What follows belongs to an exercise in optimizing a design on an open flow for small area; a production flow would make more cautious choices.
The RTL was checked by simulation tests, not by an equivalence proof against the original design.
Some runs may be left out. An edit can pass the tests and still lose a function that they never use.

### flow/design.v
module Font_rom(
  input wire [5:0] code,
  input wire [3:0] row,
  output reg [7:0] data
  );
always @*
  case ({code, row})
    10'h002: data = 8'b01111100;  
    10'h003: data = 8'b11000110;  
    10'h004: data = 8'b11000110;  
    10'h005: data = 8'b11001110;  
    10'h006: data = 8'b11011110;  
    10'h007: data = 8'b11110110;  
    10'h008: data = 8'b11100110;  
    10'h009: data = 8'b11000110;  
    10'h00a: data = 8'b11000110;  
    10'h00b: data = 8'b01111100;  
    10'h012: data = 8'b00011000;  
    10'h013: data = 8'b00111000;  
    10'h014: data = 8'b01111000;  
    10'h015: data = 8'b00011000;  
    10'h016: data = 8'b00011000;  
    10'h017: data = 8'b00011000;  
    10'h018: data = 8'b00011000;  
    10'h019: data = 8'b00011000;  
    10'h01a: data = 8'b00011000;  
    10'h01b: data = 8'b01111110;  
    10'h022: data = 8'b01111100;  
    10'h023: data = 8'b11000110;  
    10'h024: data = 8'b00000110;  
    10'h025: data = 8'b00001100;  
    10'h026: data = 8'b00011000;  
    10'h027: data = 8'b00110000;  
    10'h028: data = 8'b01100000;  
    10'h029: data = 8'b11000000;  
    10'h02a: data = 8'b11000110;  
    10'h02b: data = 8'b11111110;  
    10'h032: data = 8'b01111100;  
    10'h033: data = 8'b11000110;  
    10'h034: data = 8'b00000110;  
    10'h035: data = 8'b00000110;  
    10'h036: data = 8'b00111100;  
    10'h037: data = 8'b00000110;  
    10'h038: data = 8'b00000110;  
    10'h039: data = 8'b00000110;  
    10'h03a: data = 8'b11000110;  
    10'h03b: data = 8'b01111100;  
    10'h042: data = 8'b00001100;  
    10'h043: data = 8'b00011100;  
    10'h044: data = 8'b00111100;  
    10'h045: data = 8'b01101100;  
    10'h046: data = 8'b11001100;  
    10'h047: data = 8'b11111110;  
    10'h048: data = 8'b00001100;  
    10'h049: data = 8'b00001100;  
    10'h04a: data = 8'b00001100;  
    10'h04b: data = 8'b00011110;  
    10'h052: data = 8'b11111110;  
    10'h053: data = 8'b11000000;  
    10'h054: data = 8'b11000000;  
    10'h055: data = 8'b11000000;  
    10'h056: data = 8'b11111100;  
    10'h057: data = 8'b00000110;  
    10'h058: data = 8'b00000110;  
    10'h059: data = 8'b00000110;  
    10'h05a: data = 8'b11000110;  
    10'h05b: data = 8'b01111100;  
    10'h062: data = 8'b00111000;  
    10'h063: data = 8'b01100000;  
    10'h064: data = 8'b11000000;  
    10'h065: data = 8'b11000000;  
    10'h066: data = 8'b11111100;  
    10'h067: data = 8'b11000110;  
    10'h068: data = 8'b11000110;  
    10'h069: data = 8'b11000110;  
    10'h06a: data = 8'b11000110;  
    10'h06b: data = 8'b01111100;  
    10'h072: data = 8'b11111110;  
    10'h073: data = 8'b11000110;  
    10'h074: data = 8'b00000110;  
    10'h075: data = 8'b00000110;  
    10'h076: data = 8'b00001100;  
    10'h077: data = 8'b00011000;  
    10'h078: data = 8'b00110000;  
    10'h079: data = 8'b00110000;  
    10'h07a: data = 8'b00110000;  
    10'h07b: data = 8'b00110000;  
    10'h082: data = 8'b01111100;  
    10'h083: data = 8'b11000110;  
    10'h084: data = 8'b11000110;  
    10'h085: data = 8'b11000110;  
    10'h086: data = 8'b01111100;  
    10'h087: data = 8'b11000110;  
    10'h088: data = 8'b11000110;  
    10'h089: data = 8'b11000110;  
    10'h08a: data = 8'b11000110;  
    10'h08b: data = 8'b01111100;  
    10'h092: data = 8'b01111100;  
    10'h093: data = 8'b11000110;  
    10'h094: data = 8'b11000110;  
    10'h095: data = 8'b11000110;  
    10'h096: data = 8'b01111110;  
    10'h097: data = 8'b00000110;  
    10'h098: data = 8'b00000110;  
    10'h099: data = 8'b00000110;  
    10'h09a: data = 8'b00001100;  
    10'h09b: data = 8'b01111000;  
    10'h0a4: data = 8'b00011000;  
    10'h0a5: data = 8'b00011000;  
    10'h0a9: data = 8'b00011000;  
    10'h0aa: data = 8'b00011000;  
    10'h0b4: data = 8'b00011000;  
    10'h0b5: data = 8'b00011000;  
    10'h0b9: data = 8'b00011000;  
    10'h0ba: data = 8'b00011000;  
    10'h0bb: data = 8'b00110000;  
    10'h0c3: data = 8'b00000110;  
    10'h0c4: data = 8'b00001100;  
    10'h0c5: data = 8'b00011000;  
    10'h0c6: data = 8'b00110000;  
    10'h0c7: data = 8'b01100000;  
    10'h0c8: data = 8'b00110000;  
    10'h0c9: data = 8'b00011000;  
    10'h0ca: data = 8'b00001100;  
    10'h0cb: data = 8'b00000110;  
    10'h0d5: data = 8'b01111110;  
    10'h0d8: data = 8'b01111110;  
    10'h0e3: data = 8'b01100000;  
    10'h0e4: data = 8'b00110000;  
    10'h0e5: data = 8'b00011000;  
    10'h0e6: data = 8'b00001100;  
    10'h0e7: data = 8'b00000110;  
    10'h0e8: data = 8'b00001100;  
    10'h0e9: data = 8'b00011000;  
    10'h0ea: data = 8'b00110000;  
    10'h0eb: data = 8'b01100000;  
    10'h0f2: data = 8'b01111100;  
    10'h0f3: data = 8'b11000110;  
    10'h0f4: data = 8'b11000110;  
    10'h0f5: data = 8'b00001100;  
    10'h0f6: data = 8'b00011000;  
    10'h0f7: data = 8'b00011000;  
    10'h0f8: data = 8'b00011000;  
    10'h0fa: data = 8'b00011000;  
    10'h0fb: data = 8'b00011000;  
    10'h110: data = 8'b11111111;  
    10'h111: data = 8'b11111111;  
    10'h112: data = 8'b11111111;  
    10'h113: data = 8'b11111111;  
    10'h114: data = 8'b11111111;  
    10'h115: data = 8'b11111111;  
    10'h116: data = 8'b11111111;  
    10'h117: data = 8'b11111111;  
    10'h118: data = 8'b11111111;  
    10'h119: data = 8'b11111111;  
    10'h11a: data = 8'b11111111;  
    10'h11b: data = 8'b11111111;  
    10'h11c: data = 8'b11111111;  
    10'h11d: data = 8'b11111111;  
    10'h11e: data = 8'b11111111;  
    10'h11f: data = 8'b11111111;  
    10'h125: data = 8'b00111100;  
    10'h126: data = 8'b01100110;  
    10'h127: data = 8'b01000010;  
    10'h128: data = 8'b01000010;  
    10'h129: data = 8'b01100110;  
    10'h12a: data = 8'b00111100;  
    10'h134: data = 8'b00010000;  
    10'h135: data = 8'b00111000;  
    10'h136: data = 8'b00111000;  
    10'h137: data = 8'b01111100;  
    10'h138: data = 8'b01111100;  
    10'h139: data = 8'b11111110;  
    10'h13a: data = 8'b11111110;  
    10'h144: data = 8'b11111110;  
    10'h145: data = 8'b11111110;  
    10'h146: data = 8'b01111100;  
    10'h147: data = 8'b01111100;  
    10'h148: data = 8'b00111000;  
    10'h149: data = 8'b00111000;  
    10'h14a: data = 8'b00010000;  
    10'h152: data = 8'b00010000;  
    10'h153: data = 8'b00111000;  
    10'h154: data = 8'b01101100;  
    10'h155: data = 8'b11000110;  
    10'h156: data = 8'b11000110;  
    10'h157: data = 8'b11111110;  
    10'h158: data = 8'b11000110;  
    10'h159: data = 8'b11000110;  
    10'h15a: data = 8'b11000110;  
    10'h15b: data = 8'b11000110;  
    10'h162: data = 8'b11111100;  
    10'h163: data = 8'b01100110;  
    10'h164: data = 8'b01100110;  
    10'h165: data = 8'b01100110;  
    10'h166: data = 8'b01111100;  
    10'h167: data = 8'b01100110;  
    10'h168: data = 8'b01100110;  
    10'h169: data = 8'b01100110;  
    10'h16a: data = 8'b01100110;  
    10'h16b: data = 8'b11111100;  
    10'h172: data = 8'b00111100;  
    10'h173: data = 8'b01100110;  
    10'h174: data = 8'b11000010;  
    10'h175: data = 8'b11000000;  
    10'h176: data = 8'b11000000;  
    10'h177: data = 8'b11000000;  
    10'h178: data = 8'b11000000;  
    10'h179: data = 8'b11000010;  
    10'h17a: data = 8'b01100110;  
    10'h17b: data = 8'b00111100;  
    10'h182: data = 8'b11111000;  
    10'h183: data = 8'b01101100;  
    10'h184: data = 8'b01100110;  
    10'h185: data = 8'b01100110;  
    10'h186: data = 8'b01100110;  
    10'h187: data = 8'b01100110;  
    10'h188: data = 8'b01100110;  
    10'h189: data = 8'b01100110;  
    10'h18a: data = 8'b01101100;  
    10'h18b: data = 8'b11111000;  
    10'h192: data = 8'b11111110;  
    10'h193: data = 8'b01100110;  
    10'h194: data = 8'b01100010;  
    10'h195: data = 8'b01101000;  
    10'h196: data = 8'b01111000;  
    10'h197: data = 8'b01101000;  
    10'h198: data = 8'b01100000;  
    10'h199: data = 8'b01100010;  
    10'h19a: data = 8'b01100110;  
    10'h19b: data = 8'b11111110;  
    10'h1a2: data = 8'b11000110;  
    10'h1a3: data = 8'b11000110;  
    10'h1a4: data = 8'b11000110;  
    10'h1a5: data = 8'b11000110;  
    10'h1a6: data = 8'b11111110;  
    10'h1a7: data = 8'b11000110;  
    10'h1a8: data = 8'b11000110;  
    10'h1a9: data = 8'b11000110;  
    10'h1aa: data = 8'b11000110;  
    10'h1ab: data = 8'b11000110;  
    10'h1b2: data = 8'b00111100;  
    10'h1b3: data = 8'b00011000;  
    10'h1b4: data = 8'b00011000;  
    10'h1b5: data = 8'b00011000;  
    10'h1b6: data = 8'b00011000;  
    10'h1b7: data = 8'b00011000;  
    10'h1b8: data = 8'b00011000;  
    10'h1b9: data = 8'b00011000;  
    10'h1ba: data = 8'b00011000;  
    10'h1bb: data = 8'b00111100;  
    10'h1c2: data = 8'b11000011;  
    10'h1c3: data = 8'b11100111;  
    10'h1c4: data = 8'b11111111;  
    10'h1c5: data = 8'b11111111;  
    10'h1c6: data = 8'b11011011;  
    10'h1c7: data = 8'b11000011;  
    10'h1c8: data = 8'b11000011;  
    10'h1c9: data = 8'b11000011;  
    10'h1ca: data = 8'b11000011;  
    10'h1cb: data = 8'b11000011;  
    10'h1d2: data = 8'b11000110;  
    10'h1d3: data = 8'b11100110;  
    10'h1d4: data = 8'b11110110;  
    10'h1d5: data = 8'b11111110;  
    10'h1d6: data = 8'b11011110;  
    10'h1d7: data = 8'b11001110;  
    10'h1d8: data = 8'b11000110;  
    10'h1d9: data = 8'b11000110;  
    10'h1da: data = 8'b11000110;  
    10'h1db: data = 8'b11000110;  
    10'h1e2: data = 8'b01111100;  
    10'h1e3: data = 8'b11000110;  
    10'h1e4: data = 8'b11000110;  
    10'h1e5: data = 8'b11000110;  
    10'h1e6: data = 8'b11000110;  
    10'h1e7: data = 8'b11000110;  
    10'h1e8: data = 8'b11000110;  
    10'h1e9: data = 8'b11000110;  
    10'h1ea: data = 8'b11000110;  
    10'h1eb: data = 8'b01111100;  
    10'h1f2: data = 8'b11111100;  
    10'h1f3: data = 8'b01100110;  
    10'h1f4: data = 8'b01100110;  
    10'h1f5: data = 8'b01100110;  
    10'h1f6: data = 8'b01111100;  
    10'h1f7: data = 8'b01100000;  
    10'h1f8: data = 8'b01100000;  
    10'h1f9: data = 8'b01100000;  
    10'h1fa: data = 8'b01100000;  
    10'h1fb: data = 8'b11110000;  
    10'h202: data = 8'b01111100;  
    10'h203: data = 8'b11000110;  
    10'h204: data = 8'b11000110;  
    10'h205: data = 8'b11000110;  
    10'h206: data = 8'b11000110;  
    10'h207: data = 8'b11000110;  
    10'h208: data = 8'b11000110;  
    10'h209: data = 8'b11010110;  
    10'h20a: data = 8'b11011110;  
    10'h20b: data = 8'b01111100;  
    10'h20c: data = 8'b00001100;  
    10'h20d: data = 8'b00001110;  
    10'h212: data = 8'b11111100;  
    10'h213: data = 8'b01100110;  
    10'h214: data = 8'b01100110;  
    10'h215: data = 8'b01100110;  
    10'h216: data = 8'b01111100;  
    10'h217: data = 8'b01101100;  
    10'h218: data = 8'b01100110;  
    10'h219: data = 8'b01100110;  
    10'h21a: data = 8'b01100110;  
    10'h21b: data = 8'b11100110;  
    10'h222: data = 8'b01111100;  
    10'h223: data = 8'b11000110;  
    10'h224: data = 8'b11000110;  
    10'h225: data = 8'b01100000;  
    10'h226: data = 8'b00111000;  
    10'h227: data = 8'b00001100;  
    10'h228: data = 8'b00000110;  
    10'h229: data = 8'b11000110;  
    10'h22a: data = 8'b11000110;  
    10'h22b: data = 8'b01111100;  
    10'h232: data = 8'b11111111;  
    10'h233: data = 8'b11011011;  
    10'h234: data = 8'b10011001;  
    10'h235: data = 8'b00011000;  
    10'h236: data = 8'b00011000;  
    10'h237: data = 8'b00011000;  
    10'h238: data = 8'b00011000;  
    10'h239: data = 8'b00011000;  
    10'h23a: data = 8'b00011000;  
    10'h23b: data = 8'b00111100;  
    10'h242: data = 8'b11000110;  
    10'h243: data = 8'b11000110;  
    10'h244: data = 8'b11000110;  
    10'h245: data = 8'b11000110;  
    10'h246: data = 8'b11000110;  
    10'h247: data = 8'b11000110;  
    10'h248: data = 8'b11000110;  
    10'h249: data = 8'b11000110;  
    10'h24a: data = 8'b11000110;  
    10'h24b: data = 8'b01111100;  
    10'h252: data = 8'b11000011;  
    10'h253: data = 8'b11000011;  
    10'h254: data = 8'b11000011;  
    10'h255: data = 8'b11000011;  
    10'h256: data = 8'b11000011;  
    10'h257: data = 8'b11011011;  
    10'h258: data = 8'b11011011;  
    10'h259: data = 8'b11111111;  
    10'h25a: data = 8'b01100110;  
    10'h25b: data = 8'b01100110;  
    10'h262: data = 8'b11111111;  
    10'h263: data = 8'b11000011;  
    10'h264: data = 8'b10000110;  
    10'h265: data = 8'b00001100;  
    10'h266: data = 8'b00011000;  
    10'h267: data = 8'b00110000;  
    10'h268: data = 8'b01100000;  
    10'h269: data = 8'b11000001;  
    10'h26a: data = 8'b11000011;  
    10'h26b: data = 8'b11111111;  
    default: data = 8'b00000000;
  endcase
endmodule
`timescale 10ns / 1ps 
module SincronizadorVGA(
  input wire clk,reset,
  output wire hsync,vsync,video_on,
  output wire [9:0] pixelx,pixely
  );
localparam HD=10'd640;  
localparam HF=10'd48; 
localparam HB=10'd16; 
localparam HR=10'd96; 
localparam VD=10'd480; 
localparam VF=10'd10; 
localparam VB=10'd33; 
localparam VR=10'd2; 
reg [1:0] mod4_reg;  
reg [9:0] hcount_reg,hcount_next; 
reg [9:0] vcount_reg,vcount_next; 
reg vsync_reg,hsync_reg;
wire vsync_next,hsync_next;
wire h_end,v_end; 
reg pixel_tick;
always @(posedge clk,posedge reset)
if (reset) 
begin
vcount_reg<=0;
hcount_reg<=0;
vsync_reg<=1'b0;
hsync_reg<=1'b0;
end
else 
begin
vcount_reg<=vcount_next;
hcount_reg<=hcount_next;
vsync_reg<=vsync_next;
hsync_reg<=hsync_next;
end
always @(posedge clk,posedge reset)
if (reset)
begin
pixel_tick<=0;
mod4_reg<=2'b00;
end
else if (mod4_reg== 2'b11) 
begin
pixel_tick<=0;
mod4_reg<=2'b00;
end
else 
begin
if (mod4_reg== 2'b10)
begin
pixel_tick<=~pixel_tick;  
mod4_reg<=mod4_reg+1;
end
else
begin
pixel_tick<=0;
mod4_reg<=mod4_reg+1;
end
end
assign h_end=(hcount_reg==(HD+HF+HB+HR-1)); 
assign v_end=(vcount_reg==(VD+VF+VB+VR-1)); 
always @*
if (pixel_tick) 
if (h_end)  
hcount_next=0;
else
hcount_next=hcount_reg+1; 
else
hcount_next=hcount_reg; 
always @*
if (pixel_tick & h_end) 
if (v_end)  
vcount_next=0;
else
vcount_next=vcount_reg+1; 
else
vcount_next=vcount_reg;  
assign hsync_next=~(hcount_reg>=(HD+HB) && hcount_reg<=(HD+HB+HR-1));
assign vsync_next=~(vcount_reg>=(VD+VB-23) && vcount_reg<=(VD+VB+VR-1-23));
assign video_on=(hcount_reg<HD) && (vcount_reg<VD); 
assign hsync=hsync_reg;
assign vsync=vsync_reg;
assign pixelx=hcount_reg;
assign pixely=vcount_reg;
endmodule
module ImpresionDatos(
  input wire [9:0] x, y,
  input wire I,
  output wire fg_big, fg_txt,
  output wire [21:0] dsel,
  output wire [5:0] ccode,
  output wire [2:0] bgcolor
  );
wire [6:0] xc = x[9:3];
wire [9:0] x1 = x + 10'd1;
wire [6:0] xc1 = x1[9:3];
assign fg_big = ((y >= 10'd197 && y <= 10'd295) && (x >= 10'd58 && x <= 10'd122)) || ((y == 10'd296) && (x >= 10'd58 && x <= 10'd122)) || ((y >= 10'd197 && y <= 10'd295) && (x >= 10'd123 && x <= 10'd182)) || ((y == 10'd296) && (x >= 10'd123 && x <= 10'd182)) || ((y >= 10'd197 && y <= 10'd295) && (x >= 10'd260 && x <= 10'd323)) || ((y >= 10'd197 && y <= 10'd295) && (x >= 10'd324 && x <= 10'd388)) || ((y >= 10'd197 && y <= 10'd295) && (x >= 10'd459 && x <= 10'd523)) || ((y == 10'd296) && (x >= 10'd459 && x <= 10'd523)) || ((y >= 10'd197 && y <= 10'd295) && (x >= 10'd524 && x <= 10'd587)) || ((y == 10'd296) && (x >= 10'd524 && x <= 10'd587));
assign fg_txt = ((y >= 10'd16 && y <= 10'd29) && (xc == 7'd36)) || ((y >= 10'd80 && y <= 10'd95) && (xc == 7'd30) && I) || ((y >= 10'd80 && y <= 10'd95) && (xc == 7'd36) && I) || ((y >= 10'd80 && y <= 10'd95) && (xc == 7'd51) && I) || ((y == 10'd96) && (xc == 7'd3)) || ((y == 10'd96) && (xc == 7'd18)) || ((y == 10'd96) && (xc == 7'd30) && I) || ((y == 10'd96) && (xc == 7'd36) && I) || ((y == 10'd96) && (xc == 7'd51) && I) || ((y >= 10'd97 && y <= 10'd111) && (xc == 7'd3)) || ((y >= 10'd97 && y <= 10'd111) && (xc == 7'd18)) || ((y >= 10'd97 && y <= 10'd111) && (xc == 7'd30) && I) || ((y >= 10'd97 && y <= 10'd111) && (xc == 7'd35) && I) || ((y >= 10'd97 && y <= 10'd111) && (xc == 7'd53) && I) || ((y == 10'd112) && (xc == 7'd3)) || ((y == 10'd112) && (xc == 7'd18)) || ((y == 10'd112) && (xc == 7'd30) && I) || ((y == 10'd112) && (xc == 7'd35) && I) || ((y == 10'd112) && (xc == 7'd53) && I) || ((y >= 10'd113 && y <= 10'd128) && (xc == 7'd30) && I) || ((y >= 10'd16 && y <= 10'd29) && (xc == 7'd37)) || ((y >= 10'd80 && y <= 10'd95) && (xc == 7'd35) && I) || ((y >= 10'd80 && y <= 10'd95) && (xc == 7'd37) && I) || ((y >= 10'd80 && y <= 10'd95) && (xc == 7'd69) && I) || ((y >= 10'd80 && y <= 10'd95) && (xc == 7'd71) && I) || ((y == 10'd96) && (xc == 7'd17)) || ((y == 10'd96) && (xc == 7'd35) && I) || ((y == 10'd96) && (xc == 7'd37) && I) || ((y == 10'd96) && (xc == 7'd69) && I) || ((y == 10'd96) && (xc == 7'd71) && I) || ((y >= 10'd97 && y <= 10'd111) && (xc == 7'd17)) || ((y >= 10'd97 && y <= 10'd111) && (xc == 7'd34) && I) || ((y >= 10'd97 && y <= 10'd111) && (xc == 7'd52) && I) || ((y == 10'd112) && (xc == 7'd17)) || ((y == 10'd112) && (xc == 7'd34) && I) || ((y == 10'd112) && (xc == 7'd52) && I) || ((y >= 10'd113 && y <= 10'd128) && (xc == 7'd56) && I) || ((y >= 10'd418 && y <= 10'd428) && (xc == 7'd9)) || ((y >= 10'd16 && y <= 10'd29) && (xc == 7'd38)) || ((y >= 10'd80 && y <= 10'd95) && (xc == 7'd53) && I) || ((y == 10'd96) && (xc == 7'd53) && I) || ((y >= 10'd418 && y <= 10'd428) && (xc == 7'd8)) || ((y >= 10'd16 && y <= 10'd29) && (xc == 7'd39)) || ((y >= 10'd16 && y <= 10'd29) && (xc == 7'd41)) || ((y >= 10'd80 && y <= 10'd95) && (xc == 7'd54) && I) || ((y >= 10'd80 && y <= 10'd95) && (xc == 7'd74) && I) || ((y == 10'd96) && (xc == 7'd54) && I) || ((y == 10'd96) && (xc == 7'd74) && I) || ((y >= 10'd97 && y <= 10'd111) && (xc == 7'd55) && I) || ((y >= 10'd97 && y <= 10'd111) && (xc == 7'd68) && I) || ((y == 10'd112) && (xc == 7'd55) && I) || ((y == 10'd112) && (xc == 7'd59) && I) || ((y == 10'd112) && (xc == 7'd68) && I) || ((y >= 10'd113 && y <= 10'd128) && (xc == 7'd59) && I) || ((y >= 10'd434 && y <= 10'd446) && (xc1 == 7'd72)) || ((y >= 10'd16 && y <= 10'd29) && (xc == 7'd40)) || ((y == 10'd96) && (xc == 7'd8)) || ((y == 10'd96) && (xc == 7'd16)) || ((y == 10'd96) && (xc == 7'd75) && I) || ((y >= 10'd97 && y <= 10'd111) && (xc == 7'd8)) || ((y >= 10'd97 && y <= 10'd111) && (xc == 7'd16)) || ((y >= 10'd97 && y <= 10'd111) && (xc == 7'd75) && I) || ((y == 10'd112) && (xc == 7'd8)) || ((y == 10'd112) && (xc == 7'd16)) || ((y == 10'd112) && (xc == 7'd75) && I) || ((y >= 10'd113 && y <= 10'd128) && (xc == 7'd40) && I) || ((y >= 10'd418 && y <= 10'd428) && (xc == 7'd6)) || ((y >= 10'd16 && y <= 10'd29) && (xc1 == 7'd43)) || ((y >= 10'd16 && y <= 10'd29) && (xc1 == 7'd44)) || ((y >= 10'd80 && y <= 10'd95) && (xc == 7'd31) && I) || ((y == 10'd96) && (xc == 7'd4)) || ((y == 10'd96) && (xc == 7'd31) && I) || ((y >= 10'd97 && y <= 10'd111) && (xc == 7'd4)) || ((y >= 10'd97 && y <= 10'd111) && (xc == 7'd31) && I) || ((y == 10'd112) && (xc == 7'd4)) || ((y == 10'd112) && (xc == 7'd31) && I) || ((y >= 10'd113 && y <= 10'd128) && (xc == 7'd31) && I) || ((y >= 10'd80 && y <= 10'd95) && (xc == 7'd32) && I) || ((y == 10'd96) && (xc == 7'd32) && I) || ((y >= 10'd418 && y <= 10'd428) && (xc1 == 7'd74)) || ((y >= 10'd80 && y <= 10'd95) && (xc == 7'd33) && I) || ((y >= 10'd80 && y <= 10'd95) && (xc == 7'd50) && I) || ((y >= 10'd80 && y <= 10'd95) && (xc == 7'd55) && I) || ((y >= 10'd80 && y <= 10'd95) && (xc == 7'd67) && I) || ((y == 10'd96) && (xc == 7'd6)) || ((y == 10'd96) && (xc == 7'd33) && I) || ((y == 10'd96) && (xc == 7'd50) && I) || ((y == 10'd96) && (xc == 7'd55) && I) || ((y == 10'd96) && (xc == 7'd67) && I) || ((y >= 10'd97 && y <= 10'd111) && (xc == 7'd6)) || ((y >= 10'd97 && y <= 10'd111) && (xc == 7'd33) && I) || ((y >= 10'd97 && y <= 10'd111) && (xc == 7'd50) && I) || ((y >= 10'd97 && y <= 10'd111) && (xc == 7'd56) && I) || ((y >= 10'd97 && y <= 10'd111) && (xc == 7'd67) && I) || ((y >= 10'd97 && y <= 10'd111) && (xc == 7'd71) && I) || ((y == 10'd112) && (xc == 7'd6)) || ((y == 10'd112) && (xc == 7'd33) && I) || ((y == 10'd112) && (xc == 7'd50) && I) || ((y == 10'd112) && (xc == 7'd56) && I) || ((y == 10'd112) && (xc == 7'd67) && I) || ((y == 10'd112) && (xc == 7'd71) && I) || ((y >= 10'd113 && y <= 10'd128) && (xc == 7'd33) && I) || ((y >= 10'd113 && y <= 10'd128) && (xc == 7'd36) && I) || ((y >= 10'd113 && y <= 10'd128) && (xc == 7'd50) && I) || ((y >= 10'd80 && y <= 10'd95) && (xc == 7'd34) && I) || ((y >= 10'd80 && y <= 10'd95) && (xc == 7'd70) && I) || ((y == 10'd96) && (xc == 7'd10)) || ((y == 10'd96) && (xc == 7'd34) && I) || ((y == 10'd96) && (xc == 7'd41) && I) || ((y == 10'd96) && (xc == 7'd70) && I) || ((y >= 10'd97 && y <= 10'd111) && (xc == 7'd10)) || ((y >= 10'd97 && y <= 10'd111) && (xc == 7'd37) && I) || ((y >= 10'd97 && y <= 10'd111) && (xc == 7'd41) && I) || ((y >= 10'd97 && y <= 10'd111) && (xc == 7'd51) && I) || ((y >= 10'd97 && y <= 10'd111) && (xc == 7'd73) && I) || ((y == 10'd112) && (xc == 7'd10)) || ((y == 10'd112) && (xc == 7'd37) && I) || ((y == 10'd112) && (xc == 7'd41) && I) || ((y == 10'd112) && (xc == 7'd51) && I) || ((y == 10'd112) && (xc == 7'd73) && I) || ((y >= 10'd113 && y <= 10'd128) && (xc == 7'd35) && I) || ((y >= 10'd113 && y <= 10'd128) && (xc == 7'd38) && I) || ((y >= 10'd113 && y <= 10'd128) && (xc == 7'd57) && I) || ((y >= 10'd418 && y <= 10'd428) && (xc == 7'd4)) || ((y >= 10'd418 && y <= 10'd428) && (xc == 7'd11)) || ((y >= 10'd80 && y <= 10'd95) && (xc == 7'd38) && I) || ((y >= 10'd80 && y <= 10'd95) && (xc == 7'd48) && I) || ((y >= 10'd80 && y <= 10'd95) && (xc == 7'd65) && I) || ((y == 10'd96) && (xc == 7'd9)) || ((y == 10'd96) && (xc == 7'd38) && I) || ((y == 10'd96) && (xc == 7'd48) && I) || ((y == 10'd96) && (xc == 7'd65) && I) || ((y >= 10'd97 && y <= 10'd111) && (xc == 7'd9)) || ((y >= 10'd97 && y <= 10'd111) && (xc == 7'd48) && I) || ((y >= 10'd97 && y <= 10'd111) && (xc == 7'd54) && I) || ((y >= 10'd97 && y <= 10'd111) && (xc == 7'd65) && I) || ((y >= 10'd97 && y <= 10'd111) && (xc == 7'd70) && I) || ((y == 10'd112) && (xc == 7'd9)) || ((y == 10'd112) && (xc == 7'd48) && I) || ((y == 10'd112) && (xc == 7'd54) && I) || ((y == 10'd112) && (xc == 7'd65) && I) || ((y == 10'd112) && (xc == 7'd70) && I) || ((y >= 10'd113 && y <= 10'd128) && (xc == 7'd48) && I) || ((y >= 10'd418 && y <= 10'd428) && (xc == 7'd10)) || ((y >= 10'd80 && y <= 10'd95) && (xc == 7'd47) && I) || ((y >= 10'd80 && y <= 10'd95) && (xc == 7'd64) && I) || ((y == 10'd96) && (xc == 7'd39) && I) || ((y == 10'd96) && (xc == 7'd47) && I) || ((y == 10'd96) && (xc == 7'd64) && I) || ((y >= 10'd97 && y <= 10'd111) && (xc == 7'd39) && I) || ((y >= 10'd97 && y <= 10'd111) && (xc == 7'd47) && I) || ((y >= 10'd97 && y <= 10'd111) && (xc == 7'd64) && I) || ((y == 10'd112) && (xc == 7'd39) && I) || ((y == 10'd112) && (xc == 7'd47) && I) || ((y == 10'd112) && (xc == 7'd64) && I) || ((y >= 10'd113 && y <= 10'd128) && (xc == 7'd47) && I) || ((y >= 10'd80 && y <= 10'd95) && (xc == 7'd49) && I) || ((y == 10'd96) && (xc == 7'd49) && I) || ((y >= 10'd80 && y <= 10'd95) && (xc == 7'd52) && I) || ((y == 10'd96) && (xc == 7'd11)) || ((y == 10'd96) && (xc == 7'd52) && I) || ((y >= 10'd97 && y <= 10'd111) && (xc == 7'd11)) || ((y == 10'd112) && (xc == 7'd11)) || ((y >= 10'd113 && y <= 10'd128) && (xc == 7'd54) && I) || ((y >= 10'd80 && y <= 10'd95) && (xc == 7'd56) && I) || ((y == 10'd96) && (xc >= 7'd56 && xc <= 7'd57) && I) || ((y >= 10'd97 && y <= 10'd111) && (xc == 7'd32) && I) || ((y >= 10'd97 && y <= 10'd111) && (xc == 7'd57) && I) || ((y == 10'd112) && (xc == 7'd32) && I) || ((y == 10'd112) && (xc == 7'd57) && I) || ((y >= 10'd80 && y <= 10'd95) && (xc == 7'd66) && I) || ((y == 10'd96) && (xc == 7'd66) && I) || ((y >= 10'd80 && y <= 10'd95) && (xc == 7'd68) && I) || ((y == 10'd96) && (xc == 7'd68) && I) || ((y == 10'd112) && (xc == 7'd58) && I) || ((y >= 10'd113 && y <= 10'd128) && (xc == 7'd58) && I) || ((y >= 10'd434 && y <= 10'd446) && (xc1 == 7'd70)) || ((y >= 10'd80 && y <= 10'd95) && (xc == 7'd72) && I) || ((y == 10'd96) && (xc >= 7'd12 && xc <= 7'd13)) || ((y == 10'd96) && (xc == 7'd72) && I) || ((y >= 10'd97 && y <= 10'd111) && (xc >= 7'd12 && xc <= 7'd13)) || ((y >= 10'd97 && y <= 10'd111) && (xc == 7'd36) && I) || ((y >= 10'd97 && y <= 10'd111) && (xc == 7'd69) && I) || ((y >= 10'd97 && y <= 10'd111) && (xc == 7'd72) && I) || ((y == 10'd112) && (xc >= 7'd12 && xc <= 7'd13)) || ((y == 10'd112) && (xc == 7'd36) && I) || ((y == 10'd112) && (xc == 7'd69) && I) || ((y == 10'd112) && (xc == 7'd72) && I) || ((y >= 10'd113 && y <= 10'd128) && (xc == 7'd37) && I) || ((y >= 10'd418 && y <= 10'd428) && (xc == 7'd3)) || ((y >= 10'd80 && y <= 10'd95) && (xc == 7'd73) && I) || ((y == 10'd96) && (xc == 7'd73) && I) || ((y == 10'd96) && (xc == 7'd5)) || ((y >= 10'd97 && y <= 10'd111) && (xc == 7'd5)) || ((y == 10'd112) && (xc == 7'd5)) || ((y == 10'd96) && (xc == 7'd7)) || ((y == 10'd96) && (xc == 7'd14)) || ((y == 10'd96) && (xc == 7'd40) && I) || ((y >= 10'd97 && y <= 10'd111) && (xc == 7'd7)) || ((y >= 10'd97 && y <= 10'd111) && (xc == 7'd14)) || ((y >= 10'd97 && y <= 10'd111) && (xc == 7'd38) && I) || ((y >= 10'd97 && y <= 10'd111) && (xc == 7'd40) && I) || ((y == 10'd112) && (xc == 7'd7)) || ((y == 10'd112) && (xc == 7'd14)) || ((y == 10'd112) && (xc == 7'd38) && I) || ((y == 10'd112) && (xc == 7'd40) && I) || ((y >= 10'd113 && y <= 10'd128) && (xc == 7'd51) && I) || ((y >= 10'd113 && y <= 10'd128) && (xc == 7'd55) && I) || ((y >= 10'd434 && y <= 10'd446) && (xc1 == 7'd71)) || ((y == 10'd96) && (xc == 7'd15)) || ((y == 10'd96) && (xc == 7'd76) && I) || ((y >= 10'd97 && y <= 10'd111) && (xc == 7'd15)) || ((y >= 10'd97 && y <= 10'd111) && (xc == 7'd74) && I) || ((y >= 10'd97 && y <= 10'd111) && (xc == 7'd76) && I) || ((y == 10'd112) && (xc == 7'd15)) || ((y == 10'd112) && (xc == 7'd74) && I) || ((y == 10'd112) && (xc == 7'd76) && I) || ((y >= 10'd113 && y <= 10'd128) && (xc == 7'd39) && I) || ((y >= 10'd113 && y <= 10'd128) && (xc == 7'd41) && I) || ((y >= 10'd418 && y <= 10'd428) && (xc == 7'd5)) || ((y >= 10'd418 && y <= 10'd428) && (xc == 7'd7)) || ((y >= 10'd418 && y <= 10'd428) && (xc == 7'd12)) || ((y >= 10'd97 && y <= 10'd111) && (xc == 7'd49) && I) || ((y == 10'd112) && (xc == 7'd49) && I) || ((y >= 10'd97 && y <= 10'd111) && (xc == 7'd66) && I) || ((y == 10'd112) && (xc == 7'd66) && I) || ((y >= 10'd113 && y <= 10'd128) && (xc == 7'd32) && I) || ((y >= 10'd418 && y <= 10'd428) && (xc1 == 7'd73)) || ((y >= 10'd113 && y <= 10'd128) && (xc == 7'd34) && I) || ((y >= 10'd113 && y <= 10'd128) && (xc == 7'd49) && I) || ((y >= 10'd113 && y <= 10'd128) && (xc == 7'd52) && I) || ((y >= 10'd113 && y <= 10'd128) && (xc == 7'd53) && I) || ((y >= 10'd418 && y <= 10'd428) && (xc1 == 7'd75)) || ((y >= 10'd418 && y <= 10'd428) && (xc1 == 7'd76)) || ((y >= 10'd434 && y <= 10'd446) && (xc1 == 7'd74)) || ((y >= 10'd434 && y <= 10'd446) && (xc1 == 7'd75)) || ((y >= 10'd450 && y <= 10'd461) && (xc == 7'd13)) || ((y >= 10'd450 && y <= 10'd461) && (xc == 7'd14)) || ((y >= 10'd450 && y <= 10'd461) && (xc == 7'd16)) || ((y >= 10'd450 && y <= 10'd461) && (xc == 7'd17)) || ((y >= 10'd450 && y <= 10'd461) && (xc == 7'd19)) || ((y >= 10'd450 && y <= 10'd461) && (xc == 7'd20)) || ((y >= 10'd450 && y <= 10'd461) && (xc == 7'd72)) || ((y >= 10'd450 && y <= 10'd461) && (x >= 10'd585 && x <= 10'd591)) || ((y >= 10'd450 && y <= 10'd461) && (xc1 == 7'd76)) || ((y >= 10'd450 && y <= 10'd461) && (xc1 == 7'd77));
assign dsel[0] = ((y >= 10'd197 && y <= 10'd295) && (x >= 10'd524 && x <= 10'd587)) || ((y == 10'd296) && (x >= 10'd524 && x <= 10'd587));  
assign dsel[1] = ((y >= 10'd197 && y <= 10'd295) && (x >= 10'd459 && x <= 10'd523)) || ((y == 10'd296) && (x >= 10'd459 && x <= 10'd523));  
assign dsel[2] = ((y >= 10'd197 && y <= 10'd295) && (x >= 10'd324 && x <= 10'd388));  
assign dsel[3] = ((y >= 10'd197 && y <= 10'd295) && (x >= 10'd260 && x <= 10'd323));  
assign dsel[4] = ((y >= 10'd197 && y <= 10'd295) && (x >= 10'd123 && x <= 10'd182)) || ((y == 10'd296) && (x >= 10'd123 && x <= 10'd182));  
assign dsel[5] = ((y >= 10'd197 && y <= 10'd295) && (x >= 10'd58 && x <= 10'd122)) || ((y == 10'd296) && (x >= 10'd58 && x <= 10'd122));  
assign dsel[6] = ((y >= 10'd450 && y <= 10'd461) && (x >= 10'd585 && x <= 10'd591));  
assign dsel[7] = ((y >= 10'd450 && y <= 10'd461) && (xc == 7'd72));  
assign dsel[8] = ((y >= 10'd450 && y <= 10'd461) && (xc1 == 7'd77));  
assign dsel[9] = ((y >= 10'd450 && y <= 10'd461) && (xc1 == 7'd76));  
assign dsel[10] = ((y >= 10'd418 && y <= 10'd428) && (xc1 == 7'd76));  
assign dsel[11] = ((y >= 10'd418 && y <= 10'd428) && (xc1 == 7'd75));  
assign dsel[12] = ((y >= 10'd434 && y <= 10'd446) && (xc1 == 7'd75));  
assign dsel[13] = ((y >= 10'd434 && y <= 10'd446) && (xc1 == 7'd74));  
assign dsel[14] = ((y >= 10'd16 && y <= 10'd29) && (xc1 == 7'd44));  
assign dsel[15] = ((y >= 10'd16 && y <= 10'd29) && (xc1 == 7'd43));  
assign dsel[16] = ((y >= 10'd450 && y <= 10'd461) && (xc == 7'd20));  
assign dsel[17] = ((y >= 10'd450 && y <= 10'd461) && (xc == 7'd19));  
assign dsel[18] = ((y >= 10'd450 && y <= 10'd461) && (xc == 7'd17));  
assign dsel[19] = ((y >= 10'd450 && y <= 10'd461) && (xc == 7'd16));  
assign dsel[20] = ((y >= 10'd450 && y <= 10'd461) && (xc == 7'd14));  
assign dsel[21] = ((y >= 10'd450 && y <= 10'd461) && (xc == 7'd13));  
assign ccode[0] = ((y >= 10'd16 && y <= 10'd29) && (xc == 7'd37)) || ((y >= 10'd80 && y <= 10'd95) && (xc == 7'd35) && I) || ((y >= 10'd80 && y <= 10'd95) && (xc == 7'd37) && I) || ((y >= 10'd80 && y <= 10'd95) && (xc == 7'd69) && I) || ((y >= 10'd80 && y <= 10'd95) && (xc == 7'd71) && I) || ((y == 10'd96) && (xc == 7'd17)) || ((y == 10'd96) && (xc == 7'd35) && I) || ((y == 10'd96) && (xc == 7'd37) && I) || ((y == 10'd96) && (xc == 7'd69) && I) || ((y == 10'd96) && (xc == 7'd71) && I) || ((y >= 10'd97 && y <= 10'd111) && (xc == 7'd17)) || ((y >= 10'd97 && y <= 10'd111) && (xc == 7'd34) && I) || ((y >= 10'd97 && y <= 10'd111) && (xc == 7'd52) && I) || ((y == 10'd112) && (xc == 7'd17)) || ((y == 10'd112) && (xc == 7'd34) && I) || ((y == 10'd112) && (xc == 7'd52) && I) || ((y >= 10'd113 && y <= 10'd128) && (xc == 7'd56) && I) || ((y >= 10'd418 && y <= 10'd428) && (xc == 7'd9)) || ((y >= 10'd16 && y <= 10'd29) && (xc == 7'd39)) || ((y >= 10'd16 && y <= 10'd29) && (xc == 7'd41)) || ((y >= 10'd80 && y <= 10'd95) && (xc == 7'd54) && I) || ((y >= 10'd80 && y <= 10'd95) && (xc == 7'd74) && I) || ((y == 10'd96) && (xc == 7'd54) && I) || ((y == 10'd96) && (xc == 7'd74) && I) || ((y >= 10'd97 && y <= 10'd111) && (xc == 7'd55) && I) || ((y >= 10'd97 && y <= 10'd111) && (xc == 7'd68) && I) || ((y == 10'd112) && (xc == 7'd55) && I) || ((y == 10'd112) && (xc == 7'd59) && I) || ((y == 10'd112) && (xc == 7'd68) && I) || ((y >= 10'd113 && y <= 10'd128) && (xc == 7'd59) && I) || ((y >= 10'd434 && y <= 10'd446) && (xc1 == 7'd72)) || ((y >= 10'd16 && y <= 10'd29) && (xc == 7'd40)) || ((y == 10'd96) && (xc == 7'd8)) || ((y == 10'd96) && (xc == 7'd16)) || ((y == 10'd96) && (xc == 7'd75) && I) || ((y >= 10'd97 && y <= 10'd111) && (xc == 7'd8)) || ((y >= 10'd97 && y <= 10'd111) && (xc == 7'd16)) || ((y >= 10'd97 && y <= 10'd111) && (xc == 7'd75) && I) || ((y == 10'd112) && (xc == 7'd8)) || ((y == 10'd112) && (xc == 7'd16)) || ((y == 10'd112) && (xc == 7'd75) && I) || ((y >= 10'd113 && y <= 10'd128) && (xc == 7'd40) && I) || ((y >= 10'd418 && y <= 10'd428) && (xc == 7'd6)) || ((y >= 10'd80 && y <= 10'd95) && (xc == 7'd31) && I) || ((y == 10'd96) && (xc == 7'd4)) || ((y == 10'd96) && (xc == 7'd31) && I) || ((y >= 10'd97 && y <= 10'd111) && (xc == 7'd4)) || ((y >= 10'd97 && y <= 10'd111) && (xc == 7'd31) && I) || ((y == 10'd112) && (xc == 7'd4)) || ((y == 10'd112) && (xc == 7'd31) && I) || ((y >= 10'd113 && y <= 10'd128) && (xc == 7'd31) && I) || ((y >= 10'd80 && y <= 10'd95) && (xc == 7'd34) && I) || ((y >= 10'd80 && y <= 10'd95) && (xc == 7'd70) && I) || ((y == 10'd96) && (xc == 7'd10)) || ((y == 10'd96) && (xc == 7'd34) && I) || ((y == 10'd96) && (xc == 7'd41) && I) || ((y == 10'd96) && (xc == 7'd70) && I) || ((y >= 10'd97 && y <= 10'd111) && (xc == 7'd10)) || ((y >= 10'd97 && y <= 10'd111) && (xc == 7'd37) && I) || ((y >= 10'd97 && y <= 10'd111) && (xc == 7'd41) && I) || ((y >= 10'd97 && y <= 10'd111) && (xc == 7'd51) && I) || ((y >= 10'd97 && y <= 10'd111) && (xc == 7'd73) && I) || ((y == 10'd112) && (xc == 7'd10)) || ((y == 10'd112) && (xc == 7'd37) && I) || ((y == 10'd112) && (xc == 7'd41) && I) || ((y == 10'd112) && (xc == 7'd51) && I) || ((y == 10'd112) && (xc == 7'd73) && I) || ((y >= 10'd113 && y <= 10'd128) && (xc == 7'd35) && I) || ((y >= 10'd113 && y <= 10'd128) && (xc == 7'd38) && I) || ((y >= 10'd113 && y <= 10'd128) && (xc == 7'd57) && I) || ((y >= 10'd418 && y <= 10'd428) && (xc == 7'd4)) || ((y >= 10'd418 && y <= 10'd428) && (xc == 7'd11)) || ((y >= 10'd80 && y <= 10'd95) && (xc == 7'd38) && I) || ((y >= 10'd80 && y <= 10'd95) && (xc == 7'd48) && I) || ((y >= 10'd80 && y <= 10'd95) && (xc == 7'd65) && I) || ((y == 10'd96) && (xc == 7'd9)) || ((y == 10'd96) && (xc == 7'd38) && I) || ((y == 10'd96) && (xc == 7'd48) && I) || ((y == 10'd96) && (xc == 7'd65) && I) || ((y >= 10'd97 && y <= 10'd111) && (xc == 7'd9)) || ((y >= 10'd97 && y <= 10'd111) && (xc == 7'd48) && I) || ((y >= 10'd97 && y <= 10'd111) && (xc == 7'd54) && I) || ((y >= 10'd97 && y <= 10'd111) && (xc == 7'd65) && I) || ((y >= 10'd97 && y <= 10'd111) && (xc == 7'd70) && I) || ((y == 10'd112) && (xc == 7'd9)) || ((y == 10'd112) && (xc == 7'd48) && I) || ((y == 10'd112) && (xc == 7'd54) && I) || ((y == 10'd112) && (xc == 7'd65) && I) || ((y == 10'd112) && (xc == 7'd70) && I) || ((y >= 10'd113 && y <= 10'd128) && (xc == 7'd48) && I) || ((y >= 10'd418 && y <= 10'd428) && (xc == 7'd10)) || ((y >= 10'd80 && y <= 10'd95) && (xc == 7'd49) && I) || ((y == 10'd96) && (xc == 7'd49) && I) || ((y >= 10'd80 && y <= 10'd95) && (xc == 7'd56) && I) || ((y == 10'd96) && (xc >= 7'd56 && xc <= 7'd57) && I) || ((y >= 10'd97 && y <= 10'd111) && (xc == 7'd32) && I) || ((y >= 10'd97 && y <= 10'd111) && (xc == 7'd57) && I) || ((y == 10'd112) && (xc == 7'd32) && I) || ((y == 10'd112) && (xc == 7'd57) && I) || ((y >= 10'd80 && y <= 10'd95) && (xc == 7'd72) && I) || ((y == 10'd96) && (xc >= 7'd12 && xc <= 7'd13)) || ((y == 10'd96) && (xc == 7'd72) && I) || ((y >= 10'd97 && y <= 10'd111) && (xc >= 7'd12 && xc <= 7'd13)) || ((y >= 10'd97 && y <= 10'd111) && (xc == 7'd36) && I) || ((y >= 10'd97 && y <= 10'd111) && (xc == 7'd69) && I) || ((y >= 10'd97 && y <= 10'd111) && (xc == 7'd72) && I) || ((y == 10'd112) && (xc >= 7'd12 && xc <= 7'd13)) || ((y == 10'd112) && (xc == 7'd36) && I) || ((y == 10'd112) && (xc == 7'd69) && I) || ((y == 10'd112) && (xc == 7'd72) && I) || ((y >= 10'd113 && y <= 10'd128) && (xc == 7'd37) && I) || ((y >= 10'd418 && y <= 10'd428) && (xc == 7'd3)) || ((y == 10'd96) && (xc == 7'd5)) || ((y >= 10'd97 && y <= 10'd111) && (xc == 7'd5)) || ((y == 10'd112) && (xc == 7'd5)) || ((y == 10'd96) && (xc == 7'd7)) || ((y == 10'd96) && (xc == 7'd14)) || ((y == 10'd96) && (xc == 7'd40) && I) || ((y >= 10'd97 && y <= 10'd111) && (xc == 7'd7)) || ((y >= 10'd97 && y <= 10'd111) && (xc == 7'd14)) || ((y >= 10'd97 && y <= 10'd111) && (xc == 7'd38) && I) || ((y >= 10'd97 && y <= 10'd111) && (xc == 7'd40) && I) || ((y == 10'd112) && (xc == 7'd7)) || ((y == 10'd112) && (xc == 7'd14)) || ((y == 10'd112) && (xc == 7'd38) && I) || ((y == 10'd112) && (xc == 7'd40) && I) || ((y >= 10'd113 && y <= 10'd128) && (xc == 7'd51) && I) || ((y >= 10'd113 && y <= 10'd128) && (xc == 7'd55) && I) || ((y >= 10'd434 && y <= 10'd446) && (xc1 == 7'd71)) || ((y >= 10'd113 && y <= 10'd128) && (xc == 7'd34) && I);
assign ccode[1] = ((y >= 10'd16 && y <= 10'd29) && (xc == 7'd36)) || ((y >= 10'd80 && y <= 10'd95) && (xc == 7'd30) && I) || ((y >= 10'd80 && y <= 10'd95) && (xc == 7'd36) && I) || ((y >= 10'd80 && y <= 10'd95) && (xc == 7'd51) && I) || ((y == 10'd96) && (xc == 7'd3)) || ((y == 10'd96) && (xc == 7'd18)) || ((y == 10'd96) && (xc == 7'd30) && I) || ((y == 10'd96) && (xc == 7'd36) && I) || ((y == 10'd96) && (xc == 7'd51) && I) || ((y >= 10'd97 && y <= 10'd111) && (xc == 7'd3)) || ((y >= 10'd97 && y <= 10'd111) && (xc == 7'd18)) || ((y >= 10'd97 && y <= 10'd111) && (xc == 7'd30) && I) || ((y >= 10'd97 && y <= 10'd111) && (xc == 7'd35) && I) || ((y >= 10'd97 && y <= 10'd111) && (xc == 7'd53) && I) || ((y == 10'd112) && (xc == 7'd3)) || ((y == 10'd112) && (xc == 7'd18)) || ((y == 10'd112) && (xc == 7'd30) && I) || ((y == 10'd112) && (xc == 7'd35) && I) || ((y == 10'd112) && (xc == 7'd53) && I) || ((y >= 10'd113 && y <= 10'd128) && (xc == 7'd30) && I) || ((y >= 10'd80 && y <= 10'd95) && (xc == 7'd38) && I) || ((y >= 10'd80 && y <= 10'd95) && (xc == 7'd48) && I) || ((y >= 10'd80 && y <= 10'd95) && (xc == 7'd65) && I) || ((y == 10'd96) && (xc == 7'd9)) || ((y == 10'd96) && (xc == 7'd38) && I) || ((y == 10'd96) && (xc == 7'd48) && I) || ((y == 10'd96) && (xc == 7'd65) && I) || ((y >= 10'd97 && y <= 10'd111) && (xc == 7'd9)) || ((y >= 10'd97 && y <= 10'd111) && (xc == 7'd48) && I) || ((y >= 10'd97 && y <= 10'd111) && (xc == 7'd54) && I) || ((y >= 10'd97 && y <= 10'd111) && (xc == 7'd65) && I) || ((y >= 10'd97 && y <= 10'd111) && (xc == 7'd70) && I) || ((y == 10'd112) && (xc == 7'd9)) || ((y == 10'd112) && (xc == 7'd48) && I) || ((y == 10'd112) && (xc == 7'd54) && I) || ((y == 10'd112) && (xc == 7'd65) && I) || ((y == 10'd112) && (xc == 7'd70) && I) || ((y >= 10'd113 && y <= 10'd128) && (xc == 7'd48) && I) || ((y >= 10'd418 && y <= 10'd428) && (xc == 7'd10)) || ((y >= 10'd80 && y <= 10'd95) && (xc == 7'd47) && I) || ((y >= 10'd80 && y <= 10'd95) && (xc == 7'd64) && I) || ((y == 10'd96) && (xc == 7'd39) && I) || ((y == 10'd96) && (xc == 7'd47) && I) || ((y == 10'd96) && (xc == 7'd64) && I) || ((y >= 10'd97 && y <= 10'd111) && (xc == 7'd39) && I) || ((y >= 10'd97 && y <= 10'd111) && (xc == 7'd47) && I) || ((y >= 10'd97 && y <= 10'd111) && (xc == 7'd64) && I) || ((y == 10'd112) && (xc == 7'd39) && I) || ((y == 10'd112) && (xc == 7'd47) && I) || ((y == 10'd112) && (xc == 7'd64) && I) || ((y >= 10'd113 && y <= 10'd128) && (xc == 7'd47) && I) || ((y >= 10'd80 && y <= 10'd95) && (xc == 7'd49) && I) || ((y == 10'd96) && (xc == 7'd49) && I) || ((y >= 10'd80 && y <= 10'd95) && (xc == 7'd66) && I) || ((y == 10'd96) && (xc == 7'd66) && I) || ((y >= 10'd80 && y <= 10'd95) && (xc == 7'd72) && I) || ((y == 10'd96) && (xc >= 7'd12 && xc <= 7'd13)) || ((y == 10'd96) && (xc == 7'd72) && I) || ((y >= 10'd97 && y <= 10'd111) && (xc >= 7'd12 && xc <= 7'd13)) || ((y >= 10'd97 && y <= 10'd111) && (xc == 7'd36) && I) || ((y >= 10'd97 && y <= 10'd111) && (xc == 7'd69) && I) || ((y >= 10'd97 && y <= 10'd111) && (xc == 7'd72) && I) || ((y == 10'd112) && (xc >= 7'd12 && xc <= 7'd13)) || ((y == 10'd112) && (xc == 7'd36) && I) || ((y == 10'd112) && (xc == 7'd69) && I) || ((y == 10'd112) && (xc == 7'd72) && I) || ((y >= 10'd113 && y <= 10'd128) && (xc == 7'd37) && I) || ((y >= 10'd418 && y <= 10'd428) && (xc == 7'd3)) || ((y >= 10'd80 && y <= 10'd95) && (xc == 7'd73) && I) || ((y == 10'd96) && (xc == 7'd73) && I) || ((y == 10'd96) && (xc == 7'd5)) || ((y >= 10'd97 && y <= 10'd111) && (xc == 7'd5)) || ((y == 10'd112) && (xc == 7'd5)) || ((y == 10'd96) && (xc == 7'd7)) || ((y == 10'd96) && (xc == 7'd14)) || ((y == 10'd96) && (xc == 7'd40) && I) || ((y >= 10'd97 && y <= 10'd111) && (xc == 7'd7)) || ((y >= 10'd97 && y <= 10'd111) && (xc == 7'd14)) || ((y >= 10'd97 && y <= 10'd111) && (xc == 7'd38) && I) || ((y >= 10'd97 && y <= 10'd111) && (xc == 7'd40) && I) || ((y == 10'd112) && (xc == 7'd7)) || ((y == 10'd112) && (xc == 7'd14)) || ((y == 10'd112) && (xc == 7'd38) && I) || ((y == 10'd112) && (xc == 7'd40) && I) || ((y >= 10'd113 && y <= 10'd128) && (xc == 7'd51) && I) || ((y >= 10'd113 && y <= 10'd128) && (xc == 7'd55) && I) || ((y >= 10'd434 && y <= 10'd446) && (xc1 == 7'd71)) || ((y == 10'd96) && (xc == 7'd15)) || ((y == 10'd96) && (xc == 7'd76) && I) || ((y >= 10'd97 && y <= 10'd111) && (xc == 7'd15)) || ((y >= 10'd97 && y <= 10'd111) && (xc == 7'd74) && I) || ((y >= 10'd97 && y <= 10'd111) && (xc == 7'd76) && I) || ((y == 10'd112) && (xc == 7'd15)) || ((y == 10'd112) && (xc == 7'd74) && I) || ((y == 10'd112) && (xc == 7'd76) && I) || ((y >= 10'd113 && y <= 10'd128) && (xc == 7'd39) && I) || ((y >= 10'd113 && y <= 10'd128) && (xc == 7'd41) && I) || ((y >= 10'd418 && y <= 10'd428) && (xc == 7'd5)) || ((y >= 10'd418 && y <= 10'd428) && (xc == 7'd7)) || ((y >= 10'd418 && y <= 10'd428) && (xc == 7'd12)) || ((y >= 10'd97 && y <= 10'd111) && (xc == 7'd66) && I) || ((y == 10'd112) && (xc == 7'd66) && I) || ((y >= 10'd113 && y <= 10'd128) && (xc == 7'd32) && I) || ((y >= 10'd418 && y <= 10'd428) && (xc1 == 7'd73)) || ((y >= 10'd113 && y <= 10'd128) && (xc == 7'd34) && I) || ((y >= 10'd113 && y <= 10'd128) && (xc == 7'd52) && I);
assign ccode[2] = ((y >= 10'd16 && y <= 10'd29) && (xc == 7'd38)) || ((y >= 10'd80 && y <= 10'd95) && (xc == 7'd53) && I) || ((y == 10'd96) && (xc == 7'd53) && I) || ((y >= 10'd418 && y <= 10'd428) && (xc == 7'd8)) || ((y >= 10'd16 && y <= 10'd29) && (xc == 7'd39)) || ((y >= 10'd16 && y <= 10'd29) && (xc == 7'd41)) || ((y >= 10'd80 && y <= 10'd95) && (xc == 7'd54) && I) || ((y >= 10'd80 && y <= 10'd95) && (xc == 7'd74) && I) || ((y == 10'd96) && (xc == 7'd54) && I) || ((y == 10'd96) && (xc == 7'd74) && I) || ((y >= 10'd97 && y <= 10'd111) && (xc == 7'd55) && I) || ((y >= 10'd97 && y <= 10'd111) && (xc == 7'd68) && I) || ((y == 10'd112) && (xc == 7'd55) && I) || ((y == 10'd112) && (xc == 7'd59) && I) || ((y == 10'd112) && (xc == 7'd68) && I) || ((y >= 10'd113 && y <= 10'd128) && (xc == 7'd59) && I) || ((y >= 10'd434 && y <= 10'd446) && (xc1 == 7'd72)) || ((y >= 10'd16 && y <= 10'd29) && (xc == 7'd40)) || ((y == 10'd96) && (xc == 7'd8)) || ((y == 10'd96) && (xc == 7'd16)) || ((y == 10'd96) && (xc == 7'd75) && I) || ((y >= 10'd97 && y <= 10'd111) && (xc == 7'd8)) || ((y >= 10'd97 && y <= 10'd111) && (xc == 7'd16)) || ((y >= 10'd97 && y <= 10'd111) && (xc == 7'd75) && I) || ((y == 10'd112) && (xc == 7'd8)) || ((y == 10'd112) && (xc == 7'd16)) || ((y == 10'd112) && (xc == 7'd75) && I) || ((y >= 10'd113 && y <= 10'd128) && (xc == 7'd40) && I) || ((y >= 10'd418 && y <= 10'd428) && (xc == 7'd6)) || ((y >= 10'd80 && y <= 10'd95) && (xc == 7'd31) && I) || ((y == 10'd96) && (xc == 7'd4)) || ((y == 10'd96) && (xc == 7'd31) && I) || ((y >= 10'd97 && y <= 10'd111) && (xc == 7'd4)) || ((y >= 10'd97 && y <= 10'd111) && (xc == 7'd31) && I) || ((y == 10'd112) && (xc == 7'd4)) || ((y == 10'd112) && (xc == 7'd31) && I) || ((y >= 10'd113 && y <= 10'd128) && (xc == 7'd31) && I) || ((y >= 10'd80 && y <= 10'd95) && (xc == 7'd47) && I) || ((y >= 10'd80 && y <= 10'd95) && (xc == 7'd64) && I) || ((y == 10'd96) && (xc == 7'd39) && I) || ((y == 10'd96) && (xc == 7'd47) && I) || ((y == 10'd96) && (xc == 7'd64) && I) || ((y >= 10'd97 && y <= 10'd111) && (xc == 7'd39) && I) || ((y >= 10'd97 && y <= 10'd111) && (xc == 7'd47) && I) || ((y >= 10'd97 && y <= 10'd111) && (xc == 7'd64) && I) || ((y == 10'd112) && (xc == 7'd39) && I) || ((y == 10'd112) && (xc == 7'd47) && I) || ((y == 10'd112) && (xc == 7'd64) && I) || ((y >= 10'd113 && y <= 10'd128) && (xc == 7'd47) && I) || ((y >= 10'd80 && y <= 10'd95) && (xc == 7'd52) && I) || ((y == 10'd96) && (xc == 7'd11)) || ((y == 10'd96) && (xc == 7'd52) && I) || ((y >= 10'd97 && y <= 10'd111) && (xc == 7'd11)) || ((y == 10'd112) && (xc == 7'd11)) || ((y >= 10'd113 && y <= 10'd128) && (xc == 7'd54) && I) || ((y >= 10'd80 && y <= 10'd95) && (xc == 7'd66) && I) || ((y == 10'd96) && (xc == 7'd66) && I) || ((y >= 10'd80 && y <= 10'd95) && (xc == 7'd72) && I) || ((y == 10'd96) && (xc >= 7'd12 && xc <= 7'd13)) || ((y == 10'd96) && (xc == 7'd72) && I) || ((y >= 10'd97 && y <= 10'd111) && (xc >= 7'd12 && xc <= 7'd13)) || ((y >= 10'd97 && y <= 10'd111) && (xc == 7'd36) && I) || ((y >= 10'd97 && y <= 10'd111) && (xc == 7'd69) && I) || ((y >= 10'd97 && y <= 10'd111) && (xc == 7'd72) && I) || ((y == 10'd112) && (xc >= 7'd12 && xc <= 7'd13)) || ((y == 10'd112) && (xc == 7'd36) && I) || ((y == 10'd112) && (xc == 7'd69) && I) || ((y == 10'd112) && (xc == 7'd72) && I) || ((y >= 10'd113 && y <= 10'd128) && (xc == 7'd37) && I) || ((y >= 10'd418 && y <= 10'd428) && (xc == 7'd3)) || ((y == 10'd96) && (xc == 7'd15)) || ((y == 10'd96) && (xc == 7'd76) && I) || ((y >= 10'd97 && y <= 10'd111) && (xc == 7'd15)) || ((y >= 10'd97 && y <= 10'd111) && (xc == 7'd74) && I) || ((y >= 10'd97 && y <= 10'd111) && (xc == 7'd76) && I) || ((y == 10'd112) && (xc == 7'd15)) || ((y == 10'd112) && (xc == 7'd74) && I) || ((y == 10'd112) && (xc == 7'd76) && I) || ((y >= 10'd113 && y <= 10'd128) && (xc == 7'd39) && I) || ((y >= 10'd113 && y <= 10'd128) && (xc == 7'd41) && I) || ((y >= 10'd418 && y <= 10'd428) && (xc == 7'd5)) || ((y >= 10'd418 && y <= 10'd428) && (xc == 7'd7)) || ((y >= 10'd418 && y <= 10'd428) && (xc == 7'd12)) || ((y >= 10'd97 && y <= 10'd111) && (xc == 7'd49) && I) || ((y == 10'd112) && (xc == 7'd49) && I) || ((y >= 10'd113 && y <= 10'd128) && (xc == 7'd34) && I) || ((y >= 10'd113 && y <= 10'd128) && (xc == 7'd49) && I) || ((y >= 10'd113 && y <= 10'd128) && (xc == 7'd52) && I);
assign ccode[3] = ((y >= 10'd16 && y <= 10'd29) && (xc == 7'd37)) || ((y >= 10'd80 && y <= 10'd95) && (xc == 7'd35) && I) || ((y >= 10'd80 && y <= 10'd95) && (xc == 7'd37) && I) || ((y >= 10'd80 && y <= 10'd95) && (xc == 7'd69) && I) || ((y >= 10'd80 && y <= 10'd95) && (xc == 7'd71) && I) || ((y == 10'd96) && (xc == 7'd17)) || ((y == 10'd96) && (xc == 7'd35) && I) || ((y == 10'd96) && (xc == 7'd37) && I) || ((y == 10'd96) && (xc == 7'd69) && I) || ((y == 10'd96) && (xc == 7'd71) && I) || ((y >= 10'd97 && y <= 10'd111) && (xc == 7'd17)) || ((y >= 10'd97 && y <= 10'd111) && (xc == 7'd34) && I) || ((y >= 10'd97 && y <= 10'd111) && (xc == 7'd52) && I) || ((y == 10'd112) && (xc == 7'd17)) || ((y == 10'd112) && (xc == 7'd34) && I) || ((y == 10'd112) && (xc == 7'd52) && I) || ((y >= 10'd113 && y <= 10'd128) && (xc == 7'd56) && I) || ((y >= 10'd418 && y <= 10'd428) && (xc == 7'd9)) || ((y >= 10'd16 && y <= 10'd29) && (xc == 7'd38)) || ((y >= 10'd80 && y <= 10'd95) && (xc == 7'd53) && I) || ((y == 10'd96) && (xc == 7'd53) && I) || ((y >= 10'd418 && y <= 10'd428) && (xc == 7'd8)) || ((y >= 10'd16 && y <= 10'd29) && (xc == 7'd40)) || ((y == 10'd96) && (xc == 7'd8)) || ((y == 10'd96) && (xc == 7'd16)) || ((y == 10'd96) && (xc == 7'd75) && I) || ((y >= 10'd97 && y <= 10'd111) && (xc == 7'd8)) || ((y >= 10'd97 && y <= 10'd111) && (xc == 7'd16)) || ((y >= 10'd97 && y <= 10'd111) && (xc == 7'd75) && I) || ((y == 10'd112) && (xc == 7'd8)) || ((y == 10'd112) && (xc == 7'd16)) || ((y == 10'd112) && (xc == 7'd75) && I) || ((y >= 10'd113 && y <= 10'd128) && (xc == 7'd40) && I) || ((y >= 10'd418 && y <= 10'd428) && (xc == 7'd6)) || ((y >= 10'd80 && y <= 10'd95) && (xc == 7'd66) && I) || ((y == 10'd96) && (xc == 7'd66) && I) || ((y >= 10'd80 && y <= 10'd95) && (xc == 7'd68) && I) || ((y == 10'd96) && (xc == 7'd68) && I) || ((y == 10'd112) && (xc == 7'd58) && I) || ((y >= 10'd113 && y <= 10'd128) && (xc == 7'd58) && I) || ((y >= 10'd434 && y <= 10'd446) && (xc1 == 7'd70)) || ((y >= 10'd80 && y <= 10'd95) && (xc == 7'd73) && I) || ((y == 10'd96) && (xc == 7'd73) && I) || ((y == 10'd96) && (xc == 7'd7)) || ((y == 10'd96) && (xc == 7'd14)) || ((y == 10'd96) && (xc == 7'd40) && I) || ((y >= 10'd97 && y <= 10'd111) && (xc == 7'd7)) || ((y >= 10'd97 && y <= 10'd111) && (xc == 7'd14)) || ((y >= 10'd97 && y <= 10'd111) && (xc == 7'd38) && I) || ((y >= 10'd97 && y <= 10'd111) && (xc == 7'd40) && I) || ((y == 10'd112) && (xc == 7'd7)) || ((y == 10'd112) && (xc == 7'd14)) || ((y == 10'd112) && (xc == 7'd38) && I) || ((y == 10'd112) && (xc == 7'd40) && I) || ((y >= 10'd113 && y <= 10'd128) && (xc == 7'd51) && I) || ((y >= 10'd113 && y <= 10'd128) && (xc == 7'd55) && I) || ((y >= 10'd434 && y <= 10'd446) && (xc1 == 7'd71)) || ((y == 10'd96) && (xc == 7'd15)) || ((y == 10'd96) && (xc == 7'd76) && I) || ((y >= 10'd97 && y <= 10'd111) && (xc == 7'd15)) || ((y >= 10'd97 && y <= 10'd111) && (xc == 7'd74) && I) || ((y >= 10'd97 && y <= 10'd111) && (xc == 7'd76) && I) || ((y == 10'd112) && (xc == 7'd15)) || ((y == 10'd112) && (xc == 7'd74) && I) || ((y == 10'd112) && (xc == 7'd76) && I) || ((y >= 10'd113 && y <= 10'd128) && (xc == 7'd39) && I) || ((y >= 10'd113 && y <= 10'd128) && (xc == 7'd41) && I) || ((y >= 10'd418 && y <= 10'd428) && (xc == 7'd5)) || ((y >= 10'd418 && y <= 10'd428) && (xc == 7'd7)) || ((y >= 10'd418 && y <= 10'd428) && (xc == 7'd12)) || ((y >= 10'd113 && y <= 10'd128) && (xc == 7'd34) && I) || ((y >= 10'd113 && y <= 10'd128) && (xc == 7'd49) && I);
assign ccode[4] = ((y >= 10'd16 && y <= 10'd29) && (xc == 7'd37)) || ((y >= 10'd80 && y <= 10'd95) && (xc == 7'd35) && I) || ((y >= 10'd80 && y <= 10'd95) && (xc == 7'd37) && I) || ((y >= 10'd80 && y <= 10'd95) && (xc == 7'd69) && I) || ((y >= 10'd80 && y <= 10'd95) && (xc == 7'd71) && I) || ((y == 10'd96) && (xc == 7'd17)) || ((y == 10'd96) && (xc == 7'd35) && I) || ((y == 10'd96) && (xc == 7'd37) && I) || ((y == 10'd96) && (xc == 7'd69) && I) || ((y == 10'd96) && (xc == 7'd71) && I) || ((y >= 10'd97 && y <= 10'd111) && (xc == 7'd17)) || ((y >= 10'd97 && y <= 10'd111) && (xc == 7'd34) && I) || ((y >= 10'd97 && y <= 10'd111) && (xc == 7'd52) && I) || ((y == 10'd112) && (xc == 7'd17)) || ((y == 10'd112) && (xc == 7'd34) && I) || ((y == 10'd112) && (xc == 7'd52) && I) || ((y >= 10'd113 && y <= 10'd128) && (xc == 7'd56) && I) || ((y >= 10'd418 && y <= 10'd428) && (xc == 7'd9)) || ((y >= 10'd16 && y <= 10'd29) && (xc == 7'd38)) || ((y >= 10'd80 && y <= 10'd95) && (xc == 7'd53) && I) || ((y == 10'd96) && (xc == 7'd53) && I) || ((y >= 10'd418 && y <= 10'd428) && (xc == 7'd8)) || ((y >= 10'd16 && y <= 10'd29) && (xc == 7'd39)) || ((y >= 10'd16 && y <= 10'd29) && (xc == 7'd41)) || ((y >= 10'd80 && y <= 10'd95) && (xc == 7'd54) && I) || ((y >= 10'd80 && y <= 10'd95) && (xc == 7'd74) && I) || ((y == 10'd96) && (xc == 7'd54) && I) || ((y == 10'd96) && (xc == 7'd74) && I) || ((y >= 10'd97 && y <= 10'd111) && (xc == 7'd55) && I) || ((y >= 10'd97 && y <= 10'd111) && (xc == 7'd68) && I) || ((y == 10'd112) && (xc == 7'd55) && I) || ((y == 10'd112) && (xc == 7'd59) && I) || ((y == 10'd112) && (xc == 7'd68) && I) || ((y >= 10'd113 && y <= 10'd128) && (xc == 7'd59) && I) || ((y >= 10'd434 && y <= 10'd446) && (xc1 == 7'd72)) || ((y >= 10'd16 && y <= 10'd29) && (xc == 7'd40)) || ((y == 10'd96) && (xc == 7'd8)) || ((y == 10'd96) && (xc == 7'd16)) || ((y == 10'd96) && (xc == 7'd75) && I) || ((y >= 10'd97 && y <= 10'd111) && (xc == 7'd8)) || ((y >= 10'd97 && y <= 10'd111) && (xc == 7'd16)) || ((y >= 10'd97 && y <= 10'd111) && (xc == 7'd75) && I) || ((y == 10'd112) && (xc == 7'd8)) || ((y == 10'd112) && (xc == 7'd16)) || ((y == 10'd112) && (xc == 7'd75) && I) || ((y >= 10'd113 && y <= 10'd128) && (xc == 7'd40) && I) || ((y >= 10'd418 && y <= 10'd428) && (xc == 7'd6)) || ((y >= 10'd80 && y <= 10'd95) && (xc == 7'd33) && I) || ((y >= 10'd80 && y <= 10'd95) && (xc == 7'd50) && I) || ((y >= 10'd80 && y <= 10'd95) && (xc == 7'd55) && I) || ((y >= 10'd80 && y <= 10'd95) && (xc == 7'd67) && I) || ((y == 10'd96) && (xc == 7'd6)) || ((y == 10'd96) && (xc == 7'd33) && I) || ((y == 10'd96) && (xc == 7'd50) && I) || ((y == 10'd96) && (xc == 7'd55) && I) || ((y == 10'd96) && (xc == 7'd67) && I) || ((y >= 10'd97 && y <= 10'd111) && (xc == 7'd6)) || ((y >= 10'd97 && y <= 10'd111) && (xc == 7'd33) && I) || ((y >= 10'd97 && y <= 10'd111) && (xc == 7'd50) && I) || ((y >= 10'd97 && y <= 10'd111) && (xc == 7'd56) && I) || ((y >= 10'd97 && y <= 10'd111) && (xc == 7'd67) && I) || ((y >= 10'd97 && y <= 10'd111) && (xc == 7'd71) && I) || ((y == 10'd112) && (xc == 7'd6)) || ((y == 10'd112) && (xc == 7'd33) && I) || ((y == 10'd112) && (xc == 7'd50) && I) || ((y == 10'd112) && (xc == 7'd56) && I) || ((y == 10'd112) && (xc == 7'd67) && I) || ((y == 10'd112) && (xc == 7'd71) && I) || ((y >= 10'd113 && y <= 10'd128) && (xc == 7'd33) && I) || ((y >= 10'd113 && y <= 10'd128) && (xc == 7'd36) && I) || ((y >= 10'd113 && y <= 10'd128) && (xc == 7'd50) && I) || ((y >= 10'd80 && y <= 10'd95) && (xc == 7'd47) && I) || ((y >= 10'd80 && y <= 10'd95) && (xc == 7'd64) && I) || ((y == 10'd96) && (xc == 7'd39) && I) || ((y == 10'd96) && (xc == 7'd47) && I) || ((y == 10'd96) && (xc == 7'd64) && I) || ((y >= 10'd97 && y <= 10'd111) && (xc == 7'd39) && I) || ((y >= 10'd97 && y <= 10'd111) && (xc == 7'd47) && I) || ((y >= 10'd97 && y <= 10'd111) && (xc == 7'd64) && I) || ((y == 10'd112) && (xc == 7'd39) && I) || ((y == 10'd112) && (xc == 7'd47) && I) || ((y == 10'd112) && (xc == 7'd64) && I) || ((y >= 10'd113 && y <= 10'd128) && (xc == 7'd47) && I) || ((y >= 10'd80 && y <= 10'd95) && (xc == 7'd49) && I) || ((y == 10'd96) && (xc == 7'd49) && I) || ((y >= 10'd80 && y <= 10'd95) && (xc == 7'd68) && I) || ((y == 10'd96) && (xc == 7'd68) && I) || ((y == 10'd112) && (xc == 7'd58) && I) || ((y >= 10'd113 && y <= 10'd128) && (xc == 7'd58) && I) || ((y >= 10'd434 && y <= 10'd446) && (xc1 == 7'd70)) || ((y >= 10'd80 && y <= 10'd95) && (xc == 7'd72) && I) || ((y == 10'd96) && (xc >= 7'd12 && xc <= 7'd13)) || ((y == 10'd96) && (xc == 7'd72) && I) || ((y >= 10'd97 && y <= 10'd111) && (xc >= 7'd12 && xc <= 7'd13)) || ((y >= 10'd97 && y <= 10'd111) && (xc == 7'd36) && I) || ((y >= 10'd97 && y <= 10'd111) && (xc == 7'd69) && I) || ((y >= 10'd97 && y <= 10'd111) && (xc == 7'd72) && I) || ((y == 10'd112) && (xc >= 7'd12 && xc <= 7'd13)) || ((y == 10'd112) && (xc == 7'd36) && I) || ((y == 10'd112) && (xc == 7'd69) && I) || ((y == 10'd112) && (xc == 7'd72) && I) || ((y >= 10'd113 && y <= 10'd128) && (xc == 7'd37) && I) || ((y >= 10'd418 && y <= 10'd428) && (xc == 7'd3)) || ((y >= 10'd80 && y <= 10'd95) && (xc == 7'd73) && I) || ((y == 10'd96) && (xc == 7'd73) && I) || ((y == 10'd96) && (xc == 7'd7)) || ((y == 10'd96) && (xc == 7'd14)) || ((y == 10'd96) && (xc == 7'd40) && I) || ((y >= 10'd97 && y <= 10'd111) && (xc == 7'd7)) || ((y >= 10'd97 && y <= 10'd111) && (xc == 7'd14)) || ((y >= 10'd97 && y <= 10'd111) && (xc == 7'd38) && I) || ((y >= 10'd97 && y <= 10'd111) && (xc == 7'd40) && I) || ((y == 10'd112) && (xc == 7'd7)) || ((y == 10'd112) && (xc == 7'd14)) || ((y == 10'd112) && (xc == 7'd38) && I) || ((y == 10'd112) && (xc == 7'd40) && I) || ((y >= 10'd113 && y <= 10'd128) && (xc == 7'd51) && I) || ((y >= 10'd113 && y <= 10'd128) && (xc == 7'd55) && I) || ((y >= 10'd434 && y <= 10'd446) && (xc1 == 7'd71)) || ((y == 10'd96) && (xc == 7'd15)) || ((y == 10'd96) && (xc == 7'd76) && I) || ((y >= 10'd97 && y <= 10'd111) && (xc == 7'd15)) || ((y >= 10'd97 && y <= 10'd111) && (xc == 7'd74) && I) || ((y >= 10'd97 && y <= 10'd111) && (xc == 7'd76) && I) || ((y == 10'd112) && (xc == 7'd15)) || ((y == 10'd112) && (xc == 7'd74) && I) || ((y == 10'd112) && (xc == 7'd76) && I) || ((y >= 10'd113 && y <= 10'd128) && (xc == 7'd39) && I) || ((y >= 10'd113 && y <= 10'd128) && (xc == 7'd41) && I) || ((y >= 10'd418 && y <= 10'd428) && (xc == 7'd5)) || ((y >= 10'd418 && y <= 10'd428) && (xc == 7'd7)) || ((y >= 10'd418 && y <= 10'd428) && (xc == 7'd12)) || ((y >= 10'd97 && y <= 10'd111) && (xc == 7'd49) && I) || ((y == 10'd112) && (xc == 7'd49) && I) || ((y >= 10'd97 && y <= 10'd111) && (xc == 7'd66) && I) || ((y == 10'd112) && (xc == 7'd66) && I) || ((y >= 10'd113 && y <= 10'd128) && (xc == 7'd34) && I);
assign ccode[5] = ((y >= 10'd16 && y <= 10'd29) && (xc == 7'd36)) || ((y >= 10'd80 && y <= 10'd95) && (xc == 7'd30) && I) || ((y >= 10'd80 && y <= 10'd95) && (xc == 7'd36) && I) || ((y >= 10'd80 && y <= 10'd95) && (xc == 7'd51) && I) || ((y == 10'd96) && (xc == 7'd3)) || ((y == 10'd96) && (xc == 7'd18)) || ((y == 10'd96) && (xc == 7'd30) && I) || ((y == 10'd96) && (xc == 7'd36) && I) || ((y == 10'd96) && (xc == 7'd51) && I) || ((y >= 10'd97 && y <= 10'd111) && (xc == 7'd3)) || ((y >= 10'd97 && y <= 10'd111) && (xc == 7'd18)) || ((y >= 10'd97 && y <= 10'd111) && (xc == 7'd30) && I) || ((y >= 10'd97 && y <= 10'd111) && (xc == 7'd35) && I) || ((y >= 10'd97 && y <= 10'd111) && (xc == 7'd53) && I) || ((y == 10'd112) && (xc == 7'd3)) || ((y == 10'd112) && (xc == 7'd18)) || ((y == 10'd112) && (xc == 7'd30) && I) || ((y == 10'd112) && (xc == 7'd35) && I) || ((y == 10'd112) && (xc == 7'd53) && I) || ((y >= 10'd113 && y <= 10'd128) && (xc == 7'd30) && I) || ((y >= 10'd80 && y <= 10'd95) && (xc == 7'd31) && I) || ((y == 10'd96) && (xc == 7'd4)) || ((y == 10'd96) && (xc == 7'd31) && I) || ((y >= 10'd97 && y <= 10'd111) && (xc == 7'd4)) || ((y >= 10'd97 && y <= 10'd111) && (xc == 7'd31) && I) || ((y == 10'd112) && (xc == 7'd4)) || ((y == 10'd112) && (xc == 7'd31) && I) || ((y >= 10'd113 && y <= 10'd128) && (xc == 7'd31) && I) || ((y >= 10'd80 && y <= 10'd95) && (xc == 7'd34) && I) || ((y >= 10'd80 && y <= 10'd95) && (xc == 7'd70) && I) || ((y == 10'd96) && (xc == 7'd10)) || ((y == 10'd96) && (xc == 7'd34) && I) || ((y == 10'd96) && (xc == 7'd41) && I) || ((y == 10'd96) && (xc == 7'd70) && I) || ((y >= 10'd97 && y <= 10'd111) && (xc == 7'd10)) || ((y >= 10'd97 && y <= 10'd111) && (xc == 7'd37) && I) || ((y >= 10'd97 && y <= 10'd111) && (xc == 7'd41) && I) || ((y >= 10'd97 && y <= 10'd111) && (xc == 7'd51) && I) || ((y >= 10'd97 && y <= 10'd111) && (xc == 7'd73) && I) || ((y == 10'd112) && (xc == 7'd10)) || ((y == 10'd112) && (xc == 7'd37) && I) || ((y == 10'd112) && (xc == 7'd41) && I) || ((y == 10'd112) && (xc == 7'd51) && I) || ((y == 10'd112) && (xc == 7'd73) && I) || ((y >= 10'd113 && y <= 10'd128) && (xc == 7'd35) && I) || ((y >= 10'd113 && y <= 10'd128) && (xc == 7'd38) && I) || ((y >= 10'd113 && y <= 10'd128) && (xc == 7'd57) && I) || ((y >= 10'd418 && y <= 10'd428) && (xc == 7'd4)) || ((y >= 10'd418 && y <= 10'd428) && (xc == 7'd11)) || ((y >= 10'd80 && y <= 10'd95) && (xc == 7'd38) && I) || ((y >= 10'd80 && y <= 10'd95) && (xc == 7'd48) && I) || ((y >= 10'd80 && y <= 10'd95) && (xc == 7'd65) && I) || ((y == 10'd96) && (xc == 7'd9)) || ((y == 10'd96) && (xc == 7'd38) && I) || ((y == 10'd96) && (xc == 7'd48) && I) || ((y == 10'd96) && (xc == 7'd65) && I) || ((y >= 10'd97 && y <= 10'd111) && (xc == 7'd9)) || ((y >= 10'd97 && y <= 10'd111) && (xc == 7'd48) && I) || ((y >= 10'd97 && y <= 10'd111) && (xc == 7'd54) && I) || ((y >= 10'd97 && y <= 10'd111) && (xc == 7'd65) && I) || ((y >= 10'd97 && y <= 10'd111) && (xc == 7'd70) && I) || ((y == 10'd112) && (xc == 7'd9)) || ((y == 10'd112) && (xc == 7'd48) && I) || ((y == 10'd112) && (xc == 7'd54) && I) || ((y == 10'd112) && (xc == 7'd65) && I) || ((y == 10'd112) && (xc == 7'd70) && I) || ((y >= 10'd113 && y <= 10'd128) && (xc == 7'd48) && I) || ((y >= 10'd418 && y <= 10'd428) && (xc == 7'd10)) || ((y >= 10'd80 && y <= 10'd95) && (xc == 7'd52) && I) || ((y == 10'd96) && (xc == 7'd11)) || ((y == 10'd96) && (xc == 7'd52) && I) || ((y >= 10'd97 && y <= 10'd111) && (xc == 7'd11)) || ((y == 10'd112) && (xc == 7'd11)) || ((y >= 10'd113 && y <= 10'd128) && (xc == 7'd54) && I) || ((y >= 10'd113 && y <= 10'd128) && (xc == 7'd52) && I) || ((y >= 10'd113 && y <= 10'd128) && (xc == 7'd53) && I);
assign bgcolor[0] = ((y >= 10'd141 && y <= 10'd151) && 1'b1) || ((y == 10'd152) && (x <= 10'd32)) || ((y == 10'd152) && (x == 10'd33)) || ((y == 10'd152) && (x == 10'd34)) || ((y == 10'd152) && (x >= 10'd37 && x <= 10'd205)) || ((y == 10'd152) && (x == 10'd208)) || ((y == 10'd152) && (x == 10'd209)) || ((y == 10'd152) && (x >= 10'd210 && x <= 10'd232)) || ((y == 10'd152) && (x == 10'd233)) || ((y == 10'd152) && (x == 10'd234)) || ((y == 10'd152) && (x >= 10'd237 && x <= 10'd405)) || ((y == 10'd152) && (x == 10'd408)) || ((y == 10'd152) && (x == 10'd409)) || ((y == 10'd152) && (x >= 10'd410 && x <= 10'd432)) || ((y == 10'd152) && (x == 10'd433)) || ((y == 10'd152) && (x == 10'd434)) || ((y == 10'd152) && (x >= 10'd437 && x <= 10'd605)) || ((y == 10'd152) && (x == 10'd608)) || ((y == 10'd152) && (x == 10'd609)) || ((y == 10'd152) && (x >= 10'd610)) || ((y == 10'd153) && (x <= 10'd30)) || ((y == 10'd153) && (x == 10'd31)) || ((y == 10'd153) && (x >= 10'd34 && x <= 10'd208)) || ((y == 10'd153) && (x == 10'd211)) || ((y == 10'd153) && (x >= 10'd212 && x <= 10'd230)) || ((y == 10'd153) && (x == 10'd231)) || ((y == 10'd153) && (x >= 10'd234 && x <= 10'd408)) || ((y == 10'd153) && (x == 10'd411)) || ((y == 10'd153) && (x >= 10'd412 && x <= 10'd430)) || ((y == 10'd153) && (x == 10'd431)) || ((y == 10'd153) && (x >= 10'd434 && x <= 10'd608)) || ((y == 10'd153) && (x == 10'd611)) || ((y == 10'd153) && (x >= 10'd612)) || ((y == 10'd154) && (x <= 10'd30)) || ((y == 10'd154) && (x >= 10'd33 && x <= 10'd209)) || ((y == 10'd154) && (x >= 10'd212 && x <= 10'd230)) || ((y == 10'd154) && (x >= 10'd233 && x <= 10'd409)) || ((y == 10'd154) && (x >= 10'd412 && x <= 10'd430)) || ((y == 10'd154) && (x >= 10'd433 && x <= 10'd609)) || ((y == 10'd154) && (x >= 10'd612)) || ((y == 10'd155) && (x <= 10'd29)) || ((y == 10'd155) && (x == 10'd30)) || ((y == 10'd155) && (x >= 10'd32 && x <= 10'd210)) || ((y == 10'd155) && (x == 10'd212)) || ((y == 10'd155) && (x >= 10'd213 && x <= 10'd229)) || ((y == 10'd155) && (x == 10'd230)) || ((y == 10'd155) && (x >= 10'd232 && x <= 10'd410)) || ((y == 10'd155) && (x == 10'd412)) || ((y == 10'd155) && (x >= 10'd413 && x <= 10'd429)) || ((y == 10'd155) && (x == 10'd430)) || ((y == 10'd155) && (x >= 10'd432 && x <= 10'd610)) || ((y == 10'd155) && (x == 10'd612)) || ((y == 10'd155) && (x >= 10'd613)) || ((y == 10'd156) && (x <= 10'd28)) || ((y == 10'd156) && (x == 10'd29)) || ((y == 10'd156) && (x == 10'd30)) || ((y == 10'd156) && (x >= 10'd31 && x <= 10'd211)) || ((y == 10'd156) && (x == 10'd212)) || ((y == 10'd156) && (x == 10'd213)) || ((y == 10'd156) && (x >= 10'd214 && x <= 10'd228)) || ((y == 10'd156) && (x == 10'd229)) || ((y == 10'd156) && (x == 10'd230)) || ((y == 10'd156) && (x >= 10'd231 && x <= 10'd411)) || ((y == 10'd156) && (x == 10'd412)) || ((y == 10'd156) && (x == 10'd413)) || ((y == 10'd156) && (x >= 10'd414 && x <= 10'd428)) || ((y == 10'd156) && (x == 10'd429)) || ((y == 10'd156) && (x == 10'd430)) || ((y == 10'd156) && (x >= 10'd431 && x <= 10'd611)) || ((y == 10'd156) && (x == 10'd612)) || ((y == 10'd156) && (x == 10'd613)) || ((y == 10'd156) && (x >= 10'd614)) || ((y == 10'd157) && (x <= 10'd28)) || ((y == 10'd157) && (x == 10'd29)) || ((y == 10'd157) && (x >= 10'd31 && x <= 10'd211)) || ((y == 10'd157) && (x == 10'd213)) || ((y == 10'd157) && (x >= 10'd214 && x <= 10'd228)) || ((y == 10'd157) && (x == 10'd229)) || ((y == 10'd157) && (x >= 10'd231 && x <= 10'd411)) || ((y == 10'd157) && (x == 10'd413)) || ((y == 10'd157) && (x >= 10'd414 && x <= 10'd428)) || ((y == 10'd157) && (x == 10'd429)) || ((y == 10'd157) && (x >= 10'd431 && x <= 10'd611)) || ((y == 10'd157) && (x == 10'd613)) || ((y == 10'd157) && (x >= 10'd614)) || ((y == 10'd158) && (x <= 10'd28)) || ((y == 10'd158) && (x >= 10'd31 && x <= 10'd211)) || ((y == 10'd158) && (x >= 10'd214 && x <= 10'd228)) || ((y == 10'd158) && (x >= 10'd231 && x <= 10'd411)) || ((y == 10'd158) && (x >= 10'd414 && x <= 10'd428)) || ((y == 10'd158) && (x >= 10'd431 && x <= 10'd611)) || ((y == 10'd158) && (x >= 10'd614)) || ((y >= 10'd159 && y <= 10'd244) && (x <= 10'd28)) || ((y >= 10'd159 && y <= 10'd244) && (x == 10'd29)) || ((y >= 10'd159 && y <= 10'd244) && (x >= 10'd30 && x <= 10'd212)) || ((y >= 10'd159 && y <= 10'd244) && (x == 10'd213)) || ((y >= 10'd159 && y <= 10'd244) && (x >= 10'd214 && x <= 10'd228)) || ((y >= 10'd159 && y <= 10'd244) && (x == 10'd229)) || ((y >= 10'd159 && y <= 10'd244) && (x >= 10'd230 && x <= 10'd412)) || ((y >= 10'd159 && y <= 10'd244) && (x == 10'd413)) || ((y >= 10'd159 && y <= 10'd244) && (x >= 10'd414 && x <= 10'd428)) || ((y >= 10'd159 && y <= 10'd244) && (x == 10'd429)) || ((y >= 10'd159 && y <= 10'd244) && (x >= 10'd430 && x <= 10'd612)) || ((y >= 10'd159 && y <= 10'd244) && (x == 10'd613)) || ((y >= 10'd159 && y <= 10'd244) && (x >= 10'd614)) || ((y >= 10'd245 && y <= 10'd247) && 1'b1) || ((y >= 10'd248 && y <= 10'd333) && (x <= 10'd28)) || ((y >= 10'd248 && y <= 10'd333) && (x == 10'd29)) || ((y >= 10'd248 && y <= 10'd333) && (x >= 10'd30 && x <= 10'd212)) || ((y >= 10'd248 && y <= 10'd333) && (x == 10'd213)) || ((y >= 10'd248 && y <= 10'd333) && (x >= 10'd214 && x <= 10'd228)) || ((y >= 10'd248 && y <= 10'd333) && (x == 10'd229)) || ((y >= 10'd248 && y <= 10'd333) && (x >= 10'd230 && x <= 10'd412)) || ((y >= 10'd248 && y <= 10'd333) && (x == 10'd413)) || ((y >= 10'd248 && y <= 10'd333) && (x >= 10'd414 && x <= 10'd428)) || ((y >= 10'd248 && y <= 10'd333) && (x == 10'd429)) || ((y >= 10'd248 && y <= 10'd333) && (x >= 10'd430 && x <= 10'd611)) || ((y >= 10'd248 && y <= 10'd333) && (x >= 10'd612 && x <= 10'd613)) || ((y >= 10'd248 && y <= 10'd333) && (x >= 10'd614)) || ((y == 10'd334) && (x <= 10'd30)) || ((y == 10'd334) && (x >= 10'd33 && x <= 10'd209)) || ((y == 10'd334) && (x >= 10'd212 && x <= 10'd230)) || ((y == 10'd334) && (x >= 10'd233 && x <= 10'd409)) || ((y == 10'd334) && (x >= 10'd412 && x <= 10'd430)) || ((y == 10'd334) && (x >= 10'd433 && x <= 10'd609)) || ((y == 10'd334) && (x >= 10'd612)) || ((y == 10'd335) && (x <= 10'd30)) || ((y == 10'd335) && (x == 10'd31)) || ((y == 10'd335) && (x >= 10'd34 && x <= 10'd208)) || ((y == 10'd335) && (x == 10'd211)) || ((y == 10'd335) && (x >= 10'd212 && x <= 10'd230)) || ((y == 10'd335) && (x == 10'd231)) || ((y == 10'd335) && (x >= 10'd234 && x <= 10'd408)) || ((y == 10'd335) && (x == 10'd411)) || ((y == 10'd335) && (x >= 10'd412 && x <= 10'd430)) || ((y == 10'd335) && (x == 10'd431)) || ((y == 10'd335) && (x >= 10'd434 && x <= 10'd608)) || ((y == 10'd335) && (x == 10'd611)) || ((y == 10'd335) && (x >= 10'd612)) || ((y == 10'd336) && (x <= 10'd32)) || ((y == 10'd336) && (x == 10'd33)) || ((y == 10'd336) && (x == 10'd34)) || ((y == 10'd336) && (x >= 10'd37 && x <= 10'd205)) || ((y == 10'd336) && (x == 10'd208)) || ((y == 10'd336) && (x == 10'd209)) || ((y == 10'd336) && (x >= 10'd210 && x <= 10'd232)) || ((y == 10'd336) && (x == 10'd233)) || ((y == 10'd336) && (x == 10'd234)) || ((y == 10'd336) && (x >= 10'd237 && x <= 10'd405)) || ((y == 10'd336) && (x == 10'd408)) || ((y == 10'd336) && (x == 10'd409)) || ((y == 10'd336) && (x >= 10'd410 && x <= 10'd432)) || ((y == 10'd336) && (x == 10'd433)) || ((y == 10'd336) && (x == 10'd434)) || ((y == 10'd336) && (x >= 10'd437 && x <= 10'd605)) || ((y == 10'd336) && (x == 10'd608)) || ((y == 10'd336) && (x == 10'd609)) || ((y == 10'd336) && (x >= 10'd610)) || ((y == 10'd337) && (x <= 10'd33)) || ((y == 10'd337) && (x >= 10'd34 && x <= 10'd35)) || ((y == 10'd337) && (x >= 10'd37 && x <= 10'd205)) || ((y == 10'd337) && (x >= 10'd207 && x <= 10'd208)) || ((y == 10'd337) && (x >= 10'd209 && x <= 10'd233)) || ((y == 10'd337) && (x >= 10'd234 && x <= 10'd235)) || ((y == 10'd337) && (x >= 10'd237 && x <= 10'd405)) || ((y == 10'd337) && (x >= 10'd407 && x <= 10'd408)) || ((y == 10'd337) && (x >= 10'd409 && x <= 10'd433)) || ((y == 10'd337) && (x >= 10'd434 && x <= 10'd435)) || ((y == 10'd337) && (x >= 10'd437 && x <= 10'd605)) || ((y == 10'd337) && (x >= 10'd607 && x <= 10'd608)) || ((y == 10'd337) && (x >= 10'd609)) || ((y >= 10'd338 && y <= 10'd348) && 1'b1) || ((y >= 10'd352 && y <= 10'd353) && 1'b1);
assign bgcolor[1] = ((y == 10'd152) && (x == 10'd33)) || ((y == 10'd152) && (x >= 10'd37 && x <= 10'd205)) || ((y == 10'd152) && (x == 10'd209)) || ((y == 10'd152) && (x == 10'd233)) || ((y == 10'd152) && (x >= 10'd237 && x <= 10'd405)) || ((y == 10'd152) && (x == 10'd409)) || ((y == 10'd152) && (x == 10'd433)) || ((y == 10'd152) && (x >= 10'd437 && x <= 10'd605)) || ((y == 10'd152) && (x == 10'd609)) || ((y == 10'd153) && (x == 10'd31)) || ((y == 10'd153) && (x >= 10'd34 && x <= 10'd208)) || ((y == 10'd153) && (x == 10'd211)) || ((y == 10'd153) && (x == 10'd231)) || ((y == 10'd153) && (x >= 10'd234 && x <= 10'd408)) || ((y == 10'd153) && (x == 10'd411)) || ((y == 10'd153) && (x == 10'd431)) || ((y == 10'd153) && (x >= 10'd434 && x <= 10'd608)) || ((y == 10'd153) && (x == 10'd611)) || ((y == 10'd154) && (x >= 10'd33 && x <= 10'd209)) || ((y == 10'd154) && (x >= 10'd233 && x <= 10'd409)) || ((y == 10'd154) && (x >= 10'd433 && x <= 10'd609)) || ((y == 10'd155) && (x == 10'd30)) || ((y == 10'd155) && (x >= 10'd32 && x <= 10'd210)) || ((y == 10'd155) && (x == 10'd212)) || ((y == 10'd155) && (x == 10'd230)) || ((y == 10'd155) && (x >= 10'd232 && x <= 10'd410)) || ((y == 10'd155) && (x == 10'd412)) || ((y == 10'd155) && (x == 10'd430)) || ((y == 10'd155) && (x >= 10'd432 && x <= 10'd610)) || ((y == 10'd155) && (x == 10'd612)) || ((y == 10'd156) && (x == 10'd29)) || ((y == 10'd156) && (x >= 10'd31 && x <= 10'd211)) || ((y == 10'd156) && (x == 10'd213)) || ((y == 10'd156) && (x == 10'd229)) || ((y == 10'd156) && (x >= 10'd231 && x <= 10'd411)) || ((y == 10'd156) && (x == 10'd413)) || ((y == 10'd156) && (x == 10'd429)) || ((y == 10'd156) && (x >= 10'd431 && x <= 10'd611)) || ((y == 10'd156) && (x == 10'd613)) || ((y == 10'd157) && (x == 10'd29)) || ((y == 10'd157) && (x >= 10'd31 && x <= 10'd211)) || ((y == 10'd157) && (x == 10'd213)) || ((y == 10'd157) && (x == 10'd229)) || ((y == 10'd157) && (x >= 10'd231 && x <= 10'd411)) || ((y == 10'd157) && (x == 10'd413)) || ((y == 10'd157) && (x == 10'd429)) || ((y == 10'd157) && (x >= 10'd431 && x <= 10'd611)) || ((y == 10'd157) && (x == 10'd613)) || ((y == 10'd158) && (x >= 10'd31 && x <= 10'd211)) || ((y == 10'd158) && (x >= 10'd231 && x <= 10'd411)) || ((y == 10'd158) && (x >= 10'd431 && x <= 10'd611)) || ((y >= 10'd159 && y <= 10'd244) && (x >= 10'd30 && x <= 10'd212)) || ((y >= 10'd159 && y <= 10'd244) && (x >= 10'd230 && x <= 10'd412)) || ((y >= 10'd159 && y <= 10'd244) && (x >= 10'd430 && x <= 10'd612)) || ((y >= 10'd248 && y <= 10'd333) && (x >= 10'd30 && x <= 10'd212)) || ((y >= 10'd248 && y <= 10'd333) && (x >= 10'd230 && x <= 10'd412)) || ((y >= 10'd248 && y <= 10'd333) && (x >= 10'd430 && x <= 10'd611)) || ((y == 10'd334) && (x >= 10'd33 && x <= 10'd209)) || ((y == 10'd334) && (x >= 10'd233 && x <= 10'd409)) || ((y == 10'd334) && (x >= 10'd433 && x <= 10'd609)) || ((y == 10'd335) && (x == 10'd31)) || ((y == 10'd335) && (x >= 10'd34 && x <= 10'd208)) || ((y == 10'd335) && (x == 10'd211)) || ((y == 10'd335) && (x == 10'd231)) || ((y == 10'd335) && (x >= 10'd234 && x <= 10'd408)) || ((y == 10'd335) && (x == 10'd411)) || ((y == 10'd335) && (x == 10'd431)) || ((y == 10'd335) && (x >= 10'd434 && x <= 10'd608)) || ((y == 10'd335) && (x == 10'd611)) || ((y == 10'd336) && (x == 10'd33)) || ((y == 10'd336) && (x >= 10'd37 && x <= 10'd205)) || ((y == 10'd336) && (x == 10'd209)) || ((y == 10'd336) && (x == 10'd233)) || ((y == 10'd336) && (x >= 10'd237 && x <= 10'd405)) || ((y == 10'd336) && (x == 10'd409)) || ((y == 10'd336) && (x == 10'd433)) || ((y == 10'd336) && (x >= 10'd437 && x <= 10'd605)) || ((y == 10'd336) && (x == 10'd609)) || ((y == 10'd337) && (x >= 10'd34 && x <= 10'd35)) || ((y == 10'd337) && (x >= 10'd207 && x <= 10'd208)) || ((y == 10'd337) && (x >= 10'd234 && x <= 10'd235)) || ((y == 10'd337) && (x >= 10'd407 && x <= 10'd408)) || ((y == 10'd337) && (x >= 10'd434 && x <= 10'd435)) || ((y == 10'd337) && (x >= 10'd607 && x <= 10'd608)) || ((y >= 10'd473 && y <= 10'd480) && 1'b1);
assign bgcolor[2] = ((y == 10'd152) && (x == 10'd34)) || ((y == 10'd152) && (x >= 10'd35 && x <= 10'd36)) || ((y == 10'd152) && (x >= 10'd206 && x <= 10'd207)) || ((y == 10'd152) && (x == 10'd208)) || ((y == 10'd152) && (x == 10'd234)) || ((y == 10'd152) && (x >= 10'd235 && x <= 10'd236)) || ((y == 10'd152) && (x >= 10'd406 && x <= 10'd407)) || ((y == 10'd152) && (x == 10'd408)) || ((y == 10'd152) && (x == 10'd434)) || ((y == 10'd152) && (x >= 10'd435 && x <= 10'd436)) || ((y == 10'd152) && (x >= 10'd606 && x <= 10'd607)) || ((y == 10'd152) && (x == 10'd608)) || ((y == 10'd153) && (x >= 10'd32 && x <= 10'd33)) || ((y == 10'd153) && (x >= 10'd209 && x <= 10'd210)) || ((y == 10'd153) && (x >= 10'd232 && x <= 10'd233)) || ((y == 10'd153) && (x >= 10'd409 && x <= 10'd410)) || ((y == 10'd153) && (x >= 10'd432 && x <= 10'd433)) || ((y == 10'd153) && (x >= 10'd609 && x <= 10'd610)) || ((y == 10'd154) && (x >= 10'd31 && x <= 10'd32)) || ((y == 10'd154) && (x >= 10'd210 && x <= 10'd211)) || ((y == 10'd154) && (x >= 10'd231 && x <= 10'd232)) || ((y == 10'd154) && (x >= 10'd410 && x <= 10'd411)) || ((y == 10'd154) && (x >= 10'd431 && x <= 10'd432)) || ((y == 10'd154) && (x >= 10'd610 && x <= 10'd611)) || ((y == 10'd155) && (x == 10'd31)) || ((y == 10'd155) && (x == 10'd211)) || ((y == 10'd155) && (x == 10'd231)) || ((y == 10'd155) && (x == 10'd411)) || ((y == 10'd155) && (x == 10'd431)) || ((y == 10'd155) && (x == 10'd611)) || ((y == 10'd156) && (x == 10'd30)) || ((y == 10'd156) && (x == 10'd212)) || ((y == 10'd156) && (x == 10'd230)) || ((y == 10'd156) && (x == 10'd412)) || ((y == 10'd156) && (x == 10'd430)) || ((y == 10'd156) && (x == 10'd612)) || ((y == 10'd157) && (x == 10'd30)) || ((y == 10'd157) && (x == 10'd212)) || ((y == 10'd157) && (x == 10'd230)) || ((y == 10'd157) && (x == 10'd412)) || ((y == 10'd157) && (x == 10'd430)) || ((y == 10'd157) && (x == 10'd612)) || ((y == 10'd158) && (x >= 10'd29 && x <= 10'd30)) || ((y == 10'd158) && (x >= 10'd212 && x <= 10'd213)) || ((y == 10'd158) && (x >= 10'd229 && x <= 10'd230)) || ((y == 10'd158) && (x >= 10'd412 && x <= 10'd413)) || ((y == 10'd158) && (x >= 10'd429 && x <= 10'd430)) || ((y == 10'd158) && (x >= 10'd612 && x <= 10'd613)) || ((y >= 10'd159 && y <= 10'd244) && (x == 10'd29)) || ((y >= 10'd159 && y <= 10'd244) && (x == 10'd213)) || ((y >= 10'd159 && y <= 10'd244) && (x == 10'd229)) || ((y >= 10'd159 && y <= 10'd244) && (x == 10'd413)) || ((y >= 10'd159 && y <= 10'd244) && (x == 10'd429)) || ((y >= 10'd159 && y <= 10'd244) && (x == 10'd613)) || ((y >= 10'd248 && y <= 10'd333) && (x == 10'd29)) || ((y >= 10'd248 && y <= 10'd333) && (x == 10'd213)) || ((y >= 10'd248 && y <= 10'd333) && (x == 10'd229)) || ((y >= 10'd248 && y <= 10'd333) && (x == 10'd413)) || ((y >= 10'd248 && y <= 10'd333) && (x == 10'd429)) || ((y >= 10'd248 && y <= 10'd333) && (x >= 10'd612 && x <= 10'd613)) || ((y == 10'd334) && (x >= 10'd31 && x <= 10'd32)) || ((y == 10'd334) && (x >= 10'd210 && x <= 10'd211)) || ((y == 10'd334) && (x >= 10'd231 && x <= 10'd232)) || ((y == 10'd334) && (x >= 10'd410 && x <= 10'd411)) || ((y == 10'd334) && (x >= 10'd431 && x <= 10'd432)) || ((y == 10'd334) && (x >= 10'd610 && x <= 10'd611)) || ((y == 10'd335) && (x >= 10'd32 && x <= 10'd33)) || ((y == 10'd335) && (x >= 10'd209 && x <= 10'd210)) || ((y == 10'd335) && (x >= 10'd232 && x <= 10'd233)) || ((y == 10'd335) && (x >= 10'd409 && x <= 10'd410)) || ((y == 10'd335) && (x >= 10'd432 && x <= 10'd433)) || ((y == 10'd335) && (x >= 10'd609 && x <= 10'd610)) || ((y == 10'd336) && (x == 10'd34)) || ((y == 10'd336) && (x >= 10'd35 && x <= 10'd36)) || ((y == 10'd336) && (x >= 10'd206 && x <= 10'd207)) || ((y == 10'd336) && (x == 10'd208)) || ((y == 10'd336) && (x == 10'd234)) || ((y == 10'd336) && (x >= 10'd235 && x <= 10'd236)) || ((y == 10'd336) && (x >= 10'd406 && x <= 10'd407)) || ((y == 10'd336) && (x == 10'd408)) || ((y == 10'd336) && (x == 10'd434)) || ((y == 10'd336) && (x >= 10'd435 && x <= 10'd436)) || ((y == 10'd336) && (x >= 10'd606 && x <= 10'd607)) || ((y == 10'd336) && (x == 10'd608)) || ((y == 10'd337) && (x == 10'd36)) || ((y == 10'd337) && (x >= 10'd37 && x <= 10'd205)) || ((y == 10'd337) && (x == 10'd206)) || ((y == 10'd337) && (x == 10'd236)) || ((y == 10'd337) && (x >= 10'd237 && x <= 10'd405)) || ((y == 10'd337) && (x == 10'd406)) || ((y == 10'd337) && (x == 10'd436)) || ((y == 10'd337) && (x >= 10'd437 && x <= 10'd605)) || ((y == 10'd337) && (x == 10'd606));
endmodule
`timescale 1ns / 1ps
module Interfaz(
    input wire clk,reset,
    input wire instrucciones,ProgramarCrono,ring,
    input wire inicioSecuencia,
    input wire [7:0] datoRTC,
    input wire [7:0] cursor,
    input wire Escribir,
    output wire  [11:0] rgbO,
    output wire hsync,vsync,
    output wire video_on,
    input wire [7:0] datos0,datos1,datos2,datos3,datos4,datos5,datos6,datos7,datos8,
    datos9,datos10,
    output wire [9:0] pixelx, pixely,
    output wire [17:0] rom_addrGraficos,
    input wire [11:0] datoGraficos
    );
localparam [5:0] BLANK = 6'd16;  
localparam [5:0] BLOCK = 6'd17;  
SincronizadorVGA SincronizadorVGA_unit(
    .clk(clk),.reset(reset),
    .hsync(hsync),.vsync(vsync),.video_on(video_on),
    .pixelx(pixelx),.pixely(pixely));
wire [9:0] x = pixelx;
wire [9:0] y = pixely;
reg tick;
always @(posedge clk)
  tick <= (y >= 10'd480);
reg cargado;
always @(posedge clk, posedge reset)
  if (reset) cargado <= 1'b0;
  else if (tick) cargado <= 1'b1;
reg [7:0] d0,d1,d2,d3,d4,d5,d6,d7,d8,d9,d10;
always @(posedge clk)
  if (tick) begin
    d0 <= datos0; d1 <= datos1; d2 <= datos2; d3 <= datos3; d4 <= datos4; d5 <= datos5;
    d6 <= datos6; d7 <= datos7; d8 <= datos8; d9 <= datos9; d10 <= datos10;
  end
wire fg_big, fg_txt;
wire [21:0] dsel;
wire [5:0] ccode;
wire [2:0] bgcolor;
ImpresionDatos ImpresionDatos_unit(
    .x(x), .y(y), .I(instrucciones),
    .fg_big(fg_big), .fg_txt(fg_txt), .dsel(dsel), .ccode(ccode), .bgcolor(bgcolor));
wire ce = Escribir;
wire cc = Escribir | ProgramarCrono;
wire fg_cur =
    (cursor == 8'h21 && ce && x >= 10'd459 && x <= 10'd587 && y >= 10'd300 && y <= 10'd302) ||
    (cursor == 8'h22 && ce && x >= 10'd260 && x <= 10'd388 && y >= 10'd299 && y <= 10'd301) ||
    (cursor == 8'h23 && ce && x >= 10'd58  && x <= 10'd182 && y >= 10'd300 && y <= 10'd302) ||
    (cursor == 8'h43 && cc && x >= 10'd104 && x <= 10'd120 && y >= 10'd463 && y <= 10'd464) ||
    (cursor == 8'h42 && cc && x >= 10'd128 && x <= 10'd144 && y >= 10'd463 && y <= 10'd464) ||
    (cursor == 8'h41 && cc && x >= 10'd152 && x <= 10'd168 && y >= 10'd463 && y <= 10'd464) ||
    (cursor == 8'h28 && ce && x >= 10'd343 && x <= 10'd358 && y >= 10'd31  && y <= 10'd32 ) ||
    (cursor == 8'h27 && ce && x >= 10'd591 && x <= 10'd606 && y >= 10'd448 && y <= 10'd449) ||
    (cursor == 8'h24 && ce && x >= 10'd576 && x <= 10'd591 && y >= 10'd463 && y <= 10'd464) ||
    (cursor == 8'h26 && ce && x >= 10'd599 && x <= 10'd614 && y >= 10'd430 && y <= 10'd431) ||
    (cursor == 8'h25 && ce && x >= 10'd607 && x <= 10'd622 && y >= 10'd463 && y <= 10'd464);
wire [3:0] nib =
    ({4{dsel[0]}}  & d0[3:0]) | ({4{dsel[1]}}  & d0[7:4]) |
    ({4{dsel[2]}}  & d1[3:0]) | ({4{dsel[3]}}  & d1[7:4]) |
    ({4{dsel[4]}}  & d2[3:0]) | ({4{dsel[5]}}  & d2[7:4]) |
    ({4{dsel[6]}}  & d3[3:0]) | ({4{dsel[7]}}  & d3[7:4]) |
    ({4{dsel[8]}}  & d4[3:0]) | ({4{dsel[9]}}  & d4[7:4]) |
    ({4{dsel[10]}} & d5[3:0]) | ({4{dsel[11]}} & d5[7:4]) |
    ({4{dsel[12]}} & d6[3:0]) | ({4{dsel[13]}} & d6[7:4]) |
    ({4{dsel[14]}} & d7[3:0]) | ({4{dsel[15]}} & d7[7:4]) |
    ({4{dsel[16]}} & d8[3:0]) | ({4{dsel[17]}} & d8[7:4]) |
    ({4{dsel[18]}} & d9[3:0]) | ({4{dsel[19]}} & d9[7:4]) |
    ({4{dsel[20]}} & d10[3:0]) | ({4{dsel[21]}} & d10[7:4]);
wire esdigito = |dsel;
wire fg = fg_big | fg_txt | fg_cur;
wire [5:0] fgcode = esdigito ? (cargado ? {2'b00, nib} : BLANK) : (fg_cur ? BLOCK : ccode);
reg [5:0] code;
reg [2:0] color_addr;
reg memInt, graficos;
reg [3:0] row_addr;
reg [2:0] f8;
reg [5:0] contadorx;
wire zona_cuadros = (y >= 10'd152) && (y <= 10'd338);
always @(posedge clk) begin
  color_addr <= fg ? 3'd2 : bgcolor;
  memInt <= fg ? ~fg_txt : (y >= 10'd152);
  graficos <= fg_big;
  if (fg) code <= fgcode;
  else if (!zona_cuadros) code <= BLOCK;
  row_addr <= y[3:0];
  if (!memInt) f8 <= x[2:0];
  if (x < 10'd212) contadorx <= x[5:0] + 6'd5;
  else if (x < 10'd412) contadorx <= x[5:0] - 6'd4;
  else if (x < 10'd640) contadorx <= x[5:0] - 6'd12;
  else contadorx <= x[5:0] + 6'd5;
end
wire [7:0] font_word;
Font_rom Font_memory_unit(.code(code), .row(row_addr), .data(font_word));
reg font_bit;
always @(posedge clk, posedge reset)
  if (reset) font_bit <= 1'b0;
  else font_bit <= memInt | font_word[~f8];
reg [9:0] kdig;
always @*
  case (code)
    6'd1: kdig = 10'd928;
    6'd2: kdig = 10'd6;
    6'd3: kdig = 10'd107;
    6'd4: kdig = 10'd208;
    6'd5: kdig = 10'd308;
    6'd6: kdig = 10'd409;
    6'd7: kdig = 10'd510;
    6'd8: kdig = 10'd611;
    6'd9: kdig = 10'd713;
    default: kdig = 10'd827;
  endcase
assign rom_addrGraficos = {contadorx, 2'b00, y + kdig};
reg [11:0] color;
always @*
  case (color_addr)
    3'd0: color = 12'h032;
    3'd1: color = 12'h000;
    3'd2: color = 12'hFFE;
    3'd3: color = 12'h111;
    3'd4: color = 12'h222;
    3'd5: color = 12'h333;
    3'd6: color = 12'h032;
    default: color = 12'h120;
  endcase
wire [11:0] colorMux = graficos ? datoGraficos :
                       (ring && y >= 10'd473 && y <= 10'd480) ? 12'hf11 : color;
assign rgbO = (font_bit && video_on) ? colorMux : 12'h032;
endmodule
### flow/run.sh
#!/bin/bash
# synth_recipe.tcl (not shown) runs the flow's synth.tcl, then flattens the netlist and writes it again
# the make line also repeats each setting of config.mk as NAME=value (left out here)
make -C /OpenROAD-flow-scripts/flow DESIGN_CONFIG=/design/flow/config.mk WORK_HOME=/design/flow/orfs CLKGATE_MAP_FILE= SYNTH_SCRIPT=/design/flow/synth_recipe.tcl finish
### flow/config.mk
export PLATFORM = sky130hd
export DESIGN_NAME = Interfaz
export DESIGN_NICKNAME = Interfaz
export VERILOG_FILES = /design/flow/design.v
export SDC_FILE = /design/flow/constraint.sdc
export NUM_CORES = 4
export LEC_CHECK = 0
export CAP_MARGIN = 20
export CORE_MARGIN = 2
export CORE_UTILIZATION = 40
export SLEW_MARGIN = 20
export SYNTH_MEMORY_MAX_BITS = 32768
### flow/constraint.sdc
create_clock -name core_clock -period 10.0 [get_ports {clk}]
set_input_delay 2.0000 -clock core_clock [delete_from_list [all_inputs] [get_ports {clk}]]
set_output_delay 2.0000 -clock core_clock [all_outputs]
set_load 0.01 [all_outputs]
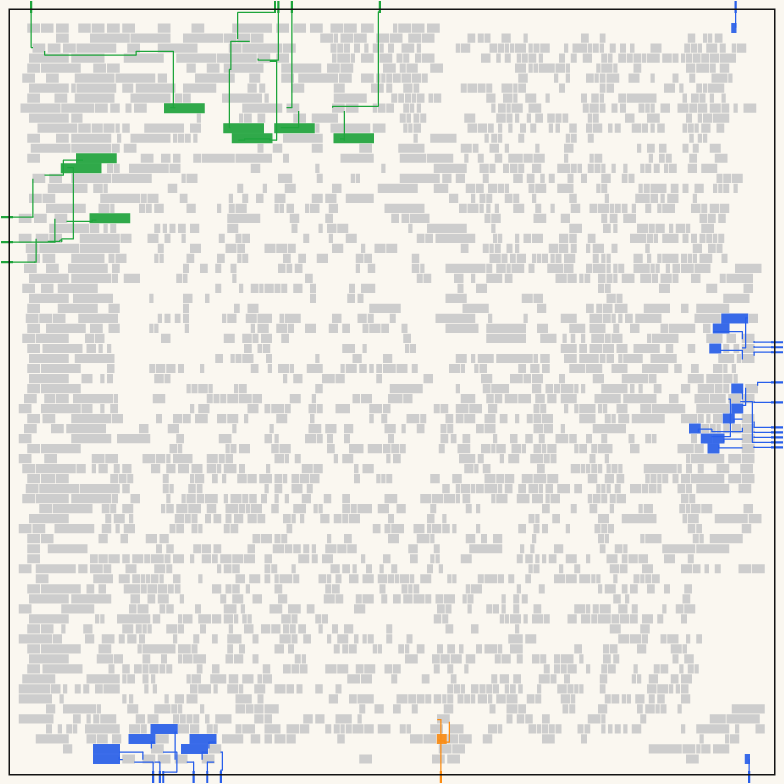
**Above:** run 1 (I/O nets highlighted).
- green: datos4 (bits 8; direction input; edge 5 top, 3 left; end cells 8; buffers 8; wire 349 um)
- blue: rom_addrGraficos (bits 18; direction output; edge 10 right, 7 bottom, 1 top; end cells 18; buffers 16; wire 227 um)
- orange: ProgramarCrono (bits 1; direction input; edge bottom; end cells 1; buffers 1; wire 24.2 um)

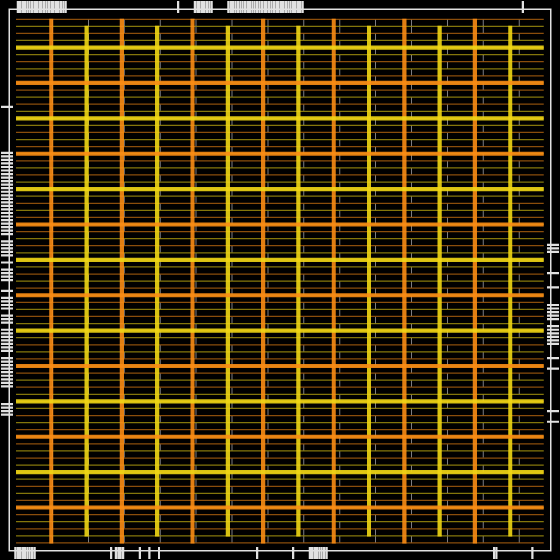
**Above:** run 1 (PDN straps and rails).
Pins as bars on the die edge. Tap cells in grey.
- yellow: VDD
- orange: VSS
- signal pins: 176
- met5 straps: 14
- tap cells: 532

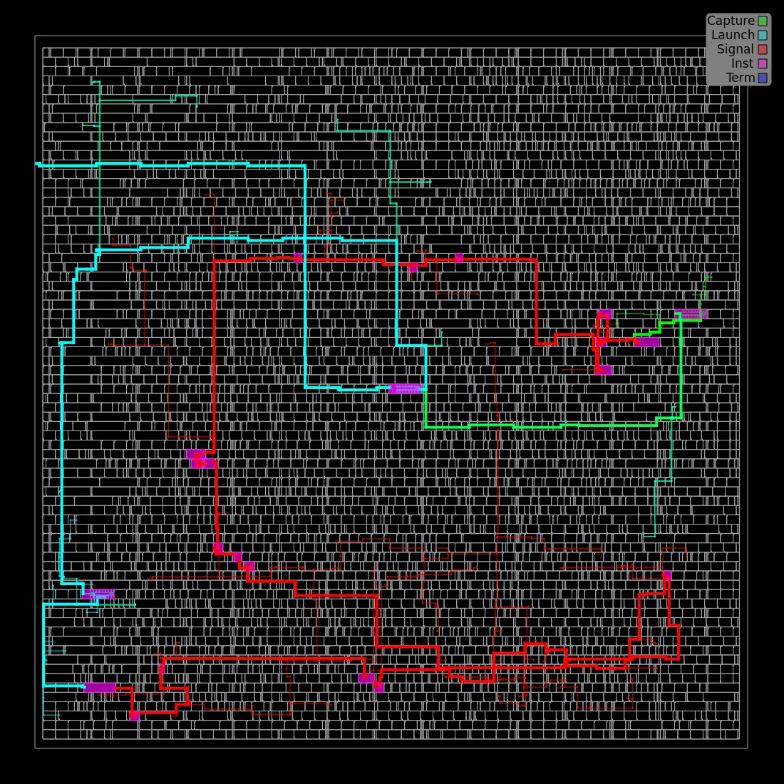
**Above:** run 1 (worst path highlighted).
Final Critical Period: 6740 ps
final core utilization: 46.9%
Fin Setup TNS: 0 ps
Worst Slack Setup Final: 3260 ps
Layout Cells excl Fill: 2,803

## run 1: final timing paths
path                       cells after the start                                               to                                            start  slack [ps]
max                                           17                                        flip-flop  SincronizadorVGA_unit.hcount_reg[1]$_DFFE_PP0P_        3260
min                                            1      SincronizadorVGA_unit.mod4_reg[0]$_DFF_PP0_      SincronizadorVGA_unit.mod4_reg[0]$_DFF_PP0_         470
max reg2reg                                   17                                        flip-flop  SincronizadorVGA_unit.hcount_reg[1]$_DFFE_PP0P_        3260
min reg2reg                                    1      SincronizadorVGA_unit.mod4_reg[0]$_DFF_PP0_      SincronizadorVGA_unit.mod4_reg[0]$_DFF_PP0_         470
max in group asynchronous                      3  SincronizadorVGA_unit.hcount_reg[5]$_DFFE_PP0P_                                            reset        7620
min in group asynchronous                      3        SincronizadorVGA_unit.vsync_reg$_DFF_PP0_                                            reset        1950
## run 1: cells in the final DEF (no fill, tap or decap), types with 33 or more instances in the layout
cell,netlist,final
a211oi_1,33,33
nand3_1,84,84
ha_1,46,46
a31oi_1,39,39
nand2b_1,38,38
nor2b_1,40,40
a21oi_1,165,165
buf_4,4,59
nand4_1,36,36
o21ai_0,162,162
nand2_1,227,227
inv_1,49,49
edfxtp_1,97,97
o211ai_1,34,34
o22ai_1,35,35
nor2_1,179,179
nor3_1,64,63
clkdlybuf4s50_1,0,164
a22oi_1,35,35
## run 1: critical path, stage by stage (launching register included)
cell	delay [ps]
dfrtp_1	340
buf_4	430
clkinv_1	560
ha_1	370
buf_4	230
nand2b_1	500
a211oi_1	380
nor4_1	100
buf_4	220
o41ai_1	350
o311ai_1	170
a311oi_2	760
nand4_1	310
nor4_1	630
o22ai_1	460
ha_1	460
mux2i_1	100
a2bb2oi_1	160
## run 1: kinds of logic (layout without fill, tap and decap cells)
group | after synthesis | after routing
adders and majority gates | 48 | 48
AOI/OAI and AO/OA | 784 | 784
other | 1 | 2
and+or+nand+nor | 921 | 921
buffers and inverters | 251 | 309
xor gates and xnor gates | 28 | 28
muxes | 29 | 29
DFF | 150 | 150
## run 1: per-layer routing
layer	wire length, um	track usage, %	share of wire, %	vias up
met4	4670	19.4	5.6	2
met3	10600	10.7	13	263
met5	32	0	0.039	-
li1	-	-	-	8592
met2	34600	53.4	42	1528
met1	33000	50.0	40	9431
## run 1: layout make-up
type                       count  area (sq um)
inverter                      54           203
clock inverter                14           180
clock buffer                  18           429
fill                        4096         21700
tap                          532           666
timing repair buffer         223          2080
sequential                   150          4120
multi-input combinational   1812         11500
==> key figures, run 1 <==
Outcome
  – Outcome: no timing/DRC/antenna violations

Placement
  – Setup WS pre-CTS: 2990 ps
  – Port Buffers: 164
  – Final GP Congestion: 1.09
  – Dpl hpwl: 60.5 mm

Synthesis
  – XOR/XNOR Fraction of Synth Area: 1.48%
  – Seq/Total Area, Yosys: 24.8%
  – Most common cell in the synthesized netlist: nand2_1
  – Post-Synth Adder-Cell Area: 3.71%
  – Largest family of logic cells by synthesized area: compound AO/OA/AOI/OAI gates
  – Simple-gate share of the synthesized area: 29.7%
  – Compound-Gate Fraction of Synth Area: 32.2%

Layout
  – Fin area: 19,200 sq um
  – Layout cell share with drive strength beyond 1: 7.09%

STA
  – Period utilisation layout: 67.4%

Critical path
  – Crit path max fanout: 37
  – Crit path arrival time: 7050 ps
  – CP Class: reg -> reg

GRT
  – First-pass GRT wire length: 122 mm

Drt
  – Antenna-violating nets left: 0

Floorplanning
  – Initial Util: 40.6%
  – Die height: 208 um
  – Ports: 176

CTS
  – Clock tree buffer depth: 2
  – Root Driver: clkbuf_16
==> run 2: a larger rewrite; changed files in full <==
removed: flow/run.sh
==> flow/design.v <==
module Font_rom(
  input wire [5:0] code,
  input wire [3:0] row,
  output reg [7:0] data
  );
always @*
  case ({code, row})
    10'h002: data = 8'b01111100;  
    10'h003: data = 8'b11000110;  
    10'h004: data = 8'b11000110;  
    10'h005: data = 8'b11001110;  
    10'h006: data = 8'b11011110;  
    10'h007: data = 8'b11110110;  
    10'h008: data = 8'b11100110;  
    10'h009: data = 8'b11000110;  
    10'h00a: data = 8'b11000110;  
    10'h00b: data = 8'b01111100;  
    10'h012: data = 8'b00011000;  
    10'h013: data = 8'b00111000;  
    10'h014: data = 8'b01111000;  
    10'h015: data = 8'b00011000;  
    10'h016: data = 8'b00011000;  
    10'h017: data = 8'b00011000;  
    10'h018: data = 8'b00011000;  
    10'h019: data = 8'b00011000;  
    10'h01a: data = 8'b00011000;  
    10'h01b: data = 8'b01111110;  
    10'h022: data = 8'b01111100;  
    10'h023: data = 8'b11000110;  
    10'h024: data = 8'b00000110;  
    10'h025: data = 8'b00001100;  
    10'h026: data = 8'b00011000;  
    10'h027: data = 8'b00110000;  
    10'h028: data = 8'b01100000;  
    10'h029: data = 8'b11000000;  
    10'h02a: data = 8'b11000110;  
    10'h02b: data = 8'b11111110;  
    10'h032: data = 8'b01111100;  
    10'h033: data = 8'b11000110;  
    10'h034: data = 8'b00000110;  
    10'h035: data = 8'b00000110;  
    10'h036: data = 8'b00111100;  
    10'h037: data = 8'b00000110;  
    10'h038: data = 8'b00000110;  
    10'h039: data = 8'b00000110;  
    10'h03a: data = 8'b11000110;  
    10'h03b: data = 8'b01111100;  
    10'h042: data = 8'b00001100;  
    10'h043: data = 8'b00011100;  
    10'h044: data = 8'b00111100;  
    10'h045: data = 8'b01101100;  
    10'h046: data = 8'b11001100;  
    10'h047: data = 8'b11111110;  
    10'h048: data = 8'b00001100;  
    10'h049: data = 8'b00001100;  
    10'h04a: data = 8'b00001100;  
    10'h04b: data = 8'b00011110;  
    10'h052: data = 8'b11111110;  
    10'h053: data = 8'b11000000;  
    10'h054: data = 8'b11000000;  
    10'h055: data = 8'b11000000;  
    10'h056: data = 8'b11111100;  
    10'h057: data = 8'b00000110;  
    10'h058: data = 8'b00000110;  
    10'h059: data = 8'b00000110;  
    10'h05a: data = 8'b11000110;  
    10'h05b: data = 8'b01111100;  
    10'h062: data = 8'b00111000;  
    10'h063: data = 8'b01100000;  
    10'h064: data = 8'b11000000;  
    10'h065: data = 8'b11000000;  
    10'h066: data = 8'b11111100;  
    10'h067: data = 8'b11000110;  
    10'h068: data = 8'b11000110;  
    10'h069: data = 8'b11000110;  
    10'h06a: data = 8'b11000110;  
    10'h06b: data = 8'b01111100;  
    10'h072: data = 8'b11111110;  
    10'h073: data = 8'b11000110;  
    10'h074: data = 8'b00000110;  
    10'h075: data = 8'b00000110;  
    10'h076: data = 8'b00001100;  
    10'h077: data = 8'b00011000;  
    10'h078: data = 8'b00110000;  
    10'h079: data = 8'b00110000;  
    10'h07a: data = 8'b00110000;  
    10'h07b: data = 8'b00110000;  
    10'h082: data = 8'b01111100;  
    10'h083: data = 8'b11000110;  
    10'h084: data = 8'b11000110;  
    10'h085: data = 8'b11000110;  
    10'h086: data = 8'b01111100;  
    10'h087: data = 8'b11000110;  
    10'h088: data = 8'b11000110;  
    10'h089: data = 8'b11000110;  
    10'h08a: data = 8'b11000110;  
    10'h08b: data = 8'b01111100;  
    10'h092: data = 8'b01111100;  
    10'h093: data = 8'b11000110;  
    10'h094: data = 8'b11000110;  
    10'h095: data = 8'b11000110;  
    10'h096: data = 8'b01111110;  
    10'h097: data = 8'b00000110;  
    10'h098: data = 8'b00000110;  
    10'h099: data = 8'b00000110;  
    10'h09a: data = 8'b00001100;  
    10'h09b: data = 8'b01111000;  
    10'h0a4: data = 8'b00011000;  
    10'h0a5: data = 8'b00011000;  
    10'h0a9: data = 8'b00011000;  
    10'h0aa: data = 8'b00011000;  
    10'h0b4: data = 8'b00011000;  
    10'h0b5: data = 8'b00011000;  
    10'h0b9: data = 8'b00011000;  
    10'h0ba: data = 8'b00011000;  
    10'h0bb: data = 8'b00110000;  
    10'h0c3: data = 8'b00000110;  
    10'h0c4: data = 8'b00001100;  
    10'h0c5: data = 8'b00011000;  
    10'h0c6: data = 8'b00110000;  
    10'h0c7: data = 8'b01100000;  
    10'h0c8: data = 8'b00110000;  
    10'h0c9: data = 8'b00011000;  
    10'h0ca: data = 8'b00001100;  
    10'h0cb: data = 8'b00000110;  
    10'h0d5: data = 8'b01111110;  
    10'h0d8: data = 8'b01111110;  
    10'h0e3: data = 8'b01100000;  
    10'h0e4: data = 8'b00110000;  
    10'h0e5: data = 8'b00011000;  
    10'h0e6: data = 8'b00001100;  
    10'h0e7: data = 8'b00000110;  
    10'h0e8: data = 8'b00001100;  
    10'h0e9: data = 8'b00011000;  
    10'h0ea: data = 8'b00110000;  
    10'h0eb: data = 8'b01100000;  
    10'h0f2: data = 8'b01111100;  
    10'h0f3: data = 8'b11000110;  
    10'h0f4: data = 8'b11000110;  
    10'h0f5: data = 8'b00001100;  
    10'h0f6: data = 8'b00011000;  
    10'h0f7: data = 8'b00011000;  
    10'h0f8: data = 8'b00011000;  
    10'h0fa: data = 8'b00011000;  
    10'h0fb: data = 8'b00011000;  
    10'h110: data = 8'b11111111;  
    10'h111: data = 8'b11111111;  
    10'h112: data = 8'b11111111;  
    10'h113: data = 8'b11111111;  
    10'h114: data = 8'b11111111;  
    10'h115: data = 8'b11111111;  
    10'h116: data = 8'b11111111;  
    10'h117: data = 8'b11111111;  
    10'h118: data = 8'b11111111;  
    10'h119: data = 8'b11111111;  
    10'h11a: data = 8'b11111111;  
    10'h11b: data = 8'b11111111;  
    10'h11c: data = 8'b11111111;  
    10'h11d: data = 8'b11111111;  
    10'h11e: data = 8'b11111111;  
    10'h11f: data = 8'b11111111;  
    10'h125: data = 8'b00111100;  
    10'h126: data = 8'b01100110;  
    10'h127: data = 8'b01000010;  
    10'h128: data = 8'b01000010;  
    10'h129: data = 8'b01100110;  
    10'h12a: data = 8'b00111100;  
    10'h134: data = 8'b00010000;  
    10'h135: data = 8'b00111000;  
    10'h136: data = 8'b00111000;  
    10'h137: data = 8'b01111100;  
    10'h138: data = 8'b01111100;  
    10'h139: data = 8'b11111110;  
    10'h13a: data = 8'b11111110;  
    10'h144: data = 8'b11111110;  
    10'h145: data = 8'b11111110;  
    10'h146: data = 8'b01111100;  
    10'h147: data = 8'b01111100;  
    10'h148: data = 8'b00111000;  
    10'h149: data = 8'b00111000;  
    10'h14a: data = 8'b00010000;  
    10'h152: data = 8'b00010000;  
    10'h153: data = 8'b00111000;  
    10'h154: data = 8'b01101100;  
    10'h155: data = 8'b11000110;  
    10'h156: data = 8'b11000110;  
    10'h157: data = 8'b11111110;  
    10'h158: data = 8'b11000110;  
    10'h159: data = 8'b11000110;  
    10'h15a: data = 8'b11000110;  
    10'h15b: data = 8'b11000110;  
    10'h162: data = 8'b11111100;  
    10'h163: data = 8'b01100110;  
    10'h164: data = 8'b01100110;  
    10'h165: data = 8'b01100110;  
    10'h166: data = 8'b01111100;  
    10'h167: data = 8'b01100110;  
    10'h168: data = 8'b01100110;  
    10'h169: data = 8'b01100110;  
    10'h16a: data = 8'b01100110;  
    10'h16b: data = 8'b11111100;  
    10'h172: data = 8'b00111100;  
    10'h173: data = 8'b01100110;  
    10'h174: data = 8'b11000010;  
    10'h175: data = 8'b11000000;  
    10'h176: data = 8'b11000000;  
    10'h177: data = 8'b11000000;  
    10'h178: data = 8'b11000000;  
    10'h179: data = 8'b11000010;  
    10'h17a: data = 8'b01100110;  
    10'h17b: data = 8'b00111100;  
    10'h182: data = 8'b11111000;  
    10'h183: data = 8'b01101100;  
    10'h184: data = 8'b01100110;  
    10'h185: data = 8'b01100110;  
    10'h186: data = 8'b01100110;  
    10'h187: data = 8'b01100110;  
    10'h188: data = 8'b01100110;  
    10'h189: data = 8'b01100110;  
    10'h18a: data = 8'b01101100;  
    10'h18b: data = 8'b11111000;  
    10'h192: data = 8'b11111110;  
    10'h193: data = 8'b01100110;  
    10'h194: data = 8'b01100010;  
    10'h195: data = 8'b01101000;  
    10'h196: data = 8'b01111000;  
    10'h197: data = 8'b01101000;  
    10'h198: data = 8'b01100000;  
    10'h199: data = 8'b01100010;  
    10'h19a: data = 8'b01100110;  
    10'h19b: data = 8'b11111110;  
    10'h1a2: data = 8'b11000110;  
    10'h1a3: data = 8'b11000110;  
    10'h1a4: data = 8'b11000110;  
    10'h1a5: data = 8'b11000110;  
    10'h1a6: data = 8'b11111110;  
    10'h1a7: data = 8'b11000110;  
    10'h1a8: data = 8'b11000110;  
    10'h1a9: data = 8'b11000110;  
    10'h1aa: data = 8'b11000110;  
    10'h1ab: data = 8'b11000110;  
    10'h1b2: data = 8'b00111100;  
    10'h1b3: data = 8'b00011000;  
    10'h1b4: data = 8'b00011000;  
    10'h1b5: data = 8'b00011000;  
    10'h1b6: data = 8'b00011000;  
    10'h1b7: data = 8'b00011000;  
    10'h1b8: data = 8'b00011000;  
    10'h1b9: data = 8'b00011000;  
    10'h1ba: data = 8'b00011000;  
    10'h1bb: data = 8'b00111100;  
    10'h1c2: data = 8'b11000011;  
    10'h1c3: data = 8'b11100111;  
    10'h1c4: data = 8'b11111111;  
    10'h1c5: data = 8'b11111111;  
    10'h1c6: data = 8'b11011011;  
    10'h1c7: data = 8'b11000011;  
    10'h1c8: data = 8'b11000011;  
    10'h1c9: data = 8'b11000011;  
    10'h1ca: data = 8'b11000011;  
    10'h1cb: data = 8'b11000011;  
    10'h1d2: data = 8'b11000110;  
    10'h1d3: data = 8'b11100110;  
    10'h1d4: data = 8'b11110110;  
    10'h1d5: data = 8'b11111110;  
    10'h1d6: data = 8'b11011110;  
    10'h1d7: data = 8'b11001110;  
    10'h1d8: data = 8'b11000110;  
    10'h1d9: data = 8'b11000110;  
    10'h1da: data = 8'b11000110;  
    10'h1db: data = 8'b11000110;  
    10'h1e2: data = 8'b01111100;  
    10'h1e3: data = 8'b11000110;  
    10'h1e4: data = 8'b11000110;  
    10'h1e5: data = 8'b11000110;  
    10'h1e6: data = 8'b11000110;  
    10'h1e7: data = 8'b11000110;  
    10'h1e8: data = 8'b11000110;  
    10'h1e9: data = 8'b11000110;  
    10'h1ea: data = 8'b11000110;  
    10'h1eb: data = 8'b01111100;  
    10'h1f2: data = 8'b11111100;  
    10'h1f3: data = 8'b01100110;  
    10'h1f4: data = 8'b01100110;  
    10'h1f5: data = 8'b01100110;  
    10'h1f6: data = 8'b01111100;  
    10'h1f7: data = 8'b01100000;  
    10'h1f8: data = 8'b01100000;  
    10'h1f9: data = 8'b01100000;  
    10'h1fa: data = 8'b01100000;  
    10'h1fb: data = 8'b11110000;  
    10'h202: data = 8'b01111100;  
    10'h203: data = 8'b11000110;  
    10'h204: data = 8'b11000110;  
    10'h205: data = 8'b11000110;  
    10'h206: data = 8'b11000110;  
    10'h207: data = 8'b11000110;  
    10'h208: data = 8'b11000110;  
    10'h209: data = 8'b11010110;  
    10'h20a: data = 8'b11011110;  
    10'h20b: data = 8'b01111100;  
    10'h20c: data = 8'b00001100;  
    10'h20d: data = 8'b00001110;  
    10'h212: data = 8'b11111100;  
    10'h213: data = 8'b01100110;  
    10'h214: data = 8'b01100110;  
    10'h215: data = 8'b01100110;  
    10'h216: data = 8'b01111100;  
    10'h217: data = 8'b01101100;  
    10'h218: data = 8'b01100110;  
    10'h219: data = 8'b01100110;  
    10'h21a: data = 8'b01100110;  
    10'h21b: data = 8'b11100110;  
    10'h222: data = 8'b01111100;  
    10'h223: data = 8'b11000110;  
    10'h224: data = 8'b11000110;  
    10'h225: data = 8'b01100000;  
    10'h226: data = 8'b00111000;  
    10'h227: data = 8'b00001100;  
    10'h228: data = 8'b00000110;  
    10'h229: data = 8'b11000110;  
    10'h22a: data = 8'b11000110;  
    10'h22b: data = 8'b01111100;  
    10'h232: data = 8'b11111111;  
    10'h233: data = 8'b11011011;  
    10'h234: data = 8'b10011001;  
    10'h235: data = 8'b00011000;  
    10'h236: data = 8'b00011000;  
    10'h237: data = 8'b00011000;  
    10'h238: data = 8'b00011000;  
    10'h239: data = 8'b00011000;  
    10'h23a: data = 8'b00011000;  
    10'h23b: data = 8'b00111100;  
    10'h242: data = 8'b11000110;  
    10'h243: data = 8'b11000110;  
    10'h244: data = 8'b11000110;  
    10'h245: data = 8'b11000110;  
    10'h246: data = 8'b11000110;  
    10'h247: data = 8'b11000110;  
    10'h248: data = 8'b11000110;  
    10'h249: data = 8'b11000110;  
    10'h24a: data = 8'b11000110;  
    10'h24b: data = 8'b01111100;  
    10'h252: data = 8'b11000011;  
    10'h253: data = 8'b11000011;  
    10'h254: data = 8'b11000011;  
    10'h255: data = 8'b11000011;  
    10'h256: data = 8'b11000011;  
    10'h257: data = 8'b11011011;  
    10'h258: data = 8'b11011011;  
    10'h259: data = 8'b11111111;  
    10'h25a: data = 8'b01100110;  
    10'h25b: data = 8'b01100110;  
    10'h262: data = 8'b11111111;  
    10'h263: data = 8'b11000011;  
    10'h264: data = 8'b10000110;  
    10'h265: data = 8'b00001100;  
    10'h266: data = 8'b00011000;  
    10'h267: data = 8'b00110000;  
    10'h268: data = 8'b01100000;  
    10'h269: data = 8'b11000001;  
    10'h26a: data = 8'b11000011;  
    10'h26b: data = 8'b11111111;  
    default: data = 8'b00000000;
  endcase
endmodule
`timescale 1ns / 1ps
module SincronizadorVGA(
  input wire clk,reset,
  output wire hsync,vsync,video_on,
  output wire [9:0] pixelx,pixely
  );
function automatic ge(input [9:0] a, input [9:0] c);
  integer i;
  reg r;
  begin
    r = 1'b1;
    for (i = 0; i < 10; i = i + 1)
      r = c[i] ? (a[i] & r) : (a[i] | r);
    ge = r;
  end
endfunction
reg [1:0] mod4_reg;
reg [9:0] hcount_reg, vcount_reg;
reg vsync_reg, hsync_reg;
wire pixel_tick = &mod4_reg;
wire h_end = (hcount_reg == 10'd799);
wire v_end = (vcount_reg == 10'd524);
always @(posedge clk, posedge reset)
  if (reset) begin
    mod4_reg <= 2'b00;
    hcount_reg <= 10'd0;
    vcount_reg <= 10'd0;
    hsync_reg <= 1'b0;
    vsync_reg <= 1'b0;
  end else begin
    mod4_reg <= mod4_reg + 2'd1;
    if (pixel_tick) begin
      hcount_reg <= h_end ? 10'd0 : hcount_reg + 10'd1;
      if (h_end)
        vcount_reg <= v_end ? 10'd0 : vcount_reg + 10'd1;
    end
    hsync_reg <= ~(ge(hcount_reg, 10'd656) & ~ge(hcount_reg, 10'd752));
    vsync_reg <= ~(vcount_reg[9:1] == 9'd245);
  end
assign video_on = ~ge(hcount_reg, 10'd640) & ~ge(vcount_reg, 10'd480);
assign hsync = hsync_reg;
assign vsync = vsync_reg;
assign pixelx = hcount_reg;
assign pixely = vcount_reg;
endmodule
module ImpresionDatos(
  input wire [9:0] x, y,
  input wire I,
  output wire fg_big,    
  output wire fg_txt,    
  output wire isdig,     
  output wire [5:0] tval,  
  output reg [2:0] bgcolor
  );
function automatic ge(input [9:0] a, input [9:0] c);
  integer i;
  reg r;
  begin
    r = 1'b1;
    for (i = 0; i < 10; i = i + 1)
      r = c[i] ? (a[i] & r) : (a[i] | r);
    ge = r;
  end
endfunction
reg [3:0] band;
always @*
  if ((ge(y, 10'd16) & ~ge(y, 10'd30))) band = 4'd1; else if ((ge(y, 10'd80) & ~ge(y, 10'd96))) band = 4'd2; else if ((y == 10'd96)) band = 4'd3; else if ((ge(y, 10'd97) & ~ge(y, 10'd112))) band = 4'd4; else if ((y == 10'd112)) band = 4'd5; else if ((ge(y, 10'd113) & ~ge(y, 10'd129))) band = 4'd6; else if ((ge(y, 10'd418) & ~ge(y, 10'd429))) band = 4'd7; else if ((ge(y, 10'd434) & ~ge(y, 10'd447))) band = 4'd8; else if ((ge(y, 10'd450) & ~ge(y, 10'd462))) band = 4'd9; else band = 4'd0;
wire x7 = &x[2:0];
reg [8:0] t;  
always @*
  case ({band, x[9:3], x7})
    12'h148: t = 9'h122;
    12'h149: t = 9'h122;
    12'h14a: t = 9'h119;
    12'h14b: t = 9'h119;
    12'h14c: t = 9'h11c;
    12'h14d: t = 9'h11c;
    12'h14e: t = 9'h115;
    12'h14f: t = 9'h115;
    12'h150: t = 9'h11d;
    12'h151: t = 9'h11d;
    12'h152: t = 9'h115;
    12'h153: t = 9'h115;
    12'h155: t = 9'h14f;
    12'h156: t = 9'h14f;
    12'h157: t = 9'h14e;
    12'h158: t = 9'h14e;
    12'h23c: t = 9'h1a2;
    12'h23d: t = 9'h1a2;
    12'h23e: t = 9'h1a5;
    12'h23f: t = 9'h1a5;
    12'h240: t = 9'h180;
    12'h241: t = 9'h180;
    12'h242: t = 9'h190;
    12'h243: t = 9'h190;
    12'h244: t = 9'h1a1;
    12'h245: t = 9'h1a1;
    12'h246: t = 9'h199;
    12'h247: t = 9'h199;
    12'h248: t = 9'h1a2;
    12'h249: t = 9'h1a2;
    12'h24a: t = 9'h199;
    12'h24b: t = 9'h199;
    12'h24c: t = 9'h1a3;
    12'h24d: t = 9'h1a3;
    12'h25e: t = 9'h196;
    12'h25f: t = 9'h196;
    12'h260: t = 9'h1a3;
    12'h261: t = 9'h1a3;
    12'h262: t = 9'h193;
    12'h263: t = 9'h193;
    12'h264: t = 9'h190;
    12'h265: t = 9'h190;
    12'h266: t = 9'h1a2;
    12'h267: t = 9'h1a2;
    12'h268: t = 9'h1a4;
    12'h269: t = 9'h1a4;
    12'h26a: t = 9'h19c;
    12'h26b: t = 9'h19c;
    12'h26c: t = 9'h195;
    12'h26d: t = 9'h195;
    12'h26e: t = 9'h190;
    12'h26f: t = 9'h190;
    12'h270: t = 9'h181;
    12'h271: t = 9'h181;
    12'h280: t = 9'h196;
    12'h281: t = 9'h196;
    12'h282: t = 9'h1a3;
    12'h283: t = 9'h1a3;
    12'h284: t = 9'h18e;
    12'h285: t = 9'h18e;
    12'h286: t = 9'h190;
    12'h287: t = 9'h190;
    12'h288: t = 9'h198;
    12'h289: t = 9'h198;
    12'h28a: t = 9'h199;
    12'h28b: t = 9'h199;
    12'h28c: t = 9'h1a1;
    12'h28d: t = 9'h1a1;
    12'h28e: t = 9'h199;
    12'h28f: t = 9'h199;
    12'h290: t = 9'h197;
    12'h291: t = 9'h197;
    12'h292: t = 9'h19a;
    12'h293: t = 9'h19a;
    12'h294: t = 9'h195;
    12'h295: t = 9'h195;
    12'h306: t = 9'h122;
    12'h307: t = 9'h122;
    12'h308: t = 9'h125;
    12'h309: t = 9'h125;
    12'h30a: t = 9'h103;
    12'h30b: t = 9'h103;
    12'h30c: t = 9'h110;
    12'h30d: t = 9'h110;
    12'h30e: t = 9'h11b;
    12'h30f: t = 9'h11b;
    12'h310: t = 9'h11d;
    12'h311: t = 9'h11d;
    12'h312: t = 9'h123;
    12'h313: t = 9'h123;
    12'h314: t = 9'h121;
    12'h315: t = 9'h121;
    12'h316: t = 9'h124;
    12'h317: t = 9'h124;
    12'h318: t = 9'h117;
    12'h319: t = 9'h117;
    12'h31a: t = 9'h117;
    12'h31b: t = 9'h117;
    12'h31c: t = 9'h11b;
    12'h31d: t = 9'h11b;
    12'h31e: t = 9'h11e;
    12'h31f: t = 9'h11e;
    12'h320: t = 9'h11d;
    12'h321: t = 9'h11d;
    12'h322: t = 9'h119;
    12'h323: t = 9'h119;
    12'h324: t = 9'h122;
    12'h325: t = 9'h122;
    12'h33c: t = 9'h1a2;
    12'h33d: t = 9'h1a2;
    12'h33e: t = 9'h1a5;
    12'h33f: t = 9'h1a5;
    12'h340: t = 9'h180;
    12'h341: t = 9'h180;
    12'h342: t = 9'h190;
    12'h343: t = 9'h190;
    12'h344: t = 9'h1a1;
    12'h345: t = 9'h1a1;
    12'h346: t = 9'h199;
    12'h347: t = 9'h199;
    12'h348: t = 9'h1a2;
    12'h349: t = 9'h1a2;
    12'h34a: t = 9'h199;
    12'h34b: t = 9'h199;
    12'h34c: t = 9'h1a3;
    12'h34d: t = 9'h1a3;
    12'h34e: t = 9'h196;
    12'h34f: t = 9'h196;
    12'h350: t = 9'h19b;
    12'h351: t = 9'h19b;
    12'h352: t = 9'h1a1;
    12'h353: t = 9'h1a1;
    12'h35e: t = 9'h196;
    12'h35f: t = 9'h196;
    12'h360: t = 9'h1a3;
    12'h361: t = 9'h1a3;
    12'h362: t = 9'h193;
    12'h363: t = 9'h193;
    12'h364: t = 9'h190;
    12'h365: t = 9'h190;
    12'h366: t = 9'h1a2;
    12'h367: t = 9'h1a2;
    12'h368: t = 9'h1a4;
    12'h369: t = 9'h1a4;
    12'h36a: t = 9'h19c;
    12'h36b: t = 9'h19c;
    12'h36c: t = 9'h195;
    12'h36d: t = 9'h195;
    12'h36e: t = 9'h190;
    12'h36f: t = 9'h190;
    12'h370: t = 9'h181;
    12'h371: t = 9'h181;
    12'h372: t = 9'h181;
    12'h373: t = 9'h181;
    12'h380: t = 9'h196;
    12'h381: t = 9'h196;
    12'h382: t = 9'h1a3;
    12'h383: t = 9'h1a3;
    12'h384: t = 9'h18e;
    12'h385: t = 9'h18e;
    12'h386: t = 9'h190;
    12'h387: t = 9'h190;
    12'h388: t = 9'h198;
    12'h389: t = 9'h198;
    12'h38a: t = 9'h199;
    12'h38b: t = 9'h199;
    12'h38c: t = 9'h1a1;
    12'h38d: t = 9'h1a1;
    12'h38e: t = 9'h199;
    12'h38f: t = 9'h199;
    12'h390: t = 9'h197;
    12'h391: t = 9'h197;
    12'h392: t = 9'h19a;
    12'h393: t = 9'h19a;
    12'h394: t = 9'h195;
    12'h395: t = 9'h195;
    12'h396: t = 9'h19d;
    12'h397: t = 9'h19d;
    12'h398: t = 9'h19e;
    12'h399: t = 9'h19e;
    12'h406: t = 9'h122;
    12'h407: t = 9'h122;
    12'h408: t = 9'h125;
    12'h409: t = 9'h125;
    12'h40a: t = 9'h103;
    12'h40b: t = 9'h103;
    12'h40c: t = 9'h110;
    12'h40d: t = 9'h110;
    12'h40e: t = 9'h11b;
    12'h40f: t = 9'h11b;
    12'h410: t = 9'h11d;
    12'h411: t = 9'h11d;
    12'h412: t = 9'h123;
    12'h413: t = 9'h123;
    12'h414: t = 9'h121;
    12'h415: t = 9'h121;
    12'h416: t = 9'h124;
    12'h417: t = 9'h124;
    12'h418: t = 9'h117;
    12'h419: t = 9'h117;
    12'h41a: t = 9'h117;
    12'h41b: t = 9'h117;
    12'h41c: t = 9'h11b;
    12'h41d: t = 9'h11b;
    12'h41e: t = 9'h11e;
    12'h41f: t = 9'h11e;
    12'h420: t = 9'h11d;
    12'h421: t = 9'h11d;
    12'h422: t = 9'h119;
    12'h423: t = 9'h119;
    12'h424: t = 9'h122;
    12'h425: t = 9'h122;
    12'h43c: t = 9'h1a2;
    12'h43d: t = 9'h1a2;
    12'h43e: t = 9'h1a5;
    12'h43f: t = 9'h1a5;
    12'h440: t = 9'h181;
    12'h441: t = 9'h181;
    12'h442: t = 9'h190;
    12'h443: t = 9'h190;
    12'h444: t = 9'h199;
    12'h445: t = 9'h199;
    12'h446: t = 9'h1a2;
    12'h447: t = 9'h1a2;
    12'h448: t = 9'h197;
    12'h449: t = 9'h197;
    12'h44a: t = 9'h1a1;
    12'h44b: t = 9'h1a1;
    12'h44c: t = 9'h19b;
    12'h44d: t = 9'h19b;
    12'h44e: t = 9'h196;
    12'h44f: t = 9'h196;
    12'h450: t = 9'h19b;
    12'h451: t = 9'h19b;
    12'h452: t = 9'h1a1;
    12'h453: t = 9'h1a1;
    12'h45e: t = 9'h196;
    12'h45f: t = 9'h196;
    12'h460: t = 9'h1a3;
    12'h461: t = 9'h1a3;
    12'h462: t = 9'h194;
    12'h463: t = 9'h194;
    12'h464: t = 9'h190;
    12'h465: t = 9'h190;
    12'h466: t = 9'h1a1;
    12'h467: t = 9'h1a1;
    12'h468: t = 9'h199;
    12'h469: t = 9'h199;
    12'h46a: t = 9'h1a2;
    12'h46b: t = 9'h1a2;
    12'h46c: t = 9'h1a3;
    12'h46d: t = 9'h1a3;
    12'h46e: t = 9'h195;
    12'h46f: t = 9'h195;
    12'h470: t = 9'h190;
    12'h471: t = 9'h190;
    12'h472: t = 9'h181;
    12'h473: t = 9'h181;
    12'h480: t = 9'h196;
    12'h481: t = 9'h196;
    12'h482: t = 9'h1a3;
    12'h483: t = 9'h1a3;
    12'h484: t = 9'h192;
    12'h485: t = 9'h192;
    12'h486: t = 9'h190;
    12'h487: t = 9'h190;
    12'h488: t = 9'h195;
    12'h489: t = 9'h195;
    12'h48a: t = 9'h197;
    12'h48b: t = 9'h197;
    12'h48c: t = 9'h1a3;
    12'h48d: t = 9'h1a3;
    12'h48e: t = 9'h190;
    12'h48f: t = 9'h190;
    12'h490: t = 9'h197;
    12'h491: t = 9'h197;
    12'h492: t = 9'h1a1;
    12'h493: t = 9'h1a1;
    12'h494: t = 9'h19e;
    12'h495: t = 9'h19e;
    12'h496: t = 9'h19d;
    12'h497: t = 9'h19d;
    12'h498: t = 9'h19e;
    12'h499: t = 9'h19e;
    12'h506: t = 9'h122;
    12'h507: t = 9'h122;
    12'h508: t = 9'h125;
    12'h509: t = 9'h125;
    12'h50a: t = 9'h103;
    12'h50b: t = 9'h103;
    12'h50c: t = 9'h110;
    12'h50d: t = 9'h110;
    12'h50e: t = 9'h11b;
    12'h50f: t = 9'h11b;
    12'h510: t = 9'h11d;
    12'h511: t = 9'h11d;
    12'h512: t = 9'h123;
    12'h513: t = 9'h123;
    12'h514: t = 9'h121;
    12'h515: t = 9'h121;
    12'h516: t = 9'h124;
    12'h517: t = 9'h124;
    12'h518: t = 9'h117;
    12'h519: t = 9'h117;
    12'h51a: t = 9'h117;
    12'h51b: t = 9'h117;
    12'h51c: t = 9'h11b;
    12'h51d: t = 9'h11b;
    12'h51e: t = 9'h11e;
    12'h51f: t = 9'h11e;
    12'h520: t = 9'h11d;
    12'h521: t = 9'h11d;
    12'h522: t = 9'h119;
    12'h523: t = 9'h119;
    12'h524: t = 9'h122;
    12'h525: t = 9'h122;
    12'h53c: t = 9'h1a2;
    12'h53d: t = 9'h1a2;
    12'h53e: t = 9'h1a5;
    12'h53f: t = 9'h1a5;
    12'h540: t = 9'h181;
    12'h541: t = 9'h181;
    12'h542: t = 9'h190;
    12'h543: t = 9'h190;
    12'h544: t = 9'h199;
    12'h545: t = 9'h199;
    12'h546: t = 9'h1a2;
    12'h547: t = 9'h1a2;
    12'h548: t = 9'h197;
    12'h549: t = 9'h197;
    12'h54a: t = 9'h1a1;
    12'h54b: t = 9'h1a1;
    12'h54c: t = 9'h19b;
    12'h54d: t = 9'h19b;
    12'h54e: t = 9'h196;
    12'h54f: t = 9'h196;
    12'h550: t = 9'h19b;
    12'h551: t = 9'h19b;
    12'h552: t = 9'h1a1;
    12'h553: t = 9'h1a1;
    12'h55e: t = 9'h196;
    12'h55f: t = 9'h196;
    12'h560: t = 9'h1a3;
    12'h561: t = 9'h1a3;
    12'h562: t = 9'h194;
    12'h563: t = 9'h194;
    12'h564: t = 9'h190;
    12'h565: t = 9'h190;
    12'h566: t = 9'h1a1;
    12'h567: t = 9'h1a1;
    12'h568: t = 9'h199;
    12'h569: t = 9'h199;
    12'h56a: t = 9'h1a2;
    12'h56b: t = 9'h1a2;
    12'h56c: t = 9'h1a3;
    12'h56d: t = 9'h1a3;
    12'h56e: t = 9'h195;
    12'h56f: t = 9'h195;
    12'h570: t = 9'h190;
    12'h571: t = 9'h190;
    12'h572: t = 9'h181;
    12'h573: t = 9'h181;
    12'h574: t = 9'h198;
    12'h575: t = 9'h198;
    12'h576: t = 9'h195;
    12'h577: t = 9'h195;
    12'h580: t = 9'h196;
    12'h581: t = 9'h196;
    12'h582: t = 9'h1a3;
    12'h583: t = 9'h1a3;
    12'h584: t = 9'h192;
    12'h585: t = 9'h192;
    12'h586: t = 9'h190;
    12'h587: t = 9'h190;
    12'h588: t = 9'h195;
    12'h589: t = 9'h195;
    12'h58a: t = 9'h197;
    12'h58b: t = 9'h197;
    12'h58c: t = 9'h1a3;
    12'h58d: t = 9'h1a3;
    12'h58e: t = 9'h190;
    12'h58f: t = 9'h190;
    12'h590: t = 9'h197;
    12'h591: t = 9'h197;
    12'h592: t = 9'h1a1;
    12'h593: t = 9'h1a1;
    12'h594: t = 9'h19e;
    12'h595: t = 9'h19e;
    12'h596: t = 9'h19d;
    12'h597: t = 9'h19d;
    12'h598: t = 9'h19e;
    12'h599: t = 9'h19e;
    12'h63c: t = 9'h1a2;
    12'h63d: t = 9'h1a2;
    12'h63e: t = 9'h1a5;
    12'h63f: t = 9'h1a5;
    12'h640: t = 9'h182;
    12'h641: t = 9'h182;
    12'h642: t = 9'h190;
    12'h643: t = 9'h190;
    12'h644: t = 9'h19f;
    12'h645: t = 9'h19f;
    12'h646: t = 9'h1a1;
    12'h647: t = 9'h1a1;
    12'h648: t = 9'h190;
    12'h649: t = 9'h190;
    12'h64a: t = 9'h197;
    12'h64b: t = 9'h197;
    12'h64c: t = 9'h1a1;
    12'h64d: t = 9'h1a1;
    12'h64e: t = 9'h19e;
    12'h64f: t = 9'h19e;
    12'h650: t = 9'h19d;
    12'h651: t = 9'h19d;
    12'h652: t = 9'h19e;
    12'h653: t = 9'h19e;
    12'h65e: t = 9'h196;
    12'h65f: t = 9'h196;
    12'h660: t = 9'h1a3;
    12'h661: t = 9'h1a3;
    12'h662: t = 9'h18c;
    12'h663: t = 9'h18c;
    12'h664: t = 9'h190;
    12'h665: t = 9'h190;
    12'h666: t = 9'h19b;
    12'h667: t = 9'h19b;
    12'h668: t = 9'h1a6;
    12'h669: t = 9'h1a6;
    12'h66a: t = 9'h1a0;
    12'h66b: t = 9'h1a0;
    12'h66c: t = 9'h1a4;
    12'h66d: t = 9'h1a4;
    12'h66e: t = 9'h19b;
    12'h66f: t = 9'h19b;
    12'h670: t = 9'h199;
    12'h671: t = 9'h199;
    12'h672: t = 9'h1a1;
    12'h673: t = 9'h1a1;
    12'h674: t = 9'h198;
    12'h675: t = 9'h198;
    12'h676: t = 9'h195;
    12'h677: t = 9'h195;
    12'h706: t = 9'h117;
    12'h707: t = 9'h117;
    12'h708: t = 9'h121;
    12'h709: t = 9'h121;
    12'h70a: t = 9'h11e;
    12'h70b: t = 9'h11e;
    12'h70c: t = 9'h11d;
    12'h70d: t = 9'h11d;
    12'h70e: t = 9'h11e;
    12'h70f: t = 9'h11e;
    12'h710: t = 9'h11c;
    12'h711: t = 9'h11c;
    12'h712: t = 9'h119;
    12'h713: t = 9'h119;
    12'h714: t = 9'h123;
    12'h715: t = 9'h123;
    12'h716: t = 9'h121;
    12'h717: t = 9'h121;
    12'h718: t = 9'h11e;
    12'h719: t = 9'h11e;
    12'h791: t = 9'h102;
    12'h792: t = 9'h102;
    12'h793: t = 9'h100;
    12'h794: t = 9'h100;
    12'h795: t = 9'h14b;
    12'h796: t = 9'h14b;
    12'h797: t = 9'h14a;
    12'h798: t = 9'h14a;
    12'h88b: t = 9'h118;
    12'h88c: t = 9'h118;
    12'h88d: t = 9'h11b;
    12'h88e: t = 9'h11b;
    12'h88f: t = 9'h115;
    12'h890: t = 9'h115;
    12'h893: t = 9'h14d;
    12'h894: t = 9'h14d;
    12'h895: t = 9'h14c;
    12'h896: t = 9'h14c;
    12'h91a: t = 9'h155;
    12'h91b: t = 9'h155;
    12'h91c: t = 9'h154;
    12'h91d: t = 9'h154;
    12'h920: t = 9'h153;
    12'h921: t = 9'h153;
    12'h922: t = 9'h152;
    12'h923: t = 9'h152;
    12'h926: t = 9'h151;
    12'h927: t = 9'h151;
    12'h928: t = 9'h150;
    12'h929: t = 9'h150;
    12'h990: t = 9'h147;
    12'h991: t = 9'h147;
    12'h992: t = 9'h146;
    12'h993: t = 9'h146;
    12'h997: t = 9'h149;
    12'h998: t = 9'h149;
    12'h999: t = 9'h148;
    12'h99a: t = 9'h148;
    default: t = 9'h000;
  endcase
assign fg_txt = t[8] & (~t[7] | I) & ~((band == 4'd9 && x == 10'd584));
assign isdig = t[6];
assign tval = t[5:0];
assign fg_big = ((ge(x, 10'd58) & ~ge(x, 10'd123)) & (ge(y, 10'd197) & ~ge(y, 10'd297))) ||
                ((ge(x, 10'd123) & ~ge(x, 10'd183)) & (ge(y, 10'd197) & ~ge(y, 10'd297))) ||
                ((ge(x, 10'd260) & ~ge(x, 10'd324)) & (ge(y, 10'd197) & ~ge(y, 10'd296))) ||
                ((ge(x, 10'd324) & ~ge(x, 10'd389)) & (ge(y, 10'd197) & ~ge(y, 10'd296))) ||
                ((ge(x, 10'd459) & ~ge(x, 10'd524)) & (ge(y, 10'd197) & ~ge(y, 10'd297))) ||
                ((ge(x, 10'd524) & ~ge(x, 10'd588)) & (ge(y, 10'd197) & ~ge(y, 10'd297)));
reg [3:0] e;
always @*
  case (x)
    10'd29: e = 4'd0;
    10'd30: e = 4'd1;
    10'd31: e = 4'd2;
    10'd32: e = 4'd3;
    10'd33: e = 4'd4;
    10'd34: e = 4'd5;
    10'd35: e = 4'd6;
    10'd36: e = 4'd7;
    10'd206: e = 4'd7;
    10'd207: e = 4'd6;
    10'd208: e = 4'd5;
    10'd209: e = 4'd4;
    10'd210: e = 4'd3;
    10'd211: e = 4'd2;
    10'd212: e = 4'd1;
    10'd213: e = 4'd0;
    10'd229: e = 4'd0;
    10'd230: e = 4'd1;
    10'd231: e = 4'd2;
    10'd232: e = 4'd3;
    10'd233: e = 4'd4;
    10'd234: e = 4'd5;
    10'd235: e = 4'd6;
    10'd236: e = 4'd7;
    10'd406: e = 4'd7;
    10'd407: e = 4'd6;
    10'd408: e = 4'd5;
    10'd409: e = 4'd4;
    10'd410: e = 4'd3;
    10'd411: e = 4'd2;
    10'd412: e = 4'd1;
    10'd413: e = 4'd0;
    10'd429: e = 4'd0;
    10'd430: e = 4'd1;
    10'd431: e = 4'd2;
    10'd432: e = 4'd3;
    10'd433: e = 4'd4;
    10'd434: e = 4'd5;
    10'd435: e = 4'd6;
    10'd436: e = 4'd7;
    10'd606: e = 4'd7;
    10'd607: e = 4'd6;
    10'd608: e = 4'd5;
    10'd609: e = 4'd4;
    10'd610: e = 4'd3;
    10'd611: e = 4'd2;
    10'd612: e = 4'd10;
    10'd613: e = 4'd0;
    default: e = ((ge(x, 10'd29) & ~ge(x, 10'd214)) | (ge(x, 10'd229) & ~ge(x, 10'd414)) | (ge(x, 10'd429) & ~ge(x, 10'd614))) ? 4'd8 : 4'd9;
  endcase
reg [4:0] rt;
always @*
  if (~ge(y, 10'd141)) rt = 5'd0; else if ((ge(y, 10'd141) & ~ge(y, 10'd152))) rt = 5'd1; else if ((y == 10'd152)) rt = 5'd2; else if ((y == 10'd153)) rt = 5'd3; else if ((y == 10'd154)) rt = 5'd4; else if ((y == 10'd155)) rt = 5'd5; else if ((y == 10'd156)) rt = 5'd6; else if ((y == 10'd157)) rt = 5'd7; else if ((y == 10'd158)) rt = 5'd8; else if ((ge(y, 10'd159) & ~ge(y, 10'd245))) rt = 5'd9; else if ((ge(y, 10'd245) & ~ge(y, 10'd248))) rt = 5'd10; else if ((ge(y, 10'd248) & ~ge(y, 10'd334))) rt = 5'd11; else if ((y == 10'd334)) rt = 5'd12; else if ((y == 10'd335)) rt = 5'd13; else if ((y == 10'd336)) rt = 5'd14; else if ((y == 10'd337)) rt = 5'd15; else if ((ge(y, 10'd338) & ~ge(y, 10'd349))) rt = 5'd16; else if ((ge(y, 10'd349) & ~ge(y, 10'd352))) rt = 5'd17; else if ((ge(y, 10'd352) & ~ge(y, 10'd354))) rt = 5'd18; else if ((ge(y, 10'd354) & ~ge(y, 10'd473))) rt = 5'd19; else if ((ge(y, 10'd473) & ~ge(y, 10'd481))) rt = 5'd20; else if ((ge(y, 10'd481) & ~ge(y, 10'd525))) rt = 5'd21; else rt = 5'd31;
always @*
  case ({rt, e})
    9'h010: bgcolor = 3'd1;
    9'h011: bgcolor = 3'd1;
    9'h012: bgcolor = 3'd1;
    9'h013: bgcolor = 3'd1;
    9'h014: bgcolor = 3'd1;
    9'h015: bgcolor = 3'd1;
    9'h016: bgcolor = 3'd1;
    9'h017: bgcolor = 3'd1;
    9'h018: bgcolor = 3'd1;
    9'h019: bgcolor = 3'd1;
    9'h01a: bgcolor = 3'd1;
    9'h020: bgcolor = 3'd1;
    9'h021: bgcolor = 3'd1;
    9'h022: bgcolor = 3'd1;
    9'h023: bgcolor = 3'd1;
    9'h024: bgcolor = 3'd3;
    9'h025: bgcolor = 3'd5;
    9'h026: bgcolor = 3'd4;
    9'h027: bgcolor = 3'd4;
    9'h028: bgcolor = 3'd3;
    9'h029: bgcolor = 3'd1;
    9'h02a: bgcolor = 3'd1;
    9'h030: bgcolor = 3'd1;
    9'h031: bgcolor = 3'd1;
    9'h032: bgcolor = 3'd3;
    9'h033: bgcolor = 3'd4;
    9'h034: bgcolor = 3'd4;
    9'h035: bgcolor = 3'd3;
    9'h036: bgcolor = 3'd3;
    9'h037: bgcolor = 3'd3;
    9'h038: bgcolor = 3'd3;
    9'h039: bgcolor = 3'd1;
    9'h03a: bgcolor = 3'd1;
    9'h040: bgcolor = 3'd1;
    9'h041: bgcolor = 3'd1;
    9'h042: bgcolor = 3'd4;
    9'h043: bgcolor = 3'd4;
    9'h044: bgcolor = 3'd3;
    9'h045: bgcolor = 3'd3;
    9'h046: bgcolor = 3'd3;
    9'h047: bgcolor = 3'd3;
    9'h048: bgcolor = 3'd3;
    9'h049: bgcolor = 3'd1;
    9'h04a: bgcolor = 3'd1;
    9'h050: bgcolor = 3'd1;
    9'h051: bgcolor = 3'd3;
    9'h052: bgcolor = 3'd4;
    9'h053: bgcolor = 3'd3;
    9'h054: bgcolor = 3'd3;
    9'h055: bgcolor = 3'd3;
    9'h056: bgcolor = 3'd3;
    9'h057: bgcolor = 3'd3;
    9'h058: bgcolor = 3'd3;
    9'h059: bgcolor = 3'd1;
    9'h05a: bgcolor = 3'd3;
    9'h060: bgcolor = 3'd3;
    9'h061: bgcolor = 3'd5;
    9'h062: bgcolor = 3'd3;
    9'h063: bgcolor = 3'd3;
    9'h064: bgcolor = 3'd3;
    9'h065: bgcolor = 3'd3;
    9'h066: bgcolor = 3'd3;
    9'h067: bgcolor = 3'd3;
    9'h068: bgcolor = 3'd3;
    9'h069: bgcolor = 3'd1;
    9'h06a: bgcolor = 3'd5;
    9'h070: bgcolor = 3'd3;
    9'h071: bgcolor = 3'd4;
    9'h072: bgcolor = 3'd3;
    9'h073: bgcolor = 3'd3;
    9'h074: bgcolor = 3'd3;
    9'h075: bgcolor = 3'd3;
    9'h076: bgcolor = 3'd3;
    9'h077: bgcolor = 3'd3;
    9'h078: bgcolor = 3'd3;
    9'h079: bgcolor = 3'd1;
    9'h07a: bgcolor = 3'd4;
    9'h080: bgcolor = 3'd4;
    9'h081: bgcolor = 3'd4;
    9'h082: bgcolor = 3'd3;
    9'h083: bgcolor = 3'd3;
    9'h084: bgcolor = 3'd3;
    9'h085: bgcolor = 3'd3;
    9'h086: bgcolor = 3'd3;
    9'h087: bgcolor = 3'd3;
    9'h088: bgcolor = 3'd3;
    9'h089: bgcolor = 3'd1;
    9'h08a: bgcolor = 3'd4;
    9'h090: bgcolor = 3'd5;
    9'h091: bgcolor = 3'd3;
    9'h092: bgcolor = 3'd3;
    9'h093: bgcolor = 3'd3;
    9'h094: bgcolor = 3'd3;
    9'h095: bgcolor = 3'd3;
    9'h096: bgcolor = 3'd3;
    9'h097: bgcolor = 3'd3;
    9'h098: bgcolor = 3'd3;
    9'h099: bgcolor = 3'd1;
    9'h09a: bgcolor = 3'd3;
    9'h0a0: bgcolor = 3'd1;
    9'h0a1: bgcolor = 3'd1;
    9'h0a2: bgcolor = 3'd1;
    9'h0a3: bgcolor = 3'd1;
    9'h0a4: bgcolor = 3'd1;
    9'h0a5: bgcolor = 3'd1;
    9'h0a6: bgcolor = 3'd1;
    9'h0a7: bgcolor = 3'd1;
    9'h0a8: bgcolor = 3'd1;
    9'h0a9: bgcolor = 3'd1;
    9'h0aa: bgcolor = 3'd1;
    9'h0b0: bgcolor = 3'd5;
    9'h0b1: bgcolor = 3'd3;
    9'h0b2: bgcolor = 3'd3;
    9'h0b3: bgcolor = 3'd3;
    9'h0b4: bgcolor = 3'd3;
    9'h0b5: bgcolor = 3'd3;
    9'h0b6: bgcolor = 3'd3;
    9'h0b7: bgcolor = 3'd3;
    9'h0b8: bgcolor = 3'd3;
    9'h0b9: bgcolor = 3'd1;
    9'h0ba: bgcolor = 3'd5;
    9'h0c0: bgcolor = 3'd1;
    9'h0c1: bgcolor = 3'd1;
    9'h0c2: bgcolor = 3'd4;
    9'h0c3: bgcolor = 3'd4;
    9'h0c4: bgcolor = 3'd3;
    9'h0c5: bgcolor = 3'd3;
    9'h0c6: bgcolor = 3'd3;
    9'h0c7: bgcolor = 3'd3;
    9'h0c8: bgcolor = 3'd3;
    9'h0c9: bgcolor = 3'd1;
    9'h0ca: bgcolor = 3'd1;
    9'h0d0: bgcolor = 3'd1;
    9'h0d1: bgcolor = 3'd1;
    9'h0d2: bgcolor = 3'd3;
    9'h0d3: bgcolor = 3'd4;
    9'h0d4: bgcolor = 3'd4;
    9'h0d5: bgcolor = 3'd3;
    9'h0d6: bgcolor = 3'd3;
    9'h0d7: bgcolor = 3'd3;
    9'h0d8: bgcolor = 3'd3;
    9'h0d9: bgcolor = 3'd1;
    9'h0da: bgcolor = 3'd1;
    9'h0e0: bgcolor = 3'd1;
    9'h0e1: bgcolor = 3'd1;
    9'h0e2: bgcolor = 3'd1;
    9'h0e3: bgcolor = 3'd1;
    9'h0e4: bgcolor = 3'd3;
    9'h0e5: bgcolor = 3'd5;
    9'h0e6: bgcolor = 3'd4;
    9'h0e7: bgcolor = 3'd4;
    9'h0e8: bgcolor = 3'd3;
    9'h0e9: bgcolor = 3'd1;
    9'h0ea: bgcolor = 3'd1;
    9'h0f0: bgcolor = 3'd1;
    9'h0f1: bgcolor = 3'd1;
    9'h0f2: bgcolor = 3'd1;
    9'h0f3: bgcolor = 3'd1;
    9'h0f4: bgcolor = 3'd1;
    9'h0f5: bgcolor = 3'd3;
    9'h0f6: bgcolor = 3'd3;
    9'h0f7: bgcolor = 3'd4;
    9'h0f8: bgcolor = 3'd5;
    9'h0f9: bgcolor = 3'd1;
    9'h0fa: bgcolor = 3'd1;
    9'h100: bgcolor = 3'd1;
    9'h101: bgcolor = 3'd1;
    9'h102: bgcolor = 3'd1;
    9'h103: bgcolor = 3'd1;
    9'h104: bgcolor = 3'd1;
    9'h105: bgcolor = 3'd1;
    9'h106: bgcolor = 3'd1;
    9'h107: bgcolor = 3'd1;
    9'h108: bgcolor = 3'd1;
    9'h109: bgcolor = 3'd1;
    9'h10a: bgcolor = 3'd1;
    9'h120: bgcolor = 3'd1;
    9'h121: bgcolor = 3'd1;
    9'h122: bgcolor = 3'd1;
    9'h123: bgcolor = 3'd1;
    9'h124: bgcolor = 3'd1;
    9'h125: bgcolor = 3'd1;
    9'h126: bgcolor = 3'd1;
    9'h127: bgcolor = 3'd1;
    9'h128: bgcolor = 3'd1;
    9'h129: bgcolor = 3'd1;
    9'h12a: bgcolor = 3'd1;
    9'h140: bgcolor = 3'd2;
    9'h141: bgcolor = 3'd2;
    9'h142: bgcolor = 3'd2;
    9'h143: bgcolor = 3'd2;
    9'h144: bgcolor = 3'd2;
    9'h145: bgcolor = 3'd2;
    9'h146: bgcolor = 3'd2;
    9'h147: bgcolor = 3'd2;
    9'h148: bgcolor = 3'd2;
    9'h149: bgcolor = 3'd2;
    9'h14a: bgcolor = 3'd2;
    default: bgcolor = 3'd0;
  endcase
endmodule
`timescale 1ns / 1ps
module Interfaz(
    input wire clk,reset,
    input wire instrucciones,ProgramarCrono,ring,
    input wire inicioSecuencia,
    input wire [7:0] datoRTC,
    input wire [7:0] cursor,
    input wire Escribir,
    output wire  [11:0] rgbO,
    output wire hsync,vsync,
    output wire video_on,
    input wire [7:0] datos0,datos1,datos2,datos3,datos4,datos5,datos6,datos7,datos8,
    datos9,datos10,
    output wire [9:0] pixelx, pixely,
    output wire [17:0] rom_addrGraficos,
    input wire [11:0] datoGraficos
    );
function automatic ge(input [9:0] a, input [9:0] c);
  integer i;
  reg r;
  begin
    r = 1'b1;
    for (i = 0; i < 10; i = i + 1)
      r = c[i] ? (a[i] & r) : (a[i] | r);
    ge = r;
  end
endfunction
function automatic rng(input [9:0] v, input [9:0] a, input [9:0] b);
  rng = ge(v, a) & ~ge(v, b + 10'd1);
endfunction
function automatic [9:0] add10(input [9:0] a, input [9:0] b);
  integer i;
  reg c;
  begin
    c = 1'b0;
    for (i = 0; i < 10; i = i + 1) begin
      add10[i] = a[i] ^ b[i] ^ c;
      c = (a[i] & b[i]) | (c & (a[i] ^ b[i]));
    end
  end
endfunction
localparam [5:0] BLANK = 6'd16;  
localparam [5:0] BLOCK = 6'd17;  
SincronizadorVGA SincronizadorVGA_unit(
    .clk(clk),.reset(reset),
    .hsync(hsync),.vsync(vsync),.video_on(video_on),
    .pixelx(pixelx),.pixely(pixely));
wire [9:0] x = pixelx;
wire [9:0] y = pixely;
reg tick;
always @(posedge clk)
  tick <= ge(y, 10'd480);
reg cargado;
always @(posedge clk, posedge reset)
  if (reset) cargado <= 1'b0;
  else if (tick) cargado <= 1'b1;
reg [7:0] d0,d1,d2,d3,d4,d5,d6,d7,d8,d9,d10;
always @(posedge clk)
  if (tick) begin
    d0 <= datos0; d1 <= datos1; d2 <= datos2; d3 <= datos3; d4 <= datos4; d5 <= datos5;
    d6 <= datos6; d7 <= datos7; d8 <= datos8; d9 <= datos9; d10 <= datos10;
  end
wire fg_big, fg_txt, isdig;
wire [5:0] tval;
wire [2:0] bgcolor;
ImpresionDatos ImpresionDatos_unit(
    .x(x), .y(y), .I(instrucciones),
    .fg_big(fg_big), .fg_txt(fg_txt), .isdig(isdig), .tval(tval), .bgcolor(bgcolor));
wire ce = Escribir;
wire cc = Escribir | ProgramarCrono;
wire fg_cur =
    (cursor == 8'h21 && ce && rng(x, 10'd459, 10'd587) && rng(y, 10'd300, 10'd302)) ||
    (cursor == 8'h22 && ce && rng(x, 10'd260, 10'd388) && rng(y, 10'd299, 10'd301)) ||
    (cursor == 8'h23 && ce && rng(x, 10'd58, 10'd182) && rng(y, 10'd300, 10'd302)) ||
    (cursor == 8'h43 && cc && rng(x, 10'd104, 10'd120) && rng(y, 10'd463, 10'd464)) ||
    (cursor == 8'h42 && cc && rng(x, 10'd128, 10'd144) && rng(y, 10'd463, 10'd464)) ||
    (cursor == 8'h41 && cc && rng(x, 10'd152, 10'd168) && rng(y, 10'd463, 10'd464)) ||
    (cursor == 8'h28 && ce && rng(x, 10'd343, 10'd358) && rng(y, 10'd31, 10'd32)) ||
    (cursor == 8'h27 && ce && rng(x, 10'd591, 10'd606) && rng(y, 10'd448, 10'd449)) ||
    (cursor == 8'h24 && ce && rng(x, 10'd576, 10'd591) && rng(y, 10'd463, 10'd464)) ||
    (cursor == 8'h26 && ce && rng(x, 10'd599, 10'd614) && rng(y, 10'd430, 10'd431)) ||
    (cursor == 8'h25 && ce && rng(x, 10'd607, 10'd622) && rng(y, 10'd463, 10'd464));
wire [4:0] dbig = ge(x, 10'd524) ? 5'd0 : ge(x, 10'd459) ? 5'd1 : ge(x, 10'd324) ? 5'd2 :
                  ge(x, 10'd260) ? 5'd3 : ge(x, 10'd123) ? 5'd4 : 5'd5;
wire [4:0] dn = fg_big ? dbig : tval[4:0];
reg [3:0] nib;
always @*
  case (dn)
    5'd0:  nib = d0[3:0];  5'd1:  nib = d0[7:4];
    5'd2:  nib = d1[3:0];  5'd3:  nib = d1[7:4];
    5'd4:  nib = d2[3:0];  5'd5:  nib = d2[7:4];
    5'd6:  nib = d3[3:0];  5'd7:  nib = d3[7:4];
    5'd8:  nib = d4[3:0];  5'd9:  nib = d4[7:4];
    5'd10: nib = d5[3:0];  5'd11: nib = d5[7:4];
    5'd12: nib = d6[3:0];  5'd13: nib = d6[7:4];
    5'd14: nib = d7[3:0];  5'd15: nib = d7[7:4];
    5'd16: nib = d8[3:0];  5'd17: nib = d8[7:4];
    5'd18: nib = d9[3:0];  5'd19: nib = d9[7:4];
    5'd20: nib = d10[3:0]; default: nib = d10[7:4];
  endcase
wire esdigito = fg_big | isdig;
wire fg = fg_big | fg_txt | fg_cur;
wire [5:0] fgcode = esdigito ? (cargado ? {2'b00, nib} : BLANK) : (fg_txt ? tval : BLOCK);
reg [5:0] code;
reg [2:0] color_addr;
reg memInt, graficos;
reg [3:0] row_addr;
reg [2:0] f8;
reg [5:0] contadorx;
wire [5:0] kx = ~ge(x, 10'd212) ? 6'd5 : ~ge(x, 10'd412) ? 6'd60 : ~ge(x, 10'd640) ? 6'd52 : 6'd5;
wire [9:0] cx = add10({4'd0, x[5:0]}, {4'd0, kx});
wire zona_cuadros = rng(y, 10'd152, 10'd338);
always @(posedge clk) begin
  color_addr <= fg ? 3'd2 : bgcolor;
  memInt <= fg ? ~fg_txt : ge(y, 10'd152);
  graficos <= fg_big;
  if (fg) code <= fgcode;
  else if (!zona_cuadros) code <= BLOCK;
  row_addr <= y[3:0];
  if (!memInt) f8 <= x[2:0];
  contadorx <= cx[5:0];
end
wire [7:0] font_word;
Font_rom Font_memory_unit(.code(code), .row(row_addr), .data(font_word));
reg font_bit;
always @(posedge clk, posedge reset)
  if (reset) font_bit <= 1'b0;
  else font_bit <= memInt | font_word[~f8];
reg [9:0] kdig;
always @*
  case (code)
    6'd1: kdig = 10'd928;
    6'd2: kdig = 10'd6;
    6'd3: kdig = 10'd107;
    6'd4: kdig = 10'd208;
    6'd5: kdig = 10'd308;
    6'd6: kdig = 10'd409;
    6'd7: kdig = 10'd510;
    6'd8: kdig = 10'd611;
    6'd9: kdig = 10'd713;
    default: kdig = 10'd827;
  endcase
assign rom_addrGraficos = {contadorx, 2'b00, add10(y, kdig)};
reg [11:0] color;
always @*
  case (color_addr)
    3'd0: color = 12'h032;
    3'd1: color = 12'h000;
    3'd2: color = 12'hFFE;
    3'd3: color = 12'h111;
    3'd4: color = 12'h222;
    3'd5: color = 12'h333;
    3'd6: color = 12'h032;
    default: color = 12'h120;
  endcase
wire [11:0] colorMux = graficos ? datoGraficos :
                       (ring && rng(y, 10'd473, 10'd480)) ? 12'hf11 : color;
assign rgbO = (font_bit && video_on) ? colorMux : 12'h032;
endmodule
==> flow/flow/run.sh <==
#!/bin/bash
# Own layout flow: the standard ORFS flow with three changes that only affect cell area:
#  - synthesis maps the logic with an area-oriented ABC script (flow/abc_area.script) and
#    without the adder extraction pass (ADDER_MAP_FILE empty); registers are untouched;
#  - ports are buffered with sky130_fd_sc_hd__buf_1 instead of the resizer's default choice.
# Each make run writes its full output to its own log file here.
set -euo pipefail
W=$PWD
mkdir -p "$W/scripts_area"
cp -r "$FLOW_HOME/scripts/." "$W/scripts_area/"
cp "$W/flow/abc_area.script" "$W/scripts_area/abc_area.script"
bash standard.sh SCRIPTS_DIR="$W/scripts_area" ABC_AREA=1 ADDER_MAP_FILE= \
  BUFFER_PORTS_ARGS="-buffer_cell sky130_fd_sc_hd__buf_1" synth > "$W/flow_synth.log" 2>&1
bash standard.sh SCRIPTS_DIR="$W/scripts_area" ABC_AREA=1 ADDER_MAP_FILE= \
  BUFFER_PORTS_ARGS="-buffer_cell sky130_fd_sc_hd__buf_1" finish > "$W/flow_finish.log" 2>&1
==> flow/flow/abc_area.script <==
strash
ifraig
scorr
dc2
strash
&get -n
&dch -f
&nf -R 1000
&put
==> flow/standard.sh <==
#!/bin/bash
# synth_recipe.tcl (not shown) runs the flow's synth.tcl, then flattens the netlist and writes it again
# the make line also repeats each setting of config.mk as NAME=value (left out here)
make -C /OpenROAD-flow-scripts/flow DESIGN_CONFIG=/design/flow/config.mk WORK_HOME=/design/flow/orfs CLKGATE_MAP_FILE= SYNTH_SCRIPT=/design/flow/synth_recipe.tcl "${@:-finish}"
==> flow/config.mk <==
export PLATFORM = sky130hd
export DESIGN_NAME = Interfaz
export DESIGN_NICKNAME = Interfaz
export VERILOG_FILES = /design/flow/design.v
export SDC_FILE = /design/flow/constraint.sdc
export NUM_CORES = 4
export LEC_CHECK = 0
export ABC_AREA = 1
export CAP_MARGIN = 20
export CORE_MARGIN = 2
export CORE_UTILIZATION = 60
export SLEW_MARGIN = 20
export SYNTH_MEMORY_MAX_BITS = 32768
==> run 2 against run 1 <==
- synthesized cell count shrank 31%
- worst hold slack better by 24 ps
- via count shrank 26%
- largest cell class unchanged
==> key figures, run 2 <==
Placement
  – Final GP Congestion: 1.09
  – Port Buffers: 164
  – Dpl hpwl: 32.9 mm
  – Cell Area, Placed: 12,500 sq um
  – Placed insts: 1,937
  – Setup WS pre-CTS: 2370 ps

STA
  – Period utilisation layout: 80.3%
  – Fin Setup TNS: 0 ps
  – Worst Slack Setup Final: 1970 ps
  – Final Critical Period: 8030 ps

Drt
  – WL/cell: 23.9 um
  – Detailed Route WL: 47.1 mm
  – Drt via density: 7.49
  – Initial drt markers: 3,710
  – Via count: 14,700
  – Antenna-violating nets left: 0

GRT
  – Antenna violations before repair: 0
  – Pin count of the biggest net entering global routing: 90
  – First-pass GRT wire length: 71.1 mm

CTS
  – Post-cts sizing count: 0
  – Root Driver: clkbuf_16
  – CTS tree: yes
  – Worst-path clk slew: 70 ps
  – Clock tree buffer depth: 2

Worst hold path
  – Min-Delay Endpoint: SincronizadorVGA_unit.mod4_reg[0]$_DFF_PP0_
  – Worst hold path startpoint: SincronizadorVGA_unit.mod4_reg[0]$_DFF_PP0_
  – Min-Delay Path Depth: 1

Layout
  – Layout Cells excl Fill: 1,970
  – Fin area: 13,200 sq um
  – Leading cell type in the layout, fill and taps excluded: nand2_1
  – Most frequent cells in the layout: 233 x nand2_1, 210 x nor2_1, 164 x buf_1
  – Layout cell share with drive strength beyond 1: 3.23%

Floorplanning
  – Ports: 176
  – Initial Util: 61.3%
  – Die extent in x: 142 um
  – Core area: 18,700 sq um
  – Die height: 142 um

Critical path
  – Crit-path most repeated cell: nand2_1
  – R2R cell count: 28
  – Worst EP required: 10,340 ps
  – CP Class: reg -> reg
  – Max stage delay cell, worst path: dfrtp_1
  – Crit path arrival time: 8370 ps
  – FF-to-FF setup slack: 1970 ps
  – Crit path max fanout: 24
  – Max incr delay on CP: 920 ps
  – Worst R2R Start: SincronizadorVGA_unit.vcount_reg[7]$_DFFE_PP0P_

Outcome
  – Outcome: no timing/DRC/antenna violations

Synthesis
  – Synth Cell Area: 11,500 sq um
  – Cells after Synth: 1,519
  – Most common cell in the synthesized netlist: nand2_1
  – Seq/Total Area, Yosys: 35.6%
run 2: changes by cell type after synthesis, moves of 20 or more:
| cell | delta |
|---|---|
| clkbuf_1 | -134 |
| inv_1 | -49 |
| ha_1 | -46 |
| a21oi_1 | -41 |
| buf_2 | -39 |
| nor2_1 | +31 |
| o21ai_0 | -31 |
| clkinv_1 | +30 |
| and2_1 | -26 |
| mux2i_1 | -23 |
| a211oi_1 | -20 |
| a22oi_1 | -20 |
run 2: per-stage QoR:
step / hold WS [ps] / util, %
after floorplan: 454 / -
after global placement: 467 / 67.0
after detailed placement: 484 / 67.0
after CTS: 500 / 70.3
after global routing: 547 / 70.5
final: 496 / 70.5
run 2: layout make-up:
| type | instances | area, sq um |
|---|---|---|
| multi-input cells | 1335 | 7250 |
| fillers | 1503 | 5520 |
| flip-flops and latches | 149 | 4090 |
| repair buffers | 186 | 801 |
| clock buffers | 17 | 425 |
| well taps | 234 | 293 |
| clock inverters | 15 | 199 |
| inverters | 34 | 128 |
run 2: how the worst max path moves through the flow:
stage                                                    startpoint        end  slack [ps]  depth (start not counted)
CTS                 SincronizadorVGA_unit.vcount_reg[7]$_DFFE_PP0P_  flip-flop        2330                         28
global placement    SincronizadorVGA_unit.vcount_reg[7]$_DFFE_PP0P_  flip-flop        2780                         28
floorplan           SincronizadorVGA_unit.vcount_reg[9]$_DFFE_PP0P_  flip-flop        4470                         27
detailed placement  SincronizadorVGA_unit.vcount_reg[7]$_DFFE_PP0P_  flip-flop        2370                         28
global route        SincronizadorVGA_unit.vcount_reg[9]$_DFFE_PP0P_  flip-flop        1720                         29
finish              SincronizadorVGA_unit.vcount_reg[7]$_DFFE_PP0P_  flip-flop        1970                         28
run 2: cell families after synthesis:
| kind of cell | Yosys count | share of synthesized area (%) |
|---|---|---|
| AND/OR/NAND/NOR | 816 | 33.7 |
| flip-flops | 149 | 35.6 |
| adder cells (fa/ha/maj) | 3 | 0.262 |
| XOR/XNOR | 29 | 2.21 |
| buffers and inverters | 36 | 1.24 |
| other | 1 | 0.0327 |
| AO/OA/AOI/OAI | 485 | 26.9 |
run 2: routing by layer:
layer | global-route usage [%] | share of wire [%] | up-vias
met1 | 58.4 | 35 | 6518
met2 | 69.6 | 43 | 1562
met3 | 13.0 | 16 | 399
met4 | 21.8 | 6.8 | 4
li1 | - | - | 6263
met5 | 2.01 | 0.16 | -
run 2: critical path: cells and delay by family, from the launching register on:
| family | cells | cell delay (ps) |
|---|---|---|
| and+or+nand+nor | 18 | 4900 |
| AOI/OAI and AO/OA | 6 | 1450 |
| DFF | 1 | 920 |
| buffers and inverters | 4 | 650 |
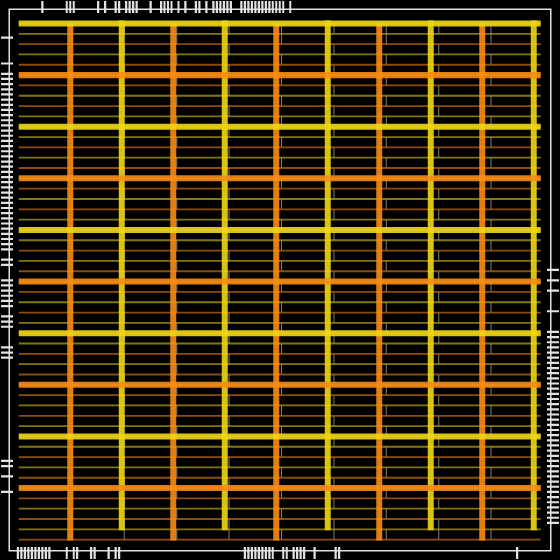
**Above:** run 2 (PDN straps and rails).
Pins as bars on the die edge. Tap cells in grey.
- orange: VSS
- yellow: VDD
- met1 rails: 51
- tap cells: 234

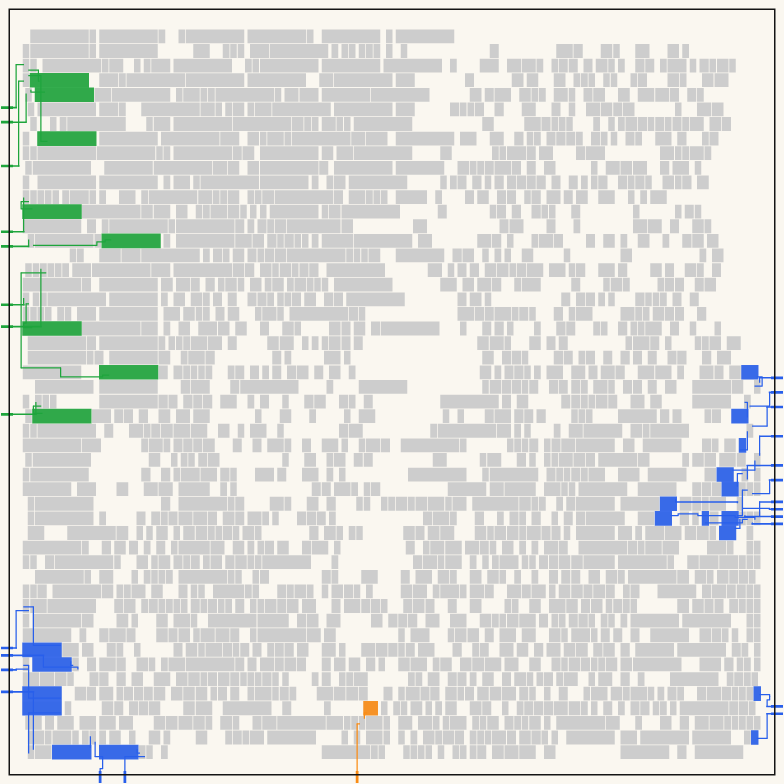
**Above:** run 2 (I/O nets highlighted).
- green: datos4 (bits 8; direction input; edge left; end cells 8; buffers 8; wire 169 um)
- orange: ProgramarCrono (bits 1; direction input; edge bottom; end cells 1; buffers 1; wire 11.0 um)
- blue: rom_addrGraficos (bits 18; direction output; edge 12 right, 4 left, 2 bottom; end cells 18; buffers 16; wire 238 um)

## Run 3: what changed since run 2
==> flow/run.sh (new file) <==
#!/bin/bash
# synth_recipe.tcl (not shown) runs the flow's synth.tcl, then flattens the netlist and writes it again
# the make line also repeats each setting of config.mk as NAME=value (left out here)
make -C /OpenROAD-flow-scripts/flow DESIGN_CONFIG=/design/flow/config.mk WORK_HOME=/design/flow/orfs CLKGATE_MAP_FILE= SYNTH_SCRIPT=/design/flow/synth_recipe.tcl finish
removed: flow/flow/run.sh
removed: flow/flow/abc_area.script
removed: flow/standard.sh
==> run 3 against run 2 <==
- synthesized cell count is 45% higher
- sequential cell count stayed put
- cell area is 26% higher
- utilization is 0.83 points higher
- fmax is 13% higher
- clock-buffer cell count stayed put
- worst setup slack better by 920 ps
==> key figures, run 3 <==
Drt
  – WL/cell: 20.4 um
  – Detailed Route WL: 54.5 mm
  – Antenna-violating nets left: 0

Layout
  – Most frequent cells in the layout: 573 x nand2_1, 343 x nor2_1, 274 x inv_1
  – # fillers: 1,921
  – Multi-input logic area: 8640 sq um
  – Fin area: 16,600 sq um

STA
  – Fin Setup TNS: 0 ps
  – Worst Slack Setup Final: 2890 ps
  – Period utilisation layout: 71.1%

Placement
  – Port Buffers: 164
  – Setup WS pre-CTS: 3360 ps
  – Placed insts: 2,631

Critical path
  – CP Class: reg -> out
  – Crit-path most repeated cell: fa_1
  – Worst EP required: 8000 ps
  – Crit path cell chain: nor2_1, inv_1, or2_2, ha_1, fa_1, fa_1, inv_1, fa_1, fa_1, fa_1, inv_1, fa_1, fa_1, inv_1, fa_1, xnor2_1, xnor2_1, clkdlybuf4s50_1
  – Crit path arrival time: 5110 ps
  – Crit path max fanout: 11

CTS
  – CTS tree: yes
  – Post-cts sizing count: 0

Outcome
  – Outcome: no timing/DRC/antenna violations

Synthesis
  – Most common cell in the synthesized netlist: nand2_1
  – Cells after Synth: 2,195
  – Seq/Total Area, Yosys: 28.9%
  – Synth Cell Area: 14,100 sq um

Floorplanning
  – Initial Util: 60.7%
  – Core area: 23,300 sq um
  – Die height: 157 um
-- run 3: cell types whose count changed after synthesis, moves of 22 or more --
cell,previous run,this run
nand2_1,233,573
inv_1,0,274
nor2_1,210,343
nand3_1,94,143
ha_1,0,44
nand2b_1,42,0
clkinv_1,34,1
a21oi_1,124,92
nor2b_1,29,0
a31oi_1,38,10
clkbuf_1,0,25
inv_2,0,24
nand2_2,0,22
-- run 3: kinds of logic (layout without fill, tap and decap cells) --
kind of cell               Yosys count  count (layout)  share of synthesized area, %
DFF                                149             149                          28.9
and+or+nand+nor                   1247            1247                          38.6
AOI/OAI and AO/OA                  378             378                          16.4
adders and majority gates           55              55                          5.46
other                                1               2                        0.0266
xor gates and xnor gates            11              11                         0.682
buffers and inverters              354             503                          9.92
-- run 3: worst max-delay path: cells and delay by family (launching register included) --
family,cells,cell delay (ps)
DFF,1,550
xor gates and xnor gates,2,290
adders and majority gates,9,2420
and+or+nand+nor,2,480
buffers and inverters,5,940
-- run 3: cell type report --
type / count / share of cell area [%]
Timing Repair Buffer: 171 / 10.3
Inverter: 300 / 6.80
Clock inverter: 15 / 1.15
Tap cell: 319 / 2.41
Clock buffer: 17 / 2.57
Sequential cell: 149 / 24.6
Multi-Input combinational cell: 1693 / 52.1
-- run 3: worst paths after layout --
kind / to / cells past startpoint / slack [ps] / start
worst min register to register: SincronizadorVGA_unit.mod4_reg[0]$_DFF_PP0_ / 1 / 490 / SincronizadorVGA_unit.mod4_reg[0]$_DFF_PP0_
max in group asynchronous: SincronizadorVGA_unit.vcount_reg[7]$_DFFE_PP0P_ / 3 / 7730 / reset
worst max register to register: flip-flop / 29 / 4300 / SincronizadorVGA_unit.vcount_reg[1]$_DFFE_PP0P_
worst max-delay path: rom_addrGraficos[9] / 18 / 2890 / code[5]$_SDFFCE_PP0N_
min in group asynchronous: SincronizadorVGA_unit.hcount_reg[2]$_DFFE_PP0P_ / 3 / 1950 / reset
worst min-delay path: SincronizadorVGA_unit.mod4_reg[0]$_DFF_PP0_ / 1 / 490 / SincronizadorVGA_unit.mod4_reg[0]$_DFF_PP0_
-- run 3: layer usage --
| metal | vias up | GRT usage, % | routed length, um |
|---|---|---|---|
| met2 | 1624 | 65.8 | 22900 |
| met3 | 386 | 12.0 | 8270 |
| met4 | 0 | 22.6 | 3530 |
| met5 | - | 0 | 0 |
| met1 | 7679 | 56.2 | 19800 |
| li1 | 7589 | - | - |
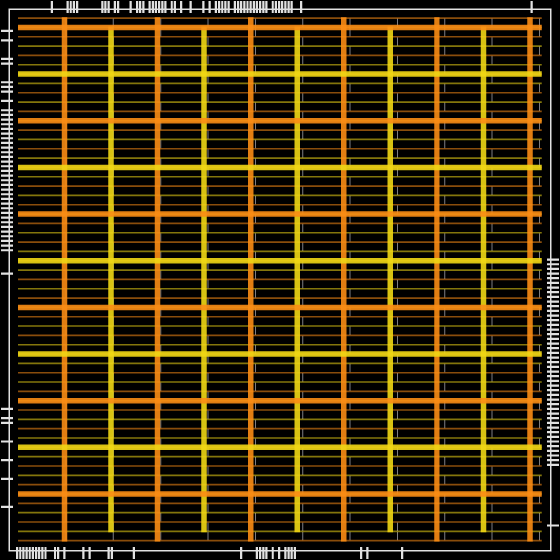
**Above:** run 3 (PDN straps and rails).
Pins as bars on the die edge. Tap cells in grey.
- orange: VSS
- yellow: VDD
- rows: 56
- met4 straps: 11
- met1 rails: 57

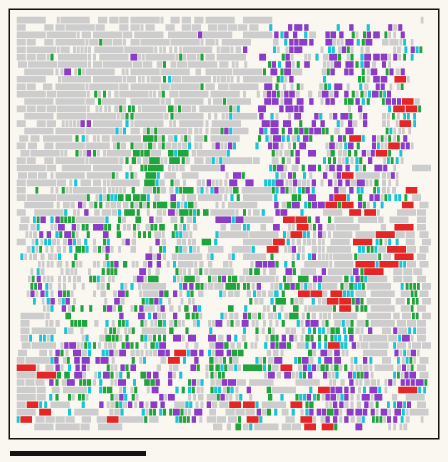
**Above:** run 3 (gate-type map).
Bar = 50 um.
- red: fa/ha/maj cells (cells 55; most used ha_1; where all over the die)
- cyan: inv cells (cells 300; most used inv_1; where all over the die)
- green: nor cells (cells 437; most used nor2_1; where all over the die)
- purple: aoi and oai cells (cells 371; most used o21ai_0; where all over the die)
fraction of area in multi-input gates: 52.1%
Layout Cells excl Fill: 2,664
leading cell type in the layout, fill and taps excluded: nand2_1

==> run 4: too many edits to list; what changed since run 3 <==
flow/design.v: 1366 -> 1455 lines; modules unchanged: 1
  Font_rom: edited, 366 -> 366 lines
  ImpresionDatos: edited, 796 -> 882 lines
  Interfaz: edited, 158 -> 161 lines
==> module Interfaz as of run 4 <==
module Interfaz(
    input wire clk,reset,
    input wire instrucciones,ProgramarCrono,ring,
    input wire inicioSecuencia,
    input wire [7:0] datoRTC,
    input wire [7:0] cursor,
    input wire Escribir,
    output wire  [11:0] rgbO,
    output wire hsync,vsync,
    output wire video_on,
    input wire [7:0] datos0,datos1,datos2,datos3,datos4,datos5,datos6,datos7,datos8,
    datos9,datos10,
    output wire [9:0] pixelx, pixely,
    output wire [17:0] rom_addrGraficos,
    input wire [11:0] datoGraficos
    );
function automatic ge(input [9:0] a, input [9:0] c);
  integer i;
  reg r;
  begin
    r = 1'b1;
    for (i = 0; i < 10; i = i + 1)
      r = c[i] ? (a[i] & r) : (a[i] | r);
    ge = r;
  end
endfunction
function automatic rng(input [9:0] v, input [9:0] a, input [9:0] b);
  rng = ge(v, a) & ~ge(v, b + 10'd1);
endfunction
function automatic [9:0] add10(input [9:0] a, input [9:0] b);
  integer i;
  reg c;
  begin
    c = 1'b0;
    for (i = 0; i < 10; i = i + 1) begin
      add10[i] = a[i] ^ b[i] ^ c;
      c = (a[i] & b[i]) | (c & (a[i] ^ b[i]));
    end
  end
endfunction
SincronizadorVGA SincronizadorVGA_unit(
    .clk(clk),.reset(reset),
    .hsync(hsync),.vsync(vsync),.video_on(video_on),
    .pixelx(pixelx),.pixely(pixely));
wire [9:0] x = pixelx;
wire [9:0] y = pixely;
reg tick;
always @(posedge clk)
  tick <= ge(y, 10'd480);
reg cargado;
always @(posedge clk, posedge reset)
  if (reset) cargado <= 1'b0;
  else if (tick) cargado <= 1'b1;
reg [7:0] d0,d1,d2,d3,d4,d5,d6,d7,d8,d9,d10;
always @(posedge clk)
  if (tick) begin
    d0 <= datos0; d1 <= datos1; d2 <= datos2; d3 <= datos3; d4 <= datos4; d5 <= datos5;
    d6 <= datos6; d7 <= datos7; d8 <= datos8; d9 <= datos9; d10 <= datos10;
  end
wire fg_big, fg_txt, isdig, tcur;
wire [5:0] tval;
wire [2:0] bgcolor;
wire [5:0] BLANK, BLOCK;  
ImpresionDatos ImpresionDatos_unit(
    .x(x), .y(y), .I(instrucciones),
    .fg_big(fg_big), .fg_txt(fg_txt), .tcur(tcur), .isdig(isdig), .tval(tval), .bgcolor(bgcolor),
    .cblank(BLANK), .cblock(BLOCK));
wire c2 = (cursor[7:4] == 4'h2) & Escribir;
wire c4 = (cursor[7:4] == 4'h4) & (Escribir | ProgramarCrono);
wire fg_cur =
    (tcur && cursor[3:0] == tval[3:0] && (tval[4] ? c4 : c2)) ||
    (c2 && cursor[3:0] == 4'h1 && rng(x, 10'd459, 10'd587) && rng(y, 10'd300, 10'd302)) ||
    (c2 && cursor[3:0] == 4'h2 && rng(x, 10'd260, 10'd388) && rng(y, 10'd299, 10'd301)) ||
    (c2 && cursor[3:0] == 4'h3 && rng(x, 10'd58, 10'd182) && rng(y, 10'd300, 10'd302));
wire [5:0] dbig = ge(x, 10'd524) ? 6'd24 : ge(x, 10'd459) ? 6'd25 : ge(x, 10'd324) ? 6'd26 :
                  ge(x, 10'd260) ? 6'd27 : ge(x, 10'd123) ? 6'd28 : 6'd29;
wire [5:0] dn = fg_big ? dbig : tval;  
reg [3:0] nib;
always @*
  case (dn)
    6'd24: nib = d0[3:0];
    6'd25: nib = d0[7:4];
    6'd26: nib = d1[3:0];
    6'd27: nib = d1[7:4];
    6'd28: nib = d2[3:0];
    6'd29: nib = d2[7:4];
    6'd30: nib = d3[3:0];
    6'd31: nib = d3[7:4];
    6'd32: nib = d4[3:0];
    6'd33: nib = d4[7:4];
    6'd34: nib = d5[3:0];
    6'd35: nib = d5[7:4];
    6'd36: nib = d6[3:0];
    6'd37: nib = d6[7:4];
    6'd38: nib = d7[3:0];
    6'd39: nib = d7[7:4];
    6'd40: nib = d8[3:0];
    6'd41: nib = d8[7:4];
    6'd42: nib = d9[3:0];
    6'd43: nib = d9[7:4];
    6'd44: nib = d10[3:0];
    default: nib = d10[7:4];
  endcase
wire esdigito = fg_big | isdig;
wire fg = fg_big | fg_txt | fg_cur;
wire [5:0] fgcode = esdigito ? (cargado ? {2'b11, nib} : BLANK) : (fg_txt ? tval : BLOCK);
reg [5:0] code;
reg [2:0] color_addr;
reg memInt, graficos;
reg [2:0] f8;
reg [5:0] contadorx;
wire [5:0] kx = ~ge(x, 10'd212) ? 6'd5 : ~ge(x, 10'd412) ? 6'd60 : ~ge(x, 10'd640) ? 6'd52 : 6'd5;
wire [9:0] cx = add10({4'd0, x[5:0]}, {4'd0, kx});
wire zona_cuadros = rng(y, 10'd152, 10'd338);
always @(posedge clk) begin
  color_addr <= fg ? 3'd2 : bgcolor;
  memInt <= fg ? ~fg_txt : ge(y, 10'd152);
  graficos <= fg_big;
  if (fg) code <= fgcode;
  else if (!zona_cuadros) code <= BLOCK;
  if (!memInt) f8 <= x[2:0];
  contadorx <= cx[5:0];
end
wire [3:0] row_addr = y[3:0];
wire [7:0] font_word;
Font_rom Font_memory_unit(.code(code), .row(row_addr), .data(font_word));
reg font_bit;
always @(posedge clk, posedge reset)
  if (reset) font_bit <= 1'b0;
  else font_bit <= memInt | font_word[~f8];
reg [9:0] kdig;
always @*
  case (code)
    6'd49: kdig = 10'd928;
    6'd50: kdig = 10'd6;
    6'd51: kdig = 10'd107;
    6'd52: kdig = 10'd208;
    6'd53: kdig = 10'd308;
    6'd54: kdig = 10'd409;
    6'd55: kdig = 10'd510;
    6'd56: kdig = 10'd611;
    6'd57: kdig = 10'd713;
    default: kdig = 10'd827;
  endcase
assign rom_addrGraficos = {contadorx, 2'b00, add10(y, kdig)};
reg [11:0] color;
always @*
  case (color_addr)
    3'd0: color = 12'h032;
    3'd1: color = 12'h000;
    3'd2: color = 12'hFFE;
    3'd3: color = 12'h111;
    3'd4: color = 12'h222;
    3'd5: color = 12'h333;
    3'd6: color = 12'h032;
    default: color = 12'h120;
  endcase
wire [11:0] colorMux = graficos ? datoGraficos :
                       (ring && rng(y, 10'd473, 10'd480)) ? 12'hf11 : color;
assign rgbO = (font_bit && video_on) ? colorMux : 12'h032;
endmodule
==> flow/flow/run.sh (new file) <==
#!/bin/bash
# Own layout flow: the standard ORFS flow with three changes that only affect cell area:
#  - synthesis maps the logic with an area-oriented ABC script (flow/abc_area.script) and
#    without the adder extraction pass (ADDER_MAP_FILE empty); registers are untouched;
#  - ports are buffered with sky130_fd_sc_hd__buf_1 instead of the resizer's default choice.
# Each make run writes its full output to its own log file here.
set -euo pipefail
W=$PWD
mkdir -p "$W/scripts_area"
cp -r "$FLOW_HOME/scripts/." "$W/scripts_area/"
cp "$W/flow/abc_area.script" "$W/scripts_area/abc_area.script"
bash standard.sh SCRIPTS_DIR="$W/scripts_area" ABC_AREA=1 ADDER_MAP_FILE= \
  BUFFER_PORTS_ARGS="-buffer_cell sky130_fd_sc_hd__buf_1" synth > "$W/flow_synth.log" 2>&1
bash standard.sh SCRIPTS_DIR="$W/scripts_area" ABC_AREA=1 ADDER_MAP_FILE= \
  BUFFER_PORTS_ARGS="-buffer_cell sky130_fd_sc_hd__buf_1" finish > "$W/flow_finish.log" 2>&1
==> flow/flow/abc_area.script (new file) <==
strash
ifraig
scorr
dc2
strash
&get -n
&dch -f
&nf -R 1000
&put
strash
&get -n
&dch -f
&nf -R 1000
&put
strash
&get -n
&dch -f
&nf -R 1000
&put
==> flow/standard.sh (new file) <==
#!/bin/bash
# synth_recipe.tcl (not shown) runs the flow's synth.tcl, then flattens the netlist and writes it again
# the make line also repeats each setting of config.mk as NAME=value (left out here)
make -C /OpenROAD-flow-scripts/flow DESIGN_CONFIG=/design/flow/config.mk WORK_HOME=/design/flow/orfs CLKGATE_MAP_FILE= SYNTH_SCRIPT=/design/flow/synth_recipe.tcl "${@:-finish}"
removed: flow/run.sh
==> run 4 against run 3 <==
- still clean on timing, DRC and antenna
- synthesized area is 26% lower
- first-iteration DRC count is 4.3% higher
- sequential share of layout area is 6.6 points higher
- via count is 20% lower
- critical path depth is 3 higher
- routed wire length is 14% lower
- critical path type is now reg -> reg
- highest routed layer unchanged
==> key figures, run 4 <==
Critical path
  – Crit path max fanout: 23
  – Crit path arrival time: 8690 ps
  – Worst EP required: 10,130 ps
  – R2R cell count: 21
  – CP Class: reg -> reg

Layout
  – Fin area: 12,200 sq um
  – Leading cell type in the layout, fill and taps excluded: nand2_1
  – Multi-input logic area: 6530 sq um
  – Layout cell share with drive strength beyond 1: 3.77%
  – Most frequent cells in the layout: 214 x nand2_1, 201 x nor2_1, 164 x buf_1
  – Layout area overhead: 16.6%
  – # fillers: 1,376

GRT
  – Pin count of the biggest net entering global routing: 90
  – First-pass GRT wire length: 70.3 mm
  – Gr usage total: 50.1%
  – Antenna violations before repair: 0

CTS
  – Worst-path clk slew: 70 ps
  – Clock tree buffer depth: 2
  – Root Driver: clkbuf_16
  – CTS tree: yes

Synthesis
  – Synth Cell Area: 10,400 sq um
  – Cells after Synth: 1,372
  – Seq/Total Area, Yosys: 36.4%
  – Most common cell in the synthesized netlist: nand2_1
  – Synth Flop Type: edfxtp_1

STA
  – Fin Setup TNS: 0 ps
  – Maximum clock rate: 117 MHz
  – Period utilisation layout: 85.6%

Placement
  – Port Buffers: 164
  – Cell Area, Placed: 11,500 sq um
  – Final GP Congestion: 1.11
  – Dpl hpwl: 32.5 mm

Drt
  – Initial drt markers: 3,290
  – WL/cell: 25.6 um
  – Drt via density: 7.59
  – Detailed Route WL: 46.6 mm
  – Antenna-violating nets left: 0

Floorplanning
  – Initial Util: 60.8%
  – Die extent in x: 136 um
  – Core area: 17,200 sq um
  – Ports: 176
  – Die height: 136 um

Worst hold path
  – Min-Delay Path Depth: 1

Outcome
  – Outcome: no timing/DRC/antenna violations
run 4: cell count changes after synthesis, sizes merged, moves of 39 or more:
cell | before | now
a21oi | 96 | 135
nor2 | 375 | 201
inv | 298 | 0
nand3 | 149 | 61
ha | 44 | 0
nand2 | 597 | 214
run 4: cells by family after synthesis:
kind of cell	after synthesis	synth area share, %
AOI/OAI and AO/OA	461	27.7
adders and majority gates	4	0.383
buffers and inverters	29	1.11
and+or+nand+nor	703	31.1
other	1	0.0359
xor gates and xnor gates	39	3.27
DFF	135	36.4
run 4: stage by stage:
stage | setup slack [ps] | utilization, % | hold slack, ps | cells
after floorplan | 3480 | - | 435 | 1373
after detailed placement | 2450 | 67.1 | 491 | 1785
final | 1440 | 70.9 | 510 | 1818
after CTS | 2330 | 70.7 | 508 | 1817
after global placement | 2600 | 67.1 | 462 | 1785
after global routing | 1500 | 70.9 | 526 | 1818
run 4: worst max-delay path, stage by stage, from the launching register on:
cell and delay, ps:
dfrtp_1 900, nand2_1 400, nor2_1 450, nor2_1 110, a2111oi_0 880, nor2_1 310, clkinv_1 120, or3_1 250
or2_0 300, o22ai_1 380, nor2_1 720, a21oi_1 150, a2111oi_0 680, nand4b_1 280, nand4bb_1 270, or4_1 530
or3_1 370, nand3_1 90, a2111oi_0 70, a21oi_1 230, nor2b_1 430, nand2_1 320
run 4: path summary, 6_finish.rpt:
| kind | start | end | slack [ps] |
|---|---|---|---|
| worst max-delay path | SincronizadorVGA_unit.vcount_reg[2]$_DFFE_PP0P_ | code[0]$_SDFFCE_PN1P_ | 1440 |
| worst min-delay path | SincronizadorVGA_unit.mod4_reg[0]$_DFF_PP0_ | SincronizadorVGA_unit.mod4_reg[0]$_DFF_PP0_ | 510 |
| worst max register to register | SincronizadorVGA_unit.vcount_reg[2]$_DFFE_PP0P_ | code[0]$_SDFFCE_PN1P_ | 1440 |
| worst min register to register | SincronizadorVGA_unit.mod4_reg[0]$_DFF_PP0_ | SincronizadorVGA_unit.mod4_reg[0]$_DFF_PP0_ | 510 |
| max in group asynchronous | reset | font_bit$_DFF_PP0_ | 7980 |
| min in group asynchronous | reset | SincronizadorVGA_unit.hcount_reg[4]$_DFFE_PP0P_ | 1620 |
run 4: metal layers:
metal  vias up  GRT usage, %  routed length [um]
met4         0          32.2                4220
met5         -             0                   0
met1      6000          59.9               14900
met2      1654          76.0               19700
li1       5691             -                   -
met3       450          18.6                7760
run 4: area by class of cell:
type	instances	share of cell area, %
well taps	225	2.31
multi-input cells	1209	53.6
flip-flops and latches	135	31.3
clock inverters	15	1.66
inverters	27	0.832
repair buffers	190	6.82
clock buffers	17	3.49
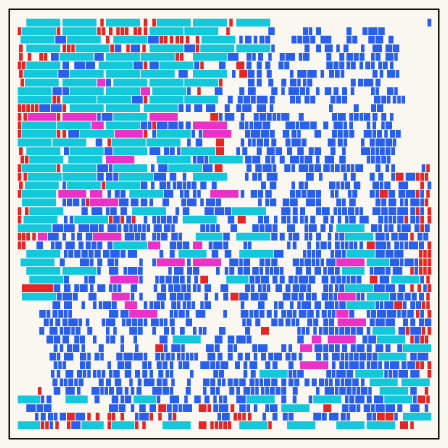
**Above:** run 4 (cell classes on the final placement).
- red: remaining buffers and delay cells (cells 190)
- magenta: clock drivers and dummy loads (cells 32)
- blue: remaining logic cells (cells 1,236)
- cyan: registers (cells 135)

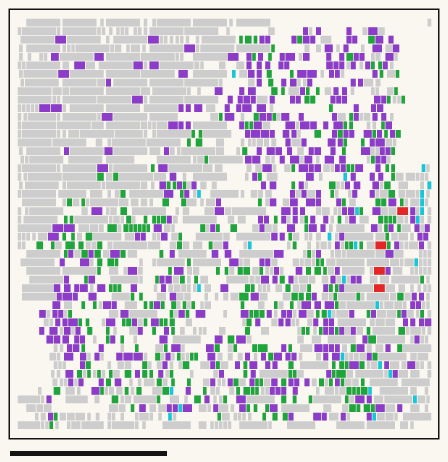
**Above:** run 4 (gate-type map).
Bar = 50 um.
- red: fa/ha/maj cells (cells 4; most used maj3_1; where right middle)
- purple: aoi and oai cells (cells 429; most used a21oi_1; where all over the die)
- cyan: inv cells (cells 27; most used clkinv_1)
- green: nor cells (cells 307; most used nor2_1; where all over the die)

## Run 5: what changed since run 4
==> flow/flow/run.sh (replaced) <==
#!/bin/bash
# Own layout flow: the standard ORFS flow with changes that only affect cell area:
#  - synthesis maps the logic with an area-oriented ABC script (flow/abc_area.script) and
#    without the adder extraction pass (ADDER_MAP_FILE empty); registers are untouched;
#  - ports are buffered with sky130_fd_sc_hd__buf_1 instead of the resizer's default choice;
#  - the clock tree is built from sky130_fd_sc_hd__clkbuf_8 without dummy loads.
# Each make run writes its full output to its own log file here.
set -euo pipefail
W=$PWD
mkdir -p "$W/scripts_area"
cp -r "$FLOW_HOME/scripts/." "$W/scripts_area/"
cp "$W/flow/abc_area.script" "$W/scripts_area/abc_area.script"
ARGS=(SCRIPTS_DIR="$W/scripts_area" ABC_AREA=1 ADDER_MAP_FILE=
  BUFFER_PORTS_ARGS="-buffer_cell sky130_fd_sc_hd__buf_1"
  CTS_ARGS="-sink_clustering_enable -repair_clock_nets -buf_list sky130_fd_sc_hd__clkbuf_8 -root_buf sky130_fd_sc_hd__clkbuf_8 -sink_clustering_size 12 -dont_use_dummy_load")
bash standard.sh "${ARGS[@]}" synth > "$W/flow_synth.log" 2>&1
bash standard.sh "${ARGS[@]}" finish > "$W/flow_finish.log" 2>&1
--- a/flow/config.mk
+++ b/flow/config.mk
@@ -10,3 +10,4 @@
 export CORE_MARGIN = 2
-export CORE_UTILIZATION = 60
+export CORE_UTILIZATION = 50
+export GPL_TIMING_DRIVEN = 0
 export SLEW_MARGIN = 20
==> run 5 against run 4 <==
- clock skew is 12 ps higher
- first-iteration DRC count is 29% lower
- worst setup slack improved by 150 ps
- worst hold slack lost 27 ps
- via count is 5.3% lower
- largest cell class unchanged
- cell count up 0.72%
- still clean
- sequential share of layout area grew 1.0 points
- synthesized area did not move
==> key figures, run 5 <==
Floorplanning
  – Initial Util: 51.3%
  – Ports: 176

Placement
  – Dpl hpwl: 34.3 mm
  – Port Buffers: 164
  – Final GP Congestion: 1.07

Layout
  – Leading cell type in the layout, fill and taps excluded: nand2_1
  – Most frequent cells in the layout: 214 x nand2_1, 198 x nor2_1, 164 x buf_1
  – Nets@finish: 1,686
  – Layout area overhead: 12.9%
  – Final core utilization: 57.9%
  – Layout cell share with drive strength beyond 1: 2.31%

Synthesis
  – Most common cell in the synthesized netlist: nand2_1
  – Number of synthesis warnings: 4
  – Synth top area share: 27.9%
  – Cells after Synth: 1,372
  – Synth Flop Type: edfxtp_1
  – Top cells by count, synth: 214 x nand2_1, 201 x nor2_1, 135 x a21oi_1
  – Synth Cell Area: 10,400 sq um
  – Seq/Total Area, Yosys: 36.4%

Critical path
  – Setup crit start: SincronizadorVGA_unit.vcount_reg[1]$_DFFE_PP0P_
  – Worst R2R Start: SincronizadorVGA_unit.vcount_reg[1]$_DFFE_PP0P_
  – Crit path max fanout: 18
  – Max stage delay cell, worst path: dfrtp_1
  – Crit path cell chain: nand2_1, nor2_1, nor2_1, a2111oi_0, nor2_1, clkinv_1, or3_1, or2_0, o22ai_1, nor2_1, a21oi_1, a2111oi_0, nand4b_1, nand4bb_1, or4_1, or3_1, nand3_1, a2111oi_0, a21oi_1, nor2b_1, nand2_1
  – Buf/Inv on CP: 1
  – Top delay family on crit path: simple AND/OR/NAND/NOR gates
  – Crit-path most repeated cell: nor2_1
  – CP Class: reg -> reg
  – Max incr delay on CP: 900 ps
  – Crit path arrival time: 8530 ps
  – Worst EP required: 10,120 ps

CTS
  – Clock tree buffer depth: 2
  – Worst-path clk slew: 70 ps
  – Post-cts sizing count: 0
  – CTS tree: yes
  – Root Driver: clkbuf_8

STA
  – Maximum clock rate: 119 MHz
  – Relative slew slack: 26.4%
  – Period utilisation layout: 84.1%
  – Fin Setup TNS: 0 ps
  – Final Critical Period: 8410 ps

Drt
  – Via count: 13,100
  – Pre-antenna DRT Iters: 7
  – Drt via density: 7.13
  – Initial drt markers: 2,352
  – WL/cell: 25.3 um
  – Antenna-violating nets left: 0
  – Detailed Route WL: 46.4 mm

GRT
  – Antenna violations before repair: 0
  – First-pass GRT wire length: 68.9 mm
  – Pin count of the biggest net entering global routing: 63
  – Gr usage total: 40.9%
  – Total gr overflow: 0

Worst hold path
  – Worst hold path startpoint: cargado$_DFFE_PP0P_

Outcome
  – Outcome: no timing/DRC/antenna violations
run 5: logic make-up after synthesis:
kind of cell / count (synthesis) / synth area share, %
AND/OR/NAND/NOR: 703 / 31.1
AO/OA/AOI/OAI: 461 / 27.7
flip-flops: 135 / 36.4
XOR/XNOR: 39 / 3.27
buffers and inverters: 29 / 1.11
adder cells (fa/ha/maj): 4 / 0.383
other: 1 / 0.0359
run 5: worst paths after layout:
path | to | slack, ps | depth (start not counted)
min in group asynchronous | SincronizadorVGA_unit.vcount_reg[0]$_DFFE_PP0P_ | 1610 | 2
hold / removal | cargado$_DFFE_PP0P_ | 480 | 1
max in group asynchronous | SincronizadorVGA_unit.hcount_reg[4]$_DFFE_PP0P_ | 7900 | 2
setup / recovery | code[4]$_SDFFCE_PN0P_ | 1590 | 21
setup reg to reg | code[4]$_SDFFCE_PN0P_ | 1590 | 21
hold reg to reg | cargado$_DFFE_PP0P_ | 480 | 1
run 5: stage by stage:
stage                     instance area (sq um)  hold slack, ps  std cells  worst slack [ps]
after detailed placement                  11500             460       1814              2020
after global placement                    11400             455       1807              1330
after floorplan                           10400             435       1373              3480
final                                     11800             482       1831              1590
after global routing                      11800             527       1831              1520
after CTS                                 11800             479       1831              2020
run 5: final cells by class:
cell class                 count  area [sq um]
fill                        1898          8580
sequential                   135          3810
tap                          270           338
buffer                         2          15.0
multi-input combinational   1209          6560
inverter                      27           101
clock buffer                  17           234
timing repair buffer         171           734
run 5: routing by layer:
metal	GRT usage (%)	vias up	wire [um]
met5	0	-	0
met4	24.0	0	3420
met3	9.05	300	5850
met2	66.1	1208	20900
met1	50.3	5935	16200
li1	-	5616	-
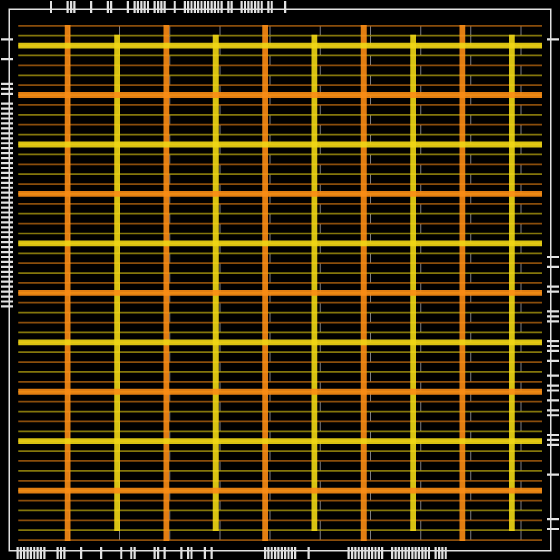
**Above:** run 5 (PDN straps and rails).
Pins as bars on the die edge. Tap cells in grey.
- orange: VSS
- yellow: VDD
- met1 rails: 53
- tap cells: 270
die extent in x: 149 um
core area: 20,400 sq um
die height: 149 um

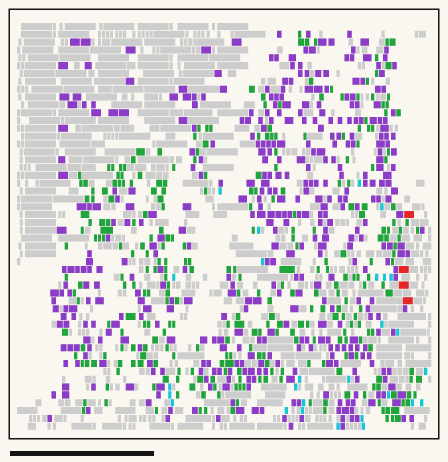
**Above:** run 5 (gate-type map).
Bar = 50 um.
- purple: aoi and oai cells (cells 429; most used a21oi_1; where all over the die)
- green: nor cells (cells 307; most used nor2_1; where all over the die)
- red: fa/ha/maj cells (cells 4; most used maj3_1)
- cyan: inv cells (cells 27; most used clkinv_1)

## Run 6: what changed since run 5
--- a/flow/flow/run.sh
+++ b/flow/flow/run.sh
@@ -14,3 +14,3 @@
   BUFFER_PORTS_ARGS="-buffer_cell sky130_fd_sc_hd__buf_1"
-  CTS_ARGS="-sink_clustering_enable -repair_clock_nets -buf_list sky130_fd_sc_hd__clkbuf_8 -root_buf sky130_fd_sc_hd__clkbuf_8 -sink_clustering_size 12 -dont_use_dummy_load")
+  CTS_ARGS="-sink_clustering_enable -repair_clock_nets -buf_list sky130_fd_sc_hd__clkbuf_8 -root_buf sky130_fd_sc_hd__clkbuf_8 -sink_clustering_size 14 -dont_use_dummy_load")
 bash standard.sh "${ARGS[@]}" synth > "$W/flow_synth.log" 2>&1
--- a/flow/flow/abc_area.script
+++ b/flow/flow/abc_area.script
@@ -19 +19,11 @@
 &put
+strash
+&get -n
+&dch -f
+&nf -R 1000
+&put
+strash
+&get -n
+&dch -f
+&nf -R 1000
+&put
--- a/flow/config.mk
+++ b/flow/config.mk
@@ -8,3 +8,3 @@
 export ABC_AREA = 1
-export CAP_MARGIN = 20
+export CAP_MARGIN = 10
 export CORE_MARGIN = 2
@@ -12,3 +12,3 @@
 export GPL_TIMING_DRIVEN = 0
-export SLEW_MARGIN = 20
+export SLEW_MARGIN = 10
 export SYNTH_MEMORY_MAX_BITS = 32768
==> run 6 against run 5 <==
- still clean
- routed wire length fell by 0.23%
- cell area fell by 0.24%
- worst hold slack got worse by 6.2 ps
- register-to-register slack improved by 510 ps
- clock skew rose by 9.1 ps
- cell count fell by 1.4%
- non-clock buffer count fell by 1
- sequential cell count did not move
==> key figures, run 6 <==
Outcome
  – Outcome: no timing/DRC/antenna violations

Drt
  – Initial drt markers: 2,240
  – Detailed Route WL: 46.3 mm
  – Via count: 13,000
  – Antenna-violating nets left: 0

Placement
  – Cell Area, Placed: 11,500 sq um
  – Final GP Congestion: 1.09
  – Dpl hpwl: 34.5 mm

Synthesis
  – Most common cell in the synthesized netlist: nand2_1
  – Top cells by count, synth: 211 x nand2_1, 175 x nor2_1, 139 x a21oi_1
  – Synth Flop Type: edfxtp_1
  – Synth top area share: 27.9%

Floorplanning
  – Initial Util: 51.2%
  – Die height: 148 um

Critical path
  – Crit path max fanout: 38
  – Max stage delay cell, worst path: nor2_1
  – Top delay family on crit path: simple AND/OR/NAND/NOR gates
  – Crit path cell chain: nor2_1, a21oi_1, nor2b_1, o22ai_1, o31ai_1, nor3_1, nor2_1, and2_0, a21oi_1, nor2_1, a311o_1, nor4_1, nand4_1, a31oi_1, nor4b_2, a222oi_1, nand3_1, a21oi_1, o22ai_1
  – Worst EP required: 10,290 ps
  – CP Class: reg -> reg
  – Crit path arrival time: 8180 ps

Layout
  – Layout cell share with drive strength beyond 1: 1.76%
  – Nets@finish: 1,658
  – Leading cell type in the layout, fill and taps excluded: nand2_1
  – Fin area: 11,800 sq um
  – Layout area overhead: 12.8%

CTS
  – CTS tree: yes
  – Post-cts sizing count: 0
  – Worst-path clk slew: 70 ps

GRT
  – Gr usage total: 41.0%
  – Total gr overflow: 0
  – Antenna violations before repair: 2
  – First-pass GRT wire length: 69.3 mm

STA
  – Relative slew slack: 11.9%
  – Period utilisation layout: 78.9%
  – Fin Setup TNS: 0 ps
-- run 6: worst paths after layout --
kind                                                                 startpoint                                         endpoint  slack, ps  depth (start not counted)
worst min register to register      SincronizadorVGA_unit.mod4_reg[1]$_DFF_PP0_      SincronizadorVGA_unit.mod4_reg[1]$_DFF_PP0_        480                          1
worst max register to register  SincronizadorVGA_unit.vcount_reg[3]$_DFFE_PP0P_                            code[2]$_SDFFCE_PN0P_       2110                         19
min in group asynchronous                                                 reset  SincronizadorVGA_unit.vcount_reg[4]$_DFFE_PP0P_       1660                          2
worst max-delay path            SincronizadorVGA_unit.vcount_reg[3]$_DFFE_PP0P_                            code[2]$_SDFFCE_PN0P_       2110                         19
max in group asynchronous                                                 reset  SincronizadorVGA_unit.vcount_reg[8]$_DFFE_PP0P_       7820                          2
worst min-delay path                SincronizadorVGA_unit.mod4_reg[1]$_DFF_PP0_      SincronizadorVGA_unit.mod4_reg[1]$_DFF_PP0_        480                          1
-- run 6: area by class of cell --
cell class              count  area [sq um]
multi-input cells        1182          6520
diodes                      2          5.00
plain buffers               2          15.0
clock buffers              17           234
inverters                  27           101
repair buffers            170           737
fillers                  1937          8610
well taps                 270           338
flip-flops and latches    135          3810
-- run 6: per-stage QoR --
stage	hold slack, ps	std cells	setup WS [ps]
final	476	1805	2110
after global routing	500	1804	1940
after CTS	482	1803	2280
after detailed placement	470	1786	2300
after global placement	454	1780	1770
after floorplan	439	1346	3670
-- run 6: metal layers --
metal / share of wire, % / wire length (um) / track usage [%] / vias up
met4: 4.2 / 1940 / 15.9 / 2
li1: - / - / - / 5584
met5: 0.028 / 13 / 0 / -
met1: 38 / 17700 / 56.3 / 5957
met2: 42 / 19300 / 59.9 / 1247
met3: 16 / 7260 / 14.0 / 201
-- run 6: kinds of logic (layout without fill, tap and decap cells) --
logic type / Yosys count / after routing / share of synthesized area, %
AO/OA/AOI/OAI: 467 / 467 / 28.6
XOR/XNOR: 35 / 35 / 2.94
adder cells (fa/ha/maj): 3 / 3 / 0.288
buffers and inverters: 29 / 216 / 1.12
flip-flops: 135 / 135 / 36.5
multiplexers: 3 / 3 / 0.312
other: 1 / 4 / 0.0360
AND/OR/NAND/NOR: 672 / 672 / 30.2
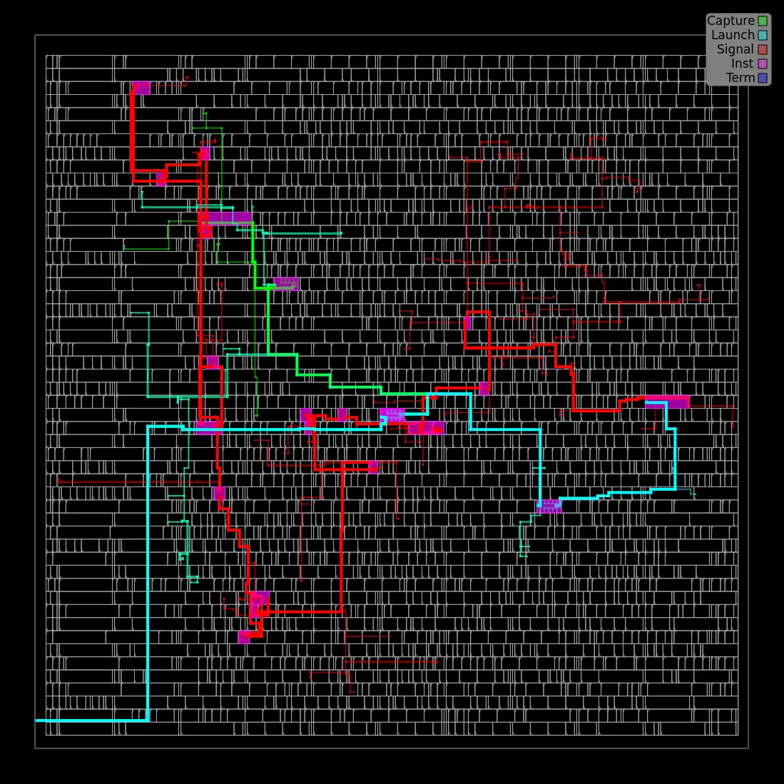
**Above:** run 6 (worst path highlighted).
final core utilization: 57.7%
Layout Cells excl Fill: 1,805
Final Critical Period: 7890 ps
Worst Slack Setup Final: 2110 ps

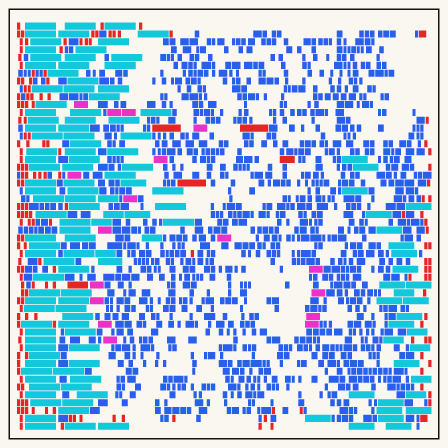
**Above:** run 6 (cell classes on the final placement).
- blue: remaining logic cells (cells 1,209)
- red: remaining buffers and delay cells (cells 172)
- cyan: registers (cells 135)
- magenta: clock-net drivers (cells 17)

## Run 7: what changed since run 6
--- a/flow/design.v
+++ b/flow/design.v
@@ -1275,10 +1275,10 @@
   case (r)
-    3'd0: corner = (ec == 4'd9 || ec <= 4'd3) ? 3'd1 : (ec == 4'd4) ? 3'd3 : (ec == 4'd5) ? 3'd5 : (ec <= 4'd7) ? 3'd4 : 3'd3;
-    3'd1: corner = (ec == 4'd9 || ec <= 4'd1) ? 3'd1 : (ec == 4'd2) ? 3'd3 : (ec <= 4'd4) ? 3'd4 : 3'd3;
-    3'd2: corner = (ec == 4'd9 || ec <= 4'd1) ? 3'd1 : (ec <= 4'd3) ? 3'd4 : 3'd3;
-    3'd3: corner = (ec == 4'd9 || ec == 4'd0) ? 3'd1 : (ec == 4'd1) ? 3'd3 : (ec == 4'd2) ? 3'd4 : 3'd3;
-    3'd4: corner = (ec == 4'd9) ? 3'd1 : (ec == 4'd1) ? 3'd5 : 3'd3;
-    3'd5: corner = (ec == 4'd9) ? 3'd1 : (ec == 4'd1) ? 3'd4 : 3'd3;
-    3'd6: corner = (ec == 4'd9) ? 3'd1 : (ec <= 4'd1) ? 3'd4 : 3'd3;
-    default: corner = (ec == 4'd9 || ec <= 4'd4) ? 3'd1 : (ec <= 4'd6) ? 3'd3 : (ec == 4'd7) ? 3'd4 : 3'd5;
+    3'd0: corner = (ec == 4'd9 || ec <= 4'd3) ? 3'd0 : (ec == 4'd4) ? 3'd1 : (ec == 4'd5) ? 3'd3 : (ec <= 4'd7) ? 3'd2 : 3'd1;
+    3'd1: corner = (ec == 4'd9 || ec <= 4'd1) ? 3'd0 : (ec == 4'd2) ? 3'd1 : (ec <= 4'd4) ? 3'd2 : 3'd1;
+    3'd2: corner = (ec == 4'd9 || ec <= 4'd1) ? 3'd0 : (ec <= 4'd3) ? 3'd2 : 3'd1;
+    3'd3: corner = (ec == 4'd9 || ec == 4'd0) ? 3'd0 : (ec == 4'd1) ? 3'd1 : (ec == 4'd2) ? 3'd2 : 3'd1;
+    3'd4: corner = (ec == 4'd9) ? 3'd0 : (ec == 4'd1) ? 3'd3 : 3'd1;
+    3'd5: corner = (ec == 4'd9) ? 3'd0 : (ec == 4'd1) ? 3'd2 : 3'd1;
+    3'd6: corner = (ec == 4'd9) ? 3'd0 : (ec <= 4'd1) ? 3'd2 : 3'd1;
+    default: corner = (ec == 4'd9 || ec <= 4'd4) ? 3'd0 : (ec <= 4'd6) ? 3'd1 : (ec == 4'd7) ? 3'd2 : 3'd3;
   endcase
@@ -1286,6 +1286,6 @@
 wire side_edge = (e == 4'd0) | ((e == 4'd10) & ge(y, 10'd248));
-wire [2:0] sidec = (e == 4'd9) ? 3'd1 : side_edge ? 3'd5 : 3'd3;
-wire [2:0] flat = (~ge(y, 10'd141)) ? 3'd0 : (~ge(y, 10'd152)) ? 3'd1 : (~ge(y, 10'd338)) ? 3'd1 :
-                  (~ge(y, 10'd349)) ? 3'd1 : (~ge(y, 10'd352)) ? 3'd0 : (~ge(y, 10'd354)) ? 3'd1 :
-                  (~ge(y, 10'd473)) ? 3'd0 : (~ge(y, 10'd481)) ? 3'd2 : 3'd0;
+wire [2:0] sidec = (e == 4'd9) ? 3'd0 : side_edge ? 3'd3 : 3'd1;
+wire [2:0] flat = (~ge(y, 10'd141)) ? 3'd4 : (~ge(y, 10'd152)) ? 3'd0 : (~ge(y, 10'd338)) ? 3'd0 :
+                  (~ge(y, 10'd349)) ? 3'd0 : (~ge(y, 10'd352)) ? 3'd4 : (~ge(y, 10'd354)) ? 3'd0 :
+                  (~ge(y, 10'd473)) ? 3'd4 : (~ge(y, 10'd481)) ? 3'd5 : 3'd4;
 always @*
@@ -1409,3 +1409,3 @@
 always @(posedge clk) begin
-  color_addr <= fg ? 3'd2 : bgcolor;
+  color_addr <= fg ? 3'd5 : bgcolor;
   memInt <= fg ? ~fg_txt : ge(y, 10'd152);
@@ -1439,14 +1439,4 @@
 assign rom_addrGraficos = {contadorx, 2'b00, add10(y, kdig)};
-reg [11:0] color;
-always @*
-  case (color_addr)
-    3'd0: color = 12'h032;
-    3'd1: color = 12'h000;
-    3'd2: color = 12'hFFE;
-    3'd3: color = 12'h111;
-    3'd4: color = 12'h222;
-    3'd5: color = 12'h333;
-    3'd6: color = 12'h032;
-    default: color = 12'h120;
-  endcase
+wire [3:0] gris = {2'b00, color_addr[1:0]};
+wire [11:0] color = ~color_addr[2] ? {gris, gris, gris} : color_addr[0] ? 12'hFFE : 12'h032;
 wire [11:0] colorMux = graficos ? datoGraficos :
--- a/flow/flow/run.sh
+++ b/flow/flow/run.sh
@@ -14,3 +14,3 @@
   BUFFER_PORTS_ARGS="-buffer_cell sky130_fd_sc_hd__buf_1"
-  CTS_ARGS="-sink_clustering_enable -repair_clock_nets -buf_list sky130_fd_sc_hd__clkbuf_8 -root_buf sky130_fd_sc_hd__clkbuf_8 -sink_clustering_size 14 -dont_use_dummy_load")
+  CTS_ARGS="-sink_clustering_enable -repair_clock_nets -buf_list sky130_fd_sc_hd__clkbuf_8 -root_buf sky130_fd_sc_hd__clkbuf_8 -sink_clustering_size 12 -dont_use_dummy_load")
 bash standard.sh "${ARGS[@]}" synth > "$W/flow_synth.log" 2>&1
==> flow/flow/abc_area.script (replaced) <==
strash
ifraig
scorr
dc2
strash
&get -n
&dch -f
&nf -R 1000
&put
strash
&get -n
&dch -f
&nf -R 1000
&put
strash
&get -n
&dch -f
&nf -R 1000
&put
--- a/flow/config.mk
+++ b/flow/config.mk
@@ -8,3 +8,3 @@
 export ABC_AREA = 1
-export CAP_MARGIN = 10
+export CAP_MARGIN = 20
 export CORE_MARGIN = 2
@@ -12,3 +12,3 @@
 export GPL_TIMING_DRIVEN = 0
-export SLEW_MARGIN = 10
+export SLEW_MARGIN = 20
 export SYNTH_MEMORY_MAX_BITS = 32768
==> run 7 against run 6 <==
- cell area is 1.5% higher
- fmax is 3.0% lower
- worst hold slack worse by 1.9 ps
- register-to-register slack better by 80 ps
- global-route usage is 0.90 points higher
- utilization is 0.62 points lower
- worst setup slack worse by 240 ps
- largest cell class unchanged
- sequential share of layout area is 0.45 points lower
- non-clock buffer count is 1 higher
==> key figures, run 7 <==
Outcome
  – Outcome: no timing/DRC/antenna violations

Floorplanning
  – Core area: 20,900 sq um
  – Initial Util: 50.7%
  – Die extent in x: 150 um

Synthesis
  – Top cells by count, synth: 215 x nor2_1, 208 x nand2_1, 139 x o21ai_0
  – Synth Cell Area: 10,600 sq um
  – Cells after Synth: 1,399

Placement
  – Dpl hpwl: 35.5 mm

Layout
  – Most frequent cells in the layout: 214 x nor2_1, 208 x nand2_1, 164 x buf_1
  – Layout Cells excl Fill: 1,863
  – Fin area: 11,900 sq um
  – Layout cell share with drive strength beyond 1: 2.27%
  – Antenna Diode Count: 0
  – Leading cell type in the layout, fill and taps excluded: nor2_1

Critical path
  – CP Class: reg -> out
  – Max incr delay on CP: 890 ps
  – Crit path max fanout: 26
  – Max stage delay cell, worst path: nor2b_1
  – Setup crit start: code[0]$_SDFFCE_PN1P_
  – Crit path cell chain: buf_8, buf_8, nor2b_1, nand2_1, nand3_1, nand2_1, a21oi_1, nand2_1, nand2_1, nor2_1, o21ai_0, and2_0, nor2_1, maj3_1, maj3_1, o21a_1, a21oi_1, a21oi_1, nand2_1, o21ai_0, maj3_1, xnor2_1, buf_1

CTS
  – Post-cts sizing count: 0
  – CTS tree: yes
  – Clock tree buffer depth: 2
  – Worst-path clk slew: 70 ps

Drt
  – Via count: 13,400
  – Detailed Route WL: 47.6 mm
  – Initial drt markers: 2,397
  – WL/cell: 25.5 um

GRT
  – First-pass GRT wire length: 71.3 mm
  – Antenna violations before repair: 0

STA
  – Final Critical Period: 8130 ps
  – Period utilisation layout: 81.3%

Worst hold path
  – Worst hold path startpoint: memInt$_DFF_P_
## run 7: cell count changes in the layout (fill, tap and decap cells not counted), moves of 6 or more
cell / delta
nor2_1: +40
o21ai_0: +33
nand4_1: +7
o211ai_1: +8
a211oi_1: -10
a31oi_1: -12
a221oi_1: +6
a21oi_1: -26
or2_0: -8
nor3_1: +20
nor4_1: +7
nand3_1: +7
## run 7: how the worst max path moves through the flow
stage	end	cells past startpoint	slack, ps
after floorplan	rom_addrGraficos[9]	21	3100
after global placement	rom_addrGraficos[9]	22	1810
after detailed placement	rom_addrGraficos[9]	23	2560
after CTS	rom_addrGraficos[9]	23	2080
after global routing	rom_addrGraficos[9]	23	1530
final	rom_addrGraficos[9]	23	1870
## run 7: logic make-up (layout without fill, tap and decap cells)
| kind of cell | count (synthesis) | count (layout) | synth area share (%) |
|---|---|---|---|
| XOR/XNOR | 37 | 37 | 3.06 |
| AND/OR/NAND/NOR | 742 | 742 | 32.6 |
| AO/OA/AOI/OAI | 451 | 451 | 26.9 |
| other | 1 | 2 | 0.0354 |
| buffers and inverters | 29 | 217 | 1.10 |
| adder cells (fa/ha/maj) | 4 | 4 | 0.378 |
| flip-flops | 135 | 135 | 35.9 |
## run 7: stage by stage
step | hold WS (ps) | worst slack, ps
after floorplan | 435 | 3100
after global placement | 454 | 1810
after detailed placement | 465 | 2560
after CTS | 477 | 2080
after global routing | 504 | 1530
final | 474 | 1870
## run 7: metal layers
layer  share of wire [%]  wire length, um  vias up  track usage, %
li1                    -                -     5734               -
met1                  38            18200     6180            57.1
met2                  42            19900     1239            62.3
met3                  15             7000      243            12.6
met4                 5.2             2470        0            17.1
met5                   0                0        -               0
## run 7: worst max-delay path: cells and delay by family (launching register included)
kind / cells / cell delay [ps]
buffers and inverters: 3 / 630
XOR/XNOR: 1 / 150
AND/OR/NAND/NOR: 10 / 2130
flip-flops: 1 / 670
adder cells (fa/ha/maj): 3 / 1160
AO/OA/AOI/OAI: 6 / 960
## run 7: final cells by class
type / instances / area (sq um)
tap: 275 / 344
fill: 2011 / 8960
timing repair buffer: 171 / 723
multi-input combinational: 1236 / 6700
inverter: 27 / 101
sequential: 135 / 3810
clock buffer: 17 / 234
buffer: 2 / 15.0
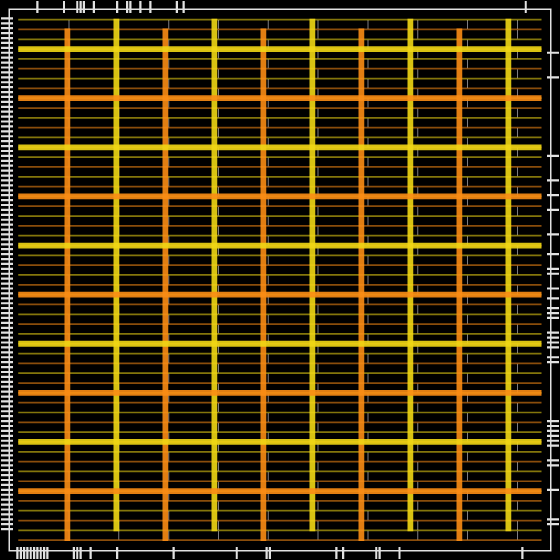
**Above:** run 7 (PDN straps and rails).
Pins as bars on the die edge. Tap cells in grey.
- orange: VSS
- yellow: VDD
- met1 rails: 54
- rows: 53
- met5 straps: 10

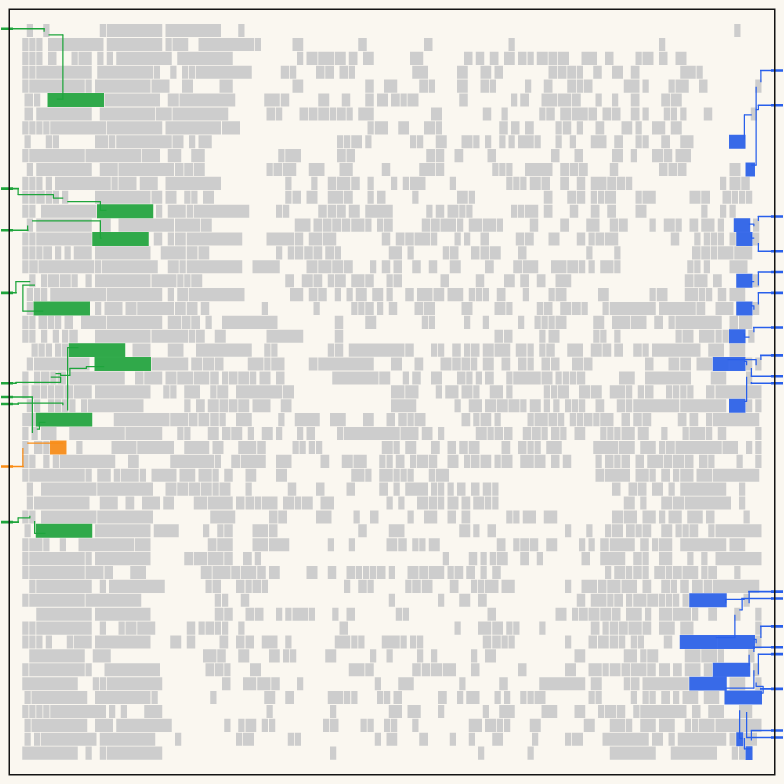
**Above:** run 7 (I/O nets highlighted).
- blue: rom_addrGraficos (bits 18; direction output; edge right; end cells 18; buffers 18; wire 171 um)
- orange: ProgramarCrono (bits 1; direction input; edge left; end cells 1; buffers 1; wire 12.5 um)
- green: datos4 (bits 8; direction input; edge left; end cells 8; buffers 8; wire 154 um)
Port Buffers: 164
Ports: 176


==> layout pictures side by side <==
Gate-type map.
Bar = 50 um.
Plate I
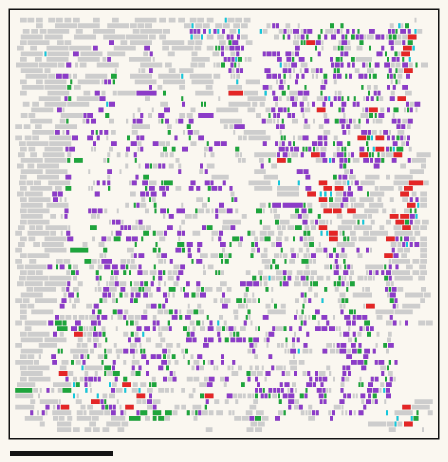
Plate II
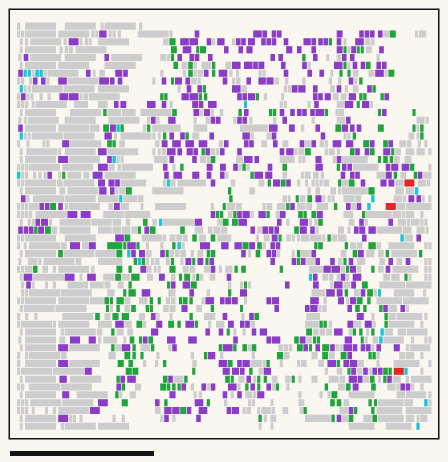
Plate III
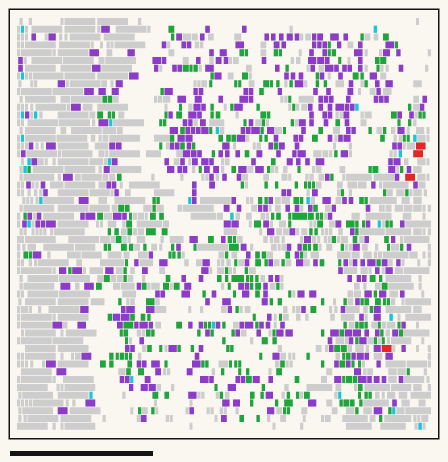
Plate IV
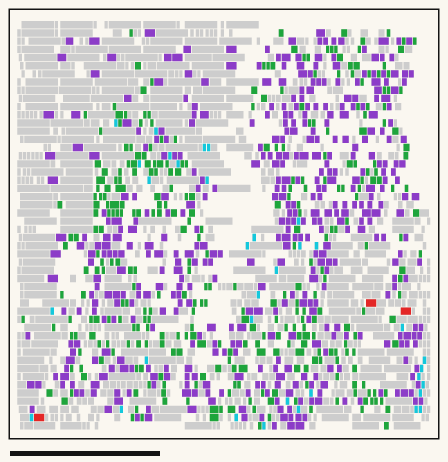
The one with the most cells is Plate I.
The one with the largest die is Plate I.
| from | picture |
|---|---|
| run 2 | Plate IV |
| run 1 | Plate I |
| run 7 | Plate III |
| run 6 | Plate II |


==> gallery <==
I/O nets highlighted.
(a)
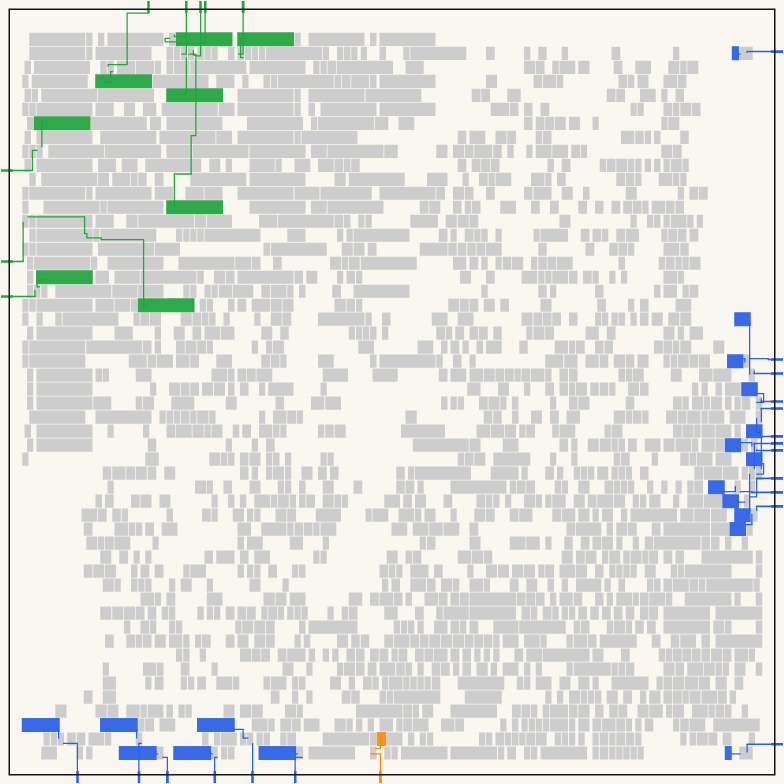
(b)
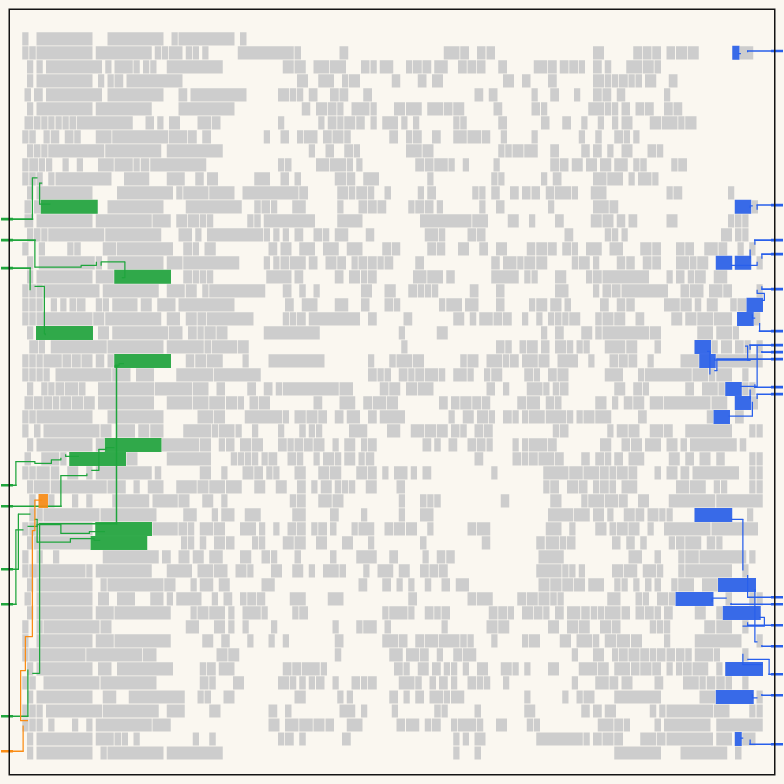
(c)
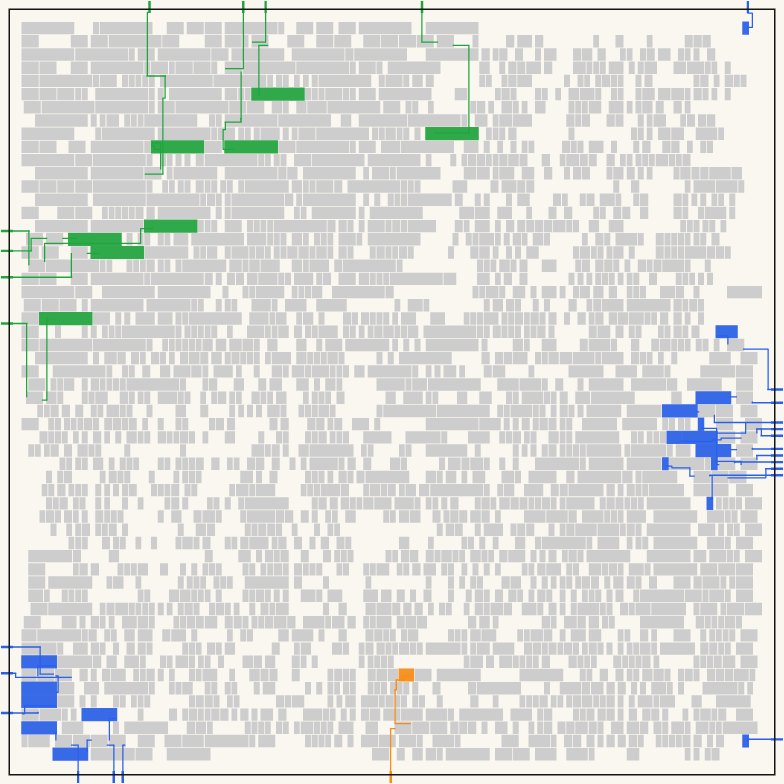
- (a) = run 5
- (c) = run 3
- (b) = run 6

Key to (b):
- green: datos4 (bits 8; direction input; edge left; end cells 8; buffers 8; wire 275 um)
- orange: ProgramarCrono (bits 1; direction input; edge left; end cells 1; buffers 1; wire 55.4 um)
- blue: rom_addrGraficos (bits 18; direction output; edge right; end cells 18; buffers 18; wire 174 um)

[port drivers added, routing unchanged]
Ports are ideal in the flow. The routed layouts listed here were re-timed in OpenROAD. Step 1, drivers: a clkbuf_16 drives clk and a buf_2 each remaining input, both assumed. Step 2 also shifts input and output timing later by t, the mid clock arrival at the registers, as if the neighbouring blocks saw the same clock. a / b / c = no drivers / after step 1 / after step 2; a / b = the first two.
run | shift t [ns] | setup slack, ns | worst data-port slew with drivers (ns)
run 1 | 0.518 | 3.255 / 3.255 / 2.776 | 0.06
run 2 | 0.482 | 1.968 / 1.968 / 1.968 | 0.06
run 3 | 0.491 | 2.889 / 2.838 / 3.329 | 0.10
run 4 | 0.482 | 1.441 / 1.441 / 1.441 | 0.08
run 5 | 0.490 | 1.594 / 1.594 / 1.594 | 0.08
run 6 | 0.477 | 2.107 / 2.107 / 2.107 | 0.07
run 7 | 0.482 | 1.865 / 1.822 / 2.185 | 0.07
After both steps setup and hold are still met in every run listed. The setup slack of run 1, which loses most, moves by 0.000 ns with the drivers and by -0.479 ns with both steps.
